This is an optimization exercise on Yosys and OpenROAD, whose aim is small area, a short achievable clock period and few clock cycles per item, not a production implementation.
The RTL was checked by simulation tests, not by an equivalence proof against the original design.
Not every run is shown, and edits may drop behaviour that the tests do not exercise.

==> flow/run.sh <==
#!/bin/bash
# synth_recipe.tcl (not shown) runs the flow's synth.tcl, then flattens the netlist and writes it again
# the make line also repeats each setting of config.mk as NAME=value (left out here)
make -C /OpenROAD-flow-scripts/flow DESIGN_CONFIG=/design/flow/config.mk WORK_HOME=/design/flow/orfs CLKGATE_MAP_FILE= SYNTH_SCRIPT=/design/flow/synth_recipe.tcl finish
==> flow/config.mk <==
export PLATFORM = sky130hd
export DESIGN_NAME = part_2_TOP
export DESIGN_NICKNAME = part_2_TOP
export VERILOG_FILES = /design/flow/design.v
export SDC_FILE = /design/flow/constraint.sdc
export NUM_CORES = 4
export LEC_CHECK = 0
export ABC_CLOCK_PERIOD_IN_PS = 4500
export CAP_MARGIN = 20
export CORE_MARGIN = 2
export CORE_UTILIZATION = 40
export PLACE_DENSITY = 0.6
export SETUP_SLACK_MARGIN = 4
export SLEW_MARGIN = 20
==> flow/constraint.sdc <==
create_clock -name core_clock -period 10.0 [get_ports {clk}]
set_input_delay 2.0000 -clock core_clock [delete_from_list [all_inputs] [get_ports {clk}]]
set_output_delay 2.0000 -clock core_clock [all_outputs]
set_load 0.01 [all_outputs]
==> flow/design.v <==
module part_2_TOP (input clk, rst, start, input [1:0] MOD, input [15:0] Xbus,
                   output Ready, output [17:0] RBUS);
    reg        busy;       
    reg        ph;         
    reg [1:0]  mr;         
    reg [2:0]  k;          
    reg [7:0]  Bone, Btwo, Bneg;   
    reg        Bb15;               
    reg [15:0] U;          
    reg [17:0] acc;        
    reg        sh;         
    reg [1:0]  lo2;
    wire        nz = |Xbus;
    wire        gt = Xbus[15] & (|Xbus[14:0]);
    wire        c0 = nz & (~Xbus[0] | gt);
    wire [14:0] y  = Xbus[15:1];
    reg  [14:0] h;                     
    integer i;
    always @(*) begin
        for (i = 0; i < 15; i = i + 1)
            h[i] = y[i] ^ (c0 & ~|(y & ((15'd1 << i) - 15'd1)));
    end
    wire [15:0] t0 = {h, Xbus[0] ^ (nz & ~gt)};
    wire [15:0] pm;
    mul16hi mu (.a(U), .one(Bone), .two(Btwo), .neg(Bneg), .b15(Bb15), .y(pm));
    reg [2:0] last;
    always @(*) begin
        case (mr)
            2'd0: last = 3'd6;
            2'd1: last = 3'd6;
            2'd2: last = 3'd5;
            default: last = 3'd7;
        endcase
    end
    wire [2:0] kn = k + 3'd1;
    reg [15:0] cn;
    always @(*) begin
        case ({mr == 2'd3, kn})
            {1'b0, 3'd2}: cn = 16'h5555;
            {1'b0, 3'd3}: cn = 16'h4000;
            {1'b0, 3'd4}: cn = 16'h3333;
            {1'b0, 3'd5}: cn = 16'h2AAA;
            {1'b0, 3'd6}: cn = 16'h2492;
            {1'b0, 3'd7}: cn = 16'h2000;
            {1'b1, 3'd2}: cn = 16'hAAAA;
            {1'b1, 3'd3}: cn = 16'hC000;
            {1'b1, 3'd4}: cn = 16'hCCCC;
            {1'b1, 3'd5}: cn = 16'hD555;
            {1'b1, 3'd6}: cn = 16'hD999;
            {1'b1, 3'd7}: cn = 16'hE000;
            default:      cn = 16'h0000;
        endcase
    end
    reg inc, neg;
    always @(*) begin
        case (mr)
            2'd0: begin inc = (k != 3'd7); neg = 1'b0;  end    
            2'd1: begin inc = ~k[0];       neg = k[1];  end    
            2'd2: begin inc = k[0];        neg = ~k[1]; end    
            default: begin inc = 1'b1;     neg = k[0];  end    
        endcase
    end
    reg aen, aneg;    
    wire [15:0] ua = sh ? {U[13:0], lo2} : U;
    wire [17:0] addend = {18{aen}} & ({18{aneg}} ^ {2'b00, ua});
    wire [18:0] sum1 = {acc, 1'b1} + {addend, aen & aneg};
    wire [17:0] sum = sum1[18:1];
    assign RBUS  = sum;
    wire skip = busy & ph & (k == 3'd2) & (mr != 2'd3);
    wire [15:0] dn = (busy & ph & ~skip) ? cn : Xbus;
    wire [16:0] db = {dn, 1'b0};
    reg [7:0] one_n, two_n, neg_n;
    integer j;
    always @(*) begin
        for (j = 0; j < 8; j = j + 1) begin
            one_n[j] = db[2*j] ^ db[2*j+1];
            two_n[j] = (db[2*j+2] & ~db[2*j+1] & ~db[2*j]) | (~db[2*j+2] & db[2*j+1] & db[2*j]);
            neg_n[j] = db[2*j+2];
        end
    end
    assign Ready = ~busy;
    always @(posedge clk or posedge rst) begin
        if (rst) begin
            busy <= 1'b0;
            ph   <= 1'b0;
            aen  <= 1'b0;
            aneg <= 1'b0;
            mr   <= 2'd0;
            k    <= 3'd0;
        end else begin
            aen  <= busy & ph & inc;
            aneg <= neg;
            if (!busy) begin
                if (start) begin
                    busy <= 1'b1;
                    ph   <= 1'b1;
                    mr   <= MOD;
                    k    <= 3'd1;
                end
            end else if (skip) begin
                k <= 3'd3;
            end else if (ph) begin
                ph <= 1'b0;
                if (k == last)
                    busy <= 1'b0;
            end else begin
                ph <= 1'b1;
                k  <= kn;
            end
        end
    end
    always @(posedge clk) begin
        U <= !busy ? {1'b0, t0[15:1]} : skip ? {2'b00, pm[15:2]} : pm;
        sh <= skip;
        lo2 <= pm[1:0];
        Bone <= one_n;
        Btwo <= two_n;
        Bneg <= neg_n;
        Bb15 <= dn[15];
        if (!busy & start) begin
            case (MOD)
                2'd0: acc <= {2'b01, t0};
                2'd2: acc <= 18'h10000;
                default: acc <= {2'b00, t0};
            endcase
        end else
            acc <= sum;
    end
endmodule
module mul16hi (input [15:0] a, input [7:0] one, input [7:0] two, input [7:0] neg, input b15, output [15:0] y);
    wire [15:0] b = {b15, 15'd0};
    wire one0 = one[0];
    wire two0 = two[0];
    wire neg0 = neg[0];
    wire one1 = one[1];
    wire two1 = two[1];
    wire neg1 = neg[1];
    wire one2 = one[2];
    wire two2 = two[2];
    wire neg2 = neg[2];
    wire one3 = one[3];
    wire two3 = two[3];
    wire neg3 = neg[3];
    wire one4 = one[4];
    wire two4 = two[4];
    wire neg4 = neg[4];
    wire one5 = one[5];
    wire two5 = two[5];
    wire neg5 = neg[5];
    wire one6 = one[6];
    wire two6 = two[6];
    wire neg6 = neg[6];
    wire one7 = one[7];
    wire two7 = two[7];
    wire neg7 = neg[7];
    wire p0_0 = ((one0 & a[0])) ^ neg0;
    wire p0_1 = ((one0 & a[1]) | (two0 & a[0])) ^ neg0;
    wire p0_2 = ((one0 & a[2]) | (two0 & a[1])) ^ neg0;
    wire p0_3 = ((one0 & a[3]) | (two0 & a[2])) ^ neg0;
    wire p0_4 = ((one0 & a[4]) | (two0 & a[3])) ^ neg0;
    wire p0_5 = ((one0 & a[5]) | (two0 & a[4])) ^ neg0;
    wire p0_6 = ((one0 & a[6]) | (two0 & a[5])) ^ neg0;
    wire p0_7 = ((one0 & a[7]) | (two0 & a[6])) ^ neg0;
    wire p0_8 = ((one0 & a[8]) | (two0 & a[7])) ^ neg0;
    wire p0_9 = ((one0 & a[9]) | (two0 & a[8])) ^ neg0;
    wire p0_10 = ((one0 & a[10]) | (two0 & a[9])) ^ neg0;
    wire p0_11 = ((one0 & a[11]) | (two0 & a[10])) ^ neg0;
    wire p0_12 = ((one0 & a[12]) | (two0 & a[11])) ^ neg0;
    wire p0_13 = ((one0 & a[13]) | (two0 & a[12])) ^ neg0;
    wire p0_14 = ((one0 & a[14]) | (two0 & a[13])) ^ neg0;
    wire p0_15 = ((one0 & a[15]) | (two0 & a[14])) ^ neg0;
    wire p0_16 = ((two0 & a[15])) ^ neg0;
    wire p1_0 = ((one1 & a[0])) ^ neg1;
    wire p1_1 = ((one1 & a[1]) | (two1 & a[0])) ^ neg1;
    wire p1_2 = ((one1 & a[2]) | (two1 & a[1])) ^ neg1;
    wire p1_3 = ((one1 & a[3]) | (two1 & a[2])) ^ neg1;
    wire p1_4 = ((one1 & a[4]) | (two1 & a[3])) ^ neg1;
    wire p1_5 = ((one1 & a[5]) | (two1 & a[4])) ^ neg1;
    wire p1_6 = ((one1 & a[6]) | (two1 & a[5])) ^ neg1;
    wire p1_7 = ((one1 & a[7]) | (two1 & a[6])) ^ neg1;
    wire p1_8 = ((one1 & a[8]) | (two1 & a[7])) ^ neg1;
    wire p1_9 = ((one1 & a[9]) | (two1 & a[8])) ^ neg1;
    wire p1_10 = ((one1 & a[10]) | (two1 & a[9])) ^ neg1;
    wire p1_11 = ((one1 & a[11]) | (two1 & a[10])) ^ neg1;
    wire p1_12 = ((one1 & a[12]) | (two1 & a[11])) ^ neg1;
    wire p1_13 = ((one1 & a[13]) | (two1 & a[12])) ^ neg1;
    wire p1_14 = ((one1 & a[14]) | (two1 & a[13])) ^ neg1;
    wire p1_15 = ((one1 & a[15]) | (two1 & a[14])) ^ neg1;
    wire p1_16 = ((two1 & a[15])) ^ neg1;
    wire p2_0 = ((one2 & a[0])) ^ neg2;
    wire p2_1 = ((one2 & a[1]) | (two2 & a[0])) ^ neg2;
    wire p2_2 = ((one2 & a[2]) | (two2 & a[1])) ^ neg2;
    wire p2_3 = ((one2 & a[3]) | (two2 & a[2])) ^ neg2;
    wire p2_4 = ((one2 & a[4]) | (two2 & a[3])) ^ neg2;
    wire p2_5 = ((one2 & a[5]) | (two2 & a[4])) ^ neg2;
    wire p2_6 = ((one2 & a[6]) | (two2 & a[5])) ^ neg2;
    wire p2_7 = ((one2 & a[7]) | (two2 & a[6])) ^ neg2;
    wire p2_8 = ((one2 & a[8]) | (two2 & a[7])) ^ neg2;
    wire p2_9 = ((one2 & a[9]) | (two2 & a[8])) ^ neg2;
    wire p2_10 = ((one2 & a[10]) | (two2 & a[9])) ^ neg2;
    wire p2_11 = ((one2 & a[11]) | (two2 & a[10])) ^ neg2;
    wire p2_12 = ((one2 & a[12]) | (two2 & a[11])) ^ neg2;
    wire p2_13 = ((one2 & a[13]) | (two2 & a[12])) ^ neg2;
    wire p2_14 = ((one2 & a[14]) | (two2 & a[13])) ^ neg2;
    wire p2_15 = ((one2 & a[15]) | (two2 & a[14])) ^ neg2;
    wire p2_16 = ((two2 & a[15])) ^ neg2;
    wire p3_0 = ((one3 & a[0])) ^ neg3;
    wire p3_1 = ((one3 & a[1]) | (two3 & a[0])) ^ neg3;
    wire p3_2 = ((one3 & a[2]) | (two3 & a[1])) ^ neg3;
    wire p3_3 = ((one3 & a[3]) | (two3 & a[2])) ^ neg3;
    wire p3_4 = ((one3 & a[4]) | (two3 & a[3])) ^ neg3;
    wire p3_5 = ((one3 & a[5]) | (two3 & a[4])) ^ neg3;
    wire p3_6 = ((one3 & a[6]) | (two3 & a[5])) ^ neg3;
    wire p3_7 = ((one3 & a[7]) | (two3 & a[6])) ^ neg3;
    wire p3_8 = ((one3 & a[8]) | (two3 & a[7])) ^ neg3;
    wire p3_9 = ((one3 & a[9]) | (two3 & a[8])) ^ neg3;
    wire p3_10 = ((one3 & a[10]) | (two3 & a[9])) ^ neg3;
    wire p3_11 = ((one3 & a[11]) | (two3 & a[10])) ^ neg3;
    wire p3_12 = ((one3 & a[12]) | (two3 & a[11])) ^ neg3;
    wire p3_13 = ((one3 & a[13]) | (two3 & a[12])) ^ neg3;
    wire p3_14 = ((one3 & a[14]) | (two3 & a[13])) ^ neg3;
    wire p3_15 = ((one3 & a[15]) | (two3 & a[14])) ^ neg3;
    wire p3_16 = ((two3 & a[15])) ^ neg3;
    wire p4_0 = ((one4 & a[0])) ^ neg4;
    wire p4_1 = ((one4 & a[1]) | (two4 & a[0])) ^ neg4;
    wire p4_2 = ((one4 & a[2]) | (two4 & a[1])) ^ neg4;
    wire p4_3 = ((one4 & a[3]) | (two4 & a[2])) ^ neg4;
    wire p4_4 = ((one4 & a[4]) | (two4 & a[3])) ^ neg4;
    wire p4_5 = ((one4 & a[5]) | (two4 & a[4])) ^ neg4;
    wire p4_6 = ((one4 & a[6]) | (two4 & a[5])) ^ neg4;
    wire p4_7 = ((one4 & a[7]) | (two4 & a[6])) ^ neg4;
    wire p4_8 = ((one4 & a[8]) | (two4 & a[7])) ^ neg4;
    wire p4_9 = ((one4 & a[9]) | (two4 & a[8])) ^ neg4;
    wire p4_10 = ((one4 & a[10]) | (two4 & a[9])) ^ neg4;
    wire p4_11 = ((one4 & a[11]) | (two4 & a[10])) ^ neg4;
    wire p4_12 = ((one4 & a[12]) | (two4 & a[11])) ^ neg4;
    wire p4_13 = ((one4 & a[13]) | (two4 & a[12])) ^ neg4;
    wire p4_14 = ((one4 & a[14]) | (two4 & a[13])) ^ neg4;
    wire p4_15 = ((one4 & a[15]) | (two4 & a[14])) ^ neg4;
    wire p4_16 = ((two4 & a[15])) ^ neg4;
    wire p5_0 = ((one5 & a[0])) ^ neg5;
    wire p5_1 = ((one5 & a[1]) | (two5 & a[0])) ^ neg5;
    wire p5_2 = ((one5 & a[2]) | (two5 & a[1])) ^ neg5;
    wire p5_3 = ((one5 & a[3]) | (two5 & a[2])) ^ neg5;
    wire p5_4 = ((one5 & a[4]) | (two5 & a[3])) ^ neg5;
    wire p5_5 = ((one5 & a[5]) | (two5 & a[4])) ^ neg5;
    wire p5_6 = ((one5 & a[6]) | (two5 & a[5])) ^ neg5;
    wire p5_7 = ((one5 & a[7]) | (two5 & a[6])) ^ neg5;
    wire p5_8 = ((one5 & a[8]) | (two5 & a[7])) ^ neg5;
    wire p5_9 = ((one5 & a[9]) | (two5 & a[8])) ^ neg5;
    wire p5_10 = ((one5 & a[10]) | (two5 & a[9])) ^ neg5;
    wire p5_11 = ((one5 & a[11]) | (two5 & a[10])) ^ neg5;
    wire p5_12 = ((one5 & a[12]) | (two5 & a[11])) ^ neg5;
    wire p5_13 = ((one5 & a[13]) | (two5 & a[12])) ^ neg5;
    wire p5_14 = ((one5 & a[14]) | (two5 & a[13])) ^ neg5;
    wire p5_15 = ((one5 & a[15]) | (two5 & a[14])) ^ neg5;
    wire p5_16 = ((two5 & a[15])) ^ neg5;
    wire p6_0 = ((one6 & a[0])) ^ neg6;
    wire p6_1 = ((one6 & a[1]) | (two6 & a[0])) ^ neg6;
    wire p6_2 = ((one6 & a[2]) | (two6 & a[1])) ^ neg6;
    wire p6_3 = ((one6 & a[3]) | (two6 & a[2])) ^ neg6;
    wire p6_4 = ((one6 & a[4]) | (two6 & a[3])) ^ neg6;
    wire p6_5 = ((one6 & a[5]) | (two6 & a[4])) ^ neg6;
    wire p6_6 = ((one6 & a[6]) | (two6 & a[5])) ^ neg6;
    wire p6_7 = ((one6 & a[7]) | (two6 & a[6])) ^ neg6;
    wire p6_8 = ((one6 & a[8]) | (two6 & a[7])) ^ neg6;
    wire p6_9 = ((one6 & a[9]) | (two6 & a[8])) ^ neg6;
    wire p6_10 = ((one6 & a[10]) | (two6 & a[9])) ^ neg6;
    wire p6_11 = ((one6 & a[11]) | (two6 & a[10])) ^ neg6;
    wire p6_12 = ((one6 & a[12]) | (two6 & a[11])) ^ neg6;
    wire p6_13 = ((one6 & a[13]) | (two6 & a[12])) ^ neg6;
    wire p6_14 = ((one6 & a[14]) | (two6 & a[13])) ^ neg6;
    wire p6_15 = ((one6 & a[15]) | (two6 & a[14])) ^ neg6;
    wire p6_16 = ((two6 & a[15])) ^ neg6;
    wire p7_0 = ((one7 & a[0])) ^ neg7;
    wire p7_1 = ((one7 & a[1]) | (two7 & a[0])) ^ neg7;
    wire p7_2 = ((one7 & a[2]) | (two7 & a[1])) ^ neg7;
    wire p7_3 = ((one7 & a[3]) | (two7 & a[2])) ^ neg7;
    wire p7_4 = ((one7 & a[4]) | (two7 & a[3])) ^ neg7;
    wire p7_5 = ((one7 & a[5]) | (two7 & a[4])) ^ neg7;
    wire p7_6 = ((one7 & a[6]) | (two7 & a[5])) ^ neg7;
    wire p7_7 = ((one7 & a[7]) | (two7 & a[6])) ^ neg7;
    wire p7_8 = ((one7 & a[8]) | (two7 & a[7])) ^ neg7;
    wire p7_9 = ((one7 & a[9]) | (two7 & a[8])) ^ neg7;
    wire p7_10 = ((one7 & a[10]) | (two7 & a[9])) ^ neg7;
    wire p7_11 = ((one7 & a[11]) | (two7 & a[10])) ^ neg7;
    wire p7_12 = ((one7 & a[12]) | (two7 & a[11])) ^ neg7;
    wire p7_13 = ((one7 & a[13]) | (two7 & a[12])) ^ neg7;
    wire p7_14 = ((one7 & a[14]) | (two7 & a[13])) ^ neg7;
    wire p7_15 = ((one7 & a[15]) | (two7 & a[14])) ^ neg7;
    wire p7_16 = ((two7 & a[15])) ^ neg7;
    wire n1 = ~neg0 ^ p1_15;
    wire n2 = ~neg0 & p1_15;
    wire n3 = p1_16 ^ p2_14;
    wire n4 = p1_16 & p2_14;
    wire n5 = p0_10 ^ p1_8;
    wire n6 = p0_10 & p1_8;
    wire n7 = p0_11 ^ p1_9;
    wire n8 = p0_11 & p1_9;
    wire n9 = p0_12 ^ p1_10 ^ p2_8;
    wire n10 = (p0_12 & p1_10) | (p0_12 & p2_8) | (p1_10 & p2_8);
    wire n11 = p3_6 ^ p4_4;
    wire n12 = p3_6 & p4_4;
    wire n13 = p0_13 ^ p1_11 ^ p2_9;
    wire n14 = (p0_13 & p1_11) | (p0_13 & p2_9) | (p1_11 & p2_9);
    wire n15 = p3_7 ^ p4_5;
    wire n16 = p3_7 & p4_5;
    wire n17 = p0_14 ^ p1_12 ^ p2_10;
    wire n18 = (p0_14 & p1_12) | (p0_14 & p2_10) | (p1_12 & p2_10);
    wire n19 = p3_8 ^ p4_6 ^ p5_4;
    wire n20 = (p3_8 & p4_6) | (p3_8 & p5_4) | (p4_6 & p5_4);
    wire n21 = p6_2 ^ p7_0;
    wire n22 = p6_2 & p7_0;
    wire n23 = p0_15 ^ p1_13 ^ p2_11;
    wire n24 = (p0_15 & p1_13) | (p0_15 & p2_11) | (p1_13 & p2_11);
    wire n25 = p3_9 ^ p4_7 ^ p5_5;
    wire n26 = (p3_9 & p4_7) | (p3_9 & p5_5) | (p4_7 & p5_5);
    wire n27 = p6_3 ^ p7_1;
    wire n28 = p6_3 & p7_1;
    wire n29 = p0_16 ^ p1_14 ^ p2_12;
    wire n30 = (p0_16 & p1_14) | (p0_16 & p2_12) | (p1_14 & p2_12);
    wire n31 = p3_10 ^ p4_8 ^ p5_6;
    wire n32 = (p3_10 & p4_8) | (p3_10 & p5_6) | (p4_8 & p5_6);
    wire n33 = p6_4 ^ p7_2 ^ (a[0] & b[15]);
    wire n34 = (p6_4 & p7_2) | (p6_4 & (a[0] & b[15])) | (p7_2 & (a[0] & b[15]));
    wire n35 = p2_13 ^ p3_11 ^ p4_9;
    wire n36 = (p2_13 & p3_11) | (p2_13 & p4_9) | (p3_11 & p4_9);
    wire n37 = p5_7 ^ p6_5 ^ p7_3;
    wire n38 = (p5_7 & p6_5) | (p5_7 & p7_3) | (p6_5 & p7_3);
    wire n39 = (a[1] & b[15]) ^ 1'b1 ^ n1;
    wire n40 = ((a[1] & b[15]) & 1'b1) | ((a[1] & b[15]) & n1) | (1'b1 & n1);
    wire n41 = p3_12 ^ p4_10 ^ p5_8;
    wire n42 = (p3_12 & p4_10) | (p3_12 & p5_8) | (p4_10 & p5_8);
    wire n43 = p6_6 ^ p7_4 ^ (a[2] & b[15]);
    wire n44 = (p6_6 & p7_4) | (p6_6 & (a[2] & b[15])) | (p7_4 & (a[2] & b[15]));
    wire n45 = 1'b1 ^ n3 ^ n2;
    wire n46 = (1'b1 & n3) | (1'b1 & n2) | (n3 & n2);
    wire n47 = ~neg1 ^ p2_15 ^ p3_13;
    wire n48 = (~neg1 & p2_15) | (~neg1 & p3_13) | (p2_15 & p3_13);
    wire n49 = p4_11 ^ p5_9 ^ p6_7;
    wire n50 = (p4_11 & p5_9) | (p4_11 & p6_7) | (p5_9 & p6_7);
    wire n51 = p7_5 ^ (a[3] & b[15]) ^ n4;
    wire n52 = (p7_5 & (a[3] & b[15])) | (p7_5 & n4) | ((a[3] & b[15]) & n4);
    wire n53 = p2_16 ^ p3_14 ^ p4_12;
    wire n54 = (p2_16 & p3_14) | (p2_16 & p4_12) | (p3_14 & p4_12);
    wire n55 = p5_10 ^ p6_8 ^ p7_6;
    wire n56 = (p5_10 & p6_8) | (p5_10 & p7_6) | (p6_8 & p7_6);
    wire n57 = (a[4] & b[15]) ^ 1'b1;
    wire n58 = (a[4] & b[15]) & 1'b1;
    wire n59 = ~neg2 ^ p3_15 ^ p4_13;
    wire n60 = (~neg2 & p3_15) | (~neg2 & p4_13) | (p3_15 & p4_13);
    wire n61 = p5_11 ^ p6_9 ^ p7_7;
    wire n62 = (p5_11 & p6_9) | (p5_11 & p7_7) | (p6_9 & p7_7);
    wire n63 = p3_16 ^ p4_14 ^ p5_12;
    wire n64 = (p3_16 & p4_14) | (p3_16 & p5_12) | (p4_14 & p5_12);
    wire n65 = p6_10 ^ p7_8;
    wire n66 = p6_10 & p7_8;
    wire n67 = ~neg3 ^ p4_15 ^ p5_13;
    wire n68 = (~neg3 & p4_15) | (~neg3 & p5_13) | (p4_15 & p5_13);
    wire n69 = p4_16 ^ p5_14;
    wire n70 = p4_16 & p5_14;
    wire n71 = p0_6 ^ p1_4;
    wire n72 = p0_6 & p1_4;
    wire n73 = p0_7 ^ p1_5;
    wire n74 = p0_7 & p1_5;
    wire n75 = p0_8 ^ p1_6 ^ p2_4;
    wire n76 = (p0_8 & p1_6) | (p0_8 & p2_4) | (p1_6 & p2_4);
    wire n77 = p3_2 ^ p4_0;
    wire n78 = p3_2 & p4_0;
    wire n79 = p0_9 ^ p1_7 ^ p2_5;
    wire n80 = (p0_9 & p1_7) | (p0_9 & p2_5) | (p1_7 & p2_5);
    wire n81 = p3_3 ^ p4_1;
    wire n82 = p3_3 & p4_1;
    wire n83 = p2_6 ^ p3_4 ^ p4_2;
    wire n84 = (p2_6 & p3_4) | (p2_6 & p4_2) | (p3_4 & p4_2);
    wire n85 = p5_0 ^ neg5 ^ n5;
    wire n86 = (p5_0 & neg5) | (p5_0 & n5) | (neg5 & n5);
    wire n87 = p2_7 ^ p3_5 ^ p4_3;
    wire n88 = (p2_7 & p3_5) | (p2_7 & p4_3) | (p3_5 & p4_3);
    wire n89 = p5_1 ^ n7 ^ n6;
    wire n90 = (p5_1 & n7) | (p5_1 & n6) | (n7 & n6);
    wire n91 = p5_2 ^ p6_0 ^ neg6;
    wire n92 = (p5_2 & p6_0) | (p5_2 & neg6) | (p6_0 & neg6);
    wire n93 = n9 ^ n11 ^ n8;
    wire n94 = (n9 & n11) | (n9 & n8) | (n11 & n8);
    wire n95 = p5_3 ^ p6_1 ^ n13;
    wire n96 = (p5_3 & p6_1) | (p5_3 & n13) | (p6_1 & n13);
    wire n97 = n15 ^ n10 ^ n12;
    wire n98 = (n15 & n10) | (n15 & n12) | (n10 & n12);
    wire n99 = neg7 ^ n17 ^ n19;
    wire n100 = (neg7 & n17) | (neg7 & n19) | (n17 & n19);
    wire n101 = n21 ^ n14 ^ n16;
    wire n102 = (n21 & n14) | (n21 & n16) | (n14 & n16);
    wire n103 = n23 ^ n25 ^ n27;
    wire n104 = (n23 & n25) | (n23 & n27) | (n25 & n27);
    wire n105 = n18 ^ n20 ^ n22;
    wire n106 = (n18 & n20) | (n18 & n22) | (n20 & n22);
    wire n107 = n29 ^ n31 ^ n33;
    wire n108 = (n29 & n31) | (n29 & n33) | (n31 & n33);
    wire n109 = n24 ^ n26 ^ n28;
    wire n110 = (n24 & n26) | (n24 & n28) | (n26 & n28);
    wire n111 = n35 ^ n37 ^ n39;
    wire n112 = (n35 & n37) | (n35 & n39) | (n37 & n39);
    wire n113 = n30 ^ n32 ^ n34;
    wire n114 = (n30 & n32) | (n30 & n34) | (n32 & n34);
    wire n115 = n41 ^ n43 ^ n45;
    wire n116 = (n41 & n43) | (n41 & n45) | (n43 & n45);
    wire n117 = n36 ^ n38 ^ n40;
    wire n118 = (n36 & n38) | (n36 & n40) | (n38 & n40);
    wire n119 = n47 ^ n49 ^ n51;
    wire n120 = (n47 & n49) | (n47 & n51) | (n49 & n51);
    wire n121 = n42 ^ n44 ^ n46;
    wire n122 = (n42 & n44) | (n42 & n46) | (n44 & n46);
    wire n123 = n53 ^ n55 ^ n57;
    wire n124 = (n53 & n55) | (n53 & n57) | (n55 & n57);
    wire n125 = n48 ^ n50 ^ n52;
    wire n126 = (n48 & n50) | (n48 & n52) | (n50 & n52);
    wire n127 = (a[5] & b[15]) ^ n59 ^ n61;
    wire n128 = ((a[5] & b[15]) & n59) | ((a[5] & b[15]) & n61) | (n59 & n61);
    wire n129 = n54 ^ n56 ^ n58;
    wire n130 = (n54 & n56) | (n54 & n58) | (n56 & n58);
    wire n131 = (a[6] & b[15]) ^ 1'b1 ^ n63;
    wire n132 = ((a[6] & b[15]) & 1'b1) | ((a[6] & b[15]) & n63) | (1'b1 & n63);
    wire n133 = n65 ^ n60 ^ n62;
    wire n134 = (n65 & n60) | (n65 & n62) | (n60 & n62);
    wire n135 = p6_11 ^ p7_9 ^ (a[7] & b[15]);
    wire n136 = (p6_11 & p7_9) | (p6_11 & (a[7] & b[15])) | (p7_9 & (a[7] & b[15]));
    wire n137 = n67 ^ n64 ^ n66;
    wire n138 = (n67 & n64) | (n67 & n66) | (n64 & n66);
    wire n139 = p6_12 ^ p7_10 ^ (a[8] & b[15]);
    wire n140 = (p6_12 & p7_10) | (p6_12 & (a[8] & b[15])) | (p7_10 & (a[8] & b[15]));
    wire n141 = 1'b1 ^ n69 ^ n68;
    wire n142 = (1'b1 & n69) | (1'b1 & n68) | (n69 & n68);
    wire n143 = ~neg4 ^ p5_15 ^ p6_13;
    wire n144 = (~neg4 & p5_15) | (~neg4 & p6_13) | (p5_15 & p6_13);
    wire n145 = p7_11 ^ (a[9] & b[15]) ^ n70;
    wire n146 = (p7_11 & (a[9] & b[15])) | (p7_11 & n70) | ((a[9] & b[15]) & n70);
    wire n147 = p5_16 ^ p6_14 ^ p7_12;
    wire n148 = (p5_16 & p6_14) | (p5_16 & p7_12) | (p6_14 & p7_12);
    wire n149 = (a[10] & b[15]) ^ 1'b1;
    wire n150 = (a[10] & b[15]) & 1'b1;
    wire n151 = ~neg5 ^ p6_15 ^ p7_13;
    wire n152 = (~neg5 & p6_15) | (~neg5 & p7_13) | (p6_15 & p7_13);
    wire n153 = p6_16 ^ p7_14;
    wire n154 = p6_16 & p7_14;
    wire n155 = p0_4 ^ p1_2;
    wire n156 = p0_4 & p1_2;
    wire n157 = p0_5 ^ p1_3;
    wire n158 = p0_5 & p1_3;
    wire n159 = p2_2 ^ p3_0 ^ neg3;
    wire n160 = (p2_2 & p3_0) | (p2_2 & neg3) | (p3_0 & neg3);
    wire n161 = p2_3 ^ p3_1 ^ n73;
    wire n162 = (p2_3 & p3_1) | (p2_3 & n73) | (p3_1 & n73);
    wire n163 = neg4 ^ n75 ^ n77;
    wire n164 = (neg4 & n75) | (neg4 & n77) | (n75 & n77);
    wire n165 = n79 ^ n81 ^ n76;
    wire n166 = (n79 & n81) | (n79 & n76) | (n81 & n76);
    wire n167 = n83 ^ n85 ^ n80;
    wire n168 = (n83 & n85) | (n83 & n80) | (n85 & n80);
    wire n169 = n87 ^ n89 ^ n84;
    wire n170 = (n87 & n89) | (n87 & n84) | (n89 & n84);
    wire n171 = n91 ^ n93 ^ n88;
    wire n172 = (n91 & n93) | (n91 & n88) | (n93 & n88);
    wire n173 = n95 ^ n97 ^ n92;
    wire n174 = (n95 & n97) | (n95 & n92) | (n97 & n92);
    wire n175 = n99 ^ n101 ^ n96;
    wire n176 = (n99 & n101) | (n99 & n96) | (n101 & n96);
    wire n177 = n103 ^ n105 ^ n100;
    wire n178 = (n103 & n105) | (n103 & n100) | (n105 & n100);
    wire n179 = n107 ^ n109 ^ n104;
    wire n180 = (n107 & n109) | (n107 & n104) | (n109 & n104);
    wire n181 = n111 ^ n113 ^ n108;
    wire n182 = (n111 & n113) | (n111 & n108) | (n113 & n108);
    wire n183 = n115 ^ n117 ^ n112;
    wire n184 = (n115 & n117) | (n115 & n112) | (n117 & n112);
    wire n185 = n119 ^ n121 ^ n116;
    wire n186 = (n119 & n121) | (n119 & n116) | (n121 & n116);
    wire n187 = n123 ^ n125 ^ n120;
    wire n188 = (n123 & n125) | (n123 & n120) | (n125 & n120);
    wire n189 = n127 ^ n129 ^ n124;
    wire n190 = (n127 & n129) | (n127 & n124) | (n129 & n124);
    wire n191 = n131 ^ n133 ^ n128;
    wire n192 = (n131 & n133) | (n131 & n128) | (n133 & n128);
    wire n193 = n135 ^ n137 ^ n132;
    wire n194 = (n135 & n137) | (n135 & n132) | (n137 & n132);
    wire n195 = n139 ^ n141 ^ n136;
    wire n196 = (n139 & n141) | (n139 & n136) | (n141 & n136);
    wire n197 = n143 ^ n145 ^ n140;
    wire n198 = (n143 & n145) | (n143 & n140) | (n145 & n140);
    wire n199 = n147 ^ n149 ^ n144;
    wire n200 = (n147 & n149) | (n147 & n144) | (n149 & n144);
    wire n201 = (a[11] & b[15]) ^ n151 ^ n148;
    wire n202 = ((a[11] & b[15]) & n151) | ((a[11] & b[15]) & n148) | (n151 & n148);
    wire n203 = (a[12] & b[15]) ^ 1'b1 ^ n153;
    wire n204 = ((a[12] & b[15]) & 1'b1) | ((a[12] & b[15]) & n153) | (1'b1 & n153);
    wire n205 = ~neg6 ^ p7_15 ^ (a[13] & b[15]);
    wire n206 = (~neg6 & p7_15) | (~neg6 & (a[13] & b[15])) | (p7_15 & (a[13] & b[15]));
    wire n207 = p7_16 ^ (a[14] & b[15]);
    wire n208 = p7_16 & (a[14] & b[15]);
    wire n209 = p0_2 ^ p1_0;
    wire n210 = p0_2 & p1_0;
    wire n211 = p0_3 ^ p1_1;
    wire n212 = p0_3 & p1_1;
    wire n213 = p2_0 ^ neg2 ^ n155;
    wire n214 = (p2_0 & neg2) | (p2_0 & n155) | (neg2 & n155);
    wire n215 = p2_1 ^ n157 ^ n156;
    wire n216 = (p2_1 & n157) | (p2_1 & n156) | (n157 & n156);
    wire n217 = n71 ^ n159 ^ n158;
    wire n218 = (n71 & n159) | (n71 & n158) | (n159 & n158);
    wire n219 = n72 ^ n161 ^ n160;
    wire n220 = (n72 & n161) | (n72 & n160) | (n161 & n160);
    wire n221 = n74 ^ n163 ^ n162;
    wire n222 = (n74 & n163) | (n74 & n162) | (n163 & n162);
    wire n223 = n78 ^ n165 ^ n164;
    wire n224 = (n78 & n165) | (n78 & n164) | (n165 & n164);
    wire n225 = n82 ^ n167 ^ n166;
    wire n226 = (n82 & n167) | (n82 & n166) | (n167 & n166);
    wire n227 = n86 ^ n169 ^ n168;
    wire n228 = (n86 & n169) | (n86 & n168) | (n169 & n168);
    wire n229 = n90 ^ n171 ^ n170;
    wire n230 = (n90 & n171) | (n90 & n170) | (n171 & n170);
    wire n231 = n94 ^ n173 ^ n172;
    wire n232 = (n94 & n173) | (n94 & n172) | (n173 & n172);
    wire n233 = n98 ^ n175 ^ n174;
    wire n234 = (n98 & n175) | (n98 & n174) | (n175 & n174);
    wire n235 = n102 ^ n177 ^ n176;
    wire n236 = (n102 & n177) | (n102 & n176) | (n177 & n176);
    wire n237 = n106 ^ n179 ^ n178;
    wire n238 = (n106 & n179) | (n106 & n178) | (n179 & n178);
    wire n239 = n110 ^ n181 ^ n180;
    wire n240 = (n110 & n181) | (n110 & n180) | (n181 & n180);
    wire n241 = n114 ^ n183 ^ n182;
    wire n242 = (n114 & n183) | (n114 & n182) | (n183 & n182);
    wire n243 = n118 ^ n185 ^ n184;
    wire n244 = (n118 & n185) | (n118 & n184) | (n185 & n184);
    wire n245 = n122 ^ n187 ^ n186;
    wire n246 = (n122 & n187) | (n122 & n186) | (n187 & n186);
    wire n247 = n126 ^ n189 ^ n188;
    wire n248 = (n126 & n189) | (n126 & n188) | (n189 & n188);
    wire n249 = n130 ^ n191 ^ n190;
    wire n250 = (n130 & n191) | (n130 & n190) | (n191 & n190);
    wire n251 = n134 ^ n193 ^ n192;
    wire n252 = (n134 & n193) | (n134 & n192) | (n193 & n192);
    wire n253 = n138 ^ n195 ^ n194;
    wire n254 = (n138 & n195) | (n138 & n194) | (n195 & n194);
    wire n255 = n142 ^ n197 ^ n196;
    wire n256 = (n142 & n197) | (n142 & n196) | (n197 & n196);
    wire n257 = n146 ^ n199 ^ n198;
    wire n258 = (n146 & n199) | (n146 & n198) | (n199 & n198);
    wire n259 = n150 ^ n201 ^ n200;
    wire n260 = (n150 & n201) | (n150 & n200) | (n201 & n200);
    wire n261 = n152 ^ n203 ^ n202;
    wire n262 = (n152 & n203) | (n152 & n202) | (n203 & n202);
    wire n263 = n154 ^ n205 ^ n204;
    wire n264 = (n154 & n205) | (n154 & n204) | (n205 & n204);
    wire n265 = 1'b1 ^ n207 ^ n206;
    wire n266 = (1'b1 & n207) | (1'b1 & n206) | (n207 & n206);
    wire n267 = ~neg7 ^ (a[15] & b[15]) ^ n208;
    wire n268 = (~neg7 & (a[15] & b[15])) | (~neg7 & n208) | ((a[15] & b[15]) & n208);
    wire [31:0] s = {n267, n265, n263, n261, n259, n257, n255, n253, n251, n249, n247, n245, n243, n241, n239, n237, n235, n233, n231, n229, n227, n225, n223, n221, n219, n217, n215, n213, n211, neg1, p0_1, p0_0} + {n266, n264, n262, n260, n258, n256, n254, n252, n250, n248, n246, n244, n242, n240, n238, n236, n234, n232, n230, n228, n226, n224, n222, n220, n218, n216, n214, n212, n210, n209, 1'b0, neg0};
    assign y = s[31:16];
endmodule
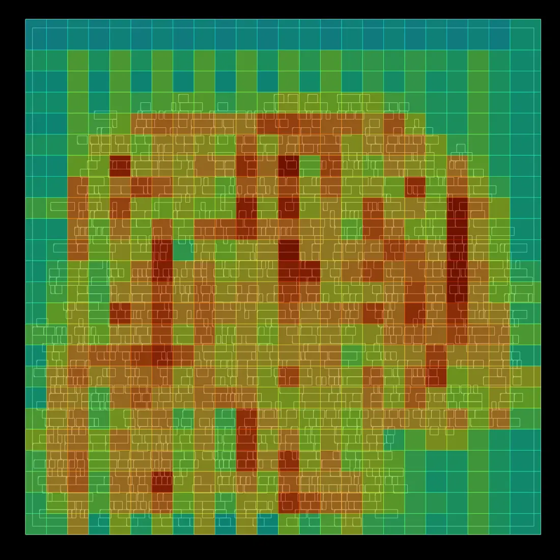
(run_1/congestion.png)
GR Util met1: 0.313
GR peak layer: met2
routed len/inst: 19.8 um
Tot GR Track Use: 0.222

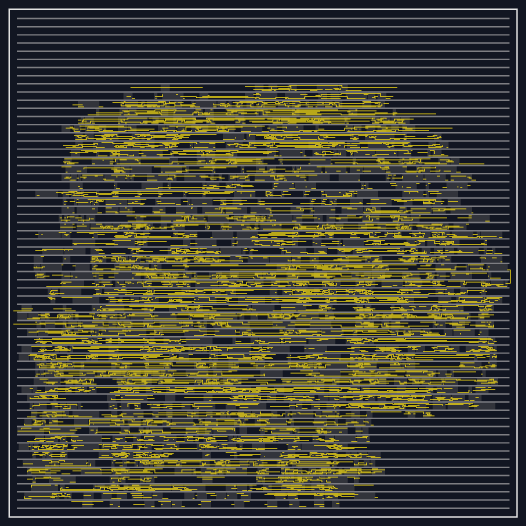
(run_1/layer_met1.png)
Scale: 3 px per um. Supply wires on this layer in gray.
wire length on this layer: 14300 um
share of all routed wire: 46%
longest straight run: 52.0 um
nets with wire on the layer: 1324
final WL: 31100 um
vias post-DR: 9114

==> run notes, run 1 <==
* Status: finished clean
* Worst flop-to-flop path startpoint: Bone[2]$_DFF_P_
* Least-Margin Pin Slew at slightly below 0.8 ns
* Io pins at 40
* # fillers at 2689
* IO Port Bufs at 39
* CTS tree: done
* Cell count after synthesis at between 1000 and 1500
* Synth Register Bits at 70
* Multi-input gate area at 8590 sq um
* Share of cells above drive strength 1 at 0.0797
* GR Overflow Total at 0
* FP Rows at 60
* Clock root cell: clkbuf_16
* Critical Path Source Type: flip-flop
* Initial Util at 0.405
* Cell with the most instances after synthesis: xnor2_1
* Worst-path clk slew at about 0.06 ns
* Ranking of synthesized cells by area: fa_1 (19%), xnor2_1 (14%), dfxtp_1 (11%), ha_1 (9.2%), a22oi_1 (8.4%)
* Initial antenna violation count at 0
* Hold path start: k[2]$_DFFE_PP0P_
* Routability cong. at between 0.8 and 0.9
* Sum Neg Setup Slack at 0 ns
* # diodes at 0
* Synth warn at 1
* Clk_skew at 0.00630 ns
* Register Area at between 1000 and 1500 sq um
* Crit-path most repeated cell: and2_1
* Vias in the first global route at around 8900
* Post-synthesis async set-or-reset flop share at 0.129
* WP data required at 8.00 ns
* CP startpoint: U[3]$_DFF_P_
* Worst EP arrival at roughly 3.8 ns
* Die Y-Extent at approximately 170 um
* Worst-Skew Late Latency at between 0.3 and 0.4 ns
* Mapped Area at between 10000 and 15000 sq um
* Core ar. at between 20000 and 30000 sq um
* Largest net degree at the start of global routing at 27
* Clock Sinks at 70
* Top delay family on crit path: compound AO/OA/AOI/OAI gates
* EDFF count, synth at 0
* Final setup vio count at 0
* Slowest library cell on the worst path: dfxtp_2
* Slew HR at 0.470
* Top cells by count, synth: xnor2_1 (177), a22oi_1 (121), inv_1 (115)
* CP Cell Sequence: mux2i_1 -> xnor2_1 -> and2_1 -> ha_1 -> and2_1 -> o21ai_0 -> o21ai_2 -> a41oi_2 -> o31ai_4 -> a221o_1 -> xnor2_2 -> clkdlybuf4s50_1
* Via density at 5.81
* Syn_area_per_cell at about 8.6 sq um
* # DRC at 0
* Seq/Total Area, Yosys at 0.133
* Top cell type's share of synthesized area at 0.188
* Fmax at between 150 and 200 MHz
* Top_reg_cell synth: dfxtp_1
* H-tree depth at 3
* Unrepaired setup endpoints after global routing: yes
* Dominant cell type by area after synthesis: fa_1
* Layout area overhead at 8.51%
* Total CTS buffers at 9
* First-pass GRT wire length at between 40000 and 50000 um
* Max-Cap Viols at 0
* Crit share post-route at 0.583
* Synth unique cells at 75
* Post-DP HPWL at 23700 um
Testbench counts for the RTL of run 1, summed over its fixed seeds: cycles 14,484, items 1,280.
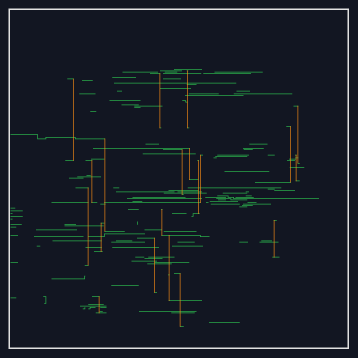
(run_1/wires.png)
Scale: 2 px per um. Only two layers are drawn.
| layer | color | wire length |
|---|---|---|
| metal 3 | green | 1680 um |
| metal 4 | orange | 501 um |

run 1: cells by family (layout without fill, tap and decap cells):
family | after synthesis | in the layout | synth area share
AND/OR/NAND/NOR | 234 | 234 | 0.111
flip-flops | 70 | 70 | 0.133
AO/OA/AOI/OAI | 330 | 330 | 0.217
buffers and inverters | 220 | 193 | 0.0772
adder cells (fa/ha/maj) | 182 | 182 | 0.280
XOR/XNOR | 196 | 196 | 0.159
multiplexers | 24 | 24 | 0.0226
run 1: sequential cells by signal (all words and copies together), names as in the netlist, 2 cells and up:
name,flops
k,3
lo2,2
acc,18
U,16
Btwo,8
Bone,8
Bneg,8
mr,2
run 1: worst register-to-register path: stages, from the launching register on:
cell,delay (ns)
dfxtp_1,0.78
a22oi_1,0.24
xnor2_1,0.21
fa_1,0.58
fa_1,0.43
fa_1,0.54
fa_1,0.43
ha_1,0.34
and3_1,0.19
o2111ai_1,0.10
a41oi_1,0.46
a2111o_1,0.33
nand2_1,0.15
o221ai_1,0.31
o221ai_1,0.26
a221oi_2,0.30
run 1: worst paths after layout:
check / slack (ns) / cells after the start / to
setup / recovery: 4.17 / 12 / RBUS[16]
hold / removal: 0.55 / 1 / busy$_DFF_PP0_
setup reg to reg: 4.25 / 15 / U[9]$_DFF_P_
hold reg to reg: 0.55 / 1 / busy$_DFF_PP0_
max in group asynchronous: 7.81 / 2 / aneg$_DFF_PP0_
min in group asynchronous: 1.91 / 2 / k[2]$_DFFE_PP0P_
run 1: layout make-up:
class,count,area share
sequential,70,0.126
clock inverter,5,0.00478
timing repair buffer,56,0.0440
inverter,121,0.0385
clock buffer,11,0.0214
multi-input combinational,966,0.729
tap,341,0.0362
run 1: metal layers:
metal	vias to the layer above	routed length [um]	global-route usage
met4	0	500	0.0450
li1	4251	-	-
met1	4520	14300	0.313
met3	45	1680	0.0292
met5	-	0	0
met2	298	14600	0.365
run 1: cells in the final DEF (no fill, tap or decap), types with 28 or more instances in the layout:
| cell type | Yosys | routed |
|---|---|---|
| xnor2_1 | 177 | 177 |
| a22oi_1 | 121 | 121 |
| inv_1 | 115 | 115 |
| fa_1 | 102 | 102 |
| nand2_1 | 89 | 89 |
| ha_1 | 80 | 80 |
| o21ai_0 | 47 | 45 |
| a21oi_1 | 42 | 42 |
| clkdlybuf4s50_1 | 0 | 39 |
| nor2_1 | 37 | 37 |
| dfxtp_1 | 61 | 35 |
| and2_1 | 28 | 28 |
run 1: per-stage QoR:
| stage | hold slack (ns) | setup WS, ns | std cells | area, sq um | utilization |
|---|---|---|---|---|---|
| after floorplan | 0.501 | 4.54 | 1256 | 10900 | - |
| after global placement | 0.567 | 3.96 | 1549 | 11400 | 0.425 |
| after detailed placement | 0.555 | 3.87 | 1549 | 11400 | 0.425 |
| after CTS | 0.556 | 3.99 | 1565 | 11700 | 0.437 |
| after global routing | 0.602 | 3.96 | 1570 | 11800 | 0.440 |
| final | 0.554 | 4.17 | 1570 | 11800 | 0.440 |
run 1: repair_timing:
action | CTS | global route
setup buffers | 0 | 5
gates resized for setup | 10 | 25
setup endpoints to repair | 10 | 16
hold buffers | 0 | 0
pin swaps | 0 | 1
==> inputs of run 2 (changes only) <==
--- a/flow/config.mk
+++ b/flow/config.mk
@@ -5,7 +5,6 @@
 export SDC_FILE = /design/flow/constraint.sdc
 export NUM_CORES = 4
 export LEC_CHECK = 0
-export ABC_CLOCK_PERIOD_IN_PS = 4500
 export CAP_MARGIN = 20
 export CORE_MARGIN = 2
 export CORE_UTILIZATION = 40
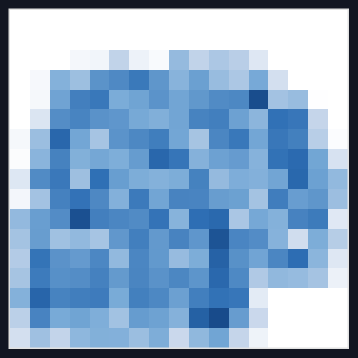
(run_2/cell_density.png)
Scale: 2 px per um. 17 x 17 tiles, from white (low) to dark blue (high), 0 to 100% covered.
nearly empty tiles: 22%
tiles over 75% full: 4.8%
fullest tile: 89%

==> run 2 against run 1 <==
Effect of this change:
- utilization stayed put
- highest routed layer unchanged
- sequential share of layout area stayed put
- cell count stayed put
- critical path depth stayed put
- die area stayed put
- critical endpoint unchanged
- flip-flop and latch count stayed put
==> run notes, run 2 <==
* Most common cell after layout, fill and taps aside: xnor2_1
* # diodes at 0 (unchanged)
* Initial antenna violation count at 0 (unchanged)
* Dominant cell type by area after synthesis: fa_1
* Tot GR Track Use at 0.222 (unchanged)
* Final core occ at 0.440 (unchanged)
* Max reg flops at 18 (unchanged)
* Layout area overhead at 8.51% (unchanged)
* Hold path depth at 1 (unchanged)
* Least-Margin Pin Slew at 0.794 ns (unchanged)
* Clock Sinks at 70 (unchanged)
* Syn_area_per_cell at 8.65 sq um (unchanged)
* Sum Neg Setup Slack at 0 ns (unchanged)
* Top delay family on crit path: compound AO/OA/AOI/OAI gates
* Via density at 5.81 (unchanged)
* Cell with the most instances after synthesis: xnor2_1
* # DRC at 0 (unchanged)
* Io pins at 40 (unchanged)
* Initial Util at 0.405 (unchanged)
* Status: finished clean
* Routed len/inst at 19.8 um (unchanged)
* First-pass GRT wire length at 49700 um (unchanged)
* Post-DP HPWL at 23700 um (unchanged)
* Top reg by flops: acc
* Core ar. at 26800 sq um (unchanged)
* Crit share post-route at 0.583 (unchanged)
* CTS tree: done
* Cell count after synthesis at 1256 (unchanged)
* Pre-CTS WS at 3.87 ns (unchanged)
* Most frequent cells in the layout: xnor2_1 (177), a22oi_1 (121), inv_1 (115)
* Worst-path clk slew at 0.06 ns (about the same)
* FP Rows at 60 (unchanged)
* Crit-path most repeated cell: and2_1
* GR Overflow Total at 0 (unchanged)
* CP Cell Sequence: mux2i_1 -> xnor2_1 -> and2_1 -> ha_1 -> and2_1 -> o21ai_0 -> o21ai_2 -> a41oi_2 -> o31ai_4 -> a221o_1 -> xnor2_2 -> clkdlybuf4s50_1
* Seq/Total Area, Yosys at 0.133 (unchanged)
* Slowest library cell on the worst path: dfxtp_2
* Vias in the first global route at 8902 (unchanged)
* Final WL at 31100 um (unchanged)
* Final WS setup at 4.17 ns (unchanged)
* Vias post-DR at 9114 (unchanged)
* Top cells by count, synth: xnor2_1 (177), a22oi_1 (121), inv_1 (115)
* Top cell type's share of synthesized area at 0.188 (unchanged)
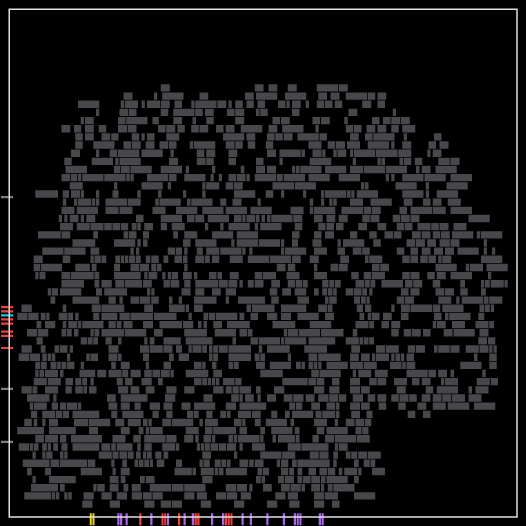
(run_2/io_placement.png)
Scale: 3 px per um. Pins as bars across the die edge, other pins in gray.
| port | color | pins | direction | edge |
|---|---|---|---|---|
| RBUS | purple | 18 | output | south |
| Xbus | red | 16 | input | 9 south, 7 west |
| MOD | yellow | 2 | input | south |
| Ready | cyan | 1 | output | west |
all pins by edge: 29 south, 11 west

run 2: cell counts after synthesis:
No cell type changed its count.
run 2: per-layer routing:
layer  vias up  GRT usage  part of all wire
li1       4251          -                 -
met1      4520      0.313              0.46
met2       298      0.365              0.47
met3        45     0.0292             0.054
met4         0     0.0450             0.016
met5         -          0                 0
run 2: worst reg2reg max path: cells and delay by family, from the launching register on:
family                   cells  cell delay [ns]
XOR/XNOR                     1             0.21
AO/OA/AOI/OAI                7             2.00
adder cells (fa/ha/maj)      5             2.32
AND/OR/NAND/NOR              2             0.34
flip-flops                   1             0.78
run 2: cells by family after synthesis:
family | count (synthesis) | synth area share
compound gates | 330 | 0.217
simple gates | 234 | 0.111
fa+ha+maj | 182 | 0.280
buf+inv | 220 | 0.0772
mux | 24 | 0.0226
flops | 70 | 0.133
xor+xnor | 196 | 0.159
run 2: final cells by class:
type	instances	area, sq um	share of cell area
timing repair buffer	56	518	0.0440
clock inverter	5	56.3	0.00478
clock buffer	11	253	0.0214
multi-input combinational	966	8590	0.729
sequential	70	1490	0.126
tap	341	427	0.0362
inverter	121	454	0.0385
run 2: path summary, 6_finish.rpt:
| path | startpoint | to | slack, ns |
|---|---|---|---|
| min in group asynchronous | rst | k[2]$_DFFE_PP0P_ | 1.91 |
| max reg2reg | Bone[2]$_DFF_P_ | U[9]$_DFF_P_ | 4.25 |
| max in group asynchronous | rst | aneg$_DFF_PP0_ | 7.81 |
| min reg2reg | k[2]$_DFFE_PP0P_ | busy$_DFF_PP0_ | 0.55 |
| max | U[3]$_DFF_P_ | RBUS[16] | 4.17 |
| min | k[2]$_DFFE_PP0P_ | busy$_DFF_PP0_ | 0.55 |
run 2: repair_timing:
action                     in CTS  in global routing
resized for setup              10                 25
setup buffers                   0                  5
pin swaps                       0                  1
setup endpoints to repair      10                 16
hold buffers                    0                  0
run 2: metrics by stage:
stage / cells / hold WS [ns]
6_report: 1570 / 0.554
5_1_grt: 1570 / 0.602
4_1_cts: 1565 / 0.556
3_5_place_dp: 1549 / 0.555
3_3_place_gp: 1549 / 0.567
2_1_floorplan: 1256 / 0.501
==> inputs of run 3 (changes only) <==
--- a/flow/config.mk
+++ b/flow/config.mk
@@ -7,7 +7,7 @@
 export LEC_CHECK = 0
 export CAP_MARGIN = 20
 export CORE_MARGIN = 2
-export CORE_UTILIZATION = 40
-export PLACE_DENSITY = 0.6
+export CORE_UTILIZATION = 65
+export PLACE_DENSITY = 0.8
 export SETUP_SLACK_MARGIN = 4
 export SLEW_MARGIN = 20
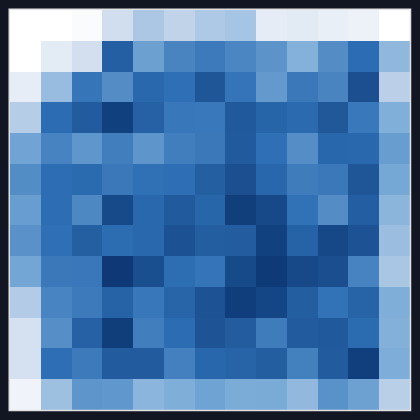
(run_3/cell_density.png)
Scale: 3 px per um. 13 x 13 tiles, from white (low) to dark blue (high), 0 to 100% covered.
final core occ: 0.705
Core ar.: 16500 sq um
Initial Util: 0.660

==> run 3 against run 2 <==
Effect of this change:
- register-to-register slack worse by 0.04 ns
- largest cell class unchanged
- highest routed layer unchanged
==> run notes, run 3 <==
* Fmax at 172 MHz
* Layout area overhead at 6.92%
* Cell count after synthesis at 1256 (unchanged)
* Final slew viol count at 0
* CTS max path bufs at 2
* Initial antenna violation count at 0 (unchanged)
* IO Port Bufs at 39
* Ranking of synthesized cells by area: fa_1 (19%), xnor2_1 (14%), dfxtp_1 (11%), ha_1 (9.2%), a22oi_1 (8.4%)
* CP startpoint: U[1]$_DFF_P_
* Final setup vio count at 0
* Critical path class: flip-flop to output port
* Hold path start: k[2]$_DFFE_PP0P_
* Vias in the first global route at 9324 (+4.7%)
* H-tree depth at 3
* Width of the chip at around 130 um
* Status: finished clean
* CTS tree: done
* Post-synthesis async set-or-reset flop share at 0.129
* Synth Register Bits at 70
* # DRC at 0 (unchanged)
* Most common cell after layout, fill and taps aside: xnor2_1
* First-pass GRT wire length at 48600 um (-2.1%)
* Critical Path Sink Type: output port
* Share of cells above drive strength 1 at 0.0775
* Clock Sinks at 70 (unchanged)
* Cell with the most instances after synthesis: xnor2_1
* GR Overflow Total at 0 (unchanged)
* Worst EP arrival at around 3.8 ns
* Syn_area_per_cell at 8.65 sq um (unchanged)
* Crit Path Max Fanout at 19
* Synth unique cells at 75
* Cts hold-fix bufs at 0 (unchanged)
* Top cells by count, synth: xnor2_1 (177), a22oi_1 (121), inv_1 (115)
* Syn Nets at ~1500
* Max reg flops at 18 (unchanged)
* Mapped Area at approximately 11000 sq um
* Io pins at 40 (unchanged)
* Least-Margin Pin Slew at 0.825 ns (+0.0311 ns)
* Worst flop-to-flop path startpoint: Bone[1]$_DFF_P_
* Sum Neg Setup Slack at 0 ns (unchanged)
* Top reg by flops: acc
* Via density at 6.60 (+14%)
* Total CTS buffers at 9
* Worst-path clk slew at 0.06 ns (about the same)
* Final ANT Viol Nets at 0
* # fillers at between 1000 and 1500
* # diodes at 0 (unchanged)
* Hold WS at 0.588 ns (+0.0336 ns)
* Synth warn at 1
* Worst hold path class: flip-flop to flip-flop
* Worst-Skew Late Latency at approximately 0.34 ns
* Slew HR at 0.443
* Crit share post-route at 0.581 (-0.00228)
* Top_reg_cell synth: dfxtp_1
* Die ar. at approximately 18000 sq um
* Critical Path Source Type: flip-flop
* Routed len/inst at 21.4 um (+7.7%)
* Tot GR Track Use at 0.347 (+0.125)
* Fin crit period at 5.81 ns
* Max-Cap Viols at 0
* Die Y-Extent at ~130 um
* Dominant cell type by area after synthesis: fa_1
* Routability cong. at about 0.95
* Clock root cell: clkbuf_16
* Hold Violations, Final at 0
* Largest net degree at the start of global routing at 27
* Unrepaired setup endpoints after global routing: yes
* WP data required at approximately 8.0 ns
* Most frequent cells in the layout: xnor2_1 (177), a22oi_1 (121), inv_1 (115)
* Seq/Total Area, Yosys at 0.133 (unchanged)
* Post-DP HPWL at 22100 um (-7.0%)
* Clk_skew at around 0.0094 ns
* FP Rows at 47 (-22%)
* Largest registers: acc: 18 flops, U: 16 flops
* Top cell type's share of synthesized area at 0.188 (unchanged)
* Router iterations before antenna repair at 8
* NumNets Final at 1424
* EDFF count, synth at 0
* Initial DRC Count at ~940
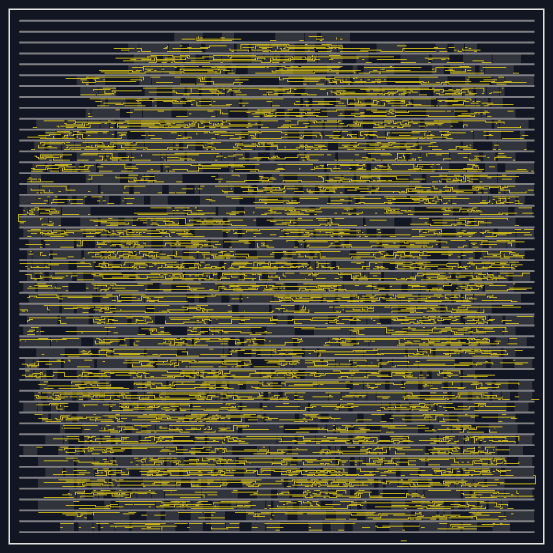
(run_3/layer_met1.png)
Scale: 4 px per um. Supply wires on this layer in gray.
vias post-DR: 9544
final WL: 30900 um
GR Util met1: 0.475

run 3: cell counts after synthesis:
Identical to the previous run, type by type.
run 3: cell type report:
type                            instances  area, sq um  share of cell area
Clock buffer                           11          254              0.0219
Clock inverter                          5         63.8             0.00550
Inverter                              121          454              0.0391
Tap cell                              220          275              0.0237
Sequential cell                        70         1490               0.128
Timing Repair Buffer                   53          495              0.0427
Multi-Input combinational cell        966         8580               0.739
run 3: kinds of logic (layout without fill, tap and decap cells):
logic type                 count (synthesis)  in the layout  synth area share
adders and majority gates                182            182             0.280
and+or+nand+nor                          234            234             0.111
DFF                                       70             70             0.133
buffers and inverters                    220            190            0.0772
muxes                                     24             24            0.0226
AOI/OAI and AO/OA                        330            330             0.217
xor gates and xnor gates                 196            196             0.159
run 3: worst max-delay path, cell delays in order, from the launching register on:
cell	delay, ns
dfxtp_2	0.58
mux2i_1	0.16
xnor2_1	0.14
and2_1	0.16
ha_1	0.32
nor2b_1	0.14
o21a_1	0.17
o21ai_0	0.27
a21boi_0	0.19
o21a_1	0.22
o21ai_0	0.24
nor2b_1	0.21
xnor2_1	0.13
clkdlybuf4s50_1	0.54
run 3: path summary, 6_finish.rpt:
kind	slack (ns)	to	cells past startpoint
worst max-delay path	4.19	RBUS[7]	13
worst min-delay path	0.59	busy$_DFF_PP0_	1
worst max register to register	4.21	U[11]$_DFF_P_	17
worst min register to register	0.59	busy$_DFF_PP0_	1
max in group asynchronous	7.78	aneg$_DFF_PP0_	2
min in group asynchronous	1.92	mr[1]$_DFFE_PP0P_	2
run 3: repair_timing:
item                                    4_1_cts  5_1_grt
cloned                                        0        0
pin swaps                                     0        1
buffers inserted                              0        5
endpoints found under the setup margin       10       17
resized for setup                             9       24
run 3: layer usage:
layer | wire [um] | GRT usage | vias to the layer above | part of all wire
met1 | 12500 | 0.475 | 4656 | 0.41
met4 | 935 | 0.126 | 0 | 0.030
met2 | 14400 | 0.556 | 564 | 0.46
met5 | 0 | 0 | - | 0
met3 | 3080 | 0.0609 | 80 | 0.10
li1 | - | - | 4244 | -
run 3: stage by stage:
step                      setup slack, ns  instances  cell area, sq um
after floorplan                      4.54       1256             10900
after global placement               4.13       1425             11200
after detailed placement             4.04       1425             11200
after CTS                            4.02       1441             11500
after global routing                 3.95       1446             11600
final                                4.19       1446             11600
==> run_3/wires.png <==
Scale: 3 px per um. Only two layers are drawn.
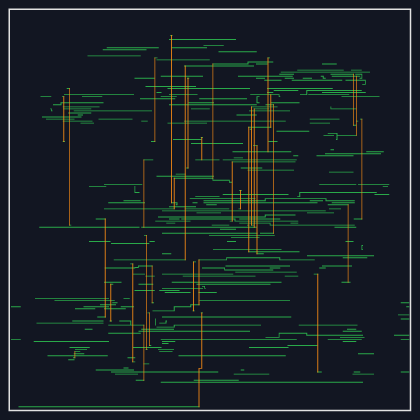

==> run 4: a larger rewrite; changed files in full <==
==> flow/design.v <==
module part_2_TOP (input clk, rst, start, input [1:0] MOD, input [15:0] Xbus,
                   output Ready, output [17:0] RBUS);
    reg        busy;       
    reg        ph;         
    reg [1:0]  mr;         
    reg [2:0]  k;          
    reg [7:0]  Bone, Btwo, Bneg;   
    reg        Bb15;               
    reg [15:0] U;          
    reg [17:0] acc;        
    reg        sh;         
    reg [1:0]  lo2;
    wire        nz = |Xbus;
    wire        gt = Xbus[15] & (|Xbus[14:0]);
    wire        c0 = nz & (~Xbus[0] | gt);
    wire [14:0] y  = Xbus[15:1];
    reg  [14:0] h;                     
    integer i;
    always @(*) begin
        for (i = 0; i < 15; i = i + 1)
            h[i] = y[i] ^ (c0 & ~|(y & ((15'd1 << i) - 15'd1)));
    end
    wire [15:0] t0 = {h, Xbus[0] ^ (nz & ~gt)};
    wire [15:0] pm;
    mul16hi mu (.a(U), .one(Bone), .two(Btwo), .neg(Bneg), .b15(Bb15), .y(pm));
    reg [2:0] last;
    always @(*) begin
        case (mr)
            2'd0: last = 3'd6;
            2'd1: last = 3'd6;
            2'd2: last = 3'd5;
            default: last = 3'd7;
        endcase
    end
    wire [2:0] kn = k + 3'd1;
    reg [15:0] cn;
    always @(*) begin
        case ({mr == 2'd3, kn})
            {1'b0, 3'd2}: cn = 16'h5555;
            {1'b0, 3'd3}: cn = 16'h4000;
            {1'b0, 3'd4}: cn = 16'h3333;
            {1'b0, 3'd5}: cn = 16'h2AAA;
            {1'b0, 3'd6}: cn = 16'h2492;
            {1'b0, 3'd7}: cn = 16'h2000;
            {1'b1, 3'd2}: cn = 16'hAAAA;
            {1'b1, 3'd3}: cn = 16'hC000;
            {1'b1, 3'd4}: cn = 16'hCCCC;
            {1'b1, 3'd5}: cn = 16'hD555;
            {1'b1, 3'd6}: cn = 16'hD999;
            {1'b1, 3'd7}: cn = 16'hE000;
            default:      cn = 16'h0000;
        endcase
    end
    reg inc, neg;
    always @(*) begin
        case (mr)
            2'd0: begin inc = (k != 3'd7); neg = 1'b0;  end    
            2'd1: begin inc = ~k[0];       neg = k[1];  end    
            2'd2: begin inc = k[0];        neg = ~k[1]; end    
            default: begin inc = 1'b1;     neg = k[0];  end    
        endcase
    end
    reg aen, aneg;    
    wire [15:0] ua = sh ? {U[13:0], lo2} : U;
    wire [17:0] addend = {18{aen}} & ({18{aneg}} ^ {2'b00, ua});
    wire [18:0] sum1 = {acc, 1'b1} + {addend, aen & aneg};
    wire [17:0] sum = sum1[18:1];
    assign RBUS  = sum;
    wire skip = busy & ph & (k == 3'd2) & (mr != 2'd3);
    wire [15:0] dn = (busy & ph & ~skip) ? cn : Xbus;
    wire [16:0] db = {dn, 1'b0};
    reg [7:0] one_n, two_n, neg_n;
    integer j;
    always @(*) begin
        for (j = 0; j < 8; j = j + 1) begin
            one_n[j] = db[2*j] ^ db[2*j+1];
            two_n[j] = (db[2*j+2] & ~db[2*j+1] & ~db[2*j]) | (~db[2*j+2] & db[2*j+1] & db[2*j]);
            neg_n[j] = db[2*j+2];
        end
    end
    assign Ready = ~busy;
    always @(posedge clk or posedge rst) begin
        if (rst) begin
            busy <= 1'b0;
            ph   <= 1'b0;
            aen  <= 1'b0;
            aneg <= 1'b0;
            mr   <= 2'd0;
            k    <= 3'd0;
        end else begin
            aen  <= busy & ph & inc;
            aneg <= neg;
            if (!busy) begin
                if (start) begin
                    busy <= 1'b1;
                    ph   <= 1'b1;
                    mr   <= MOD;
                    k    <= 3'd1;
                end
            end else if (skip) begin
                k <= 3'd3;
            end else if (ph) begin
                ph <= 1'b0;
                if (k == last)
                    busy <= 1'b0;
            end else begin
                ph <= 1'b1;
                k  <= kn;
            end
        end
    end
    always @(posedge clk) begin
        U <= !busy ? {1'b0, t0[15:1]} : skip ? {2'b00, pm[15:2]} : pm;
        sh <= skip;
        lo2 <= pm[1:0];
        Bone <= one_n;
        Btwo <= two_n;
        Bneg <= neg_n;
        Bb15 <= dn[15];
        if (!busy & start) begin
            case (MOD)
                2'd0: acc <= {2'b01, t0};
                2'd2: acc <= 18'h10000;
                default: acc <= {2'b00, t0};
            endcase
        end else
            acc <= sum;
    end
endmodule
module mul16hi (input [15:0] a, input [7:0] one, input [7:0] two, input [7:0] neg, input b15, output [15:0] y);
    wire [15:0] b = {b15, 15'd0};
    wire one0 = one[0];
    wire two0 = two[0];
    wire neg0 = neg[0];
    wire one1 = one[1];
    wire two1 = two[1];
    wire neg1 = neg[1];
    wire one2 = one[2];
    wire two2 = two[2];
    wire neg2 = neg[2];
    wire one3 = one[3];
    wire two3 = two[3];
    wire neg3 = neg[3];
    wire one4 = one[4];
    wire two4 = two[4];
    wire neg4 = neg[4];
    wire one5 = one[5];
    wire two5 = two[5];
    wire neg5 = neg[5];
    wire one6 = one[6];
    wire two6 = two[6];
    wire neg6 = neg[6];
    wire one7 = one[7];
    wire two7 = two[7];
    wire neg7 = neg[7];
    wire p0_0 = ((one0 & a[0])) ^ neg0;
    wire p0_1 = ((one0 & a[1]) | (two0 & a[0])) ^ neg0;
    wire p0_2 = ((one0 & a[2]) | (two0 & a[1])) ^ neg0;
    wire p0_3 = ((one0 & a[3]) | (two0 & a[2])) ^ neg0;
    wire p0_4 = ((one0 & a[4]) | (two0 & a[3])) ^ neg0;
    wire p0_5 = ((one0 & a[5]) | (two0 & a[4])) ^ neg0;
    wire p0_6 = ((one0 & a[6]) | (two0 & a[5])) ^ neg0;
    wire p0_7 = ((one0 & a[7]) | (two0 & a[6])) ^ neg0;
    wire p0_8 = ((one0 & a[8]) | (two0 & a[7])) ^ neg0;
    wire p0_9 = ((one0 & a[9]) | (two0 & a[8])) ^ neg0;
    wire p0_10 = ((one0 & a[10]) | (two0 & a[9])) ^ neg0;
    wire p0_11 = ((one0 & a[11]) | (two0 & a[10])) ^ neg0;
    wire p0_12 = ((one0 & a[12]) | (two0 & a[11])) ^ neg0;
    wire p0_13 = ((one0 & a[13]) | (two0 & a[12])) ^ neg0;
    wire p0_14 = ((one0 & a[14]) | (two0 & a[13])) ^ neg0;
    wire p0_15 = ((one0 & a[15]) | (two0 & a[14])) ^ neg0;
    wire p0_16 = ((two0 & a[15])) ^ neg0;
    wire p1_0 = ((one1 & a[0])) ^ neg1;
    wire p1_1 = ((one1 & a[1]) | (two1 & a[0])) ^ neg1;
    wire p1_2 = ((one1 & a[2]) | (two1 & a[1])) ^ neg1;
    wire p1_3 = ((one1 & a[3]) | (two1 & a[2])) ^ neg1;
    wire p1_4 = ((one1 & a[4]) | (two1 & a[3])) ^ neg1;
    wire p1_5 = ((one1 & a[5]) | (two1 & a[4])) ^ neg1;
    wire p1_6 = ((one1 & a[6]) | (two1 & a[5])) ^ neg1;
    wire p1_7 = ((one1 & a[7]) | (two1 & a[6])) ^ neg1;
    wire p1_8 = ((one1 & a[8]) | (two1 & a[7])) ^ neg1;
    wire p1_9 = ((one1 & a[9]) | (two1 & a[8])) ^ neg1;
    wire p1_10 = ((one1 & a[10]) | (two1 & a[9])) ^ neg1;
    wire p1_11 = ((one1 & a[11]) | (two1 & a[10])) ^ neg1;
    wire p1_12 = ((one1 & a[12]) | (two1 & a[11])) ^ neg1;
    wire p1_13 = ((one1 & a[13]) | (two1 & a[12])) ^ neg1;
    wire p1_14 = ((one1 & a[14]) | (two1 & a[13])) ^ neg1;
    wire p1_15 = ((one1 & a[15]) | (two1 & a[14])) ^ neg1;
    wire p1_16 = ((two1 & a[15])) ^ neg1;
    wire p2_0 = ((one2 & a[0])) ^ neg2;
    wire p2_1 = ((one2 & a[1]) | (two2 & a[0])) ^ neg2;
    wire p2_2 = ((one2 & a[2]) | (two2 & a[1])) ^ neg2;
    wire p2_3 = ((one2 & a[3]) | (two2 & a[2])) ^ neg2;
    wire p2_4 = ((one2 & a[4]) | (two2 & a[3])) ^ neg2;
    wire p2_5 = ((one2 & a[5]) | (two2 & a[4])) ^ neg2;
    wire p2_6 = ((one2 & a[6]) | (two2 & a[5])) ^ neg2;
    wire p2_7 = ((one2 & a[7]) | (two2 & a[6])) ^ neg2;
    wire p2_8 = ((one2 & a[8]) | (two2 & a[7])) ^ neg2;
    wire p2_9 = ((one2 & a[9]) | (two2 & a[8])) ^ neg2;
    wire p2_10 = ((one2 & a[10]) | (two2 & a[9])) ^ neg2;
    wire p2_11 = ((one2 & a[11]) | (two2 & a[10])) ^ neg2;
    wire p2_12 = ((one2 & a[12]) | (two2 & a[11])) ^ neg2;
    wire p2_13 = ((one2 & a[13]) | (two2 & a[12])) ^ neg2;
    wire p2_14 = ((one2 & a[14]) | (two2 & a[13])) ^ neg2;
    wire p2_15 = ((one2 & a[15]) | (two2 & a[14])) ^ neg2;
    wire p2_16 = ((two2 & a[15])) ^ neg2;
    wire p3_0 = ((one3 & a[0])) ^ neg3;
    wire p3_1 = ((one3 & a[1]) | (two3 & a[0])) ^ neg3;
    wire p3_2 = ((one3 & a[2]) | (two3 & a[1])) ^ neg3;
    wire p3_3 = ((one3 & a[3]) | (two3 & a[2])) ^ neg3;
    wire p3_4 = ((one3 & a[4]) | (two3 & a[3])) ^ neg3;
    wire p3_5 = ((one3 & a[5]) | (two3 & a[4])) ^ neg3;
    wire p3_6 = ((one3 & a[6]) | (two3 & a[5])) ^ neg3;
    wire p3_7 = ((one3 & a[7]) | (two3 & a[6])) ^ neg3;
    wire p3_8 = ((one3 & a[8]) | (two3 & a[7])) ^ neg3;
    wire p3_9 = ((one3 & a[9]) | (two3 & a[8])) ^ neg3;
    wire p3_10 = ((one3 & a[10]) | (two3 & a[9])) ^ neg3;
    wire p3_11 = ((one3 & a[11]) | (two3 & a[10])) ^ neg3;
    wire p3_12 = ((one3 & a[12]) | (two3 & a[11])) ^ neg3;
    wire p3_13 = ((one3 & a[13]) | (two3 & a[12])) ^ neg3;
    wire p3_14 = ((one3 & a[14]) | (two3 & a[13])) ^ neg3;
    wire p3_15 = ((one3 & a[15]) | (two3 & a[14])) ^ neg3;
    wire p3_16 = ((two3 & a[15])) ^ neg3;
    wire p4_0 = ((one4 & a[0])) ^ neg4;
    wire p4_1 = ((one4 & a[1]) | (two4 & a[0])) ^ neg4;
    wire p4_2 = ((one4 & a[2]) | (two4 & a[1])) ^ neg4;
    wire p4_3 = ((one4 & a[3]) | (two4 & a[2])) ^ neg4;
    wire p4_4 = ((one4 & a[4]) | (two4 & a[3])) ^ neg4;
    wire p4_5 = ((one4 & a[5]) | (two4 & a[4])) ^ neg4;
    wire p4_6 = ((one4 & a[6]) | (two4 & a[5])) ^ neg4;
    wire p4_7 = ((one4 & a[7]) | (two4 & a[6])) ^ neg4;
    wire p4_8 = ((one4 & a[8]) | (two4 & a[7])) ^ neg4;
    wire p4_9 = ((one4 & a[9]) | (two4 & a[8])) ^ neg4;
    wire p4_10 = ((one4 & a[10]) | (two4 & a[9])) ^ neg4;
    wire p4_11 = ((one4 & a[11]) | (two4 & a[10])) ^ neg4;
    wire p4_12 = ((one4 & a[12]) | (two4 & a[11])) ^ neg4;
    wire p4_13 = ((one4 & a[13]) | (two4 & a[12])) ^ neg4;
    wire p4_14 = ((one4 & a[14]) | (two4 & a[13])) ^ neg4;
    wire p4_15 = ((one4 & a[15]) | (two4 & a[14])) ^ neg4;
    wire p4_16 = ((two4 & a[15])) ^ neg4;
    wire p5_0 = ((one5 & a[0])) ^ neg5;
    wire p5_1 = ((one5 & a[1]) | (two5 & a[0])) ^ neg5;
    wire p5_2 = ((one5 & a[2]) | (two5 & a[1])) ^ neg5;
    wire p5_3 = ((one5 & a[3]) | (two5 & a[2])) ^ neg5;
    wire p5_4 = ((one5 & a[4]) | (two5 & a[3])) ^ neg5;
    wire p5_5 = ((one5 & a[5]) | (two5 & a[4])) ^ neg5;
    wire p5_6 = ((one5 & a[6]) | (two5 & a[5])) ^ neg5;
    wire p5_7 = ((one5 & a[7]) | (two5 & a[6])) ^ neg5;
    wire p5_8 = ((one5 & a[8]) | (two5 & a[7])) ^ neg5;
    wire p5_9 = ((one5 & a[9]) | (two5 & a[8])) ^ neg5;
    wire p5_10 = ((one5 & a[10]) | (two5 & a[9])) ^ neg5;
    wire p5_11 = ((one5 & a[11]) | (two5 & a[10])) ^ neg5;
    wire p5_12 = ((one5 & a[12]) | (two5 & a[11])) ^ neg5;
    wire p5_13 = ((one5 & a[13]) | (two5 & a[12])) ^ neg5;
    wire p5_14 = ((one5 & a[14]) | (two5 & a[13])) ^ neg5;
    wire p5_15 = ((one5 & a[15]) | (two5 & a[14])) ^ neg5;
    wire p5_16 = ((two5 & a[15])) ^ neg5;
    wire p6_0 = ((one6 & a[0])) ^ neg6;
    wire p6_1 = ((one6 & a[1]) | (two6 & a[0])) ^ neg6;
    wire p6_2 = ((one6 & a[2]) | (two6 & a[1])) ^ neg6;
    wire p6_3 = ((one6 & a[3]) | (two6 & a[2])) ^ neg6;
    wire p6_4 = ((one6 & a[4]) | (two6 & a[3])) ^ neg6;
    wire p6_5 = ((one6 & a[5]) | (two6 & a[4])) ^ neg6;
    wire p6_6 = ((one6 & a[6]) | (two6 & a[5])) ^ neg6;
    wire p6_7 = ((one6 & a[7]) | (two6 & a[6])) ^ neg6;
    wire p6_8 = ((one6 & a[8]) | (two6 & a[7])) ^ neg6;
    wire p6_9 = ((one6 & a[9]) | (two6 & a[8])) ^ neg6;
    wire p6_10 = ((one6 & a[10]) | (two6 & a[9])) ^ neg6;
    wire p6_11 = ((one6 & a[11]) | (two6 & a[10])) ^ neg6;
    wire p6_12 = ((one6 & a[12]) | (two6 & a[11])) ^ neg6;
    wire p6_13 = ((one6 & a[13]) | (two6 & a[12])) ^ neg6;
    wire p6_14 = ((one6 & a[14]) | (two6 & a[13])) ^ neg6;
    wire p6_15 = ((one6 & a[15]) | (two6 & a[14])) ^ neg6;
    wire p6_16 = ((two6 & a[15])) ^ neg6;
    wire p7_0 = ((one7 & a[0])) ^ neg7;
    wire p7_1 = ((one7 & a[1]) | (two7 & a[0])) ^ neg7;
    wire p7_2 = ((one7 & a[2]) | (two7 & a[1])) ^ neg7;
    wire p7_3 = ((one7 & a[3]) | (two7 & a[2])) ^ neg7;
    wire p7_4 = ((one7 & a[4]) | (two7 & a[3])) ^ neg7;
    wire p7_5 = ((one7 & a[5]) | (two7 & a[4])) ^ neg7;
    wire p7_6 = ((one7 & a[6]) | (two7 & a[5])) ^ neg7;
    wire p7_7 = ((one7 & a[7]) | (two7 & a[6])) ^ neg7;
    wire p7_8 = ((one7 & a[8]) | (two7 & a[7])) ^ neg7;
    wire p7_9 = ((one7 & a[9]) | (two7 & a[8])) ^ neg7;
    wire p7_10 = ((one7 & a[10]) | (two7 & a[9])) ^ neg7;
    wire p7_11 = ((one7 & a[11]) | (two7 & a[10])) ^ neg7;
    wire p7_12 = ((one7 & a[12]) | (two7 & a[11])) ^ neg7;
    wire p7_13 = ((one7 & a[13]) | (two7 & a[12])) ^ neg7;
    wire p7_14 = ((one7 & a[14]) | (two7 & a[13])) ^ neg7;
    wire p7_15 = ((one7 & a[15]) | (two7 & a[14])) ^ neg7;
    wire p7_16 = ((two7 & a[15])) ^ neg7;
    wire w1 = p0_10 ^ p1_8;
    wire w2 = p0_10 & p1_8;
    wire w3 = p0_11 ^ p1_9;
    wire w4 = p0_11 & p1_9;
    wire w5 = p0_12 ^ p1_10 ^ p2_8;
    wire w6 = (p0_12 & p1_10) | (p0_12 & p2_8) | (p1_10 & p2_8);
    wire w7 = p3_6 ^ p4_4;
    wire w8 = p3_6 & p4_4;
    wire w9 = p0_13 ^ p1_11 ^ p2_9;
    wire w10 = (p0_13 & p1_11) | (p0_13 & p2_9) | (p1_11 & p2_9);
    wire w11 = p3_7 ^ p4_5;
    wire w12 = p3_7 & p4_5;
    wire w13 = p0_14 ^ p1_12 ^ p2_10;
    wire w14 = (p0_14 & p1_12) | (p0_14 & p2_10) | (p1_12 & p2_10);
    wire w15 = p3_8 ^ p4_6 ^ p5_4;
    wire w16 = (p3_8 & p4_6) | (p3_8 & p5_4) | (p4_6 & p5_4);
    wire w17 = p6_2 ^ p7_0;
    wire w18 = p6_2 & p7_0;
    wire w19 = p0_15 ^ p1_13 ^ p2_11;
    wire w20 = (p0_15 & p1_13) | (p0_15 & p2_11) | (p1_13 & p2_11);
    wire w21 = p3_9 ^ p4_7 ^ p5_5;
    wire w22 = (p3_9 & p4_7) | (p3_9 & p5_5) | (p4_7 & p5_5);
    wire w23 = p6_3 ^ p7_1;
    wire w24 = p6_3 & p7_1;
    wire w25 = p0_16 ^ p1_14 ^ p2_12;
    wire w26 = (p0_16 & p1_14) | (p0_16 & p2_12) | (p1_14 & p2_12);
    wire w27 = p3_10 ^ p4_8 ^ p5_6;
    wire w28 = (p3_10 & p4_8) | (p3_10 & p5_6) | (p4_8 & p5_6);
    wire w29 = p6_4 ^ p7_2 ^ (a[0] & b[15]);
    wire w30 = (p6_4 & p7_2) | (p6_4 & (a[0] & b[15])) | (p7_2 & (a[0] & b[15]));
    wire w31 = neg0 ^ p1_15 ^ p2_13;
    wire w32 = (neg0 & p1_15) | (neg0 & p2_13) | (p1_15 & p2_13);
    wire w33 = p3_11 ^ p4_9 ^ p5_7;
    wire w34 = (p3_11 & p4_9) | (p3_11 & p5_7) | (p4_9 & p5_7);
    wire w35 = p6_5 ^ p7_3 ^ (a[1] & b[15]);
    wire w36 = (p6_5 & p7_3) | (p6_5 & (a[1] & b[15])) | (p7_3 & (a[1] & b[15]));
    wire w37 = neg0 ^ p1_16 ^ p2_14;
    wire w38 = (neg0 & p1_16) | (neg0 & p2_14) | (p1_16 & p2_14);
    wire w39 = p3_12 ^ p4_10 ^ p5_8;
    wire w40 = (p3_12 & p4_10) | (p3_12 & p5_8) | (p4_10 & p5_8);
    wire w41 = p6_6 ^ p7_4 ^ (a[2] & b[15]);
    wire w42 = (p6_6 & p7_4) | (p6_6 & (a[2] & b[15])) | (p7_4 & (a[2] & b[15]));
    wire w43 = ~neg0 ^ ~neg1 ^ p2_15;
    wire w44 = (~neg0 & ~neg1) | (~neg0 & p2_15) | (~neg1 & p2_15);
    wire w45 = p3_13 ^ p4_11 ^ p5_9;
    wire w46 = (p3_13 & p4_11) | (p3_13 & p5_9) | (p4_11 & p5_9);
    wire w47 = p6_7 ^ p7_5 ^ (a[3] & b[15]);
    wire w48 = (p6_7 & p7_5) | (p6_7 & (a[3] & b[15])) | (p7_5 & (a[3] & b[15]));
    wire w49 = p2_16 ^ p3_14 ^ p4_12;
    wire w50 = (p2_16 & p3_14) | (p2_16 & p4_12) | (p3_14 & p4_12);
    wire w51 = p5_10 ^ p6_8 ^ p7_6;
    wire w52 = (p5_10 & p6_8) | (p5_10 & p7_6) | (p6_8 & p7_6);
    wire w53 = (a[4] & b[15]) ^ 1'b1;
    wire w54 = (a[4] & b[15]) & 1'b1;
    wire w55 = ~neg2 ^ p3_15 ^ p4_13;
    wire w56 = (~neg2 & p3_15) | (~neg2 & p4_13) | (p3_15 & p4_13);
    wire w57 = p5_11 ^ p6_9 ^ p7_7;
    wire w58 = (p5_11 & p6_9) | (p5_11 & p7_7) | (p6_9 & p7_7);
    wire w59 = p3_16 ^ p4_14 ^ p5_12;
    wire w60 = (p3_16 & p4_14) | (p3_16 & p5_12) | (p4_14 & p5_12);
    wire w61 = p6_10 ^ p7_8;
    wire w62 = p6_10 & p7_8;
    wire w63 = ~neg3 ^ p4_15 ^ p5_13;
    wire w64 = (~neg3 & p4_15) | (~neg3 & p5_13) | (p4_15 & p5_13);
    wire w65 = p4_16 ^ p5_14;
    wire w66 = p4_16 & p5_14;
    wire w67 = p0_6 ^ p1_4;
    wire w68 = p0_6 & p1_4;
    wire w69 = p0_7 ^ p1_5;
    wire w70 = p0_7 & p1_5;
    wire w71 = p0_8 ^ p1_6 ^ p2_4;
    wire w72 = (p0_8 & p1_6) | (p0_8 & p2_4) | (p1_6 & p2_4);
    wire w73 = p3_2 ^ p4_0;
    wire w74 = p3_2 & p4_0;
    wire w75 = p0_9 ^ p1_7 ^ p2_5;
    wire w76 = (p0_9 & p1_7) | (p0_9 & p2_5) | (p1_7 & p2_5);
    wire w77 = p3_3 ^ p4_1;
    wire w78 = p3_3 & p4_1;
    wire w79 = p2_6 ^ p3_4 ^ p4_2;
    wire w80 = (p2_6 & p3_4) | (p2_6 & p4_2) | (p3_4 & p4_2);
    wire w81 = p5_0 ^ neg5 ^ w1;
    wire w82 = (p5_0 & neg5) | (p5_0 & w1) | (neg5 & w1);
    wire w83 = p2_7 ^ p3_5 ^ p4_3;
    wire w84 = (p2_7 & p3_5) | (p2_7 & p4_3) | (p3_5 & p4_3);
    wire w85 = p5_1 ^ w3 ^ w2;
    wire w86 = (p5_1 & w3) | (p5_1 & w2) | (w3 & w2);
    wire w87 = p5_2 ^ p6_0 ^ neg6;
    wire w88 = (p5_2 & p6_0) | (p5_2 & neg6) | (p6_0 & neg6);
    wire w89 = w5 ^ w7 ^ w4;
    wire w90 = (w5 & w7) | (w5 & w4) | (w7 & w4);
    wire w91 = p5_3 ^ p6_1 ^ w9;
    wire w92 = (p5_3 & p6_1) | (p5_3 & w9) | (p6_1 & w9);
    wire w93 = w11 ^ w6 ^ w8;
    wire w94 = (w11 & w6) | (w11 & w8) | (w6 & w8);
    wire w95 = neg7 ^ w13 ^ w15;
    wire w96 = (neg7 & w13) | (neg7 & w15) | (w13 & w15);
    wire w97 = w17 ^ w10 ^ w12;
    wire w98 = (w17 & w10) | (w17 & w12) | (w10 & w12);
    wire w99 = w19 ^ w21 ^ w23;
    wire w100 = (w19 & w21) | (w19 & w23) | (w21 & w23);
    wire w101 = w14 ^ w16 ^ w18;
    wire w102 = (w14 & w16) | (w14 & w18) | (w16 & w18);
    wire w103 = w25 ^ w27 ^ w29;
    wire w104 = (w25 & w27) | (w25 & w29) | (w27 & w29);
    wire w105 = w20 ^ w22 ^ w24;
    wire w106 = (w20 & w22) | (w20 & w24) | (w22 & w24);
    wire w107 = w31 ^ w33 ^ w35;
    wire w108 = (w31 & w33) | (w31 & w35) | (w33 & w35);
    wire w109 = w26 ^ w28 ^ w30;
    wire w110 = (w26 & w28) | (w26 & w30) | (w28 & w30);
    wire w111 = w37 ^ w39 ^ w41;
    wire w112 = (w37 & w39) | (w37 & w41) | (w39 & w41);
    wire w113 = w32 ^ w34 ^ w36;
    wire w114 = (w32 & w34) | (w32 & w36) | (w34 & w36);
    wire w115 = w43 ^ w45 ^ w47;
    wire w116 = (w43 & w45) | (w43 & w47) | (w45 & w47);
    wire w117 = w38 ^ w40 ^ w42;
    wire w118 = (w38 & w40) | (w38 & w42) | (w40 & w42);
    wire w119 = w49 ^ w51 ^ w53;
    wire w120 = (w49 & w51) | (w49 & w53) | (w51 & w53);
    wire w121 = w44 ^ w46 ^ w48;
    wire w122 = (w44 & w46) | (w44 & w48) | (w46 & w48);
    wire w123 = (a[5] & b[15]) ^ w55 ^ w57;
    wire w124 = ((a[5] & b[15]) & w55) | ((a[5] & b[15]) & w57) | (w55 & w57);
    wire w125 = w50 ^ w52 ^ w54;
    wire w126 = (w50 & w52) | (w50 & w54) | (w52 & w54);
    wire w127 = (a[6] & b[15]) ^ 1'b1 ^ w59;
    wire w128 = ((a[6] & b[15]) & 1'b1) | ((a[6] & b[15]) & w59) | (1'b1 & w59);
    wire w129 = w61 ^ w56 ^ w58;
    wire w130 = (w61 & w56) | (w61 & w58) | (w56 & w58);
    wire w131 = p6_11 ^ p7_9 ^ (a[7] & b[15]);
    wire w132 = (p6_11 & p7_9) | (p6_11 & (a[7] & b[15])) | (p7_9 & (a[7] & b[15]));
    wire w133 = w63 ^ w60 ^ w62;
    wire w134 = (w63 & w60) | (w63 & w62) | (w60 & w62);
    wire w135 = p6_12 ^ p7_10 ^ (a[8] & b[15]);
    wire w136 = (p6_12 & p7_10) | (p6_12 & (a[8] & b[15])) | (p7_10 & (a[8] & b[15]));
    wire w137 = 1'b1 ^ w65 ^ w64;
    wire w138 = (1'b1 & w65) | (1'b1 & w64) | (w65 & w64);
    wire w139 = ~neg4 ^ p5_15 ^ p6_13;
    wire w140 = (~neg4 & p5_15) | (~neg4 & p6_13) | (p5_15 & p6_13);
    wire w141 = p7_11 ^ (a[9] & b[15]) ^ w66;
    wire w142 = (p7_11 & (a[9] & b[15])) | (p7_11 & w66) | ((a[9] & b[15]) & w66);
    wire w143 = p5_16 ^ p6_14 ^ p7_12;
    wire w144 = (p5_16 & p6_14) | (p5_16 & p7_12) | (p6_14 & p7_12);
    wire w145 = (a[10] & b[15]) ^ 1'b1;
    wire w146 = (a[10] & b[15]) & 1'b1;
    wire w147 = ~neg5 ^ p6_15 ^ p7_13;
    wire w148 = (~neg5 & p6_15) | (~neg5 & p7_13) | (p6_15 & p7_13);
    wire w149 = p6_16 ^ p7_14;
    wire w150 = p6_16 & p7_14;
    wire w151 = p0_4 ^ p1_2;
    wire w152 = p0_4 & p1_2;
    wire w153 = p0_5 ^ p1_3;
    wire w154 = p0_5 & p1_3;
    wire w155 = p2_2 ^ p3_0 ^ neg3;
    wire w156 = (p2_2 & p3_0) | (p2_2 & neg3) | (p3_0 & neg3);
    wire w157 = p2_3 ^ p3_1 ^ w69;
    wire w158 = (p2_3 & p3_1) | (p2_3 & w69) | (p3_1 & w69);
    wire w159 = neg4 ^ w71 ^ w73;
    wire w160 = (neg4 & w71) | (neg4 & w73) | (w71 & w73);
    wire w161 = w75 ^ w77 ^ w72;
    wire w162 = (w75 & w77) | (w75 & w72) | (w77 & w72);
    wire w163 = w79 ^ w81 ^ w76;
    wire w164 = (w79 & w81) | (w79 & w76) | (w81 & w76);
    wire w165 = w83 ^ w85 ^ w80;
    wire w166 = (w83 & w85) | (w83 & w80) | (w85 & w80);
    wire w167 = w87 ^ w89 ^ w84;
    wire w168 = (w87 & w89) | (w87 & w84) | (w89 & w84);
    wire w169 = w91 ^ w93 ^ w88;
    wire w170 = (w91 & w93) | (w91 & w88) | (w93 & w88);
    wire w171 = w95 ^ w97 ^ w92;
    wire w172 = (w95 & w97) | (w95 & w92) | (w97 & w92);
    wire w173 = w99 ^ w101 ^ w96;
    wire w174 = (w99 & w101) | (w99 & w96) | (w101 & w96);
    wire w175 = w103 ^ w105 ^ w100;
    wire w176 = (w103 & w105) | (w103 & w100) | (w105 & w100);
    wire w177 = w107 ^ w109 ^ w104;
    wire w178 = (w107 & w109) | (w107 & w104) | (w109 & w104);
    wire w179 = w111 ^ w113 ^ w108;
    wire w180 = (w111 & w113) | (w111 & w108) | (w113 & w108);
    wire w181 = w115 ^ w117 ^ w112;
    wire w182 = (w115 & w117) | (w115 & w112) | (w117 & w112);
    wire w183 = w119 ^ w121 ^ w116;
    wire w184 = (w119 & w121) | (w119 & w116) | (w121 & w116);
    wire w185 = w123 ^ w125 ^ w120;
    wire w186 = (w123 & w125) | (w123 & w120) | (w125 & w120);
    wire w187 = w127 ^ w129 ^ w124;
    wire w188 = (w127 & w129) | (w127 & w124) | (w129 & w124);
    wire w189 = w131 ^ w133 ^ w128;
    wire w190 = (w131 & w133) | (w131 & w128) | (w133 & w128);
    wire w191 = w135 ^ w137 ^ w132;
    wire w192 = (w135 & w137) | (w135 & w132) | (w137 & w132);
    wire w193 = w139 ^ w141 ^ w136;
    wire w194 = (w139 & w141) | (w139 & w136) | (w141 & w136);
    wire w195 = w143 ^ w145 ^ w140;
    wire w196 = (w143 & w145) | (w143 & w140) | (w145 & w140);
    wire w197 = (a[11] & b[15]) ^ w147 ^ w144;
    wire w198 = ((a[11] & b[15]) & w147) | ((a[11] & b[15]) & w144) | (w147 & w144);
    wire w199 = (a[12] & b[15]) ^ 1'b1 ^ w149;
    wire w200 = ((a[12] & b[15]) & 1'b1) | ((a[12] & b[15]) & w149) | (1'b1 & w149);
    wire w201 = ~neg6 ^ p7_15 ^ (a[13] & b[15]);
    wire w202 = (~neg6 & p7_15) | (~neg6 & (a[13] & b[15])) | (p7_15 & (a[13] & b[15]));
    wire w203 = p7_16 ^ (a[14] & b[15]);
    wire w204 = p7_16 & (a[14] & b[15]);
    wire w205 = p0_2 ^ p1_0;
    wire w206 = p0_2 & p1_0;
    wire w207 = p0_3 ^ p1_1;
    wire w208 = p0_3 & p1_1;
    wire w209 = p2_0 ^ neg2 ^ w151;
    wire w210 = (p2_0 & neg2) | (p2_0 & w151) | (neg2 & w151);
    wire w211 = p2_1 ^ w153 ^ w152;
    wire w212 = (p2_1 & w153) | (p2_1 & w152) | (w153 & w152);
    wire w213 = w67 ^ w155 ^ w154;
    wire w214 = (w67 & w155) | (w67 & w154) | (w155 & w154);
    wire w215 = w68 ^ w157 ^ w156;
    wire w216 = (w68 & w157) | (w68 & w156) | (w157 & w156);
    wire w217 = w70 ^ w159 ^ w158;
    wire w218 = (w70 & w159) | (w70 & w158) | (w159 & w158);
    wire w219 = w74 ^ w161 ^ w160;
    wire w220 = (w74 & w161) | (w74 & w160) | (w161 & w160);
    wire w221 = w78 ^ w163 ^ w162;
    wire w222 = (w78 & w163) | (w78 & w162) | (w163 & w162);
    wire w223 = w82 ^ w165 ^ w164;
    wire w224 = (w82 & w165) | (w82 & w164) | (w165 & w164);
    wire w225 = w86 ^ w167 ^ w166;
    wire w226 = (w86 & w167) | (w86 & w166) | (w167 & w166);
    wire w227 = w90 ^ w169 ^ w168;
    wire w228 = (w90 & w169) | (w90 & w168) | (w169 & w168);
    wire w229 = w94 ^ w171 ^ w170;
    wire w230 = (w94 & w171) | (w94 & w170) | (w171 & w170);
    wire w231 = w98 ^ w173 ^ w172;
    wire w232 = (w98 & w173) | (w98 & w172) | (w173 & w172);
    wire w233 = w102 ^ w175 ^ w174;
    wire w234 = (w102 & w175) | (w102 & w174) | (w175 & w174);
    wire w235 = w106 ^ w177 ^ w176;
    wire w236 = (w106 & w177) | (w106 & w176) | (w177 & w176);
    wire w237 = w110 ^ w179 ^ w178;
    wire w238 = (w110 & w179) | (w110 & w178) | (w179 & w178);
    wire w239 = w114 ^ w181 ^ w180;
    wire w240 = (w114 & w181) | (w114 & w180) | (w181 & w180);
    wire w241 = w118 ^ w183 ^ w182;
    wire w242 = (w118 & w183) | (w118 & w182) | (w183 & w182);
    wire w243 = w122 ^ w185 ^ w184;
    wire w244 = (w122 & w185) | (w122 & w184) | (w185 & w184);
    wire w245 = w126 ^ w187 ^ w186;
    wire w246 = (w126 & w187) | (w126 & w186) | (w187 & w186);
    wire w247 = w130 ^ w189 ^ w188;
    wire w248 = (w130 & w189) | (w130 & w188) | (w189 & w188);
    wire w249 = w134 ^ w191 ^ w190;
    wire w250 = (w134 & w191) | (w134 & w190) | (w191 & w190);
    wire w251 = w138 ^ w193 ^ w192;
    wire w252 = (w138 & w193) | (w138 & w192) | (w193 & w192);
    wire w253 = w142 ^ w195 ^ w194;
    wire w254 = (w142 & w195) | (w142 & w194) | (w195 & w194);
    wire w255 = w146 ^ w197 ^ w196;
    wire w256 = (w146 & w197) | (w146 & w196) | (w197 & w196);
    wire w257 = w148 ^ w199 ^ w198;
    wire w258 = (w148 & w199) | (w148 & w198) | (w199 & w198);
    wire w259 = w150 ^ w201 ^ w200;
    wire w260 = (w150 & w201) | (w150 & w200) | (w201 & w200);
    wire w261 = 1'b1 ^ w203 ^ w202;
    wire w262 = (1'b1 & w203) | (1'b1 & w202) | (w203 & w202);
    wire w263 = ~neg7 ^ (a[15] & b[15]) ^ w204;
    wire w264 = (~neg7 & (a[15] & b[15])) | (~neg7 & w204) | ((a[15] & b[15]) & w204);
    wire [31:0] s = {w263, w261, w259, w257, w255, w253, w251, w249, w247, w245, w243, w241, w239, w237, w235, w233, w231, w229, w227, w225, w223, w221, w219, w217, w215, w213, w211, w209, w207, neg1, p0_1, p0_0} + {w262, w260, w258, w256, w254, w252, w250, w248, w246, w244, w242, w240, w238, w236, w234, w232, w230, w228, w226, w224, w222, w220, w218, w216, w214, w212, w210, w208, w206, w205, 1'b0, neg0};
    assign y = s[31:16];
endmodule
==> flow/config.mk <==
export PLATFORM = sky130hd
export DESIGN_NAME = part_2_TOP
export DESIGN_NICKNAME = part_2_TOP
export VERILOG_FILES = /design/flow/design.v
export SDC_FILE = /design/flow/constraint.sdc
export NUM_CORES = 4
export LEC_CHECK = 0
export CAP_MARGIN = 20
export CORE_MARGIN = 2
export CORE_UTILIZATION = 40
export PLACE_DENSITY = 0.6
export SETUP_SLACK_MARGIN = 4
export SLEW_MARGIN = 20
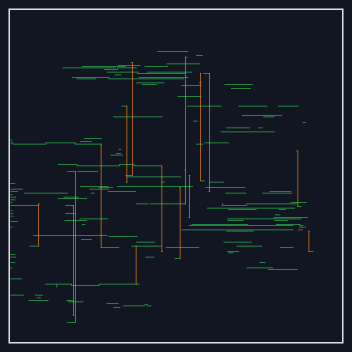
(run_4/wires.png)
Scale: 2 px per um. Only two layers are drawn.
| layer | color | wire length |
|---|---|---|
| metal 3 | green | 1620 um |
| metal 4 | orange | 641 um |

==> run 4 against run 3 <==
Effect of this change:
- still clean on timing, DRC and antenna
- first-iteration DRC count is 32% lower
- flip-flop and latch count stayed put
- register-to-register slack better by 0.04 ns
- cell count is 4.8% higher
- non-clock buffer count is 9 higher
- area after synthesis is 3.3% lower
- worst setup slack better by 0.015 ns
- utilization is 26 points lower
==> run notes, run 4 <==
* Routed wl met2 at 14000 um (-2.2%)
* Top cells by count, synth: xnor2_1 (173), a22oi_1 (120), fa_1 (104), inv_1 (104), clkbuf_1 (91)
* Worst-path clk slew at 0.05 ns (about the same)
* Final WL at 30100 um (-2.6%)
* Mux share of post-synthesis cell area at 0.0247 (+0.00209)
* Status: finished clean
* Most frequent cells in the layout: xnor2_1 (173), a22oi_1 (120), fa_1 (104)
* Initial Util at 0.405 (-0.254)
* FP Rows at 59 (+26%)
* GR Overflow Total at 0 (unchanged)
* Unrepaired setup endpoints after global routing: no
* Fin crit period at 5.79 ns (-0.0154 ns)
* Routed len/inst at 19.9 um (-7.0%)
* Synth Register Bits at 70 (unchanged)
* Cts hold-fix bufs at 0 (unchanged)
* Worst-Skew Late Latency at 0.33 ns (about the same)
* Synth warn at 1 (unchanged)
* M1 WL at 13800 um (+10%)
* Clock root cell: clkbuf_16
* Share of cells above drive strength 1 at 0.0788 (+0.00133)
* Cell count after synthesis at 1204 (-4.1%)
* Hold WS at 0.555 ns (-0.0321 ns)
* NumNets Final at 1376 (-3.4%)
* Initial antenna violation count at 0 (unchanged)
* Top reg by flops: acc
* Worst hold path class: flip-flop to flip-flop
* Max-Cap Viols at 0 (unchanged)
* FF-to-FF setup slack at 4.25 ns (+0.04 ns)
* Clock Sinks at 70 (unchanged)
* Dominant cell type by area after synthesis: fa_1
* EDFF count, synth at 0 (unchanged)
* WP data required at 8.00 ns (about the same)
* Die ar. at 27600 sq um (+55%)
* Largest net degree at the start of global routing at 25 (-7.4%)
* Critical path class: flip-flop to output port
* Final ANT Viol Nets at 0 (unchanged)
* Seq/Total Area, Yosys at 0.138 (+0.00459)
* Crit share post-route at 0.579 (-0.00154)
* Top cell type's share of synthesized area at 0.198 (+0.0103)
* Sum Neg Setup Slack at 0 ns (unchanged)
* First-pass GRT wire length at 48400 um (-0.48%)
* Critical Path Source Type: flip-flop
* Vias post-DR at 8687 (-9.0%)
* CTS tree: done
* Hold path start: k[2]$_DFFE_PP0P_
* Fmax at 173 MHz (+0.27%)
* Max reg flops at 18 (unchanged)
* Simple logic cell fraction of the synthesized area at 0.0955 (-0.0156)
* Critical Path Sink Type: output port
* Core ar. at 25900 sq um (+57%)
* Vias in the first global route at 8696 (-6.7%)
* Top layer in use: met4
* Adder-Cell Fraction of Synth Area at 0.289 (+0.00870)
* DP Area at 11000 sq um (-2.2%)
* CP startpoint: U[7]$_DFF_P_
* Top_reg_cell synth: dfxtp_1
* Synth unique cells at 63 (-16%)
* Hold Violations, Final at 0 (unchanged)
* Reg2reg end: U[12]$_DFF_P_
* Final setup vio count at 0 (unchanged)
* Clk_skew at 0.00313 ns (-0.00629 ns)
* # DRC at 0 (unchanged)
* Tot GR Track Use at 0.220 (-0.128)
* Total CTS buffers at 9 (unchanged)
* Worst flop-to-flop path startpoint: Bone[1]$_DFF_P_
* Most common cell after layout, fill and taps aside: xnor2_1
* Crit Path Max Fanout at 19 (unchanged)
* Final slew viol count at 0 (unchanged)
* Syn Nets at 1405 (-3.7%)
* Cell area after layout at 11500 sq um (-1.2%)
* Slew HR at 0.506 (+0.0635)
* CTS max path bufs at 2 (unchanged)
* Post-synthesis async set-or-reset flop share at 0.129 (unchanged)
* Router iterations before antenna repair at 5 (-3)
* Compound-Gate Fraction of Synth Area at 0.210 (-0.00706)
* Hold path depth at 1 (unchanged)
* Largest registers: acc: 18 flops, U: 16 flops
* Least-Margin Pin Slew at 0.740 ns (-0.0845 ns)
* Cell with the most instances after synthesis: xnor2_1
* Via density at 5.73 (-13%)
Testbench counts for the RTL of run 4, summed over its fixed seeds: cycles 14,484, items 1,280.
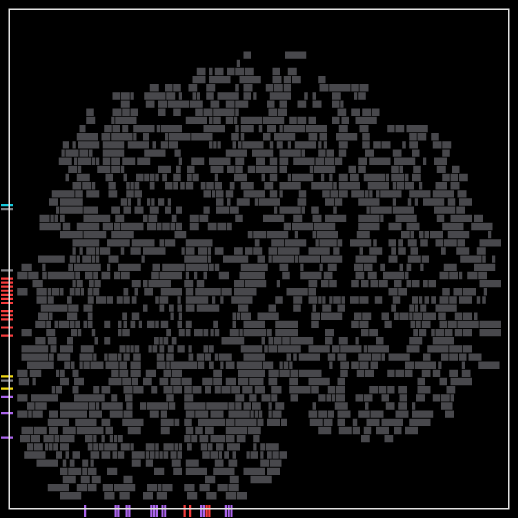
(run_4/io_placement.png)
Scale: 3 px per um. Pins as bars across the die edge, other pins in gray.
| port | color | pins | direction | edge |
|---|---|---|---|---|
| Xbus | red | 16 | input | 12 west, 4 south |
| RBUS | purple | 18 | output | 15 south, 3 west |
| Ready | cyan | 1 | output | west |
| MOD | yellow | 2 | input | west |
Die Y-Extent: 166 um
width of the chip: 166 um
IO Port Bufs: 39

## run 4: changes by cell type in the layout (fill, tap and decap cells not counted), sizes merged, moves of 5 or more
cell,change
nand2,-21
inv,-17
o21ai,-16
buf,+9
xor2,+9
o2bb2ai,+8
nor2,+6
nor2b,-5
xnor2,-5
## run 4: cells by family after synthesis
group | count (synthesis)
adder cells (fa/ha/maj) | 180
multiplexers | 25
AO/OA/AOI/OAI | 310
XOR/XNOR | 200
AND/OR/NAND/NOR | 208
buffers and inverters | 211
flip-flops | 70
## run 4: what timing repair did
action / in CTS / in global routing
gates resized for setup: 12 / 30
pin swaps: 0 / 1
buffers inserted: 2 / 14
setup endpoints to repair: 13 / 18
## run 4: layout make-up
class,instances,area (sq um)
Timing Repair Buffer,62,563
Sequential cell,70,1500
Inverter,109,417
Fill cell,2570,14400
Clock buffer,15,309
Multi-Input combinational cell,923,8260
Tap cell,335,419
Clock inverter,1,7.51
## run 4: worst max path at each step
| stage | endpoint | slack (ns) | cells past startpoint |
|---|---|---|---|
| 2_1_floorplan | RBUS[17] | 4.49 | 14 |
| 3_3_place_gp | U[12]$_DFF_P_ | 3.98 | 17 |
| 3_5_place_dp | U[12]$_DFF_P_ | 3.98 | 17 |
| 6_report | RBUS[17] | 4.21 | 12 |
| 5_1_grt | U[13]$_DFF_P_ | 4.01 | 18 |
| 4_1_cts | RBUS[17] | 4.01 | 13 |
## run 4: worst max-delay path, stage by stage, from the launching register on
cell and delay [ns]:
dfxtp_2 0.68, mux2i_1 0.17, xnor2_1 0.16, and2_1 0.16
ha_1 0.32, and3_1 0.23, o21a_1 0.13, o31ai_1 0.09
a31o_2 0.27, o21a_1 0.20, a311o_1 0.27, xnor2_1 0.19
clkdlybuf4s50_1 0.56
## run 4: layer usage
layer  track usage  up-vias
met5             0        -
met4        0.0563        0
met3        0.0265       36
met2         0.353      281
met1         0.315     4323
li1              -     4047
## run 4: through the flow
| step | utilization | worst slack, ns | cells |
|---|---|---|---|
| floorplan | - | 4.49 | 1204 |
| global placement | 0.423 | 3.98 | 1483 |
| detailed placement | 0.423 | 3.98 | 1483 |
| finish | 0.443 | 4.21 | 1515 |
| CTS | 0.437 | 4.01 | 1501 |
| global route | 0.443 | 4.01 | 1515 |
==> run_4/congestion.png <==
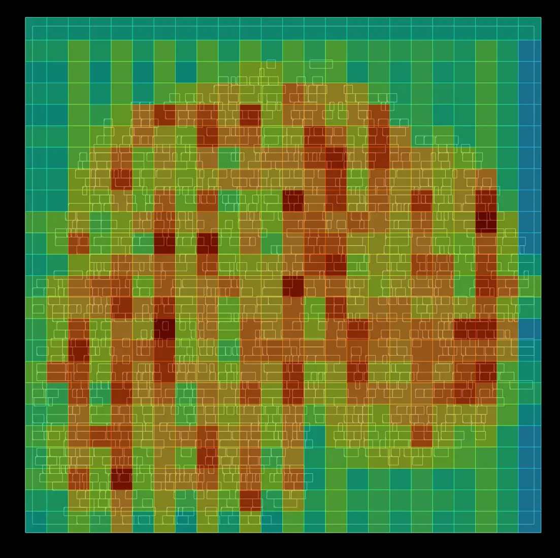

==> inputs of run 5 (changes only) <==
--- a/flow/config.mk
+++ b/flow/config.mk
@@ -9,5 +9,5 @@
 export CORE_MARGIN = 2
 export CORE_UTILIZATION = 40
 export PLACE_DENSITY = 0.6
-export SETUP_SLACK_MARGIN = 4
+export SETUP_SLACK_MARGIN = 5
 export SLEW_MARGIN = 20
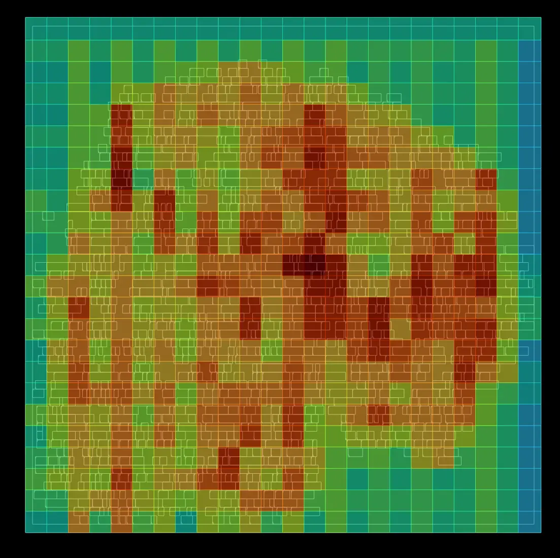
(run_5/congestion.png)
final core occ: 0.522
GR Util met1: 0.326
routed len/inst: 21.0 um
M3 GR Usage: 0.0396
met2 Use GR: 0.396

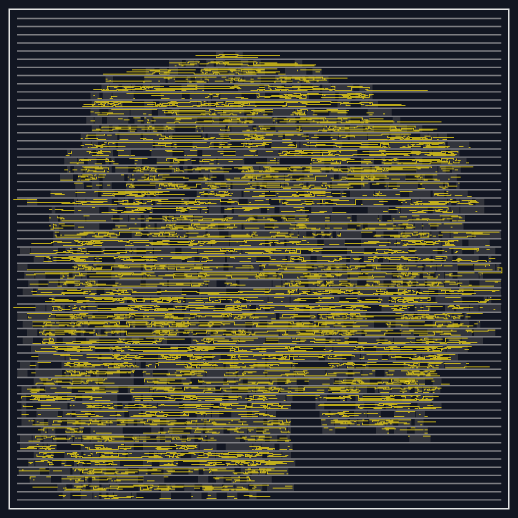
(run_5/layer_met1.png)
Scale: 3 px per um. Supply wires on this layer in gray.
wire length on this layer: 14600 um
longest straight run: 70.8 um
nets with wire on the layer: 1382
share of all routed wire: 42%

==> run 5 against run 4 <==
Effect of this change:
- area after synthesis did not move
- sequential share of layout area fell by 1.4 points
- hold slack gained 0.0087 ns
==> run notes, run 5 <==
* Status: finished clean
* Share of cells above drive strength 1 at 0.263 (+0.185)
* Post-synthesis async set-or-reset flop share at 0.129 (unchanged)
* Syn_area_per_cell at 8.72 sq um
* GR Overflow Total at 0 (unchanged)
* Worst-Skew Late Latency at 0.35 ns (+0.02 ns)
* Tot GR Track Use at 0.244 (+0.0243)
* Synth Register Bits at 70 (unchanged)
* NumNets Final at 1502 (+9.2%)
* Syn Nets at 1405 (unchanged)
* Critical Path Sink Type: output port
* # fillers at 2293 (-11%)
* Slew HR at 0.513 (+0.00645)
* FF-to-FF setup slack at 4.69 ns (+0.44 ns)
* Hold WS at 0.564 ns (+0.00866 ns)
* Via density at 5.75 (+0.24%)
* Max reg flops at 18 (unchanged)
* Initial Util at 0.405 (unchanged)
* Fmax at 185 MHz (+7.1%)
* Core ar. at 25900 sq um (unchanged)
* Top reg by flops: acc
* Unrepaired setup endpoints after global routing: yes
* Largest net degree at the start of global routing at 23 (-8.0%)
* Top cells by count, synth: xnor2_1 (173), a22oi_1 (120), fa_1 (104), inv_1 (104), clkbuf_1 (91)
* Sum Neg Setup Slack at 0 ns (unchanged)
* Most common cell after layout, fill and taps aside: xnor2_1
* Most frequent cells in the layout: xnor2_1 (161), buf_4 (114), a22oi_1 (101)
* Initial antenna violation count at 0 (unchanged)
* Ranking of synthesized cells by area: fa_1 (20%), xnor2_1 (14%), dfxtp_1 (12%), ha_1 (9.1%), a22oi_1 (8.6%)
* Cell count after synthesis at 1204 (unchanged)
* IO Port Bufs at 39 (unchanged)
* Critical path class: flip-flop to output port
* Worst hold path class: flip-flop to flip-flop
* Final WL at 34500 um (+15%)
* Crit Path Max Fanout at 6 (-13)
* Reg2reg end: acc[12]$_DFF_P_
* DP Area at 11100 sq um (+0.78%)
* Placed Instances at 1487 (+0.27%)
* Layout Cells excl Fill at 1641 (+8.3%)
* Die Y-Extent at 166 um (unchanged)
* Width of the chip at 166 um (unchanged)
* Die ar. at 27600 sq um (unchanged)
* Router iterations before antenna repair at 7 (+2)
* Worst flop-to-flop path startpoint: sh$_DFF_P_
* Vias in the first global route at 9425 (+8.4%)
* Multi-input gate area at 9010 sq um (+9.1%)
* Seq/Total Area, Yosys at 0.138 (unchanged)
* FP Rows at 59 (unchanged)
* Total CTS buffers at 9 (unchanged)
* Clock root cell: clkbuf_16
* Final ANT Viol Nets at 0 (unchanged)
* First-pass GRT wire length at 53100 um (+9.7%)
* WP data required at 8.00 ns (about the same)
* Critical Path Source Type: flip-flop
* Final slew viol count at 0 (unchanged)
* Hold path start: k[2]$_DFFE_PP0P_
* Clk_skew at 0.00971 ns (+0.00658 ns)
* Pre-CTS WS at 4.02 ns (+0.0418 ns)
* CTS tree: done
* Crit share post-route at 0.541 (-0.0381)
* Synth warn at 1 (unchanged)
* Final WS setup at 4.59 ns (+0.381 ns)
* Synth unique cells at 63 (unchanged)
* Largest registers: acc: 18 flops, U: 16 flops
* Worst EP arrival at between 3 and 4 ns
* Register Area at 1580 sq um (+5.1%)
* Clock Sinks at 70 (unchanged)
* Cell with the most instances after synthesis: xnor2_1
* Final setup vio count at 0 (unchanged)
* Top cell type's share of synthesized area at 0.198 (unchanged)
* Vias post-DR at 9432 (+8.6%)
* Hold path depth at 1 (unchanged)
* Cell area after layout at 13500 sq um (+18%)
* # DRC at 0 (unchanged)
[run 5: cell counts after synthesis]
No cell type changed its count.
[run 5: repair_timing]
action	in CTS	in global routing
hold buffers	0	0
gates cloned	2	0
setup buffers	116	20
resized for setup	216	78
pin swaps	86	36
setup endpoints to repair	35	31
[run 5: logic make-up after synthesis]
group / after synthesis / synth area share
AOI/OAI and AO/OA: 310 / 0.210
and+or+nand+nor: 208 / 0.0955
DFF: 70 / 0.138
adders and majority gates: 180 / 0.289
muxes: 25 / 0.0247
xor gates and xnor gates: 200 / 0.167
buffers and inverters: 211 / 0.0764
[run 5: cell type report]
cell class	instances	area share
Multi-Input combinational cell	923	0.666
Timing Repair Buffer	188	0.130
Sequential cell	70	0.116
Inverter	109	0.0312
Tap cell	335	0.0310
Clock buffer	10	0.0177
Clock inverter	6	0.00804
[run 5: critical path, stage by stage (launching register included)]
cell and delay, ns:
dfxtp_4 0.39, buf_4 0.13, buf_8 0.12, mux2i_2 0.25, xnor2_1 0.09, and2_1 0.19, ha_4 0.29, and3_4 0.19
o21a_1 0.14, o31ai_2 0.08, a31o_2 0.28, o21a_1 0.21, a311o_1 0.30, xnor2_2 0.17, clkdlybuf4s15_2 0.24
[run 5: how the worst max path moves through the flow]
stage | slack [ns] | from | endpoint | depth (start not counted)
after floorplan | 5.00 | Bone[3]$_DFF_P_ | U[13]$_DFF_P_ | 18
after global placement | 4.03 | sh$_DFF_P_ | RBUS[14] | 14
after detailed placement | 4.02 | sh$_DFF_P_ | RBUS[14] | 14
after CTS | 4.71 | sh$_DFF_P_ | RBUS[14] | 14
after global routing | 4.49 | sh$_DFF_P_ | RBUS[17] | 14
final | 4.59 | sh$_DFF_P_ | RBUS[17] | 14
[run 5: layer usage]
layer  vias to the layer above  global-route usage  wire length [um]
met5                         -                   0                 0
met4                         0              0.0941              1150
met3                        73              0.0396              2170
met2                       354               0.396             16500
met1                      4691               0.326             14600
li1                       4314                   -                 -
==> run_5/cell_density.png <==
Scale: 2 px per um. 17 x 17 tiles, from white (low) to dark blue (high), 0 to 100% covered.
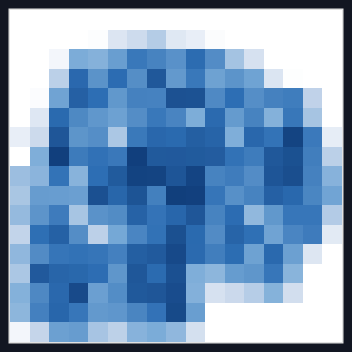

==> inputs of run 6 (changes only) <==
--- a/flow/config.mk
+++ b/flow/config.mk
@@ -9,5 +9,5 @@
 export CORE_MARGIN = 2
 export CORE_UTILIZATION = 40
 export PLACE_DENSITY = 0.6
-export SETUP_SLACK_MARGIN = 5
+export SETUP_SLACK_MARGIN = 4.5
 export SLEW_MARGIN = 20
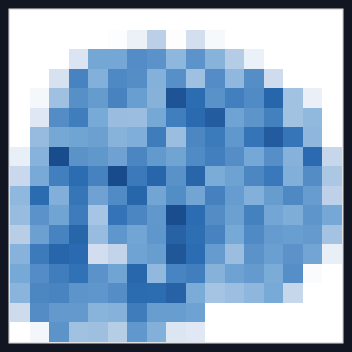
(run_6/cell_density.png)
Scale: 2 px per um. 17 x 17 tiles, from white (low) to dark blue (high), 0 to 100% covered.
fullest tile: 89%
emptiest ninth of the die: north-east
nearly empty tiles: 23%
densest ninth of the die: center
tiles over 75% full: 9.0%
mean over tiles: 41%

==> run 6 against run 5 <==
Effect of this change:
- still clean
- design area decreased by 13%
- die area unchanged
- count of clock-buffer cells in the layout decreased by 1
- sequential share of layout area increased by 1.6 points
- cell count decreased by 6.6%
- non-clock buffer count decreased by 108
- critical path depth unchanged
- utilization decreased by 6.6 points
- via count decreased by 6.3%
- global-route usage decreased by 2.5 points
- critical path type unchanged
==> run notes, run 6 <==
* Post-synthesis async set-or-reset flop share at 0.129 (unchanged)
* Final slew viol count at 0 (unchanged)
* Fmax at 184 MHz (-0.40%)
* Share of cells above drive strength 1 at 0.115 (-0.148)
* Critical Path Source Type: flip-flop
* Router iterations before antenna repair at 5 (-2)
* Total CTS buffers at 9 (unchanged)
* Largest net degree at the start of global routing at 25 (+8.7%)
* Initial Util at 0.405 (unchanged)
* Hold WS at 0.580 ns (+0.0160 ns)
* Synth warn at 1 (unchanged)
* Top cells by count, synth: xnor2_1 (173), a22oi_1 (120), fa_1 (104), inv_1 (104), clkbuf_1 (91)
* Syn Nets at 1405 (unchanged)
* Cell count after synthesis at 1204 (unchanged)
* Most common cell after layout, fill and taps aside: xnor2_1
* First-pass GRT wire length at 48200 um (-9.2%)
* Clock root cell: clkbuf_16
* Most frequent cells in the layout: xnor2_1 (170), a22oi_1 (120), fa_1 (104)
* Vias post-DR at 8835 (-6.3%)
* Max reg flops at 18 (unchanged)
* Routed len/inst at 19.9 um (-5.3%)
* Final setup vio count at 0 (unchanged)
* DP Area at 11000 sq um (-0.77%)
* GR Overflow Total at 0 (unchanged)
* Clock Sinks at 70 (unchanged)
* Sum Neg Setup Slack at 0 ns (unchanged)
* IO Port Bufs at 39 (unchanged)
* Status: finished clean
* Clk_skew at 0.00579 ns (-0.00392 ns)
* Slowest Stage Delay on Critical Path at 0.40 ns (about the same)
* Synth unique cells at 63 (unchanged)
* FF-to-FF setup slack at 4.71 ns (+0.02 ns)
* Critical Path Sink Type: output port
* NumNets Final at 1394 (-7.2%)
* Unrepaired setup endpoints after global routing: yes
* Cell area after layout at 11800 sq um (-13%)
* # DRC at 0 (unchanged)
* Worst-Skew Late Latency at 0.34 ns (about the same)
* Critical path class: flip-flop to output port
* Largest registers: acc: 18 flops, U: 16 flops
* Die ar. at 27600 sq um (unchanged)
* Slowest library cell on the worst path: dfxtp_4
* Worst EP arrival at 3.43 ns (+0.02 ns)
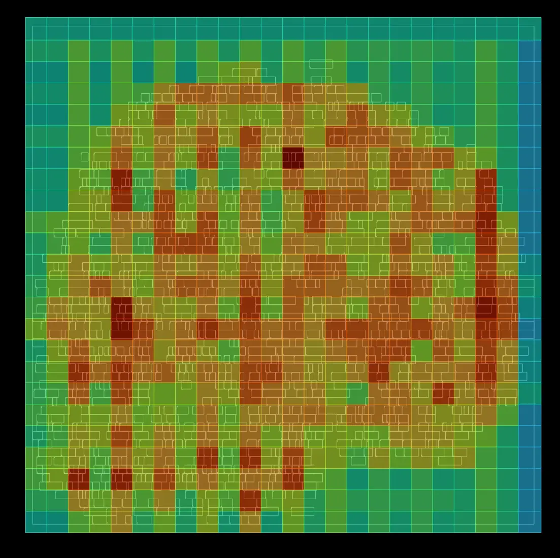
(run_6/congestion.png)
GR Util met1: 0.312
Tot GR Track Use: 0.219
met2 Use GR: 0.358

## run 6: timing repair
item	CTS	global route
endpoints found under the setup margin	27	22
hold endpoints to repair	0	0
setup buffers	12	22
resized for setup	65	53
pin swaps	1	5
## run 6: layer usage
metal  vias to the layer above  track usage  wire (um)
li1                       4087            -          -
met3                        30       0.0217       1660
met4                         0       0.0529        447
met1                      4422        0.312      13600
met2                       296        0.358      14700
met5                         -            0          0
## run 6: final timing paths
path / depth (start not counted) / to / from
setup / recovery: 14 / RBUS[15] / sh$_DFF_P_
hold / removal: 1 / busy$_DFF_PP0_ / k[2]$_DFFE_PP0P_
setup reg to reg: 17 / U[13]$_DFF_P_ / Bneg[5]$_DFF_P_
hold reg to reg: 1 / busy$_DFF_PP0_ / k[2]$_DFFE_PP0P_
max in group asynchronous: 2 / aneg$_DFF_PP0_ / rst
min in group asynchronous: 2 / k[2]$_DFFE_PP0P_ / rst
## run 6: logic make-up after synthesis
family / after synthesis / synth area share
AO/OA/AOI/OAI: 310 / 0.210
buffers and inverters: 211 / 0.0764
AND/OR/NAND/NOR: 208 / 0.0955
XOR/XNOR: 200 / 0.167
adder cells (fa/ha/maj): 180 / 0.289
flip-flops: 70 / 0.138
multiplexers: 25 / 0.0247
## run 6: stage by stage
step                 util  std cells  worst slack [ns]
finish              0.457       1533              4.57
global route        0.457       1533              4.37
CTS                 0.442       1511              4.28
detailed placement  0.423       1483              3.94
global placement    0.423       1483              4.00
floorplan               -       1204              4.52
## run 6: area by class of cell
| cell class | instances | area [sq um] |
|---|---|---|
| Fill cell | 2551 | 14100 |
| Multi-Input combinational cell | 923 | 8390 |
| Sequential cell | 70 | 1570 |
| Timing Repair Buffer | 80 | 739 |
| Tap cell | 335 | 419 |
| Inverter | 109 | 417 |
| Clock buffer | 9 | 225 |
| Clock inverter | 7 | 73.8 |
## run 6: worst max-delay path, delay by kind of cell (launching register included)
kind	cells	cell delay, ns
fa+ha+maj	1	0.35
flops	1	0.40
buf+inv	3	0.57
compound gates	5	0.86
mux	1	0.21
xor+xnor	2	0.31
simple gates	2	0.40
==> run_6/layer_met1.png <==
Scale: 3 px per um. Supply wires on this layer in gray.
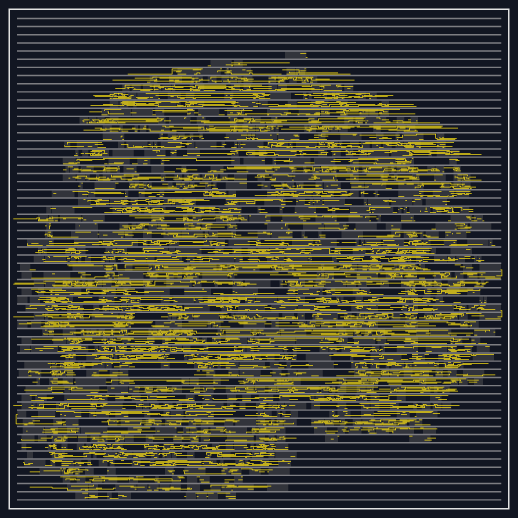

==> inputs of run 7 (changes only) <==
--- a/flow/design.v
+++ b/flow/design.v
@@ -8,8 +8,7 @@
     reg        Bb15;               
     reg [15:0] U;          
     reg [17:0] acc;        
-    reg        sh;         
-    reg [1:0]  lo2;
+    reg [1:0]  lo2;        
     wire        nz = |Xbus;
     wire        gt = Xbus[15] & (|Xbus[14:0]);
     wire        c0 = nz & (~Xbus[0] | gt);
@@ -60,10 +59,11 @@
             default: begin inc = 1'b1;     neg = k[0];  end    
         endcase
     end
-    reg aen, aneg;    
-    wire [15:0] ua = sh ? {U[13:0], lo2} : U;
-    wire [17:0] addend = {18{aen}} & ({18{aneg}} ^ {2'b00, ua});
-    wire [18:0] sum1 = {acc, 1'b1} + {addend, aen & aneg};
+    reg sp, sn, sp2, sn2, asub;
+    wire [15:0] u2 = {U[13:0], lo2};
+    wire [15:0] ad = ({16{sp}} & U) | ({16{sn}} & ~U) | ({16{sp2}} & u2) | ({16{sn2}} & ~u2);
+    wire [17:0] addend = {{2{asub}}, ad};
+    wire [18:0] sum1 = {acc, 1'b1} + {addend, asub};
     wire [17:0] sum = sum1[18:1];
     assign RBUS  = sum;
     wire skip = busy & ph & (k == 3'd2) & (mr != 2'd3);
@@ -83,13 +83,19 @@
         if (rst) begin
             busy <= 1'b0;
             ph   <= 1'b0;
-            aen  <= 1'b0;
-            aneg <= 1'b0;
+            sp   <= 1'b0;
+            sn   <= 1'b0;
+            sp2  <= 1'b0;
+            sn2  <= 1'b0;
+            asub <= 1'b0;
             mr   <= 2'd0;
             k    <= 3'd0;
         end else begin
-            aen  <= busy & ph & inc;
-            aneg <= neg;
+            sp   <= busy & ph & inc & ~neg & ~skip;
+            sn   <= busy & ph & inc & neg & ~skip;
+            sp2  <= busy & ph & inc & ~neg & skip;
+            sn2  <= busy & ph & inc & neg & skip;
+            asub <= busy & ph & inc & neg;
             if (!busy) begin
                 if (start) begin
                     busy <= 1'b1;
@@ -111,7 +117,6 @@
     end
     always @(posedge clk) begin
         U <= !busy ? {1'b0, t0[15:1]} : skip ? {2'b00, pm[15:2]} : pm;
-        sh <= skip;
         lo2 <= pm[1:0];
         Bone <= one_n;
         Btwo <= two_n;
--- a/flow/config.mk
+++ b/flow/config.mk
@@ -9,5 +9,5 @@
 export CORE_MARGIN = 2
 export CORE_UTILIZATION = 40
 export PLACE_DENSITY = 0.6
-export SETUP_SLACK_MARGIN = 4.5
+export SETUP_SLACK_MARGIN = 4.75
 export SLEW_MARGIN = 20
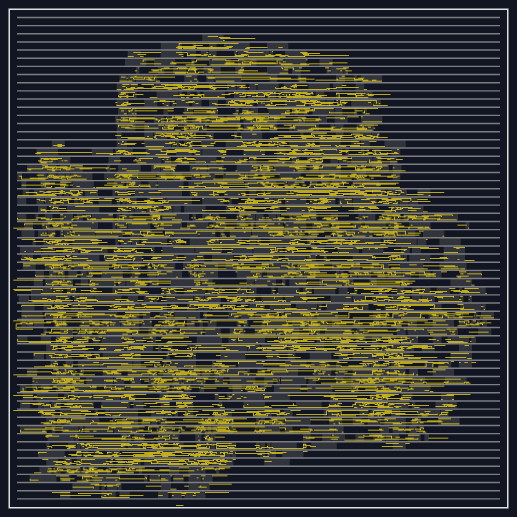
(run_7/layer_met1.png)
Scale: 3 px per um. Supply wires on this layer in gray.
wire length on this layer: 13600 um
share of all routed wire: 44%
vias post-DR: 9045
final WL: 30700 um

==> run 7 against run 6 <==
Effect of this change:
- still clean
- design area increased by 5.9%
- register-to-register slack improved by 0.15 ns
- cell count increased by 4.0%
- global-route usage decreased by 0.39 points
- utilization increased by 2.8 points
- area after synthesis decreased by 0.41%
==> run notes, run 7 <==
* Router iterations before antenna repair at 5 (unchanged)
* Via density at 5.67
* Synth warn at 1 (unchanged)
* Fin crit period at 5.26 ns
* Clock Sinks at 72 (+2.9%)
* # DRC at 0 (unchanged)
* Status: finished clean
* Fmax at 190 MHz (+3.3%)
* Share of cells above drive strength 1 at 0.172 (+0.0564)
* # diodes at 0
* IO Port Bufs at 39 (unchanged)
* Unrepaired setup endpoints after global routing: yes
* Hold WS at 0.612 ns (+0.0322 ns)
* Post-synthesis async set-or-reset flop share at 0.167 (+0.0381)
* Worst flop-to-flop path startpoint: Bneg[7]$_DFF_P_
* Reg2reg end: U[11]$_DFF_P_
* Syn Nets at 1411 (+0.43%)
* Top cells by count, synth: xnor2_1 (159), a22oi_1 (120), inv_1 (113)
* Placed Instances at 1504 (+1.4%)
* Hold path depth at 1 (unchanged)
* Worst-Skew Late Latency at 0.34 ns (about the same)
* R2R depth at 19 (+2)
* Cell with the most instances after synthesis: xnor2_1
* Most common cell after layout, fill and taps aside: xnor2_1
* Clock root cell: clkbuf_16
* Die ar. at 27400 sq um (-0.40%)
* Clk_skew at 0.00689 ns (+0.00111 ns)
* Post-DP HPWL at 21700 um
* Critical path class: flip-flop to output port
* Critical Path Sink Type: output port
* Hold path start: k[2]$_DFFE_PP0P_
* Max-Cap Viols at 0
* Layout Cells excl Fill at 1594 (+4.0%)
* Hold Violations, Final at 0
* Core ar. at around 26000 sq um
* Critical Path Source Type: flip-flop
* Routed len/inst at 19.2 um (-3.3%)
* Final ANT Viol Nets at 0
* FF-to-FF setup slack at 4.86 ns (+0.15 ns)
* Total CTS buffers at 9 (unchanged)
* Top reg by flops: acc
* GR Overflow Total at 0 (unchanged)
* Layout area overhead at 19.8%
* Largest registers: acc: 18 flops, U: 16 flops
* Synth unique cells at 67 (+6.3%)
* Cell count after synthesis at 1210 (+0.50%)
* Hold Path Sink: busy$_DFF_PP0_
* First-pass GRT wire length at 48100 um (-0.14%)
* Largest net degree at the start of global routing at 25 (unchanged)
* Max reg flops at 18 (unchanged)
* Seq/Total Area, Yosys at 0.144
* Final slew viol count at 0 (unchanged)
* Tot GR Track Use at 0.215 (-0.00389)
* Synth Register Bits at 72
* Dominant cell type by area after synthesis: fa_1
* Most frequent cells in the layout: xnor2_1 (156), a22oi_1 (112), inv_1 (110)
* Initial Util at 0.405 (-0.000489)
* Initial DRC Count at around 670
* Sum Neg Setup Slack at 0 ns (unchanged)
* Final core occ at 0.485 (+0.0284)
* Mapped Area at between 10000 and 15000 sq um
* Routability cong. at 0.900
* Worst EP arrival at 3.26 ns (-0.17 ns)
* Io pins at 40
* Final setup vio count at 0 (unchanged)
* NumNets Final at 1456 (+4.4%)
Testbench counts for the RTL of run 7, summed over its fixed seeds: cycles 14,484, items 1,280.
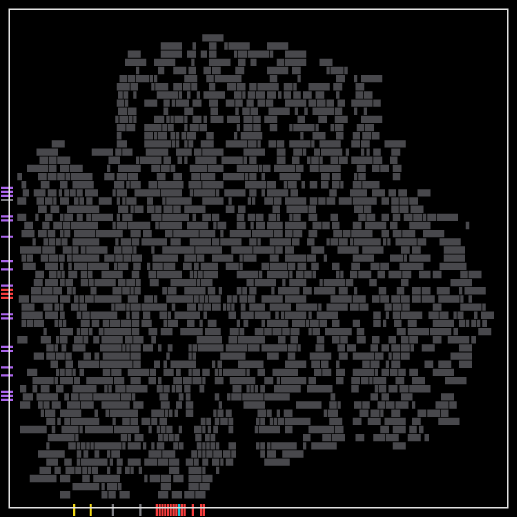
(run_7/io_placement.png)
Scale: 3 px per um. Pins as bars across the die edge, other pins in gray.
width of the chip: 166 um
Die Y-Extent: 166 um

run 7: routing by layer:
| metal | vias to the layer above | wire (um) | GRT usage |
|---|---|---|---|
| met5 | - | 0 | 0 |
| met4 | 0 | 626 | 0.0541 |
| met3 | 58 | 1720 | 0.0249 |
| met2 | 323 | 14700 | 0.360 |
| met1 | 4471 | 13600 | 0.296 |
| li1 | 4193 | - | - |
run 7: worst max path at each step:
stage	depth (start not counted)	start	to
final	15	sp2$_DFF_PP0_	RBUS[16]
after global routing	15	U[5]$_DFF_P_	RBUS[16]
after CTS	19	Bneg[7]$_DFF_P_	U[12]$_DFF_P_
after detailed placement	12	U[0]$_DFF_P_	RBUS[17]
after global placement	12	U[0]$_DFF_P_	RBUS[17]
after floorplan	19	Bneg[6]$_DFF_P_	U[11]$_DFF_P_
run 7: cell families after synthesis:
logic type | after synthesis | share of synthesized area
mux | 40 | 0.0390
fa+ha+maj | 180 | 0.290
xor+xnor | 183 | 0.153
compound gates | 299 | 0.198
flops | 72 | 0.144
simple gates | 223 | 0.0987
buf+inv | 213 | 0.0774
run 7: what timing repair did:
action / in CTS / in global routing
resized for setup: 66 / 101
cloned: 0 / 2
pin swaps: 13 / 47
setup endpoints to repair: 30 / 26
buffers inserted: 35 / 38
run 7: final cells by class:
| cell class | count | area, sq um |
|---|---|---|
| tap | 335 | 419 |
| clock buffer | 10 | 229 |
| timing repair buffer | 131 | 1250 |
| multi-input combinational | 925 | 8460 |
| fill | 2434 | 13300 |
| sequential | 72 | 1620 |
| inverter | 116 | 448 |
| clock inverter | 5 | 106 |
run 7: through the flow:
| stage | setup WS [ns] | area [sq um] |
|---|---|---|
| 6_report | 4.74 | 12500 |
| 5_1_grt | 4.63 | 12500 |
| 4_1_cts | 4.72 | 11800 |
| 3_5_place_dp | 4.19 | 11000 |
| 3_3_place_gp | 4.28 | 11000 |
| 2_1_floorplan | 4.81 | 10500 |
run 7: worst max-delay path, stage by stage (launching register included):
cell	delay (ns)
dfrtp_2	0.45
buf_4	0.16
mux2i_1	0.14
nand2_1	0.12
ha_4	0.20
a21o_1	0.15
a21o_1	0.17
a21o_1	0.19
nor3_2	0.14
a21oi_2	0.11
buf_4	0.14
buf_4	0.12
a211o_1	0.31
a31oi_2	0.21
xnor2_1	0.16
buf_2	0.16
==> run_7/wires.png <==
Scale: 2 px per um. Only two layers are drawn.
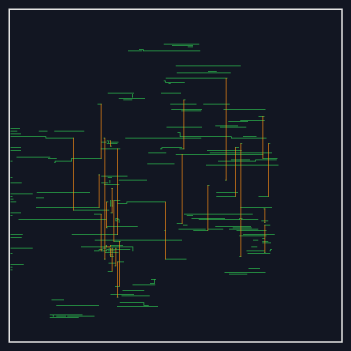

==> inputs of run 8 (changes only) <==
--- a/flow/config.mk
+++ b/flow/config.mk
@@ -9,5 +9,5 @@
 export CORE_MARGIN = 2
 export CORE_UTILIZATION = 40
 export PLACE_DENSITY = 0.6
-export SETUP_SLACK_MARGIN = 4.75
+export SETUP_SLACK_MARGIN = 4.25
 export SLEW_MARGIN = 20
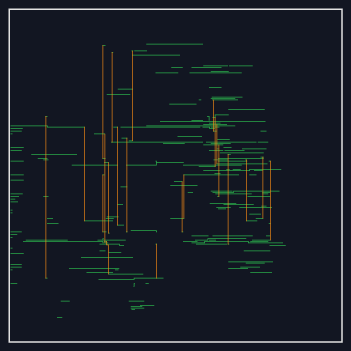
(run_8/wires.png)
Scale: 2 px per um. Only two layers are drawn.
vias post-DR: 8589
routed len/inst: 19.4 um
Tot GR Track Use: 0.217

==> run 8 against run 7 <==
Effect of this change:
- die area unchanged
- critical path depth is 3 lower
- first-iteration DRC count down 7.6%
==> run notes, run 8 <==
* Total CTS buffers at 9 (unchanged)
* Seq/Total Area, Yosys at 0.144 (unchanged)
* Critical Path Sink Type: output port
* Pre-CTS WS at 4.33 ns (+0.140 ns)
* Clk_skew at 0.00891 ns (+0.00201 ns)
* Worst-path clk slew at about 0.06 ns
* Least-Margin Pin Slew at roughly 0.94 ns
* # DRC at 0 (unchanged)
* Routability cong. at 0.902 (+0.28%)
* Top cell type's share of synthesized area at 0.199
* Worst Setup EP: RBUS[17]
* Hold Violations, Final at 0 (unchanged)
* # diodes at 0 (unchanged)
* Clock root cell: clkbuf_16
* Synth unique cells at 67 (unchanged)
* Layout area overhead at 9.06%
* Initial DRC Count at 621 (-7.6%)
* Unrepaired setup endpoints after global routing: yes
* NumNets Final at 1385 (-4.9%)
* CP startpoint: sp2$_DFF_PP0_
* Clock Sinks at 72 (unchanged)
* IO Port Bufs at 39 (unchanged)
* Worst flop-to-flop path startpoint: Bneg[3]$_DFF_P_
* Final setup vio count at 0 (unchanged)
* WP data required at ~8.0 ns
* Dominant cell type by area after synthesis: fa_1
* Cell with the most instances after synthesis: xnor2_1
* Worst hold path class: flip-flop to flip-flop
* Initial Util at 0.405 (unchanged)
* Fmax at 177 MHz (-6.7%)
* Router iterations before antenna repair at 5 (unchanged)
* Max reg flops at 18 (unchanged)
* Most common cell after layout, fill and taps aside: xnor2_1
* Via density at 5.64 (-0.68%)
* Top reg by flops: acc
* FP Rows at slightly below 60
* H-tree depth at 3
* Io pins at 40 (unchanged)
* First-pass GRT wire length at 48300 um (+0.33%)
* Top cells by count, synth: xnor2_1 (159), a22oi_1 (120), inv_1 (113)
* Critical Path Source Type: flip-flop
* CTS max path bufs at 2
* FF-to-FF setup slack at 4.59 ns (-0.27 ns)
* Cell count after synthesis at 1210 (unchanged)
* Critical path class: flip-flop to output port
* R2R depth at 18 (-1)
* CTS tree: done
* Initial antenna violation count at 0
* Die ar. at 27400 sq um (unchanged)
* Synth warn at 1 (unchanged)
* Share of cells above drive strength 1 at 0.0765 (-0.0950)
* Reg2reg end: U[13]$_DFF_P_
* Worst EP arrival at 3.64 ns (+0.38 ns)
* Fin crit period at 5.64 ns (+0.380 ns)
* Worst-Skew Late Latency at 0.34 ns (about the same)
* Most frequent cells in the layout: xnor2_1 (159), a22oi_1 (120), inv_1 (112)
* GR Overflow Total at 0 (unchanged)
* Final ANT Viol Nets at 0 (unchanged)
* Crit share post-route at 0.564
* Max-Cap Viols at 0 (unchanged)
* Status: finished clean
* Largest registers: acc: 18 flops, U: 16 flops
* Syn_area_per_cell at roughly 8.6 sq um
* Mapped Area at 10500 sq um (unchanged)
* Die Y-Extent at 166 um (unchanged)
* Vias in the first global route at between 8000 and 9000
* Synth Register Bits at 72 (unchanged)
* Top_reg_cell synth: dfxtp_1
* Syn Nets at 1411 (unchanged)
* Cts hold-fix bufs at 0
* Sum Neg Setup Slack at 0 ns (unchanged)
* Largest net degree at the start of global routing at 24 (-4.0%)
* Core ar. at 25800 sq um (unchanged)
* EDFF count, synth at 0
* Width of the chip at 166 um (unchanged)
* Final WS setup at 4.36 ns (-0.380 ns)
* Post-synthesis async set-or-reset flop share at 0.167 (unchanged)
* Slew HR at 0.370
* Crit Path Max Fanout at 16
* Ranking of synthesized cells by area: fa_1 (20%), xnor2_1 (13%), dfxtp_1 (11%), ha_1 (9.1%), a22oi_1 (8.6%)
* Final slew viol count at 0 (unchanged)
* Post-DP HPWL at 22000 um (+1.6%)
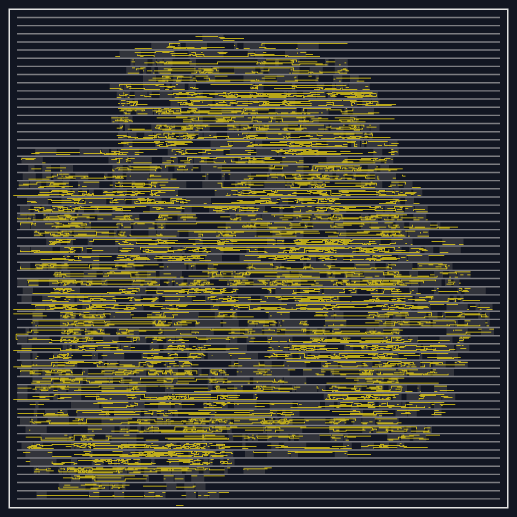
(run_8/layer_met1.png)
Scale: 3 px per um. Supply wires on this layer in gray.
GR Util met1: 0.302
final WL: 29600 um

-- run 8: cell counts after synthesis --
No cell type changed its count.
-- run 8: routing by layer --
metal | track usage | vias up | share of wire | routed length [um]
met4 | 0.0752 | 0 | 0.027 | 800
met5 | 0 | - | 0 | 0
met2 | 0.351 | 321 | 0.46 | 13600
met3 | 0.0246 | 50 | 0.059 | 1740
li1 | - | 4067 | - | -
met1 | 0.302 | 4151 | 0.45 | 13500
-- run 8: final cells by class --
class / count / area [sq um]
Clock inverter: 6 / 42.5
Sequential cell: 72 / 1550
Clock buffer: 10 / 229
Inverter: 116 / 439
Timing Repair Buffer: 60 / 558
Tap cell: 335 / 419
Multi-Input combinational cell: 925 / 8170
Fill cell: 2591 / 14400
-- run 8: worst min path at each step --
stage                           startpoint              to  cells after the start
final                       ph$_DFFE_PP0P_  ph$_DFFE_PP0P_                      2
after global routing      k[2]$_DFFE_PP0P_  busy$_DFF_PP0_                      1
after floorplan           k[2]$_DFFE_PP0P_  busy$_DFF_PP0_                      1
after CTS                   ph$_DFFE_PP0P_  ph$_DFFE_PP0P_                      2
after detailed placement    ph$_DFFE_PP0P_  ph$_DFFE_PP0P_                      2
after global placement      ph$_DFFE_PP0P_  ph$_DFFE_PP0P_                      2
-- run 8: per-stage QoR --
| stage | std cells | cell area [sq um] | hold WS (ns) | util |
|---|---|---|---|---|
| after floorplan | 1210 | 10500 | 0.543 | - |
| after global placement | 1505 | 11000 | 0.623 | 0.427 |
| after detailed placement | 1505 | 11000 | 0.615 | 0.427 |
| after CTS | 1521 | 11300 | 0.628 | 0.438 |
| after global routing | 1524 | 11400 | 0.679 | 0.441 |
| final | 1524 | 11400 | 0.624 | 0.441 |
-- run 8: worst max-delay path, cell delays in order (launching register included) --
cell and delay, ns:
dfrtp_2 0.51, mux2i_1 0.17, nand2_1 0.12, fa_1 0.44, a211oi_1 0.26, nor2_1 0.12, o31ai_2 0.27, a211oi_1 0.17
nor2_1 0.13, a21oi_1 0.10, a31o_2 0.27, xnor2_1 0.18, clkdlybuf4s50_1 0.57
-- run 8: repair_timing --
item                       in CTS  in global routing
pin swaps                       0                  1
setup buffers                   0                  3
setup endpoints to repair       6                 21
gates resized for setup        13                 28
cloned                          0                  0
-- run 8: logic make-up (layout without fill, tap and decap cells) --
logic type | count (synthesis) | after routing | share of synthesized area
multiplexers | 40 | 40 | 0.0390
buffers and inverters | 213 | 192 | 0.0774
AO/OA/AOI/OAI | 299 | 299 | 0.198
flip-flops | 72 | 72 | 0.144
AND/OR/NAND/NOR | 223 | 223 | 0.0987
XOR/XNOR | 183 | 183 | 0.153
adder cells (fa/ha/maj) | 180 | 180 | 0.290
==> run_8/cell_density.png <==
Scale: 2 px per um. 17 x 17 tiles, from white (low) to dark blue (high), 0 to 100% covered.
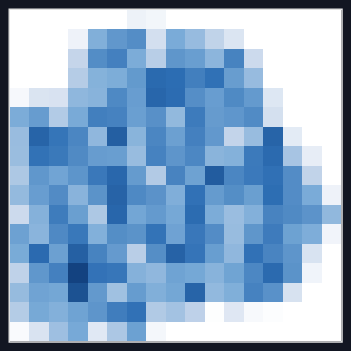

==> inputs of run 9 (changes only) <==
--- a/flow/config.mk
+++ b/flow/config.mk
@@ -8,6 +8,6 @@
 export CAP_MARGIN = 20
 export CORE_MARGIN = 2
 export CORE_UTILIZATION = 40
-export PLACE_DENSITY = 0.6
-export SETUP_SLACK_MARGIN = 4.25
+export PLACE_DENSITY = 0.75
+export SETUP_SLACK_MARGIN = 4.5
 export SLEW_MARGIN = 20
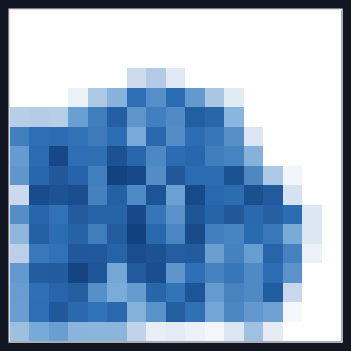
(run_9/cell_density.png)
Scale: 2 px per um. 17 x 17 tiles, from white (low) to dark blue (high), 0 to 100% covered.
mean over tiles: 41%
tiles over 75% full: 27%
nearly empty tiles: 35%
emptiest ninth of the die: north-east
fullest tile: 93%

==> run 9 against run 8 <==
Effect of this change:
- still clean on timing, DRC and antenna
- critical path depth grew 1
- sequential share of layout area is essentially flat
- critical endpoint is now RBUS[12]
==> run notes, run 9 <==
* Status: finished clean
* CTS max path bufs at 2 (unchanged)
* Worst EP arrival at 3.38 ns (-0.26 ns)
* NumNets Final at 1400 (+1.1%)
* Syn_area_per_cell at 8.64 sq um (unchanged)
* Final setup vio count at 0 (unchanged)
* Largest net degree at the start of global routing at 25 (+4.2%)
* IO Port Bufs at 39 (unchanged)
* DP Area at 11000 sq um (-0.65%)
* Die ar. at 27400 sq um (unchanged)
* EDFF count, synth at 0 (unchanged)
* Synth Register Bits at 72 (unchanged)
* Most frequent cells in the layout: xnor2_1 (158), a22oi_1 (120), inv_1 (111)
* Hold WS at 0.622 ns (-0.00152 ns)
* Initial DRC Count at 898 (+45%)
* Width of the chip at 166 um (unchanged)
* Post-synthesis async set-or-reset flop share at 0.167 (unchanged)
* Initial Util at 0.405 (unchanged)
* Clock Sinks at 72 (unchanged)
* Hold Path Sink: busy$_DFF_PP0_
* Unrepaired setup endpoints after global routing: yes
* Vias in the first global route at 8880 (+0.66%)
* Final ANT Viol Nets at 0 (unchanged)
* Clock root cell: clkbuf_16
* GR Overflow Total at 0 (unchanged)
* Max-Cap Viols at 0 (unchanged)
* Final core occ at 0.451 (+0.00998)
* Post-DP HPWL at 20800 um (-5.7%)
* Layout area overhead at 11.5%
* Multi-input gate area at 8230 sq um (+0.77%)
* FF-to-FF setup slack at 4.68 ns (+0.09 ns)
* Fmax at 186 MHz (+4.8%)
* # fillers at 2476 (-4.4%)
* Top cell type's share of synthesized area at 0.199 (unchanged)
* Sum Neg Setup Slack at 0 ns (unchanged)
* Syn Nets at 1411 (unchanged)
* Initial antenna violation count at 0 (unchanged)
* Io pins at 40 (unchanged)
* Hold path start: k[2]$_DFFE_PP0P_
* Top cells by count, synth: xnor2_1 (159), a22oi_1 (120), inv_1 (113)
* Router iterations before antenna repair at 6 (+1)
* Worst flop-to-flop path startpoint: Bneg[3]$_DFF_P_
* Critical Path Sink Type: output port
* Synth unique cells at 67 (unchanged)
* Layout Cells excl Fill at 1539 (+0.98%)
* Register Area at 1590 sq um (+2.5%)
* Top_reg_cell synth: dfxtp_1
* Final slew viol count at 0 (unchanged)
* Routability cong. at 0.905 (+0.35%)
* Crit share post-route at 0.538 (-0.0260)
* Seq/Total Area, Yosys at 0.144 (unchanged)
* Least-Margin Pin Slew at 1.00 ns (+0.0581 ns)
* Critical Path Source Type: flip-flop
* Most common cell after layout, fill and taps aside: xnor2_1
* Placed Instances at 1496 (-0.60%)
* Worst hold path class: flip-flop to flip-flop
* Cell area after layout at 11700 sq um (+2.3%)
* Share of cells above drive strength 1 at 0.106 (+0.0298)
* First-pass GRT wire length at 46600 um (-3.5%)
* Max reg flops at 18 (unchanged)
* Synth warn at 1 (unchanged)
* Reg2reg end: U[7]$_DFF_P_
* Ranking of synthesized cells by area: fa_1 (20%), xnor2_1 (13%), dfxtp_1 (11%), ha_1 (9.1%), a22oi_1 (8.6%)
* Total CTS buffers at 9 (unchanged)
* Via density at 5.79 (+2.8%)
* Fin crit period at 5.38 ns (-0.260 ns)
* Die Y-Extent at 166 um (unchanged)
* R2R depth at 18 (unchanged)
* Tot GR Track Use at 0.206 (-0.0113)
* # diodes at 0 (unchanged)
* Clk_skew at 0.00657 ns (-0.00234 ns)
* Routed len/inst at 18.4 um (-5.2%)
* FP Rows at 59 (unchanged)
* Top reg by flops: acc
* H-tree depth at 3 (unchanged)
* Slew HR at 0.329 (-0.0406)
* Hold Violations, Final at 0 (unchanged)
* Core ar. at 25800 sq um (unchanged)
* Largest registers: acc: 18 flops, U: 16 flops
* Worst-Skew Late Latency at 0.34 ns (about the same)
* Cell count after synthesis at 1210 (unchanged)
* Cell with the most instances after synthesis: xnor2_1
* Dominant cell type by area after synthesis: fa_1
* Critical path class: flip-flop to output port
* # DRC at 0 (unchanged)
* Hold path depth at 1 (-1)
* CTS tree: done
* Crit Path Max Fanout at 7 (-9)
* Worst-path clk slew at 0.06 ns (about the same)
* WP data required at 8.00 ns (about the same)
* Mapped Area at 10500 sq um (unchanged)
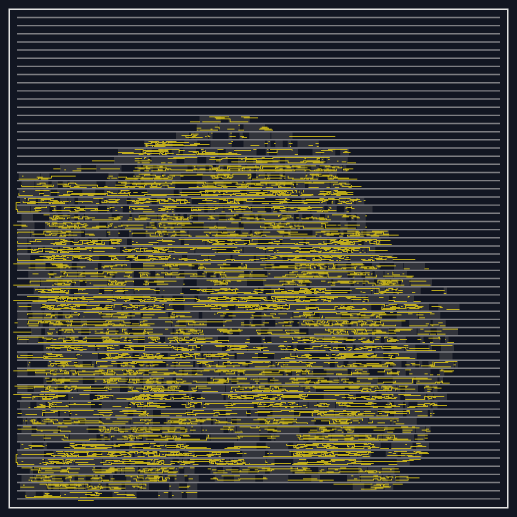
(run_9/layer_met1.png)
Scale: 3 px per um. Supply wires on this layer in gray.
GR Util met1: 0.279
final WL: 28400 um
vias post-DR: 8913

[run 9: cell counts after synthesis]
No cell type changed its count.
[run 9: worst max-delay path by stage]
stage                               start             to  cells after the start  slack (ns)
after CTS                    sp$_DFF_PP0_       RBUS[17]                     12        4.47
after global routing        sp2$_DFF_PP0_       RBUS[12]                     13        4.43
final                        sp$_DFF_PP0_       RBUS[12]                     13        4.62
after detailed placement  Bneg[7]$_DFF_P_  U[11]$_DFF_P_                     17        3.97
after floorplan           Bneg[4]$_DFF_P_  U[11]$_DFF_P_                     17        4.67
after global placement    Bneg[7]$_DFF_P_  U[11]$_DFF_P_                     17        4.12
[run 9: cells by family after synthesis]
kind of cell / count (synthesis) / share of synthesized area
simple gates: 223 / 0.0987
fa+ha+maj: 180 / 0.290
xor+xnor: 183 / 0.153
mux: 40 / 0.0390
flops: 72 / 0.144
buf+inv: 213 / 0.0774
compound gates: 299 / 0.198
[run 9: metrics by stage]
stage / worst slack (ns)
floorplan: 4.67
global placement: 4.12
detailed placement: 3.97
CTS: 4.47
global route: 4.43
finish: 4.62
[run 9: worst max-delay path, stage by stage, from the launching register on]
cell and delay, ns:
dfrtp_2 0.46, mux2i_1 0.15, nand2_1 0.08, ha_2 0.31, a21o_1 0.18, a21o_1 0.16, a21o_1 0.20, nor3_2 0.23
a21oi_2 0.12, a21o_1 0.19, a21oi_1 0.17, xor2_1 0.25, inv_1 0.06, clkdlybuf4s50_1 0.47
[run 9: layout make-up]
| type | count | area share |
|---|---|---|
| clock inverters | 6 | 0.00451 |
| repair buffers | 75 | 0.0589 |
| clock buffers | 10 | 0.0205 |
| well taps | 335 | 0.0359 |
| inverters | 116 | 0.0383 |
| flip-flops and latches | 72 | 0.136 |
| multi-input cells | 925 | 0.706 |
[run 9: what timing repair did]
action                     in CTS  in global routing
setup endpoints to repair      24                 26
hold buffers                    0                  0
gates resized for setup        32                 50
setup buffers                  17                 10
pin swaps                       1                  7
gates cloned                    0                  0
[run 9: layer usage]
| layer | vias up | GRT usage | wire length, um |
|---|---|---|---|
| li1 | 4087 | - | - |
| met4 | 0 | 0.0677 | 642 |
| met2 | 452 | 0.335 | 13500 |
| met1 | 4308 | 0.279 | 11700 |
| met3 | 66 | 0.0335 | 2450 |
| met5 | - | 0 | 0 |
==> run_9/io_placement.png <==
Scale: 3 px per um. Pins as bars across the die edge, other pins in gray.
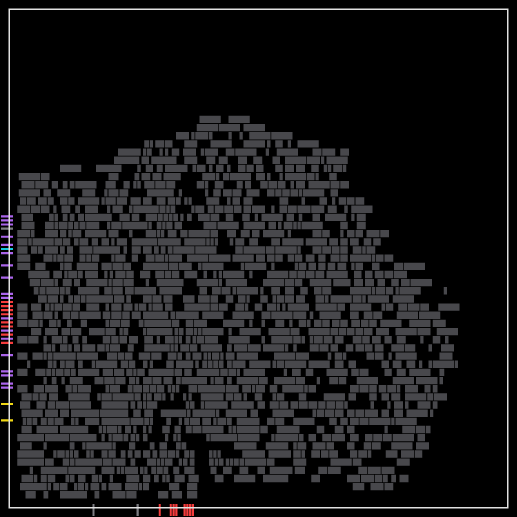

==> inputs of run 10 (changes only) <==
--- a/flow/config.mk
+++ b/flow/config.mk
@@ -8,6 +8,6 @@
 export CAP_MARGIN = 20
 export CORE_MARGIN = 2
 export CORE_UTILIZATION = 40
-export PLACE_DENSITY = 0.75
+export PLACE_DENSITY = 0.45
 export SETUP_SLACK_MARGIN = 4.5
 export SLEW_MARGIN = 20
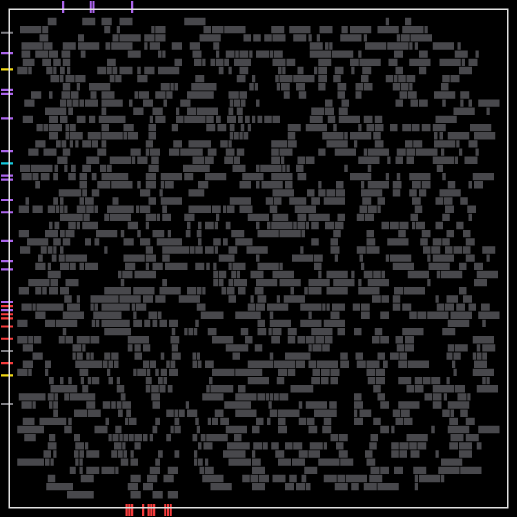
(run_10/io_placement.png)
Scale: 3 px per um. Pins as bars across the die edge, other pins in gray.

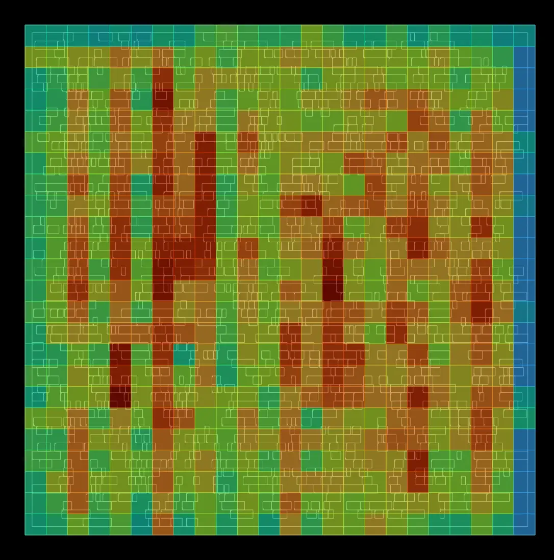
(run_10/congestion.png)
final core occ: 0.457
routed len/inst: 20.7 um
M3 GR Usage: 0.0244
met2 Use GR: 0.399
Tot GR Track Use: 0.239

==> run 10 against run 9 <==
Effect of this change:
- cell count increased by 0.97%
- hold slack improved by 0.0099 ns
- utilization up 0.56 points
- critical path type unchanged
- via count shrank 4.1%
- worst setup slack better by 0.064 ns
- area after synthesis unchanged
- clock skew is 0.00055 ns lower
- sequential share of layout area fell by 0.55 points
- register-to-register slack improved by 0.08 ns
- fmax is 1.2% higher
==> run notes, run 10 <==
* Status: finished clean
* Width of the chip at 166 um (unchanged)
* Worst hold path class: flip-flop to flip-flop
* Unrepaired setup endpoints after global routing: no
* Die ar. at 27400 sq um (unchanged)
* Clk_skew at 0.00602 ns (-0.000551 ns)
* Reg2reg end: U[13]$_DFF_P_
* Critical Path Source Type: flip-flop
* Io pins at 40 (unchanged)
* EDFF count, synth at 0 (unchanged)
* Sum Neg Setup Slack at 0 ns (unchanged)
* Worst flop-to-flop path startpoint: Btwo[6]$_DFF_P_
* Slowest Stage Delay on Critical Path at 0.47 ns (about the same)
* Largest registers: acc: 18 flops, U: 16 flops
* R2R depth at 17 (-1)
* FP Rows at 59 (unchanged)
* Hold Violations, Final at 0 (unchanged)
* Final slew viol count at 0 (unchanged)
* Core ar. at 25800 sq um (unchanged)
* Ranking of synthesized cells by area: fa_1 (20%), xnor2_1 (13%), dfxtp_1 (11%), ha_1 (9.1%), a22oi_1 (8.6%)
* Vias in the first global route at 8994 (+1.3%)
* Die Y-Extent at 166 um (unchanged)
* Initial Util at 0.405 (unchanged)
* Worst-Skew Late Latency at 0.35 ns (about the same)
* GR Overflow Total at 0 (unchanged)
* Router iterations before antenna repair at 7 (+1)
* Synth Register Bits at 72 (unchanged)
* Top reg by flops: acc
* Largest net degree at the start of global routing at 24 (-4.0%)
* Crit Path Max Fanout at 5 (-2)
* Crit share post-route at 0.531 (-0.00641)
* Least-Margin Pin Slew at 1.00 ns (+0.000750 ns)
* IO Port Bufs at 39 (unchanged)
* Critical Path Sink Type: output port
* Synth unique cells at 67 (unchanged)
* CTS tree: done
* H-tree depth at 3 (unchanged)
* Vias post-DR at 8549 (-4.1%)
* Top cell type's share of synthesized area at 0.199 (unchanged)
* Mapped Area at 10500 sq um (unchanged)
* Most frequent cells in the layout: xnor2_1 (158), a22oi_1 (120), inv_1 (111)
* CP Cell Sequence: buf_4 -> mux2i_1 -> nand2_1 -> ha_2 -> a21o_1 -> a21o_1 -> a21o_1 -> nor3_2 -> a21oi_2 -> a21o_1 -> a21oi_1 -> xor2_1 -> inv_1 -> clkdlybuf4s50_1
* FF-to-FF setup slack at 4.76 ns (+0.08 ns)
* Total CTS buffers at 9 (unchanged)
* Final WL at 32200 um (+13%)
* Final ANT Viol Nets at 0 (unchanged)
* Clock root cell: clkbuf_16
* Post-synthesis async set-or-reset flop share at 0.167 (unchanged)
* Initial antenna violation count at 0 (unchanged)
* Placed Instances at 1516 (+1.3%)
* Fin crit period at 5.31 ns (-0.0641 ns)
* First-pass GRT wire length at 51800 um (+11%)
* Layout area overhead at 12.9%
* Routability cong. at 0.840 (-7.3%)
* Post-DP HPWL at 24000 um (+16%)
* Worst-path clk slew at 0.06 ns (about the same)
* Most common cell after layout, fill and taps aside: xnor2_1
* Slew HR at 0.331 (+0.00151)
* Cell count after synthesis at 1210 (unchanged)
* Share of cells above drive strength 1 at 0.103 (-0.00377)
* CTS max path bufs at 2 (unchanged)
* Syn_area_per_cell at 8.64 sq um (unchanged)
* Hold path start: k[2]$_DFFE_PP0P_
* Dominant cell type by area after synthesis: fa_1
* Max reg flops at 18 (unchanged)
* # diodes at 0 (unchanged)
* Syn Nets at 1411 (unchanged)
* NumNets Final at 1415 (+1.1%)
* Synth warn at 1 (unchanged)
* Via density at 5.50 (-5.0%)
* Hold Path Sink: busy$_DFF_PP0_
* Max-Cap Viols at 0 (unchanged)
* Seq/Total Area, Yosys at 0.144 (unchanged)
* Initial DRC Count at 543 (-40%)
* Critical path class: flip-flop to output port
* Cell with the most instances after synthesis: xnor2_1
* Worst EP arrival at 3.31 ns (-0.07 ns)
* # DRC at 0 (unchanged)
* Crit path buf inv count at 3 (+1)
* Final setup vio count at 0 (unchanged)
* Fmax at 188 MHz (+1.2%)
-- run 10: repair_timing --
item | CTS | global route
pin swaps | 2 | 12
hold buffers | 0 | 0
endpoints found under the setup margin | 19 | 21
setup buffers | 11 | 11
gates resized for setup | 19 | 47
-- run 10: worst register-to-register path, stage by stage, from the launching register on --
cell and delay, ns:
dfxtp_2 0.60, a22oi_1 0.20, xnor2_2 0.19, fa_1 0.55, inv_1 0.05, fa_1 0.46
fa_1 0.58, fa_1 0.45, ha_1 0.37, o21a_1 0.13, o21ai_0 0.14, a21oi_1 0.10
nor2b_2 0.18, a21oi_4 0.24, o21ai_1 0.15, o41ai_2 0.25, xnor2_1 0.14, a221o_1 0.35
-- run 10: worst max-delay path by stage --
stage                         start             to  slack, ns  depth (start not counted)
finish                 sp$_DFF_PP0_       RBUS[12]       4.69                         14
detailed placement     U[1]$_DFF_P_       RBUS[17]       4.23                         12
floorplan           Bneg[4]$_DFF_P_  U[11]$_DFF_P_       4.67                         17
global placement       U[1]$_DFF_P_       RBUS[17]       4.32                         12
global route           sp$_DFF_PP0_       RBUS[12]       4.49                         13
CTS                 Btwo[1]$_DFF_P_  U[11]$_DFF_P_       4.50                         17
-- run 10: final cells by class --
cell class	instances	area, sq um
clock buffer	10	250
clock inverter	6	50.0
fill	2633	14000
inverter	116	447
multi-input combinational	925	8230
sequential	72	1540
tap	335	419
timing repair buffer	90	867
-- run 10: cell families after synthesis --
kind of cell | Yosys count | synth area share
adder cells (fa/ha/maj) | 180 | 0.290
multiplexers | 40 | 0.0390
flip-flops | 72 | 0.144
AND/OR/NAND/NOR | 223 | 0.0987
buffers and inverters | 213 | 0.0774
XOR/XNOR | 183 | 0.153
AO/OA/AOI/OAI | 299 | 0.198
-- run 10: through the flow --
stage	instance area (sq um)	setup WS, ns
global placement	11100	4.32
global route	11800	4.49
finish	11800	4.69
detailed placement	11100	4.23
floorplan	10500	4.67
CTS	11600	4.50
-- run 10: per-layer routing --
layer	vias up	global-route usage	part of all wire
met2	175	0.399	0.47
met4	0	0.0696	0.024
met1	4219	0.329	0.47
li1	4118	-	-
met5	-	0	0
met3	37	0.0244	0.037
==> run_10/layer_met1.png <==
Scale: 3 px per um. Supply wires on this layer in gray.
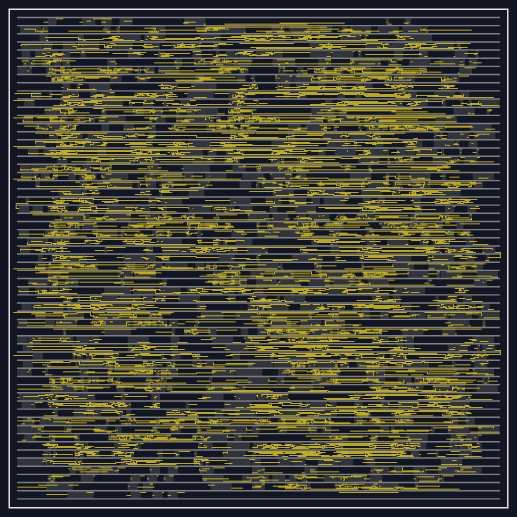

==> inputs of run 11 (changes only) <==
--- a/flow/config.mk
+++ b/flow/config.mk
@@ -8,6 +8,6 @@
 export CAP_MARGIN = 20
 export CORE_MARGIN = 2
 export CORE_UTILIZATION = 40
-export PLACE_DENSITY = 0.45
+export PLACE_DENSITY = 0.6
 export SETUP_SLACK_MARGIN = 4.5
 export SLEW_MARGIN = 20
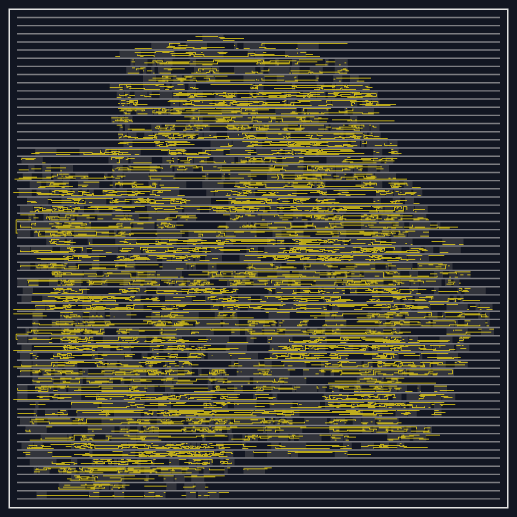
(run_11/layer_met1.png)
Scale: 3 px per um. Supply wires on this layer in gray.
GR Util met1: 0.303
vias post-DR: 8742
final WL: 29900 um

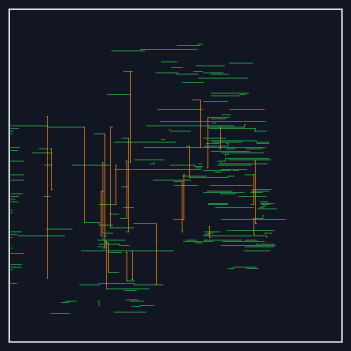
(run_11/wires.png)
Scale: 2 px per um. Only two layers are drawn.
routed len/inst: 19.4 um
Tot GR Track Use: 0.217

==> run 11 against run 10 <==
Effect of this change:
- global-route usage decreased by 2.2 points
- routed wire length decreased by 7.2%
- clock skew increased by 0.0029 ns
- first-iteration DRC count increased by 15%
- flip-flop and latch count unchanged
- area after synthesis unchanged
- die area unchanged
- design area decreased by 1.0%
- critical path type unchanged
- via count increased by 2.3%
==> run notes, run 11 <==
* Largest registers: acc: 18 flops, U: 16 flops
* DP Area at 11000 sq um (-0.73%)
* Critical Path Source Type: flip-flop
* Crit share post-route at 0.534 (+0.00223)
* Clk_skew at 0.00895 ns (+0.00293 ns)
* Top cells by count, synth: xnor2_1 (159), a22oi_1 (120), inv_1 (113)
* Top_reg_cell synth: dfxtp_1
* Synth Register Bits at 72 (unchanged)
* Die Y-Extent at 166 um (unchanged)
* Synth warn at 1 (unchanged)
* IO Port Bufs at 39 (unchanged)
* Initial DRC Count at 623 (+15%)
* Largest net degree at the start of global routing at 24 (unchanged)
* Ranking of synthesized cells by area: fa_1 (20%), xnor2_1 (13%), dfxtp_1 (11%), ha_1 (9.1%), a22oi_1 (8.6%)
* Vias in the first global route at 8841 (-1.7%)
* Initial antenna violation count at 0 (unchanged)
* R2R depth at 18 (+1)
* GR Overflow Total at 0 (unchanged)
* Final ANT Viol Nets at 0 (unchanged)
* Cell with the most instances after synthesis: xnor2_1
* H-tree depth at 3 (unchanged)
* Cts hold-fix bufs at 0 (unchanged)
* Die ar. at 27400 sq um (unchanged)
* Status: finished clean
* Most common cell after layout, fill and taps aside: xnor2_1
* Hold path start: ph$_DFFE_PP0P_
* Total CTS buffers at 9 (unchanged)
* Worst-Skew Late Latency at 0.34 ns (about the same)
* Syn_area_per_cell at 8.64 sq um (unchanged)
* Worst-path clk slew at 0.06 ns (about the same)
* Routability cong. at 0.902 (+7.4%)
* Router iterations before antenna repair at 6 (-1)
* Worst flop-to-flop path startpoint: U[4]$_DFF_P_
* Final setup vio count at 0 (unchanged)
* CTS tree: done
* CTS max path bufs at 2 (unchanged)
* EDFF count, synth at 0 (unchanged)
* Core ar. at 25800 sq um (unchanged)
* FF-to-FF setup slack at 4.74 ns (-0.02 ns)
* Width of the chip at 166 um (unchanged)
* Max reg flops at 18 (unchanged)
* Unrepaired setup endpoints after global routing: no
* Dominant cell type by area after synthesis: fa_1
* Worst hold path class: flip-flop to flip-flop
* Fmax at 187 MHz (-0.42%)
* Top reg by flops: acc
* Layout area overhead at 11.8%
* Max-Cap Viols at 0 (unchanged)
* Top cell type's share of synthesized area at 0.199 (unchanged)
* Synth unique cells at 67 (unchanged)
* # DRC at 0 (unchanged)
* Mapped Area at 10500 sq um (unchanged)
* Cell count after synthesis at 1210 (unchanged)
* Slew HR at 0.368 (+0.0369)
* Post-synthesis async set-or-reset flop share at 0.167 (unchanged)
* FP Rows at 59 (unchanged)
* Fin crit period at 5.34 ns (+0.0223 ns)
* Critical path class: flip-flop to output port
* Seq/Total Area, Yosys at 0.144 (unchanged)
* Reg2reg end: U[13]$_DFF_P_
* # diodes at 0 (unchanged)
* Hold Path Sink: ph$_DFFE_PP0P_
* Via density at 5.67 (+3.1%)
* Crit Path Max Fanout at 14 (+9)
* Io pins at 40 (unchanged)
* Least-Margin Pin Slew at 0.945 ns (-0.0557 ns)
* Most frequent cells in the layout: xnor2_1 (159), a22oi_1 (120), inv_1 (111)
* Clock root cell: clkbuf_16
* Cell area after layout at 11700 sq um (-1.0%)
* Hold Violations, Final at 0 (unchanged)
* Critical Path Sink Type: output port
* CP startpoint: sn2$_DFF_PP0_
* Final slew viol count at 0 (unchanged)
* Syn Nets at 1411 (unchanged)
* NumNets Final at 1402 (-0.92%)
* Share of cells above drive strength 1 at 0.101 (-0.00138)
* Worst EP arrival at 3.34 ns (+0.03 ns)
* Initial Util at 0.405 (unchanged)
* First-pass GRT wire length at 48300 um (-6.7%)
run 11: cell counts after synthesis:
Identical to the previous run, type by type.
run 11: kinds of logic after synthesis:
family / share of synthesized area
AOI/OAI and AO/OA: 0.198
and+or+nand+nor: 0.0987
buffers and inverters: 0.0774
xor gates and xnor gates: 0.153
adders and majority gates: 0.290
DFF: 0.144
muxes: 0.0390
run 11: per-stage QoR:
| stage | utilization | hold WS [ns] | worst slack (ns) | instances |
|---|---|---|---|---|
| detailed placement | 0.427 | 0.615 | 4.33 | 1505 |
| floorplan | - | 0.543 | 4.67 | 1210 |
| CTS | 0.441 | 0.628 | 4.35 | 1524 |
| finish | 0.452 | 0.628 | 4.66 | 1541 |
| global placement | 0.427 | 0.623 | 4.35 | 1505 |
| global route | 0.452 | 0.679 | 4.50 | 1541 |
run 11: worst max-delay path by stage:
stage / to
2_1_floorplan: U[11]$_DFF_P_
3_3_place_gp: RBUS[17]
3_5_place_dp: RBUS[17]
4_1_cts: RBUS[17]
5_1_grt: U[13]$_DFF_P_
6_report: RBUS[7]
run 11: critical path, stage by stage, from the launching register on:
cell             delay [ns]
dfrtp_2                0.42
buf_4                  0.19
mux2i_1                0.13
nand2_1                0.08
ha_1                   0.34
a211oi_2               0.20
nor2_1                 0.10
buf_4                  0.14
o21a_1                 0.15
nor2_1                 0.17
o21bai_1               0.10
a21oi_1                0.18
xnor2_1                0.19
clkdlybuf4s50_1        0.60
run 11: cell type report:
type | count | area (sq um)
Tap cell | 335 | 419
Timing Repair Buffer | 77 | 761
Inverter | 116 | 447
Fill cell | 2552 | 14200
Sequential cell | 72 | 1570
Clock inverter | 6 | 42.5
Multi-Input combinational cell | 925 | 8210
Clock buffer | 10 | 229
run 11: timing repair:
action / in CTS / in global routing
setup endpoints to repair: 20 / 27
setup buffers: 3 / 17
pin swaps: 0 / 8
resized for setup: 27 / 55
run 11: metal layers:
metal	vias to the layer above	track usage	wire length, um
met5	-	0	0
met4	0	0.0775	735
met3	55	0.0251	1930
met2	360	0.348	13700
met1	4230	0.303	13500
li1	4097	-	-
==> run_11/cell_density.png <==
Scale: 2 px per um. 17 x 17 tiles, from white (low) to dark blue (high), 0 to 100% covered.
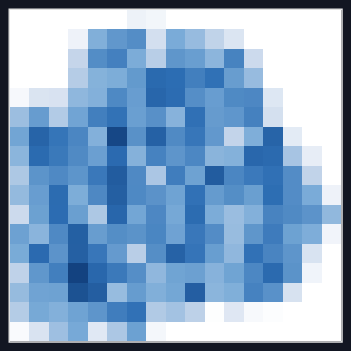

==> inputs of run 12 (changes only) <==
--- a/flow/config.mk
+++ b/flow/config.mk
@@ -5,9 +5,9 @@
 export SDC_FILE = /design/flow/constraint.sdc
 export NUM_CORES = 4
 export LEC_CHECK = 0
-export CAP_MARGIN = 20
+export CAP_MARGIN = 0
 export CORE_MARGIN = 2
 export CORE_UTILIZATION = 40
 export PLACE_DENSITY = 0.6
 export SETUP_SLACK_MARGIN = 4.5
-export SLEW_MARGIN = 20
+export SLEW_MARGIN = 0
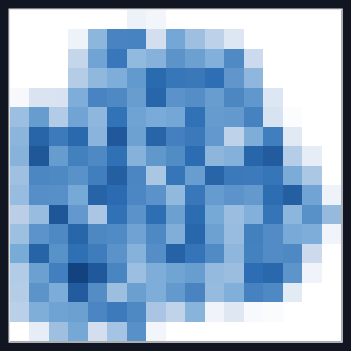
(run_12/cell_density.png)
Scale: 2 px per um. 17 x 17 tiles, from white (low) to dark blue (high), 0 to 100% covered.
tiles over 75% full: 9.7%
mean over tiles: 41%
emptiest ninth of the die: north-east
nearly empty tiles: 22%
fullest tile: 93%

==> run 12 against run 11 <==
Effect of this change:
- area after synthesis is the same
- hold slack improved by 0.0032 ns
- count of clock-buffer cells in the layout did not move
- utilization down 0.087 points
- sequential share of layout area about the same
- routed wire length rose by 0.13%
- register-to-register slack better by 0.02 ns
==> run notes, run 12 <==
* Status: finished clean
* Initial antenna violation count at 0 (unchanged)
* DP Area at 11000 sq um (about the same)
* Slowest Stage Delay on Critical Path at 0.53 ns (-0.07 ns)
* Io pins at 40 (unchanged)
* First-pass GRT wire length at 48400 um (+0.11%)
* Max reg flops at 18 (unchanged)
* Cell area after layout at 11700 sq um (-0.19%)
* Dominant cell type by area after synthesis: fa_1
* Top cell type's share of synthesized area at 0.199 (unchanged)
* H-tree depth at 3 (unchanged)
* Clock root cell: clkbuf_16
* Crit path buf inv count at 2 (-1)
* Critical Path Sink Type: output port
* Slew HR at 0.244 (-0.124)
* GR peak layer: met2
* Core ar. at 25800 sq um (unchanged)
* Post-synthesis async set-or-reset flop share at 0.167 (unchanged)
* EDFF count, synth at 0 (unchanged)
* Synth Register Bits at 72 (unchanged)
* Worst EP arrival at 3.29 ns (-0.05 ns)
* Die Y-Extent at 166 um (unchanged)
* R2R depth at 18 (unchanged)
* CTS max path bufs at 2 (unchanged)
* Hold WS at 0.631 ns (+0.00323 ns)
* GR Overflow Total at 0 (unchanged)
* Worst-Skew Late Latency at 0.34 ns (about the same)
* Fin crit period at 5.29 ns (-0.0487 ns)
* Cell count after synthesis at 1210 (unchanged)
* Critical Path Source Type: flip-flop
* Final WL at 29900 um (+0.13%)
* Tot GR Track Use at 0.218 (+0.00124)
* Worst hold path class: flip-flop to flip-flop
* # DRC at 0 (unchanged)
* Final ANT Viol Nets at 0 (unchanged)
* Cell with the most instances after synthesis: xnor2_1
* Max-Cap Viols at 0 (unchanged)
* Reg2reg end: U[13]$_DFF_P_
* IO Port Bufs at 39 (unchanged)
* Crit-path most repeated cell: a21o_1
* Met2 Use GR at 0.350 (+0.00198)
* Seq/Total Area, Yosys at 0.144 (unchanged)
* Initial DRC Count at 675 (+8.3%)
* Ranking of synthesized cells by area: fa_1 (20%), xnor2_1 (13%), dfxtp_1 (11%), ha_1 (9.1%), a22oi_1 (8.6%)
* Die ar. at 27400 sq um (unchanged)
* Via density at 5.63 (-0.72%)
* Syn Nets at 1411 (unchanged)
* Largest net degree at the start of global routing at 24 (unchanged)
* Final setup vio count at 0 (unchanged)
* Final WS setup at 4.71 ns (+0.0487 ns)
* CP startpoint: U[2]$_DFF_P_
* Top_reg_cell synth: dfxtp_1
* Total CTS buffers at 9 (unchanged)
* Crit Path Max Fanout at 19 (+5)
* Pre-CTS WS at 4.33 ns (+0.000620 ns)
* FF-to-FF setup slack at 4.76 ns (+0.02 ns)
* Top reg by flops: acc
* Crit share post-route at 0.529 (-0.00487)
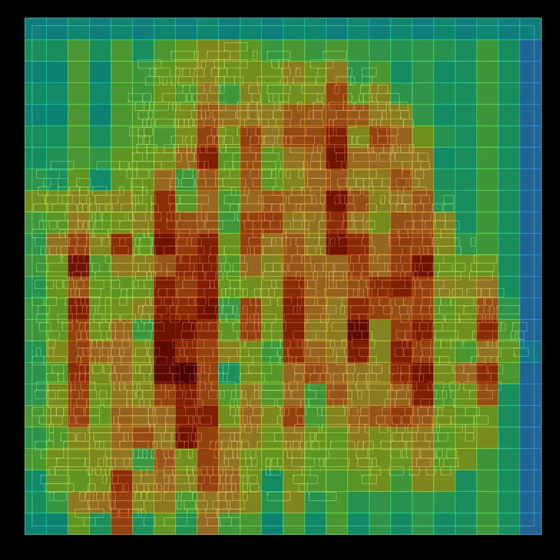
(run_12/congestion.png)
routed len/inst: 19.4 um
M3 GR Usage: 0.0251
final core occ: 0.451

## run 12: worst min-delay path by stage
stage                                 from              to  slack [ns]
after floorplan           k[2]$_DFFE_PP0P_  busy$_DFF_PP0_        0.54
after global placement      ph$_DFFE_PP0P_  ph$_DFFE_PP0P_        0.62
after detailed placement    ph$_DFFE_PP0P_  ph$_DFFE_PP0P_        0.61
after CTS                   ph$_DFFE_PP0P_  ph$_DFFE_PP0P_        0.62
after global routing      k[2]$_DFFE_PP0P_  busy$_DFF_PP0_        0.68
final                       ph$_DFFE_PP0P_  ph$_DFFE_PP0P_        0.63
## run 12: final cells by class
| class | count | area, sq um |
|---|---|---|
| clock inverters | 6 | 42.5 |
| flip-flops and latches | 72 | 1580 |
| fillers | 2568 | 14200 |
| inverters | 116 | 447 |
| repair buffers | 79 | 742 |
| multi-input cells | 925 | 8210 |
| clock buffers | 10 | 229 |
| well taps | 335 | 419 |
## run 12: metal layers
layer  share of wire  wire length, um
met1            0.45            13500
met2            0.46            13800
met3           0.058             1730
met4           0.030              889
met5               0                0
## run 12: what timing repair did
| action | CTS | global route |
|---|---|---|
| endpoints found under the setup margin | 20 | 26 |
| pin swaps | 0 | 8 |
| gates resized for setup | 26 | 55 |
| setup buffers | 3 | 19 |
## run 12: through the flow
| stage | cells | util |
|---|---|---|
| after floorplan | 1210 | - |
| after global placement | 1505 | 0.427 |
| after detailed placement | 1505 | 0.427 |
| after CTS | 1524 | 0.440 |
| after global routing | 1543 | 0.451 |
| final | 1543 | 0.451 |
## run 12: logic make-up (layout without fill, tap and decap cells)
logic type      Yosys count  after routing  share of synthesized area
fa+ha+maj               180            180                      0.290
simple gates            223            223                     0.0987
xor+xnor                183            183                      0.153
mux                      40             40                     0.0390
buf+inv                 213            211                     0.0774
flops                    72             72                      0.144
compound gates          299            299                      0.198
## run 12: tightest hold or removal path: stages (launching register included)
cell	delay [ns]
dfrtp_1	0.36
inv_1	0.10
a21oi_1	0.13
==> run_12/io_placement.png <==
Scale: 3 px per um. Pins as bars across the die edge, other pins in gray.
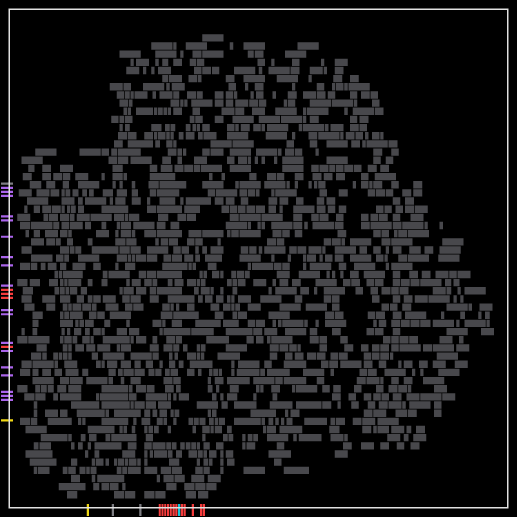

==> inputs of run 13 (changes only) <==
==> flow/config.mk (replaced) <==
export PLATFORM = sky130hd
export DESIGN_NAME = part_2_TOP
export DESIGN_NICKNAME = part_2_TOP
export VERILOG_FILES = /design/flow/design.v
export SDC_FILE = /design/flow/constraint.sdc
export NUM_CORES = 4
export LEC_CHECK = 0
export CAP_MARGIN = 5
export CORE_MARGIN = 2
export CORE_UTILIZATION = 40
export PLACE_DENSITY = 0.6
export SETUP_SLACK_MARGIN = 4.4
export SLEW_MARGIN = 5
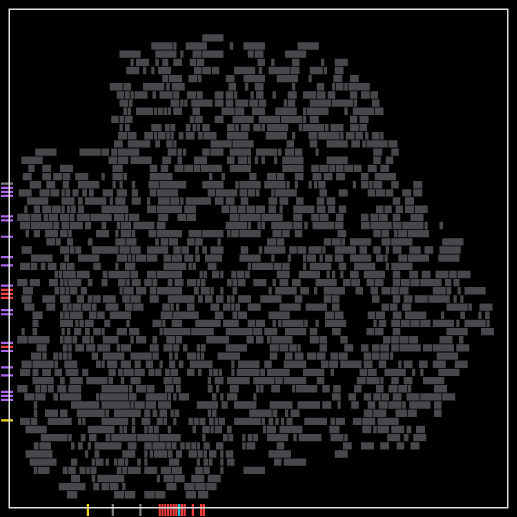
(run_13/io_placement.png)
Scale: 3 px per um. Pins as bars across the die edge, other pins in gray.

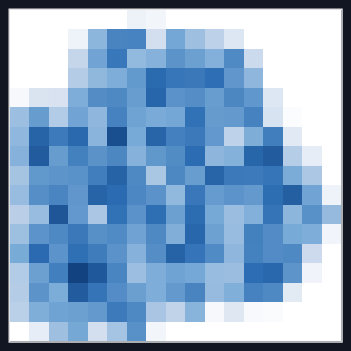
(run_13/cell_density.png)
Scale: 2 px per um. 17 x 17 tiles, from white (low) to dark blue (high), 0 to 100% covered.
nearly empty tiles: 22%
mean over tiles: 41%
fullest tile: 93%
emptiest ninth of the die: north-east
tiles over 75% full: 9.3%
Initial Util: 0.405
final core occ: 0.450

==> run 13 against run 12 <==
Effect of this change:
- critical path type unchanged
- clock skew down 0.00056 ns
- global-route usage stayed put
- hold slack worse by 0.0058 ns
- worst setup slack got worse by 0.090 ns
- design area decreased by 0.28%
- via count decreased by 0.17%
- non-clock buffer count unchanged
- largest cell class unchanged
- critical endpoint is now RBUS[12]
==> run notes, run 13 <==
* Status: finished clean
* Post-synthesis async set-or-reset flop share at 0.167 (unchanged)
* EDFF count, synth at 0 (unchanged)
* Die Y-Extent at 166 um (unchanged)
* Fin crit period at 5.38 ns (+0.0897 ns)
* Critical Path Sink Type: output port
* Synth unique cells at between 60 and 70
* CTS max path bufs at 2 (unchanged)
* FF-to-FF setup slack at 4.69 ns (-0.07 ns)
* Routed len/inst at 19.4 um (about the same)
* Hold path start: ph$_DFFE_PP0P_
* Tot GR Track Use at 0.218 (unchanged)
* Crit path buf inv count at 4 (+2)
* Slew HR at 0.240 (-0.00377)
* Largest net degree at the start of global routing at 24 (unchanged)
* Routability cong. at 0.902
* Ranking of synthesized cells by area: fa_1 (20%), xnor2_1 (13%), dfxtp_1 (11%), ha_1 (9.1%), a22oi_1 (8.6%)
* Top reg by flops: acc
* Io pins at 40 (unchanged)
* Total CTS buffers at 9 (unchanged)
* Initial DRC Count at 596 (-12%)
* Worst hold path class: flip-flop to flip-flop
* Layout area overhead at 11.2%
* Placed Instances at 1505 (unchanged)
* Initial antenna violation count at 0 (unchanged)
* Syn Nets at 1411 (unchanged)
* Worst Setup EP: RBUS[12]
* Core ar. at 25800 sq um (unchanged)
* Via density at 5.62 (-0.17%)
* Clock root cell: clkbuf_16
* CP startpoint: sp$_DFF_PP0_
* H-tree depth at 3 (unchanged)
* Crit-path most repeated cell: buf_4
* Critical Path Source Type: flip-flop
* Synth Register Bits at 72 (unchanged)
* GR Overflow Total at 0 (unchanged)
* Layout Cells excl Fill at 1543 (unchanged)
* Die ar. at 27400 sq um (unchanged)
* Cell with the most instances after synthesis: xnor2_1
* Worst-Skew Late Latency at 0.34 ns (about the same)
* Worst EP arrival at 3.38 ns (+0.09 ns)
* Reg2reg end: U[13]$_DFF_P_
* Pre-CTS WS at 4.33 ns (unchanged)
* Crit share post-route at 0.538 (+0.00897)
* R2R depth at 17 (-1)
* Final WS setup at 4.62 ns (-0.0897 ns)
* Final WL at 29900 um (about the same)
* # DRC at 0 (unchanged)
* Seq/Total Area, Yosys at 0.144 (unchanged)
* Top cell type's share of synthesized area at 0.199 (unchanged)
* Final setup vio count at 0 (unchanged)
* # fillers at 2572 (+0.16%)
* Max reg flops at 18 (unchanged)
* First-pass GRT wire length at 48400 um (about the same)
* Top_reg_cell synth: dfxtp_1
[run 13: cell counts after synthesis]
Identical to the previous run, type by type.
[run 13: worst min-delay path by stage]
stage	to	slack (ns)	cells past startpoint
2_1_floorplan	busy$_DFF_PP0_	0.54	1
3_3_place_gp	ph$_DFFE_PP0P_	0.62	2
3_5_place_dp	ph$_DFFE_PP0P_	0.61	2
4_1_cts	ph$_DFFE_PP0P_	0.62	2
5_1_grt	busy$_DFF_PP0_	0.68	1
6_report	ph$_DFFE_PP0P_	0.63	2
[run 13: what timing repair did]
action | in CTS | in global routing
gates resized for setup | 20 | 44
endpoints found under the setup margin | 15 | 22
pin swaps | 0 | 4
setup buffers | 1 | 21
[run 13: layer usage]
layer  track usage  up-vias  share of wire
met5             0        -              0
met4        0.0783        0          0.031
met3        0.0237       67          0.054
met2         0.350      300           0.46
met1         0.306     4216           0.46
li1              -     4092              -
[run 13: tightest hold or removal path: cells and delay by family, from the launching register on]
family / cells / cell delay [ns]
buffers and inverters: 1 / 0.09
AO/OA/AOI/OAI: 1 / 0.13
flip-flops: 1 / 0.36
[run 13: area by class of cell]
class                   instances  area (sq um)  area share
clock buffers                  10           229      0.0197
clock inverters                 6          42.5     0.00366
inverters                     116           447      0.0384
multi-input cells             925          8190       0.704
flip-flops and latches         72          1560       0.134
well taps                     335           419      0.0360
repair buffers                 79           747      0.0642
[run 13: stage by stage]
step | area [sq um] | utilization | hold WS, ns
detailed placement | 11000 | 0.427 | 0.611
floorplan | 10500 | - | 0.543
global placement | 11000 | 0.427 | 0.623
finish | 11600 | 0.450 | 0.625
CTS | 11300 | 0.439 | 0.624
global route | 11600 | 0.450 | 0.678
[run 13: logic make-up (layout without fill, tap and decap cells)]
logic type	after synthesis	count (layout)	synth area share
buffers and inverters	213	211	0.0774
and+or+nand+nor	223	223	0.0987
adders and majority gates	180	180	0.290
muxes	40	40	0.0390
AOI/OAI and AO/OA	299	299	0.198
DFF	72	72	0.144
xor gates and xnor gates	183	183	0.153
==> run_13/congestion.png <==
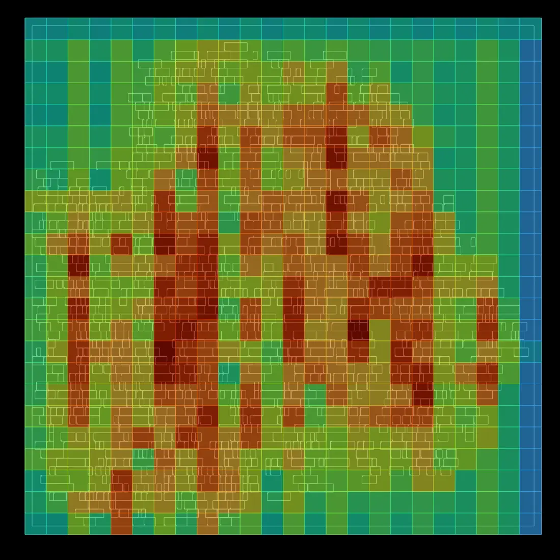

==> inputs of run 14 (changes only) <==
--- a/flow/config.mk
+++ b/flow/config.mk
@@ -9,5 +9,5 @@
 export CORE_MARGIN = 2
 export CORE_UTILIZATION = 40
 export PLACE_DENSITY = 0.6
-export SETUP_SLACK_MARGIN = 4.4
+export SETUP_SLACK_MARGIN = 4.6
 export SLEW_MARGIN = 5
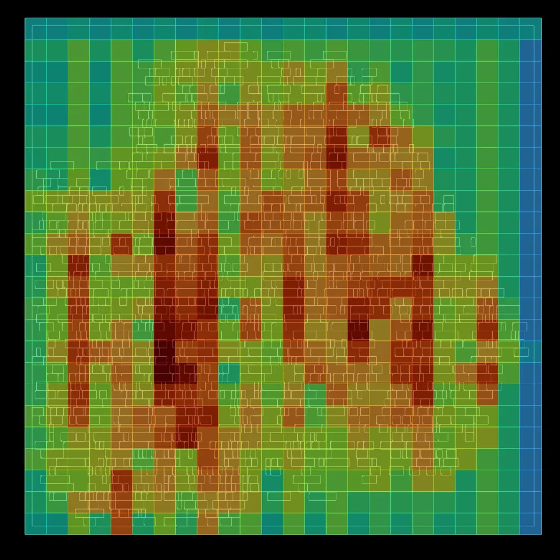
(run_14/congestion.png)
Tot GR Track Use: 0.219
met2 Use GR: 0.352
M3 GR Usage: 0.0275
GR Util met1: 0.305

==> run 14 against run 13 <==
Effect of this change:
- via count increased by 1.1%
- worst setup slack better by 0.14 ns
- synthesized cell count unchanged
- utilization rose by 1.1 points
- design area is 2.4% higher
- first-iteration DRC count increased by 21%
- critical path depth stayed put
- critical endpoint unchanged
==> run notes, run 14 <==
* Top_reg_cell synth: dfxtp_1
* CTS tree: done
* GR Overflow Total at 0 (unchanged)
* Width of the chip at between 150 and 200 um
* Cell count after synthesis at about 1200
* EDFF count, synth at 0 (unchanged)
* Max reg flops at 18 (unchanged)
* Post-synthesis async set-or-reset flop share at 0.167 (unchanged)
* Final ANT Viol Nets at 0
* Initial DRC Count at 723 (+21%)
* Total CTS buffers at 9 (unchanged)
* Top reg by flops: acc
* Mapped Area at between 10000 and 15000 sq um
* Worst hold path class: flip-flop to flip-flop
* H-tree depth at 3 (unchanged)
* Worst EP arrival at 3.23 ns (-0.15 ns)
* Layout Cells excl Fill at 1556 (+0.84%)
* Syn Nets at 1411 (unchanged)
* Cell with the most instances after synthesis: xnor2_1
* Crit Path Max Fanout at 8
* Crit share post-route at 0.523 (-0.0143)
* Crit-path most repeated cell: a21o_1
* Synth unique cells at 67 (unchanged)
* # diodes at 0
* Synth Register Bits at 72 (unchanged)
* Fin crit period at 5.23 ns (-0.143 ns)
* Io pins at 40 (unchanged)
* Mux share of post-synthesis cell area at 0.0390 (unchanged)
* Fmax at roughly 190 MHz
* Die ar. at 27400 sq um (unchanged)
* Critical Path Source Type: flip-flop
* Final slew viol count at 0
* Crit path buf inv count at 3 (-1)
* Placed Instances at 1505 (unchanged)
* First-pass GRT wire length at 48700 um (+0.58%)
* Via density at 5.63 (+0.23%)
* Slowest library cell on the worst path: clkdlybuf4s50_1
* Most common cell after layout, fill and taps aside: xnor2_1
* Slew HR at 0.234 (-0.00613)
* Top cell type's share of synthesized area at 0.199 (unchanged)
* Routed len/inst at 19.4 um (-0.16%)
* Sum Neg Setup Slack at 0 ns
* Seq/Total Area, Yosys at 0.144 (unchanged)
* Unrepaired setup endpoints after global routing: yes
* Top cells by count, synth: xnor2_1 (159), a22oi_1 (120), inv_1 (113)
* Vias in the first global route at a little under 9000
* Layout area overhead at 13.9%
* Synth Area in XOR/XNOR at 0.153 (unchanged)
* Max-Cap Viols at 0
* Share of cells above drive strength 1 at 0.120
* Router iterations before antenna repair at 6
* Worst-path clk slew at 0.06 ns
* CTS max path bufs at 2 (unchanged)
* Largest net degree at the start of global routing at 24 (unchanged)
* Post-DP HPWL at 22000 um
* # DRC at 0 (unchanged)
* Clk_skew at 0.00898 ns
* Die Y-Extent at 166 um (unchanged)
* Initial Util at 0.405 (unchanged)
* Final WL at 30100 um (+0.68%)
* Initial antenna violation count at 0 (unchanged)
* # fillers at 2536 (-1.4%)
* Routability cong. at 0.902 (unchanged)
* Clock Sinks at just over 70
* Adder-Cell Fraction of Synth Area at 0.290 (unchanged)
* Clock root cell: clkbuf_16
* Least-Margin Pin Slew at between 1 and 1.5 ns
* Critical Path Sink Type: output port
* Final setup vio count at 0 (unchanged)
* Main combinational cell family by area after synthesis: adder cells
* Core ar. at 25800 sq um (unchanged)
* Simple logic cell fraction of the synthesized area at 0.0987 (unchanged)
* Status: finished clean
* Compound-Gate Fraction of Synth Area at 0.198 (unchanged)
* FF-to-FF setup slack at 4.85 ns (+0.16 ns)
* Ranking of synthesized cells by area: fa_1 (20%), xnor2_1 (13%), dfxtp_1 (11%), ha_1 (9.1%), a22oi_1 (8.6%)
* Syn_area_per_cell at 8.64 sq um
* Worst-Skew Late Latency at 0.34 ns (about the same)
* Hold Violations, Final at 0
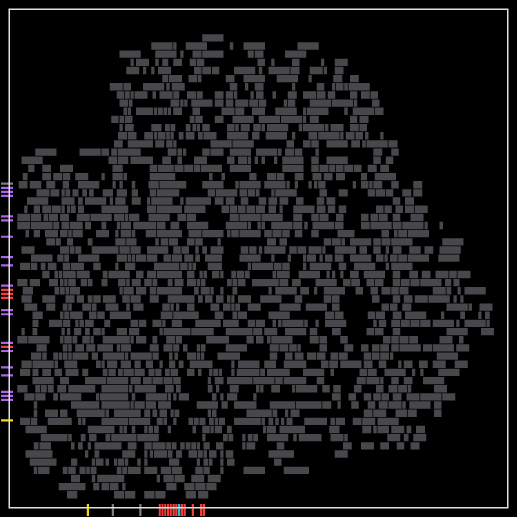
(run_14/io_placement.png)
Scale: 3 px per um. Pins as bars across the die edge, other pins in gray.
| port | color | pins | direction | edge |
|---|---|---|---|---|
| Ready | cyan | 1 | output | south |
| Xbus | red | 16 | input | 12 south, 4 west |
| MOD | yellow | 2 | input | 1 west, 1 south |
| RBUS | purple | 18 | output | west |
all pins by edge: 24 west, 16 south

run 14: cell types whose count changed in the layout (fill, tap and decap cells not counted), sizes merged:
cell	previous run	this run
buf	40	52
inv	115	116
clkinvlp	5	4
clkdlybuf4s50	36	32
clkbuf	10	12
dlymetal6s2s	2	5
run 14: final cells by class:
| cell class | instances | area (sq um) | area share |
|---|---|---|---|
| clock inverters | 6 | 42.5 | 0.00357 |
| clock buffers | 10 | 229 | 0.0192 |
| well taps | 335 | 419 | 0.0352 |
| multi-input cells | 925 | 8260 | 0.693 |
| flip-flops and latches | 72 | 1590 | 0.133 |
| repair buffers | 92 | 926 | 0.0778 |
| inverters | 116 | 445 | 0.0374 |
run 14: through the flow:
step	utilization	hold slack [ns]	setup slack, ns	instance area (sq um)
final	0.461	0.634	4.77	11900
after floorplan	-	0.543	4.67	10500
after global placement	0.427	0.623	4.35	11000
after global routing	0.461	0.678	4.47	11900
after detailed placement	0.427	0.611	4.33	11000
after CTS	0.448	0.624	4.61	11600
run 14: final timing paths:
check,to,depth (start not counted),start
setup / recovery,RBUS[12],14,sp$_DFF_PP0_
hold / removal,ph$_DFFE_PP0P_,2,ph$_DFFE_PP0P_
setup reg to reg,U[2]$_DFF_P_,19,U[4]$_DFF_P_
hold reg to reg,ph$_DFFE_PP0P_,2,ph$_DFFE_PP0P_
max in group asynchronous,sp2$_DFF_PP0_,2,rst
min in group asynchronous,busy$_DFF_PP0_,2,rst
run 14: timing repair:
action,in CTS,in global routing
endpoints found under the setup margin,26,26
pin swaps,1,17
buffers inserted,16,19
gates resized for setup,47,60
hold buffers,0,0
run 14: cell families (layout without fill, tap and decap cells):
| logic type | count (synthesis) | in the layout |
|---|---|---|
| xor gates and xnor gates | 183 | 183 |
| muxes | 40 | 40 |
| DFF | 72 | 72 |
| buffers and inverters | 213 | 224 |
| adders and majority gates | 180 | 180 |
| AOI/OAI and AO/OA | 299 | 299 |
| and+or+nand+nor | 223 | 223 |
run 14: metal layers:
metal	GRT usage	share of wire
met5	0	0
met4	0.0775	0.027
met3	0.0275	0.063
met2	0.352	0.46
met1	0.305	0.45
run 14: worst register-to-register path, stage by stage, from the launching register on:
cell and delay, ns:
dfxtp_4 0.40, buf_4 0.20, a22oi_1 0.24, xnor2_1 0.19, fa_1 0.47, fa_1 0.47, fa_1 0.54, inv_1 0.05
fa_1 0.46, ha_1 0.33, nand4_1 0.10, nor2_1 0.08, o21ai_0 0.11, o21ai_2 0.35, buf_4 0.19, a21oi_1 0.09
o21ai_0 0.22, xor2_1 0.14, a21oi_1 0.26, o211ai_1 0.13
==> run_14/wires.png <==
Scale: 2 px per um. Only two layers are drawn.
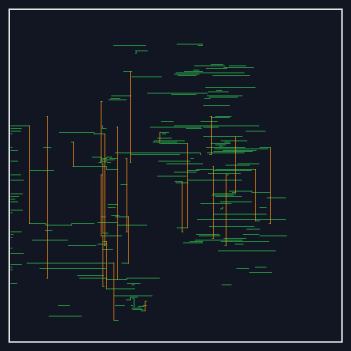

==> inputs of run 15 (changes only) <==
--- a/flow/config.mk
+++ b/flow/config.mk
@@ -9,5 +9,5 @@
 export CORE_MARGIN = 2
 export CORE_UTILIZATION = 40
 export PLACE_DENSITY = 0.6
-export SETUP_SLACK_MARGIN = 4.6
+export SETUP_SLACK_MARGIN = 4.5
 export SLEW_MARGIN = 5
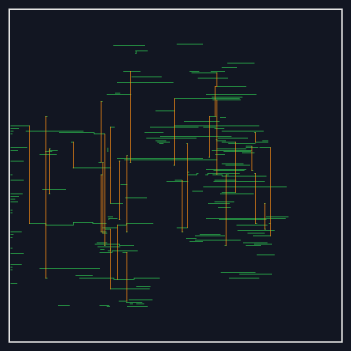
(run_15/wires.png)
Scale: 2 px per um. Only two layers are drawn.
| layer | color | wire length |
|---|---|---|
| metal 4 | orange | 890 um |
| metal 3 | green | 1730 um |

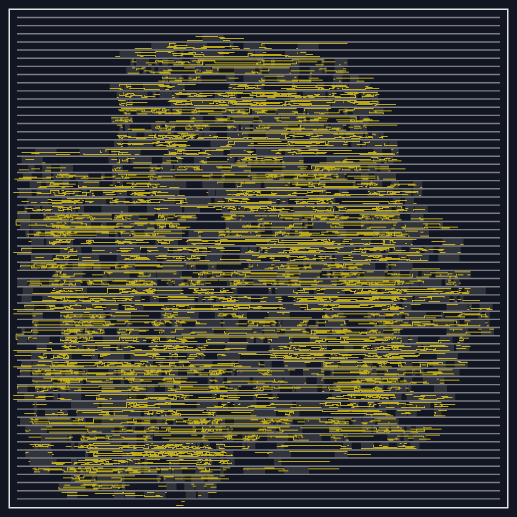
(run_15/layer_met1.png)
Scale: 3 px per um. Supply wires on this layer in gray.
share of all routed wire: 45%
nets with wire on the layer: 1288
longest straight run: 49.2 um
vias post-DR: 8690
GR Util met1: 0.305
final WL: 29900 um

==> run 15 against run 14 <==
Effect of this change:
- utilization is 0.94 points lower
- fmax is 1.0% lower
- via count is 0.89% lower
- critical endpoint is now RBUS[16]
- largest cell class unchanged
- highest routed layer unchanged
==> run notes, run 15 <==
* Crit share post-route at 0.529 (+0.00530)
* Crit-path most repeated cell: a21o_1
* Die ar. at 27400 sq um (unchanged)
* Syn_area_per_cell at 8.64 sq um (unchanged)
* Crit path buf inv count at 2 (-1)
* First-pass GRT wire length at 48400 um (-0.64%)
* Final WS setup at 4.71 ns (-0.0530 ns)
* Largest net degree at the start of global routing at 24 (unchanged)
* Worst-Skew Late Latency at 0.34 ns (about the same)
* Layout area overhead at 11.5%
* Syn Nets at 1411 (unchanged)
* Top cells by count, synth: xnor2_1 (159), a22oi_1 (120), inv_1 (113)
* Top delay family on crit path: compound AO/OA/AOI/OAI gates
* Total CTS buffers at 9 (unchanged)
* Hold Violations, Final at 0 (unchanged)
* CP Cell Sequence: mux2i_1 -> nand2_1 -> ha_1 -> a21o_1 -> a21o_1 -> a21o_1 -> nor3_2 -> a21oi_2 -> buf_4 -> a211o_1 -> a31oi_1 -> xnor2_1 -> dlygate4sd2_1
* Cell with the most instances after synthesis: xnor2_1
* Tot GR Track Use at 0.218 (-0.00133)
* Unrepaired setup endpoints after global routing: no
* CTS tree: done
* Die Y-Extent at 166 um (unchanged)
* Top cell type's share of synthesized area at 0.199 (unchanged)
* Pre-CTS WS at 4.33 ns (unchanged)
* H-tree depth at 3 (unchanged)
* Simple logic cell fraction of the synthesized area at 0.0987 (unchanged)
* Post-DP HPWL at 22000 um (unchanged)
* Sum Neg Setup Slack at 0 ns (unchanged)
* Cell count after synthesis at 1210 (unchanged)
* Clock root cell: clkbuf_16
* Fmax at 189 MHz (-1.0%)
* Routed len/inst at 19.4 um (+0.11%)
* Critical Path Source Type: flip-flop
* Synth unique cells at 67 (unchanged)
* Worst EP arrival at 3.29 ns (+0.06 ns)
* GR Overflow Total at 0 (unchanged)
* WP data required at ~8.0 ns
* Width of the chip at 166 um (unchanged)
* Io pins at 40 (unchanged)
* Critical Path Sink Type: output port
* Most common cell after layout, fill and taps aside: xnor2_1
* Final core occ at 0.451 (-0.00944)
* Worst-path clk slew at 0.06 ns (about the same)
* Core ar. at 25800 sq um (unchanged)
* Slowest Stage Delay on Critical Path at 0.53 ns
* # diodes at 0 (unchanged)
* Via density at 5.63 (about the same)
* Mux share of post-synthesis cell area at 0.0390 (unchanged)
* Largest registers: acc: 18 flops, U: 16 flops
* Hold WS at 0.631 ns (-0.00279 ns)
* Critical path class: flip-flop to output port
* Post-synthesis async set-or-reset flop share at 0.167 (unchanged)
* CTS max path bufs at 2 (unchanged)
* Dominant cell type by area after synthesis: fa_1
* Max-Cap Viols at 0 (unchanged)
* Slowest library cell on the worst path: dfxtp_4
* Initial Util at 0.405 (unchanged)
* Share of cells above drive strength 1 at 0.101 (-0.0186)
* FP Rows at 59
* Adder-Cell Fraction of Synth Area at 0.290 (unchanged)
* IO Port Bufs at 39
* Final setup vio count at 0 (unchanged)
* Synth Register Bits at 72 (unchanged)
* EDFF count, synth at 0 (unchanged)
* Synth Area in XOR/XNOR at 0.153 (unchanged)
* Most frequent cells in the layout: xnor2_1 (159), a22oi_1 (120), inv_1 (111)
* Initial antenna violation count at 0 (unchanged)
* # fillers at 2568 (+1.3%)
* Ranking of synthesized cells by area: fa_1 (20%), xnor2_1 (13%), dfxtp_1 (11%), ha_1 (9.1%), a22oi_1 (8.6%)
* Main combinational cell family by area after synthesis: adder cells
* # DRC at 0 (unchanged)
* Mapped Area at 10500 sq um (unchanged)
* Synth warn at 1
* Clock Sinks at 72 (unchanged)
* Max reg flops at 18 (unchanged)
* Fin crit period at 5.29 ns (+0.0530 ns)
* Final slew viol count at 0 (unchanged)
* Seq/Total Area, Yosys at 0.144 (unchanged)
* Router iterations before antenna repair at 5 (-1)
* Routability cong. at 0.902 (unchanged)
* Compound-Gate Fraction of Synth Area at 0.198 (unchanged)
* Clk_skew at 0.00961 ns (+0.000629 ns)
* Worst hold path class: flip-flop to flip-flop
* Slew HR at 0.244 (+0.00990)
* Status: finished clean
* FF-to-FF setup slack at 4.76 ns (-0.09 ns)
* Top_reg_cell synth: dfxtp_1
* Initial DRC Count at 675 (-6.6%)
* Top reg by flops: acc
* Vias in the first global route at 8787 (-0.73%)
* NumNets Final at 1404
* Final ANT Viol Nets at 0 (unchanged)
* Crit Path Max Fanout at 19 (+11)
* Least-Margin Pin Slew at 1.13 ns (-0.0148 ns)
[run 15: cell types whose count changed in the layout (fill, tap and decap cells not counted), sizes merged]
cell           previous run  this run
buf                      52        40
clkbuf                   12        10
inv                     116       115
clkdlybuf4s50            32        34
dlymetal6s2s              5         4
clkinvlp                  4         5
[run 15: worst reg2reg max path, delay by kind of cell, from the launching register on]
kind | cells | cell delay (ns)
and+or+nand+nor | 1 | 0.17
xor gates and xnor gates | 2 | 0.34
AOI/OAI and AO/OA | 8 | 1.46
buffers and inverters | 2 | 0.29
DFF | 1 | 0.47
adders and majority gates | 5 | 2.42
[run 15: what timing repair did]
item / in CTS / in global routing
gates resized for setup: 26 / 55
pin swaps: 0 / 8
hold endpoints to repair: 0 / 0
setup buffers: 3 / 19
hold buffers: 0 / 0
endpoints found under the setup margin: 20 / 26
[run 15: final timing paths]
kind | from | endpoint | cells after the start
min | ph$_DFFE_PP0P_ | ph$_DFFE_PP0P_ | 2
max | U[2]$_DFF_P_ | RBUS[16] | 13
max reg2reg | U[4]$_DFF_P_ | U[13]$_DFF_P_ | 18
max in group asynchronous | rst | sp$_DFF_PP0_ | 2
min reg2reg | ph$_DFFE_PP0P_ | ph$_DFFE_PP0P_ | 2
min in group asynchronous | rst | busy$_DFF_PP0_ | 2
[run 15: per-layer routing]
layer  vias to the layer above  share of wire  track usage  wire length (um)
met4                         0          0.030       0.0771               889
met5                         -              0            0                 0
li1                       4094              -            -                 -
met1                      4220           0.45        0.305             13500
met3                        65          0.058       0.0251              1730
met2                       311           0.46        0.350             13800
[run 15: cell type report]
type / instances / area, sq um / area share
clock buffer: 10 / 229 / 0.0196
inverter: 116 / 447 / 0.0383
timing repair buffer: 79 / 742 / 0.0636
clock inverter: 6 / 42.5 / 0.00365
sequential: 72 / 1580 / 0.135
tap: 335 / 419 / 0.0359
multi-input combinational: 925 / 8210 / 0.704
[run 15: stage by stage]
stage / cell area, sq um / std cells
5_1_grt: 11700 / 1543
2_1_floorplan: 10500 / 1210
3_5_place_dp: 11000 / 1505
6_report: 11700 / 1543
3_3_place_gp: 11000 / 1505
4_1_cts: 11400 / 1524
[run 15: kinds of logic after synthesis]
group | Yosys count
compound gates | 299
xor+xnor | 183
fa+ha+maj | 180
buf+inv | 213
flops | 72
mux | 40
simple gates | 223

==> notes/layouts.md <==
Pictures saved along the way, in no particular order.

Routing congestion map.
picture 1
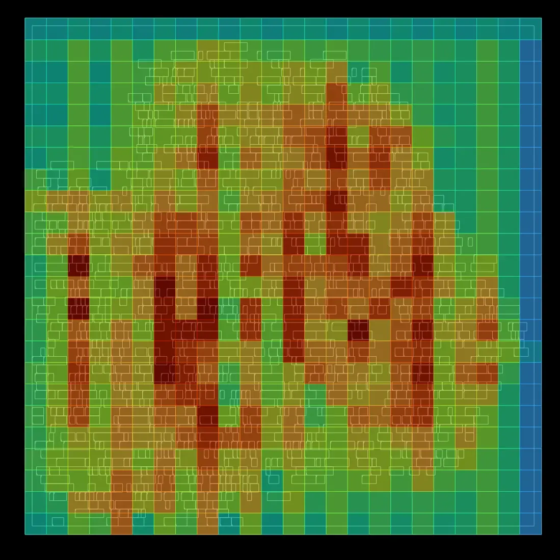
picture 2
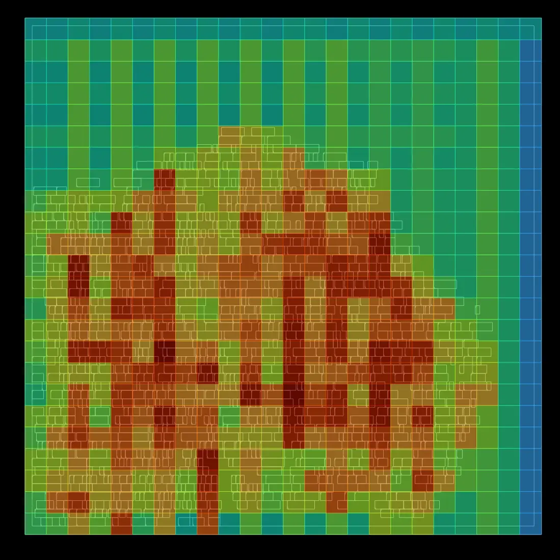
picture 3
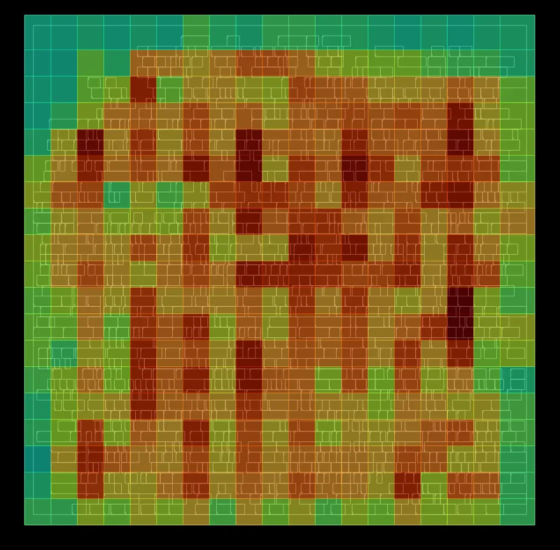
picture 3 -> run 3
picture 1 -> run 11
picture 2 -> run 9
- highest utilization: picture 3
- highest track usage: picture 3


==> screenshots <==
Cell area per tile.
Scale: 2 px per um. 17 x 17 tiles, from white (low) to dark blue (high), 0 to 100% covered.
panel A
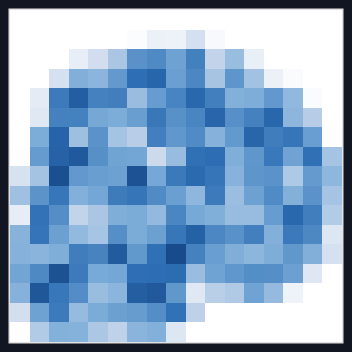
panel B
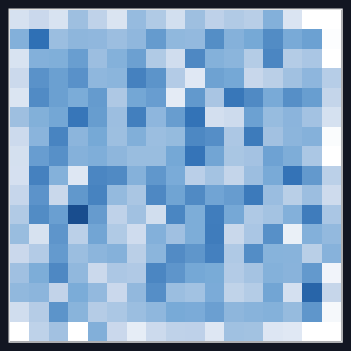
panel B: run 10
panel A: run 4

Key to panel B:
tiles over 75% full: 0.70%
nearly empty tiles: 3.1%
fullest tile: 88%
mean over tiles: 42%

-- port drivers added, routing unchanged --
No port has a modelled driver above. Below, the same layouts with a new extraction and two added sets of constraints.
Step 1: set_driving_cell puts a clkbuf_16 on clk and a buf_2 on each other input, an assumption about the parent block.
Step 2 adds t to the input delays and takes it off the output delays; t is the mean of the earliest and latest rising clock arrival at the registers after step 1. Input paths then give back, and output paths get back, about the clock's delay inside the block.
a / b / c = ideal ports / drivers / drivers and shift; a / b = the first two.
run	t (ns)	slack for setup (ns)	worst data-port slew with drivers (ns)
run 1	0.378	4.171 / 4.129 / 4.250	0.05
run 2	0.378	4.171 / 4.129 / 4.250	0.05
run 3	0.374	4.194 / 4.159 / 4.208	0.04
run 4	0.375	4.209 / 4.167 / 4.248	0.04
run 5	0.382	4.591 / 4.551 / 4.686	0.03
run 6	0.372	4.569 / 4.530 / 4.709	0.04
run 7	0.381	4.742 / 4.702 / 4.858	0.03
run 8	0.377	4.361 / 4.320 / 4.593	0.04
run 9	0.373	4.622 / 4.585 / 4.683	0.05
run 10	0.394	4.686 / 4.639 / 4.757	0.03
run 11	0.382	4.663 / 4.622 / 4.742	0.04
run 12	0.380	4.712 / 4.671 / 4.758	0.03
run 13	0.383	4.622 / 4.579 / 4.691	0.03
run 14	0.380	4.765 / 4.724 / 4.849	0.03
run 15	0.380	4.712 / 4.671 / 4.758	0.03
After both steps every run listed still meets setup and hold.
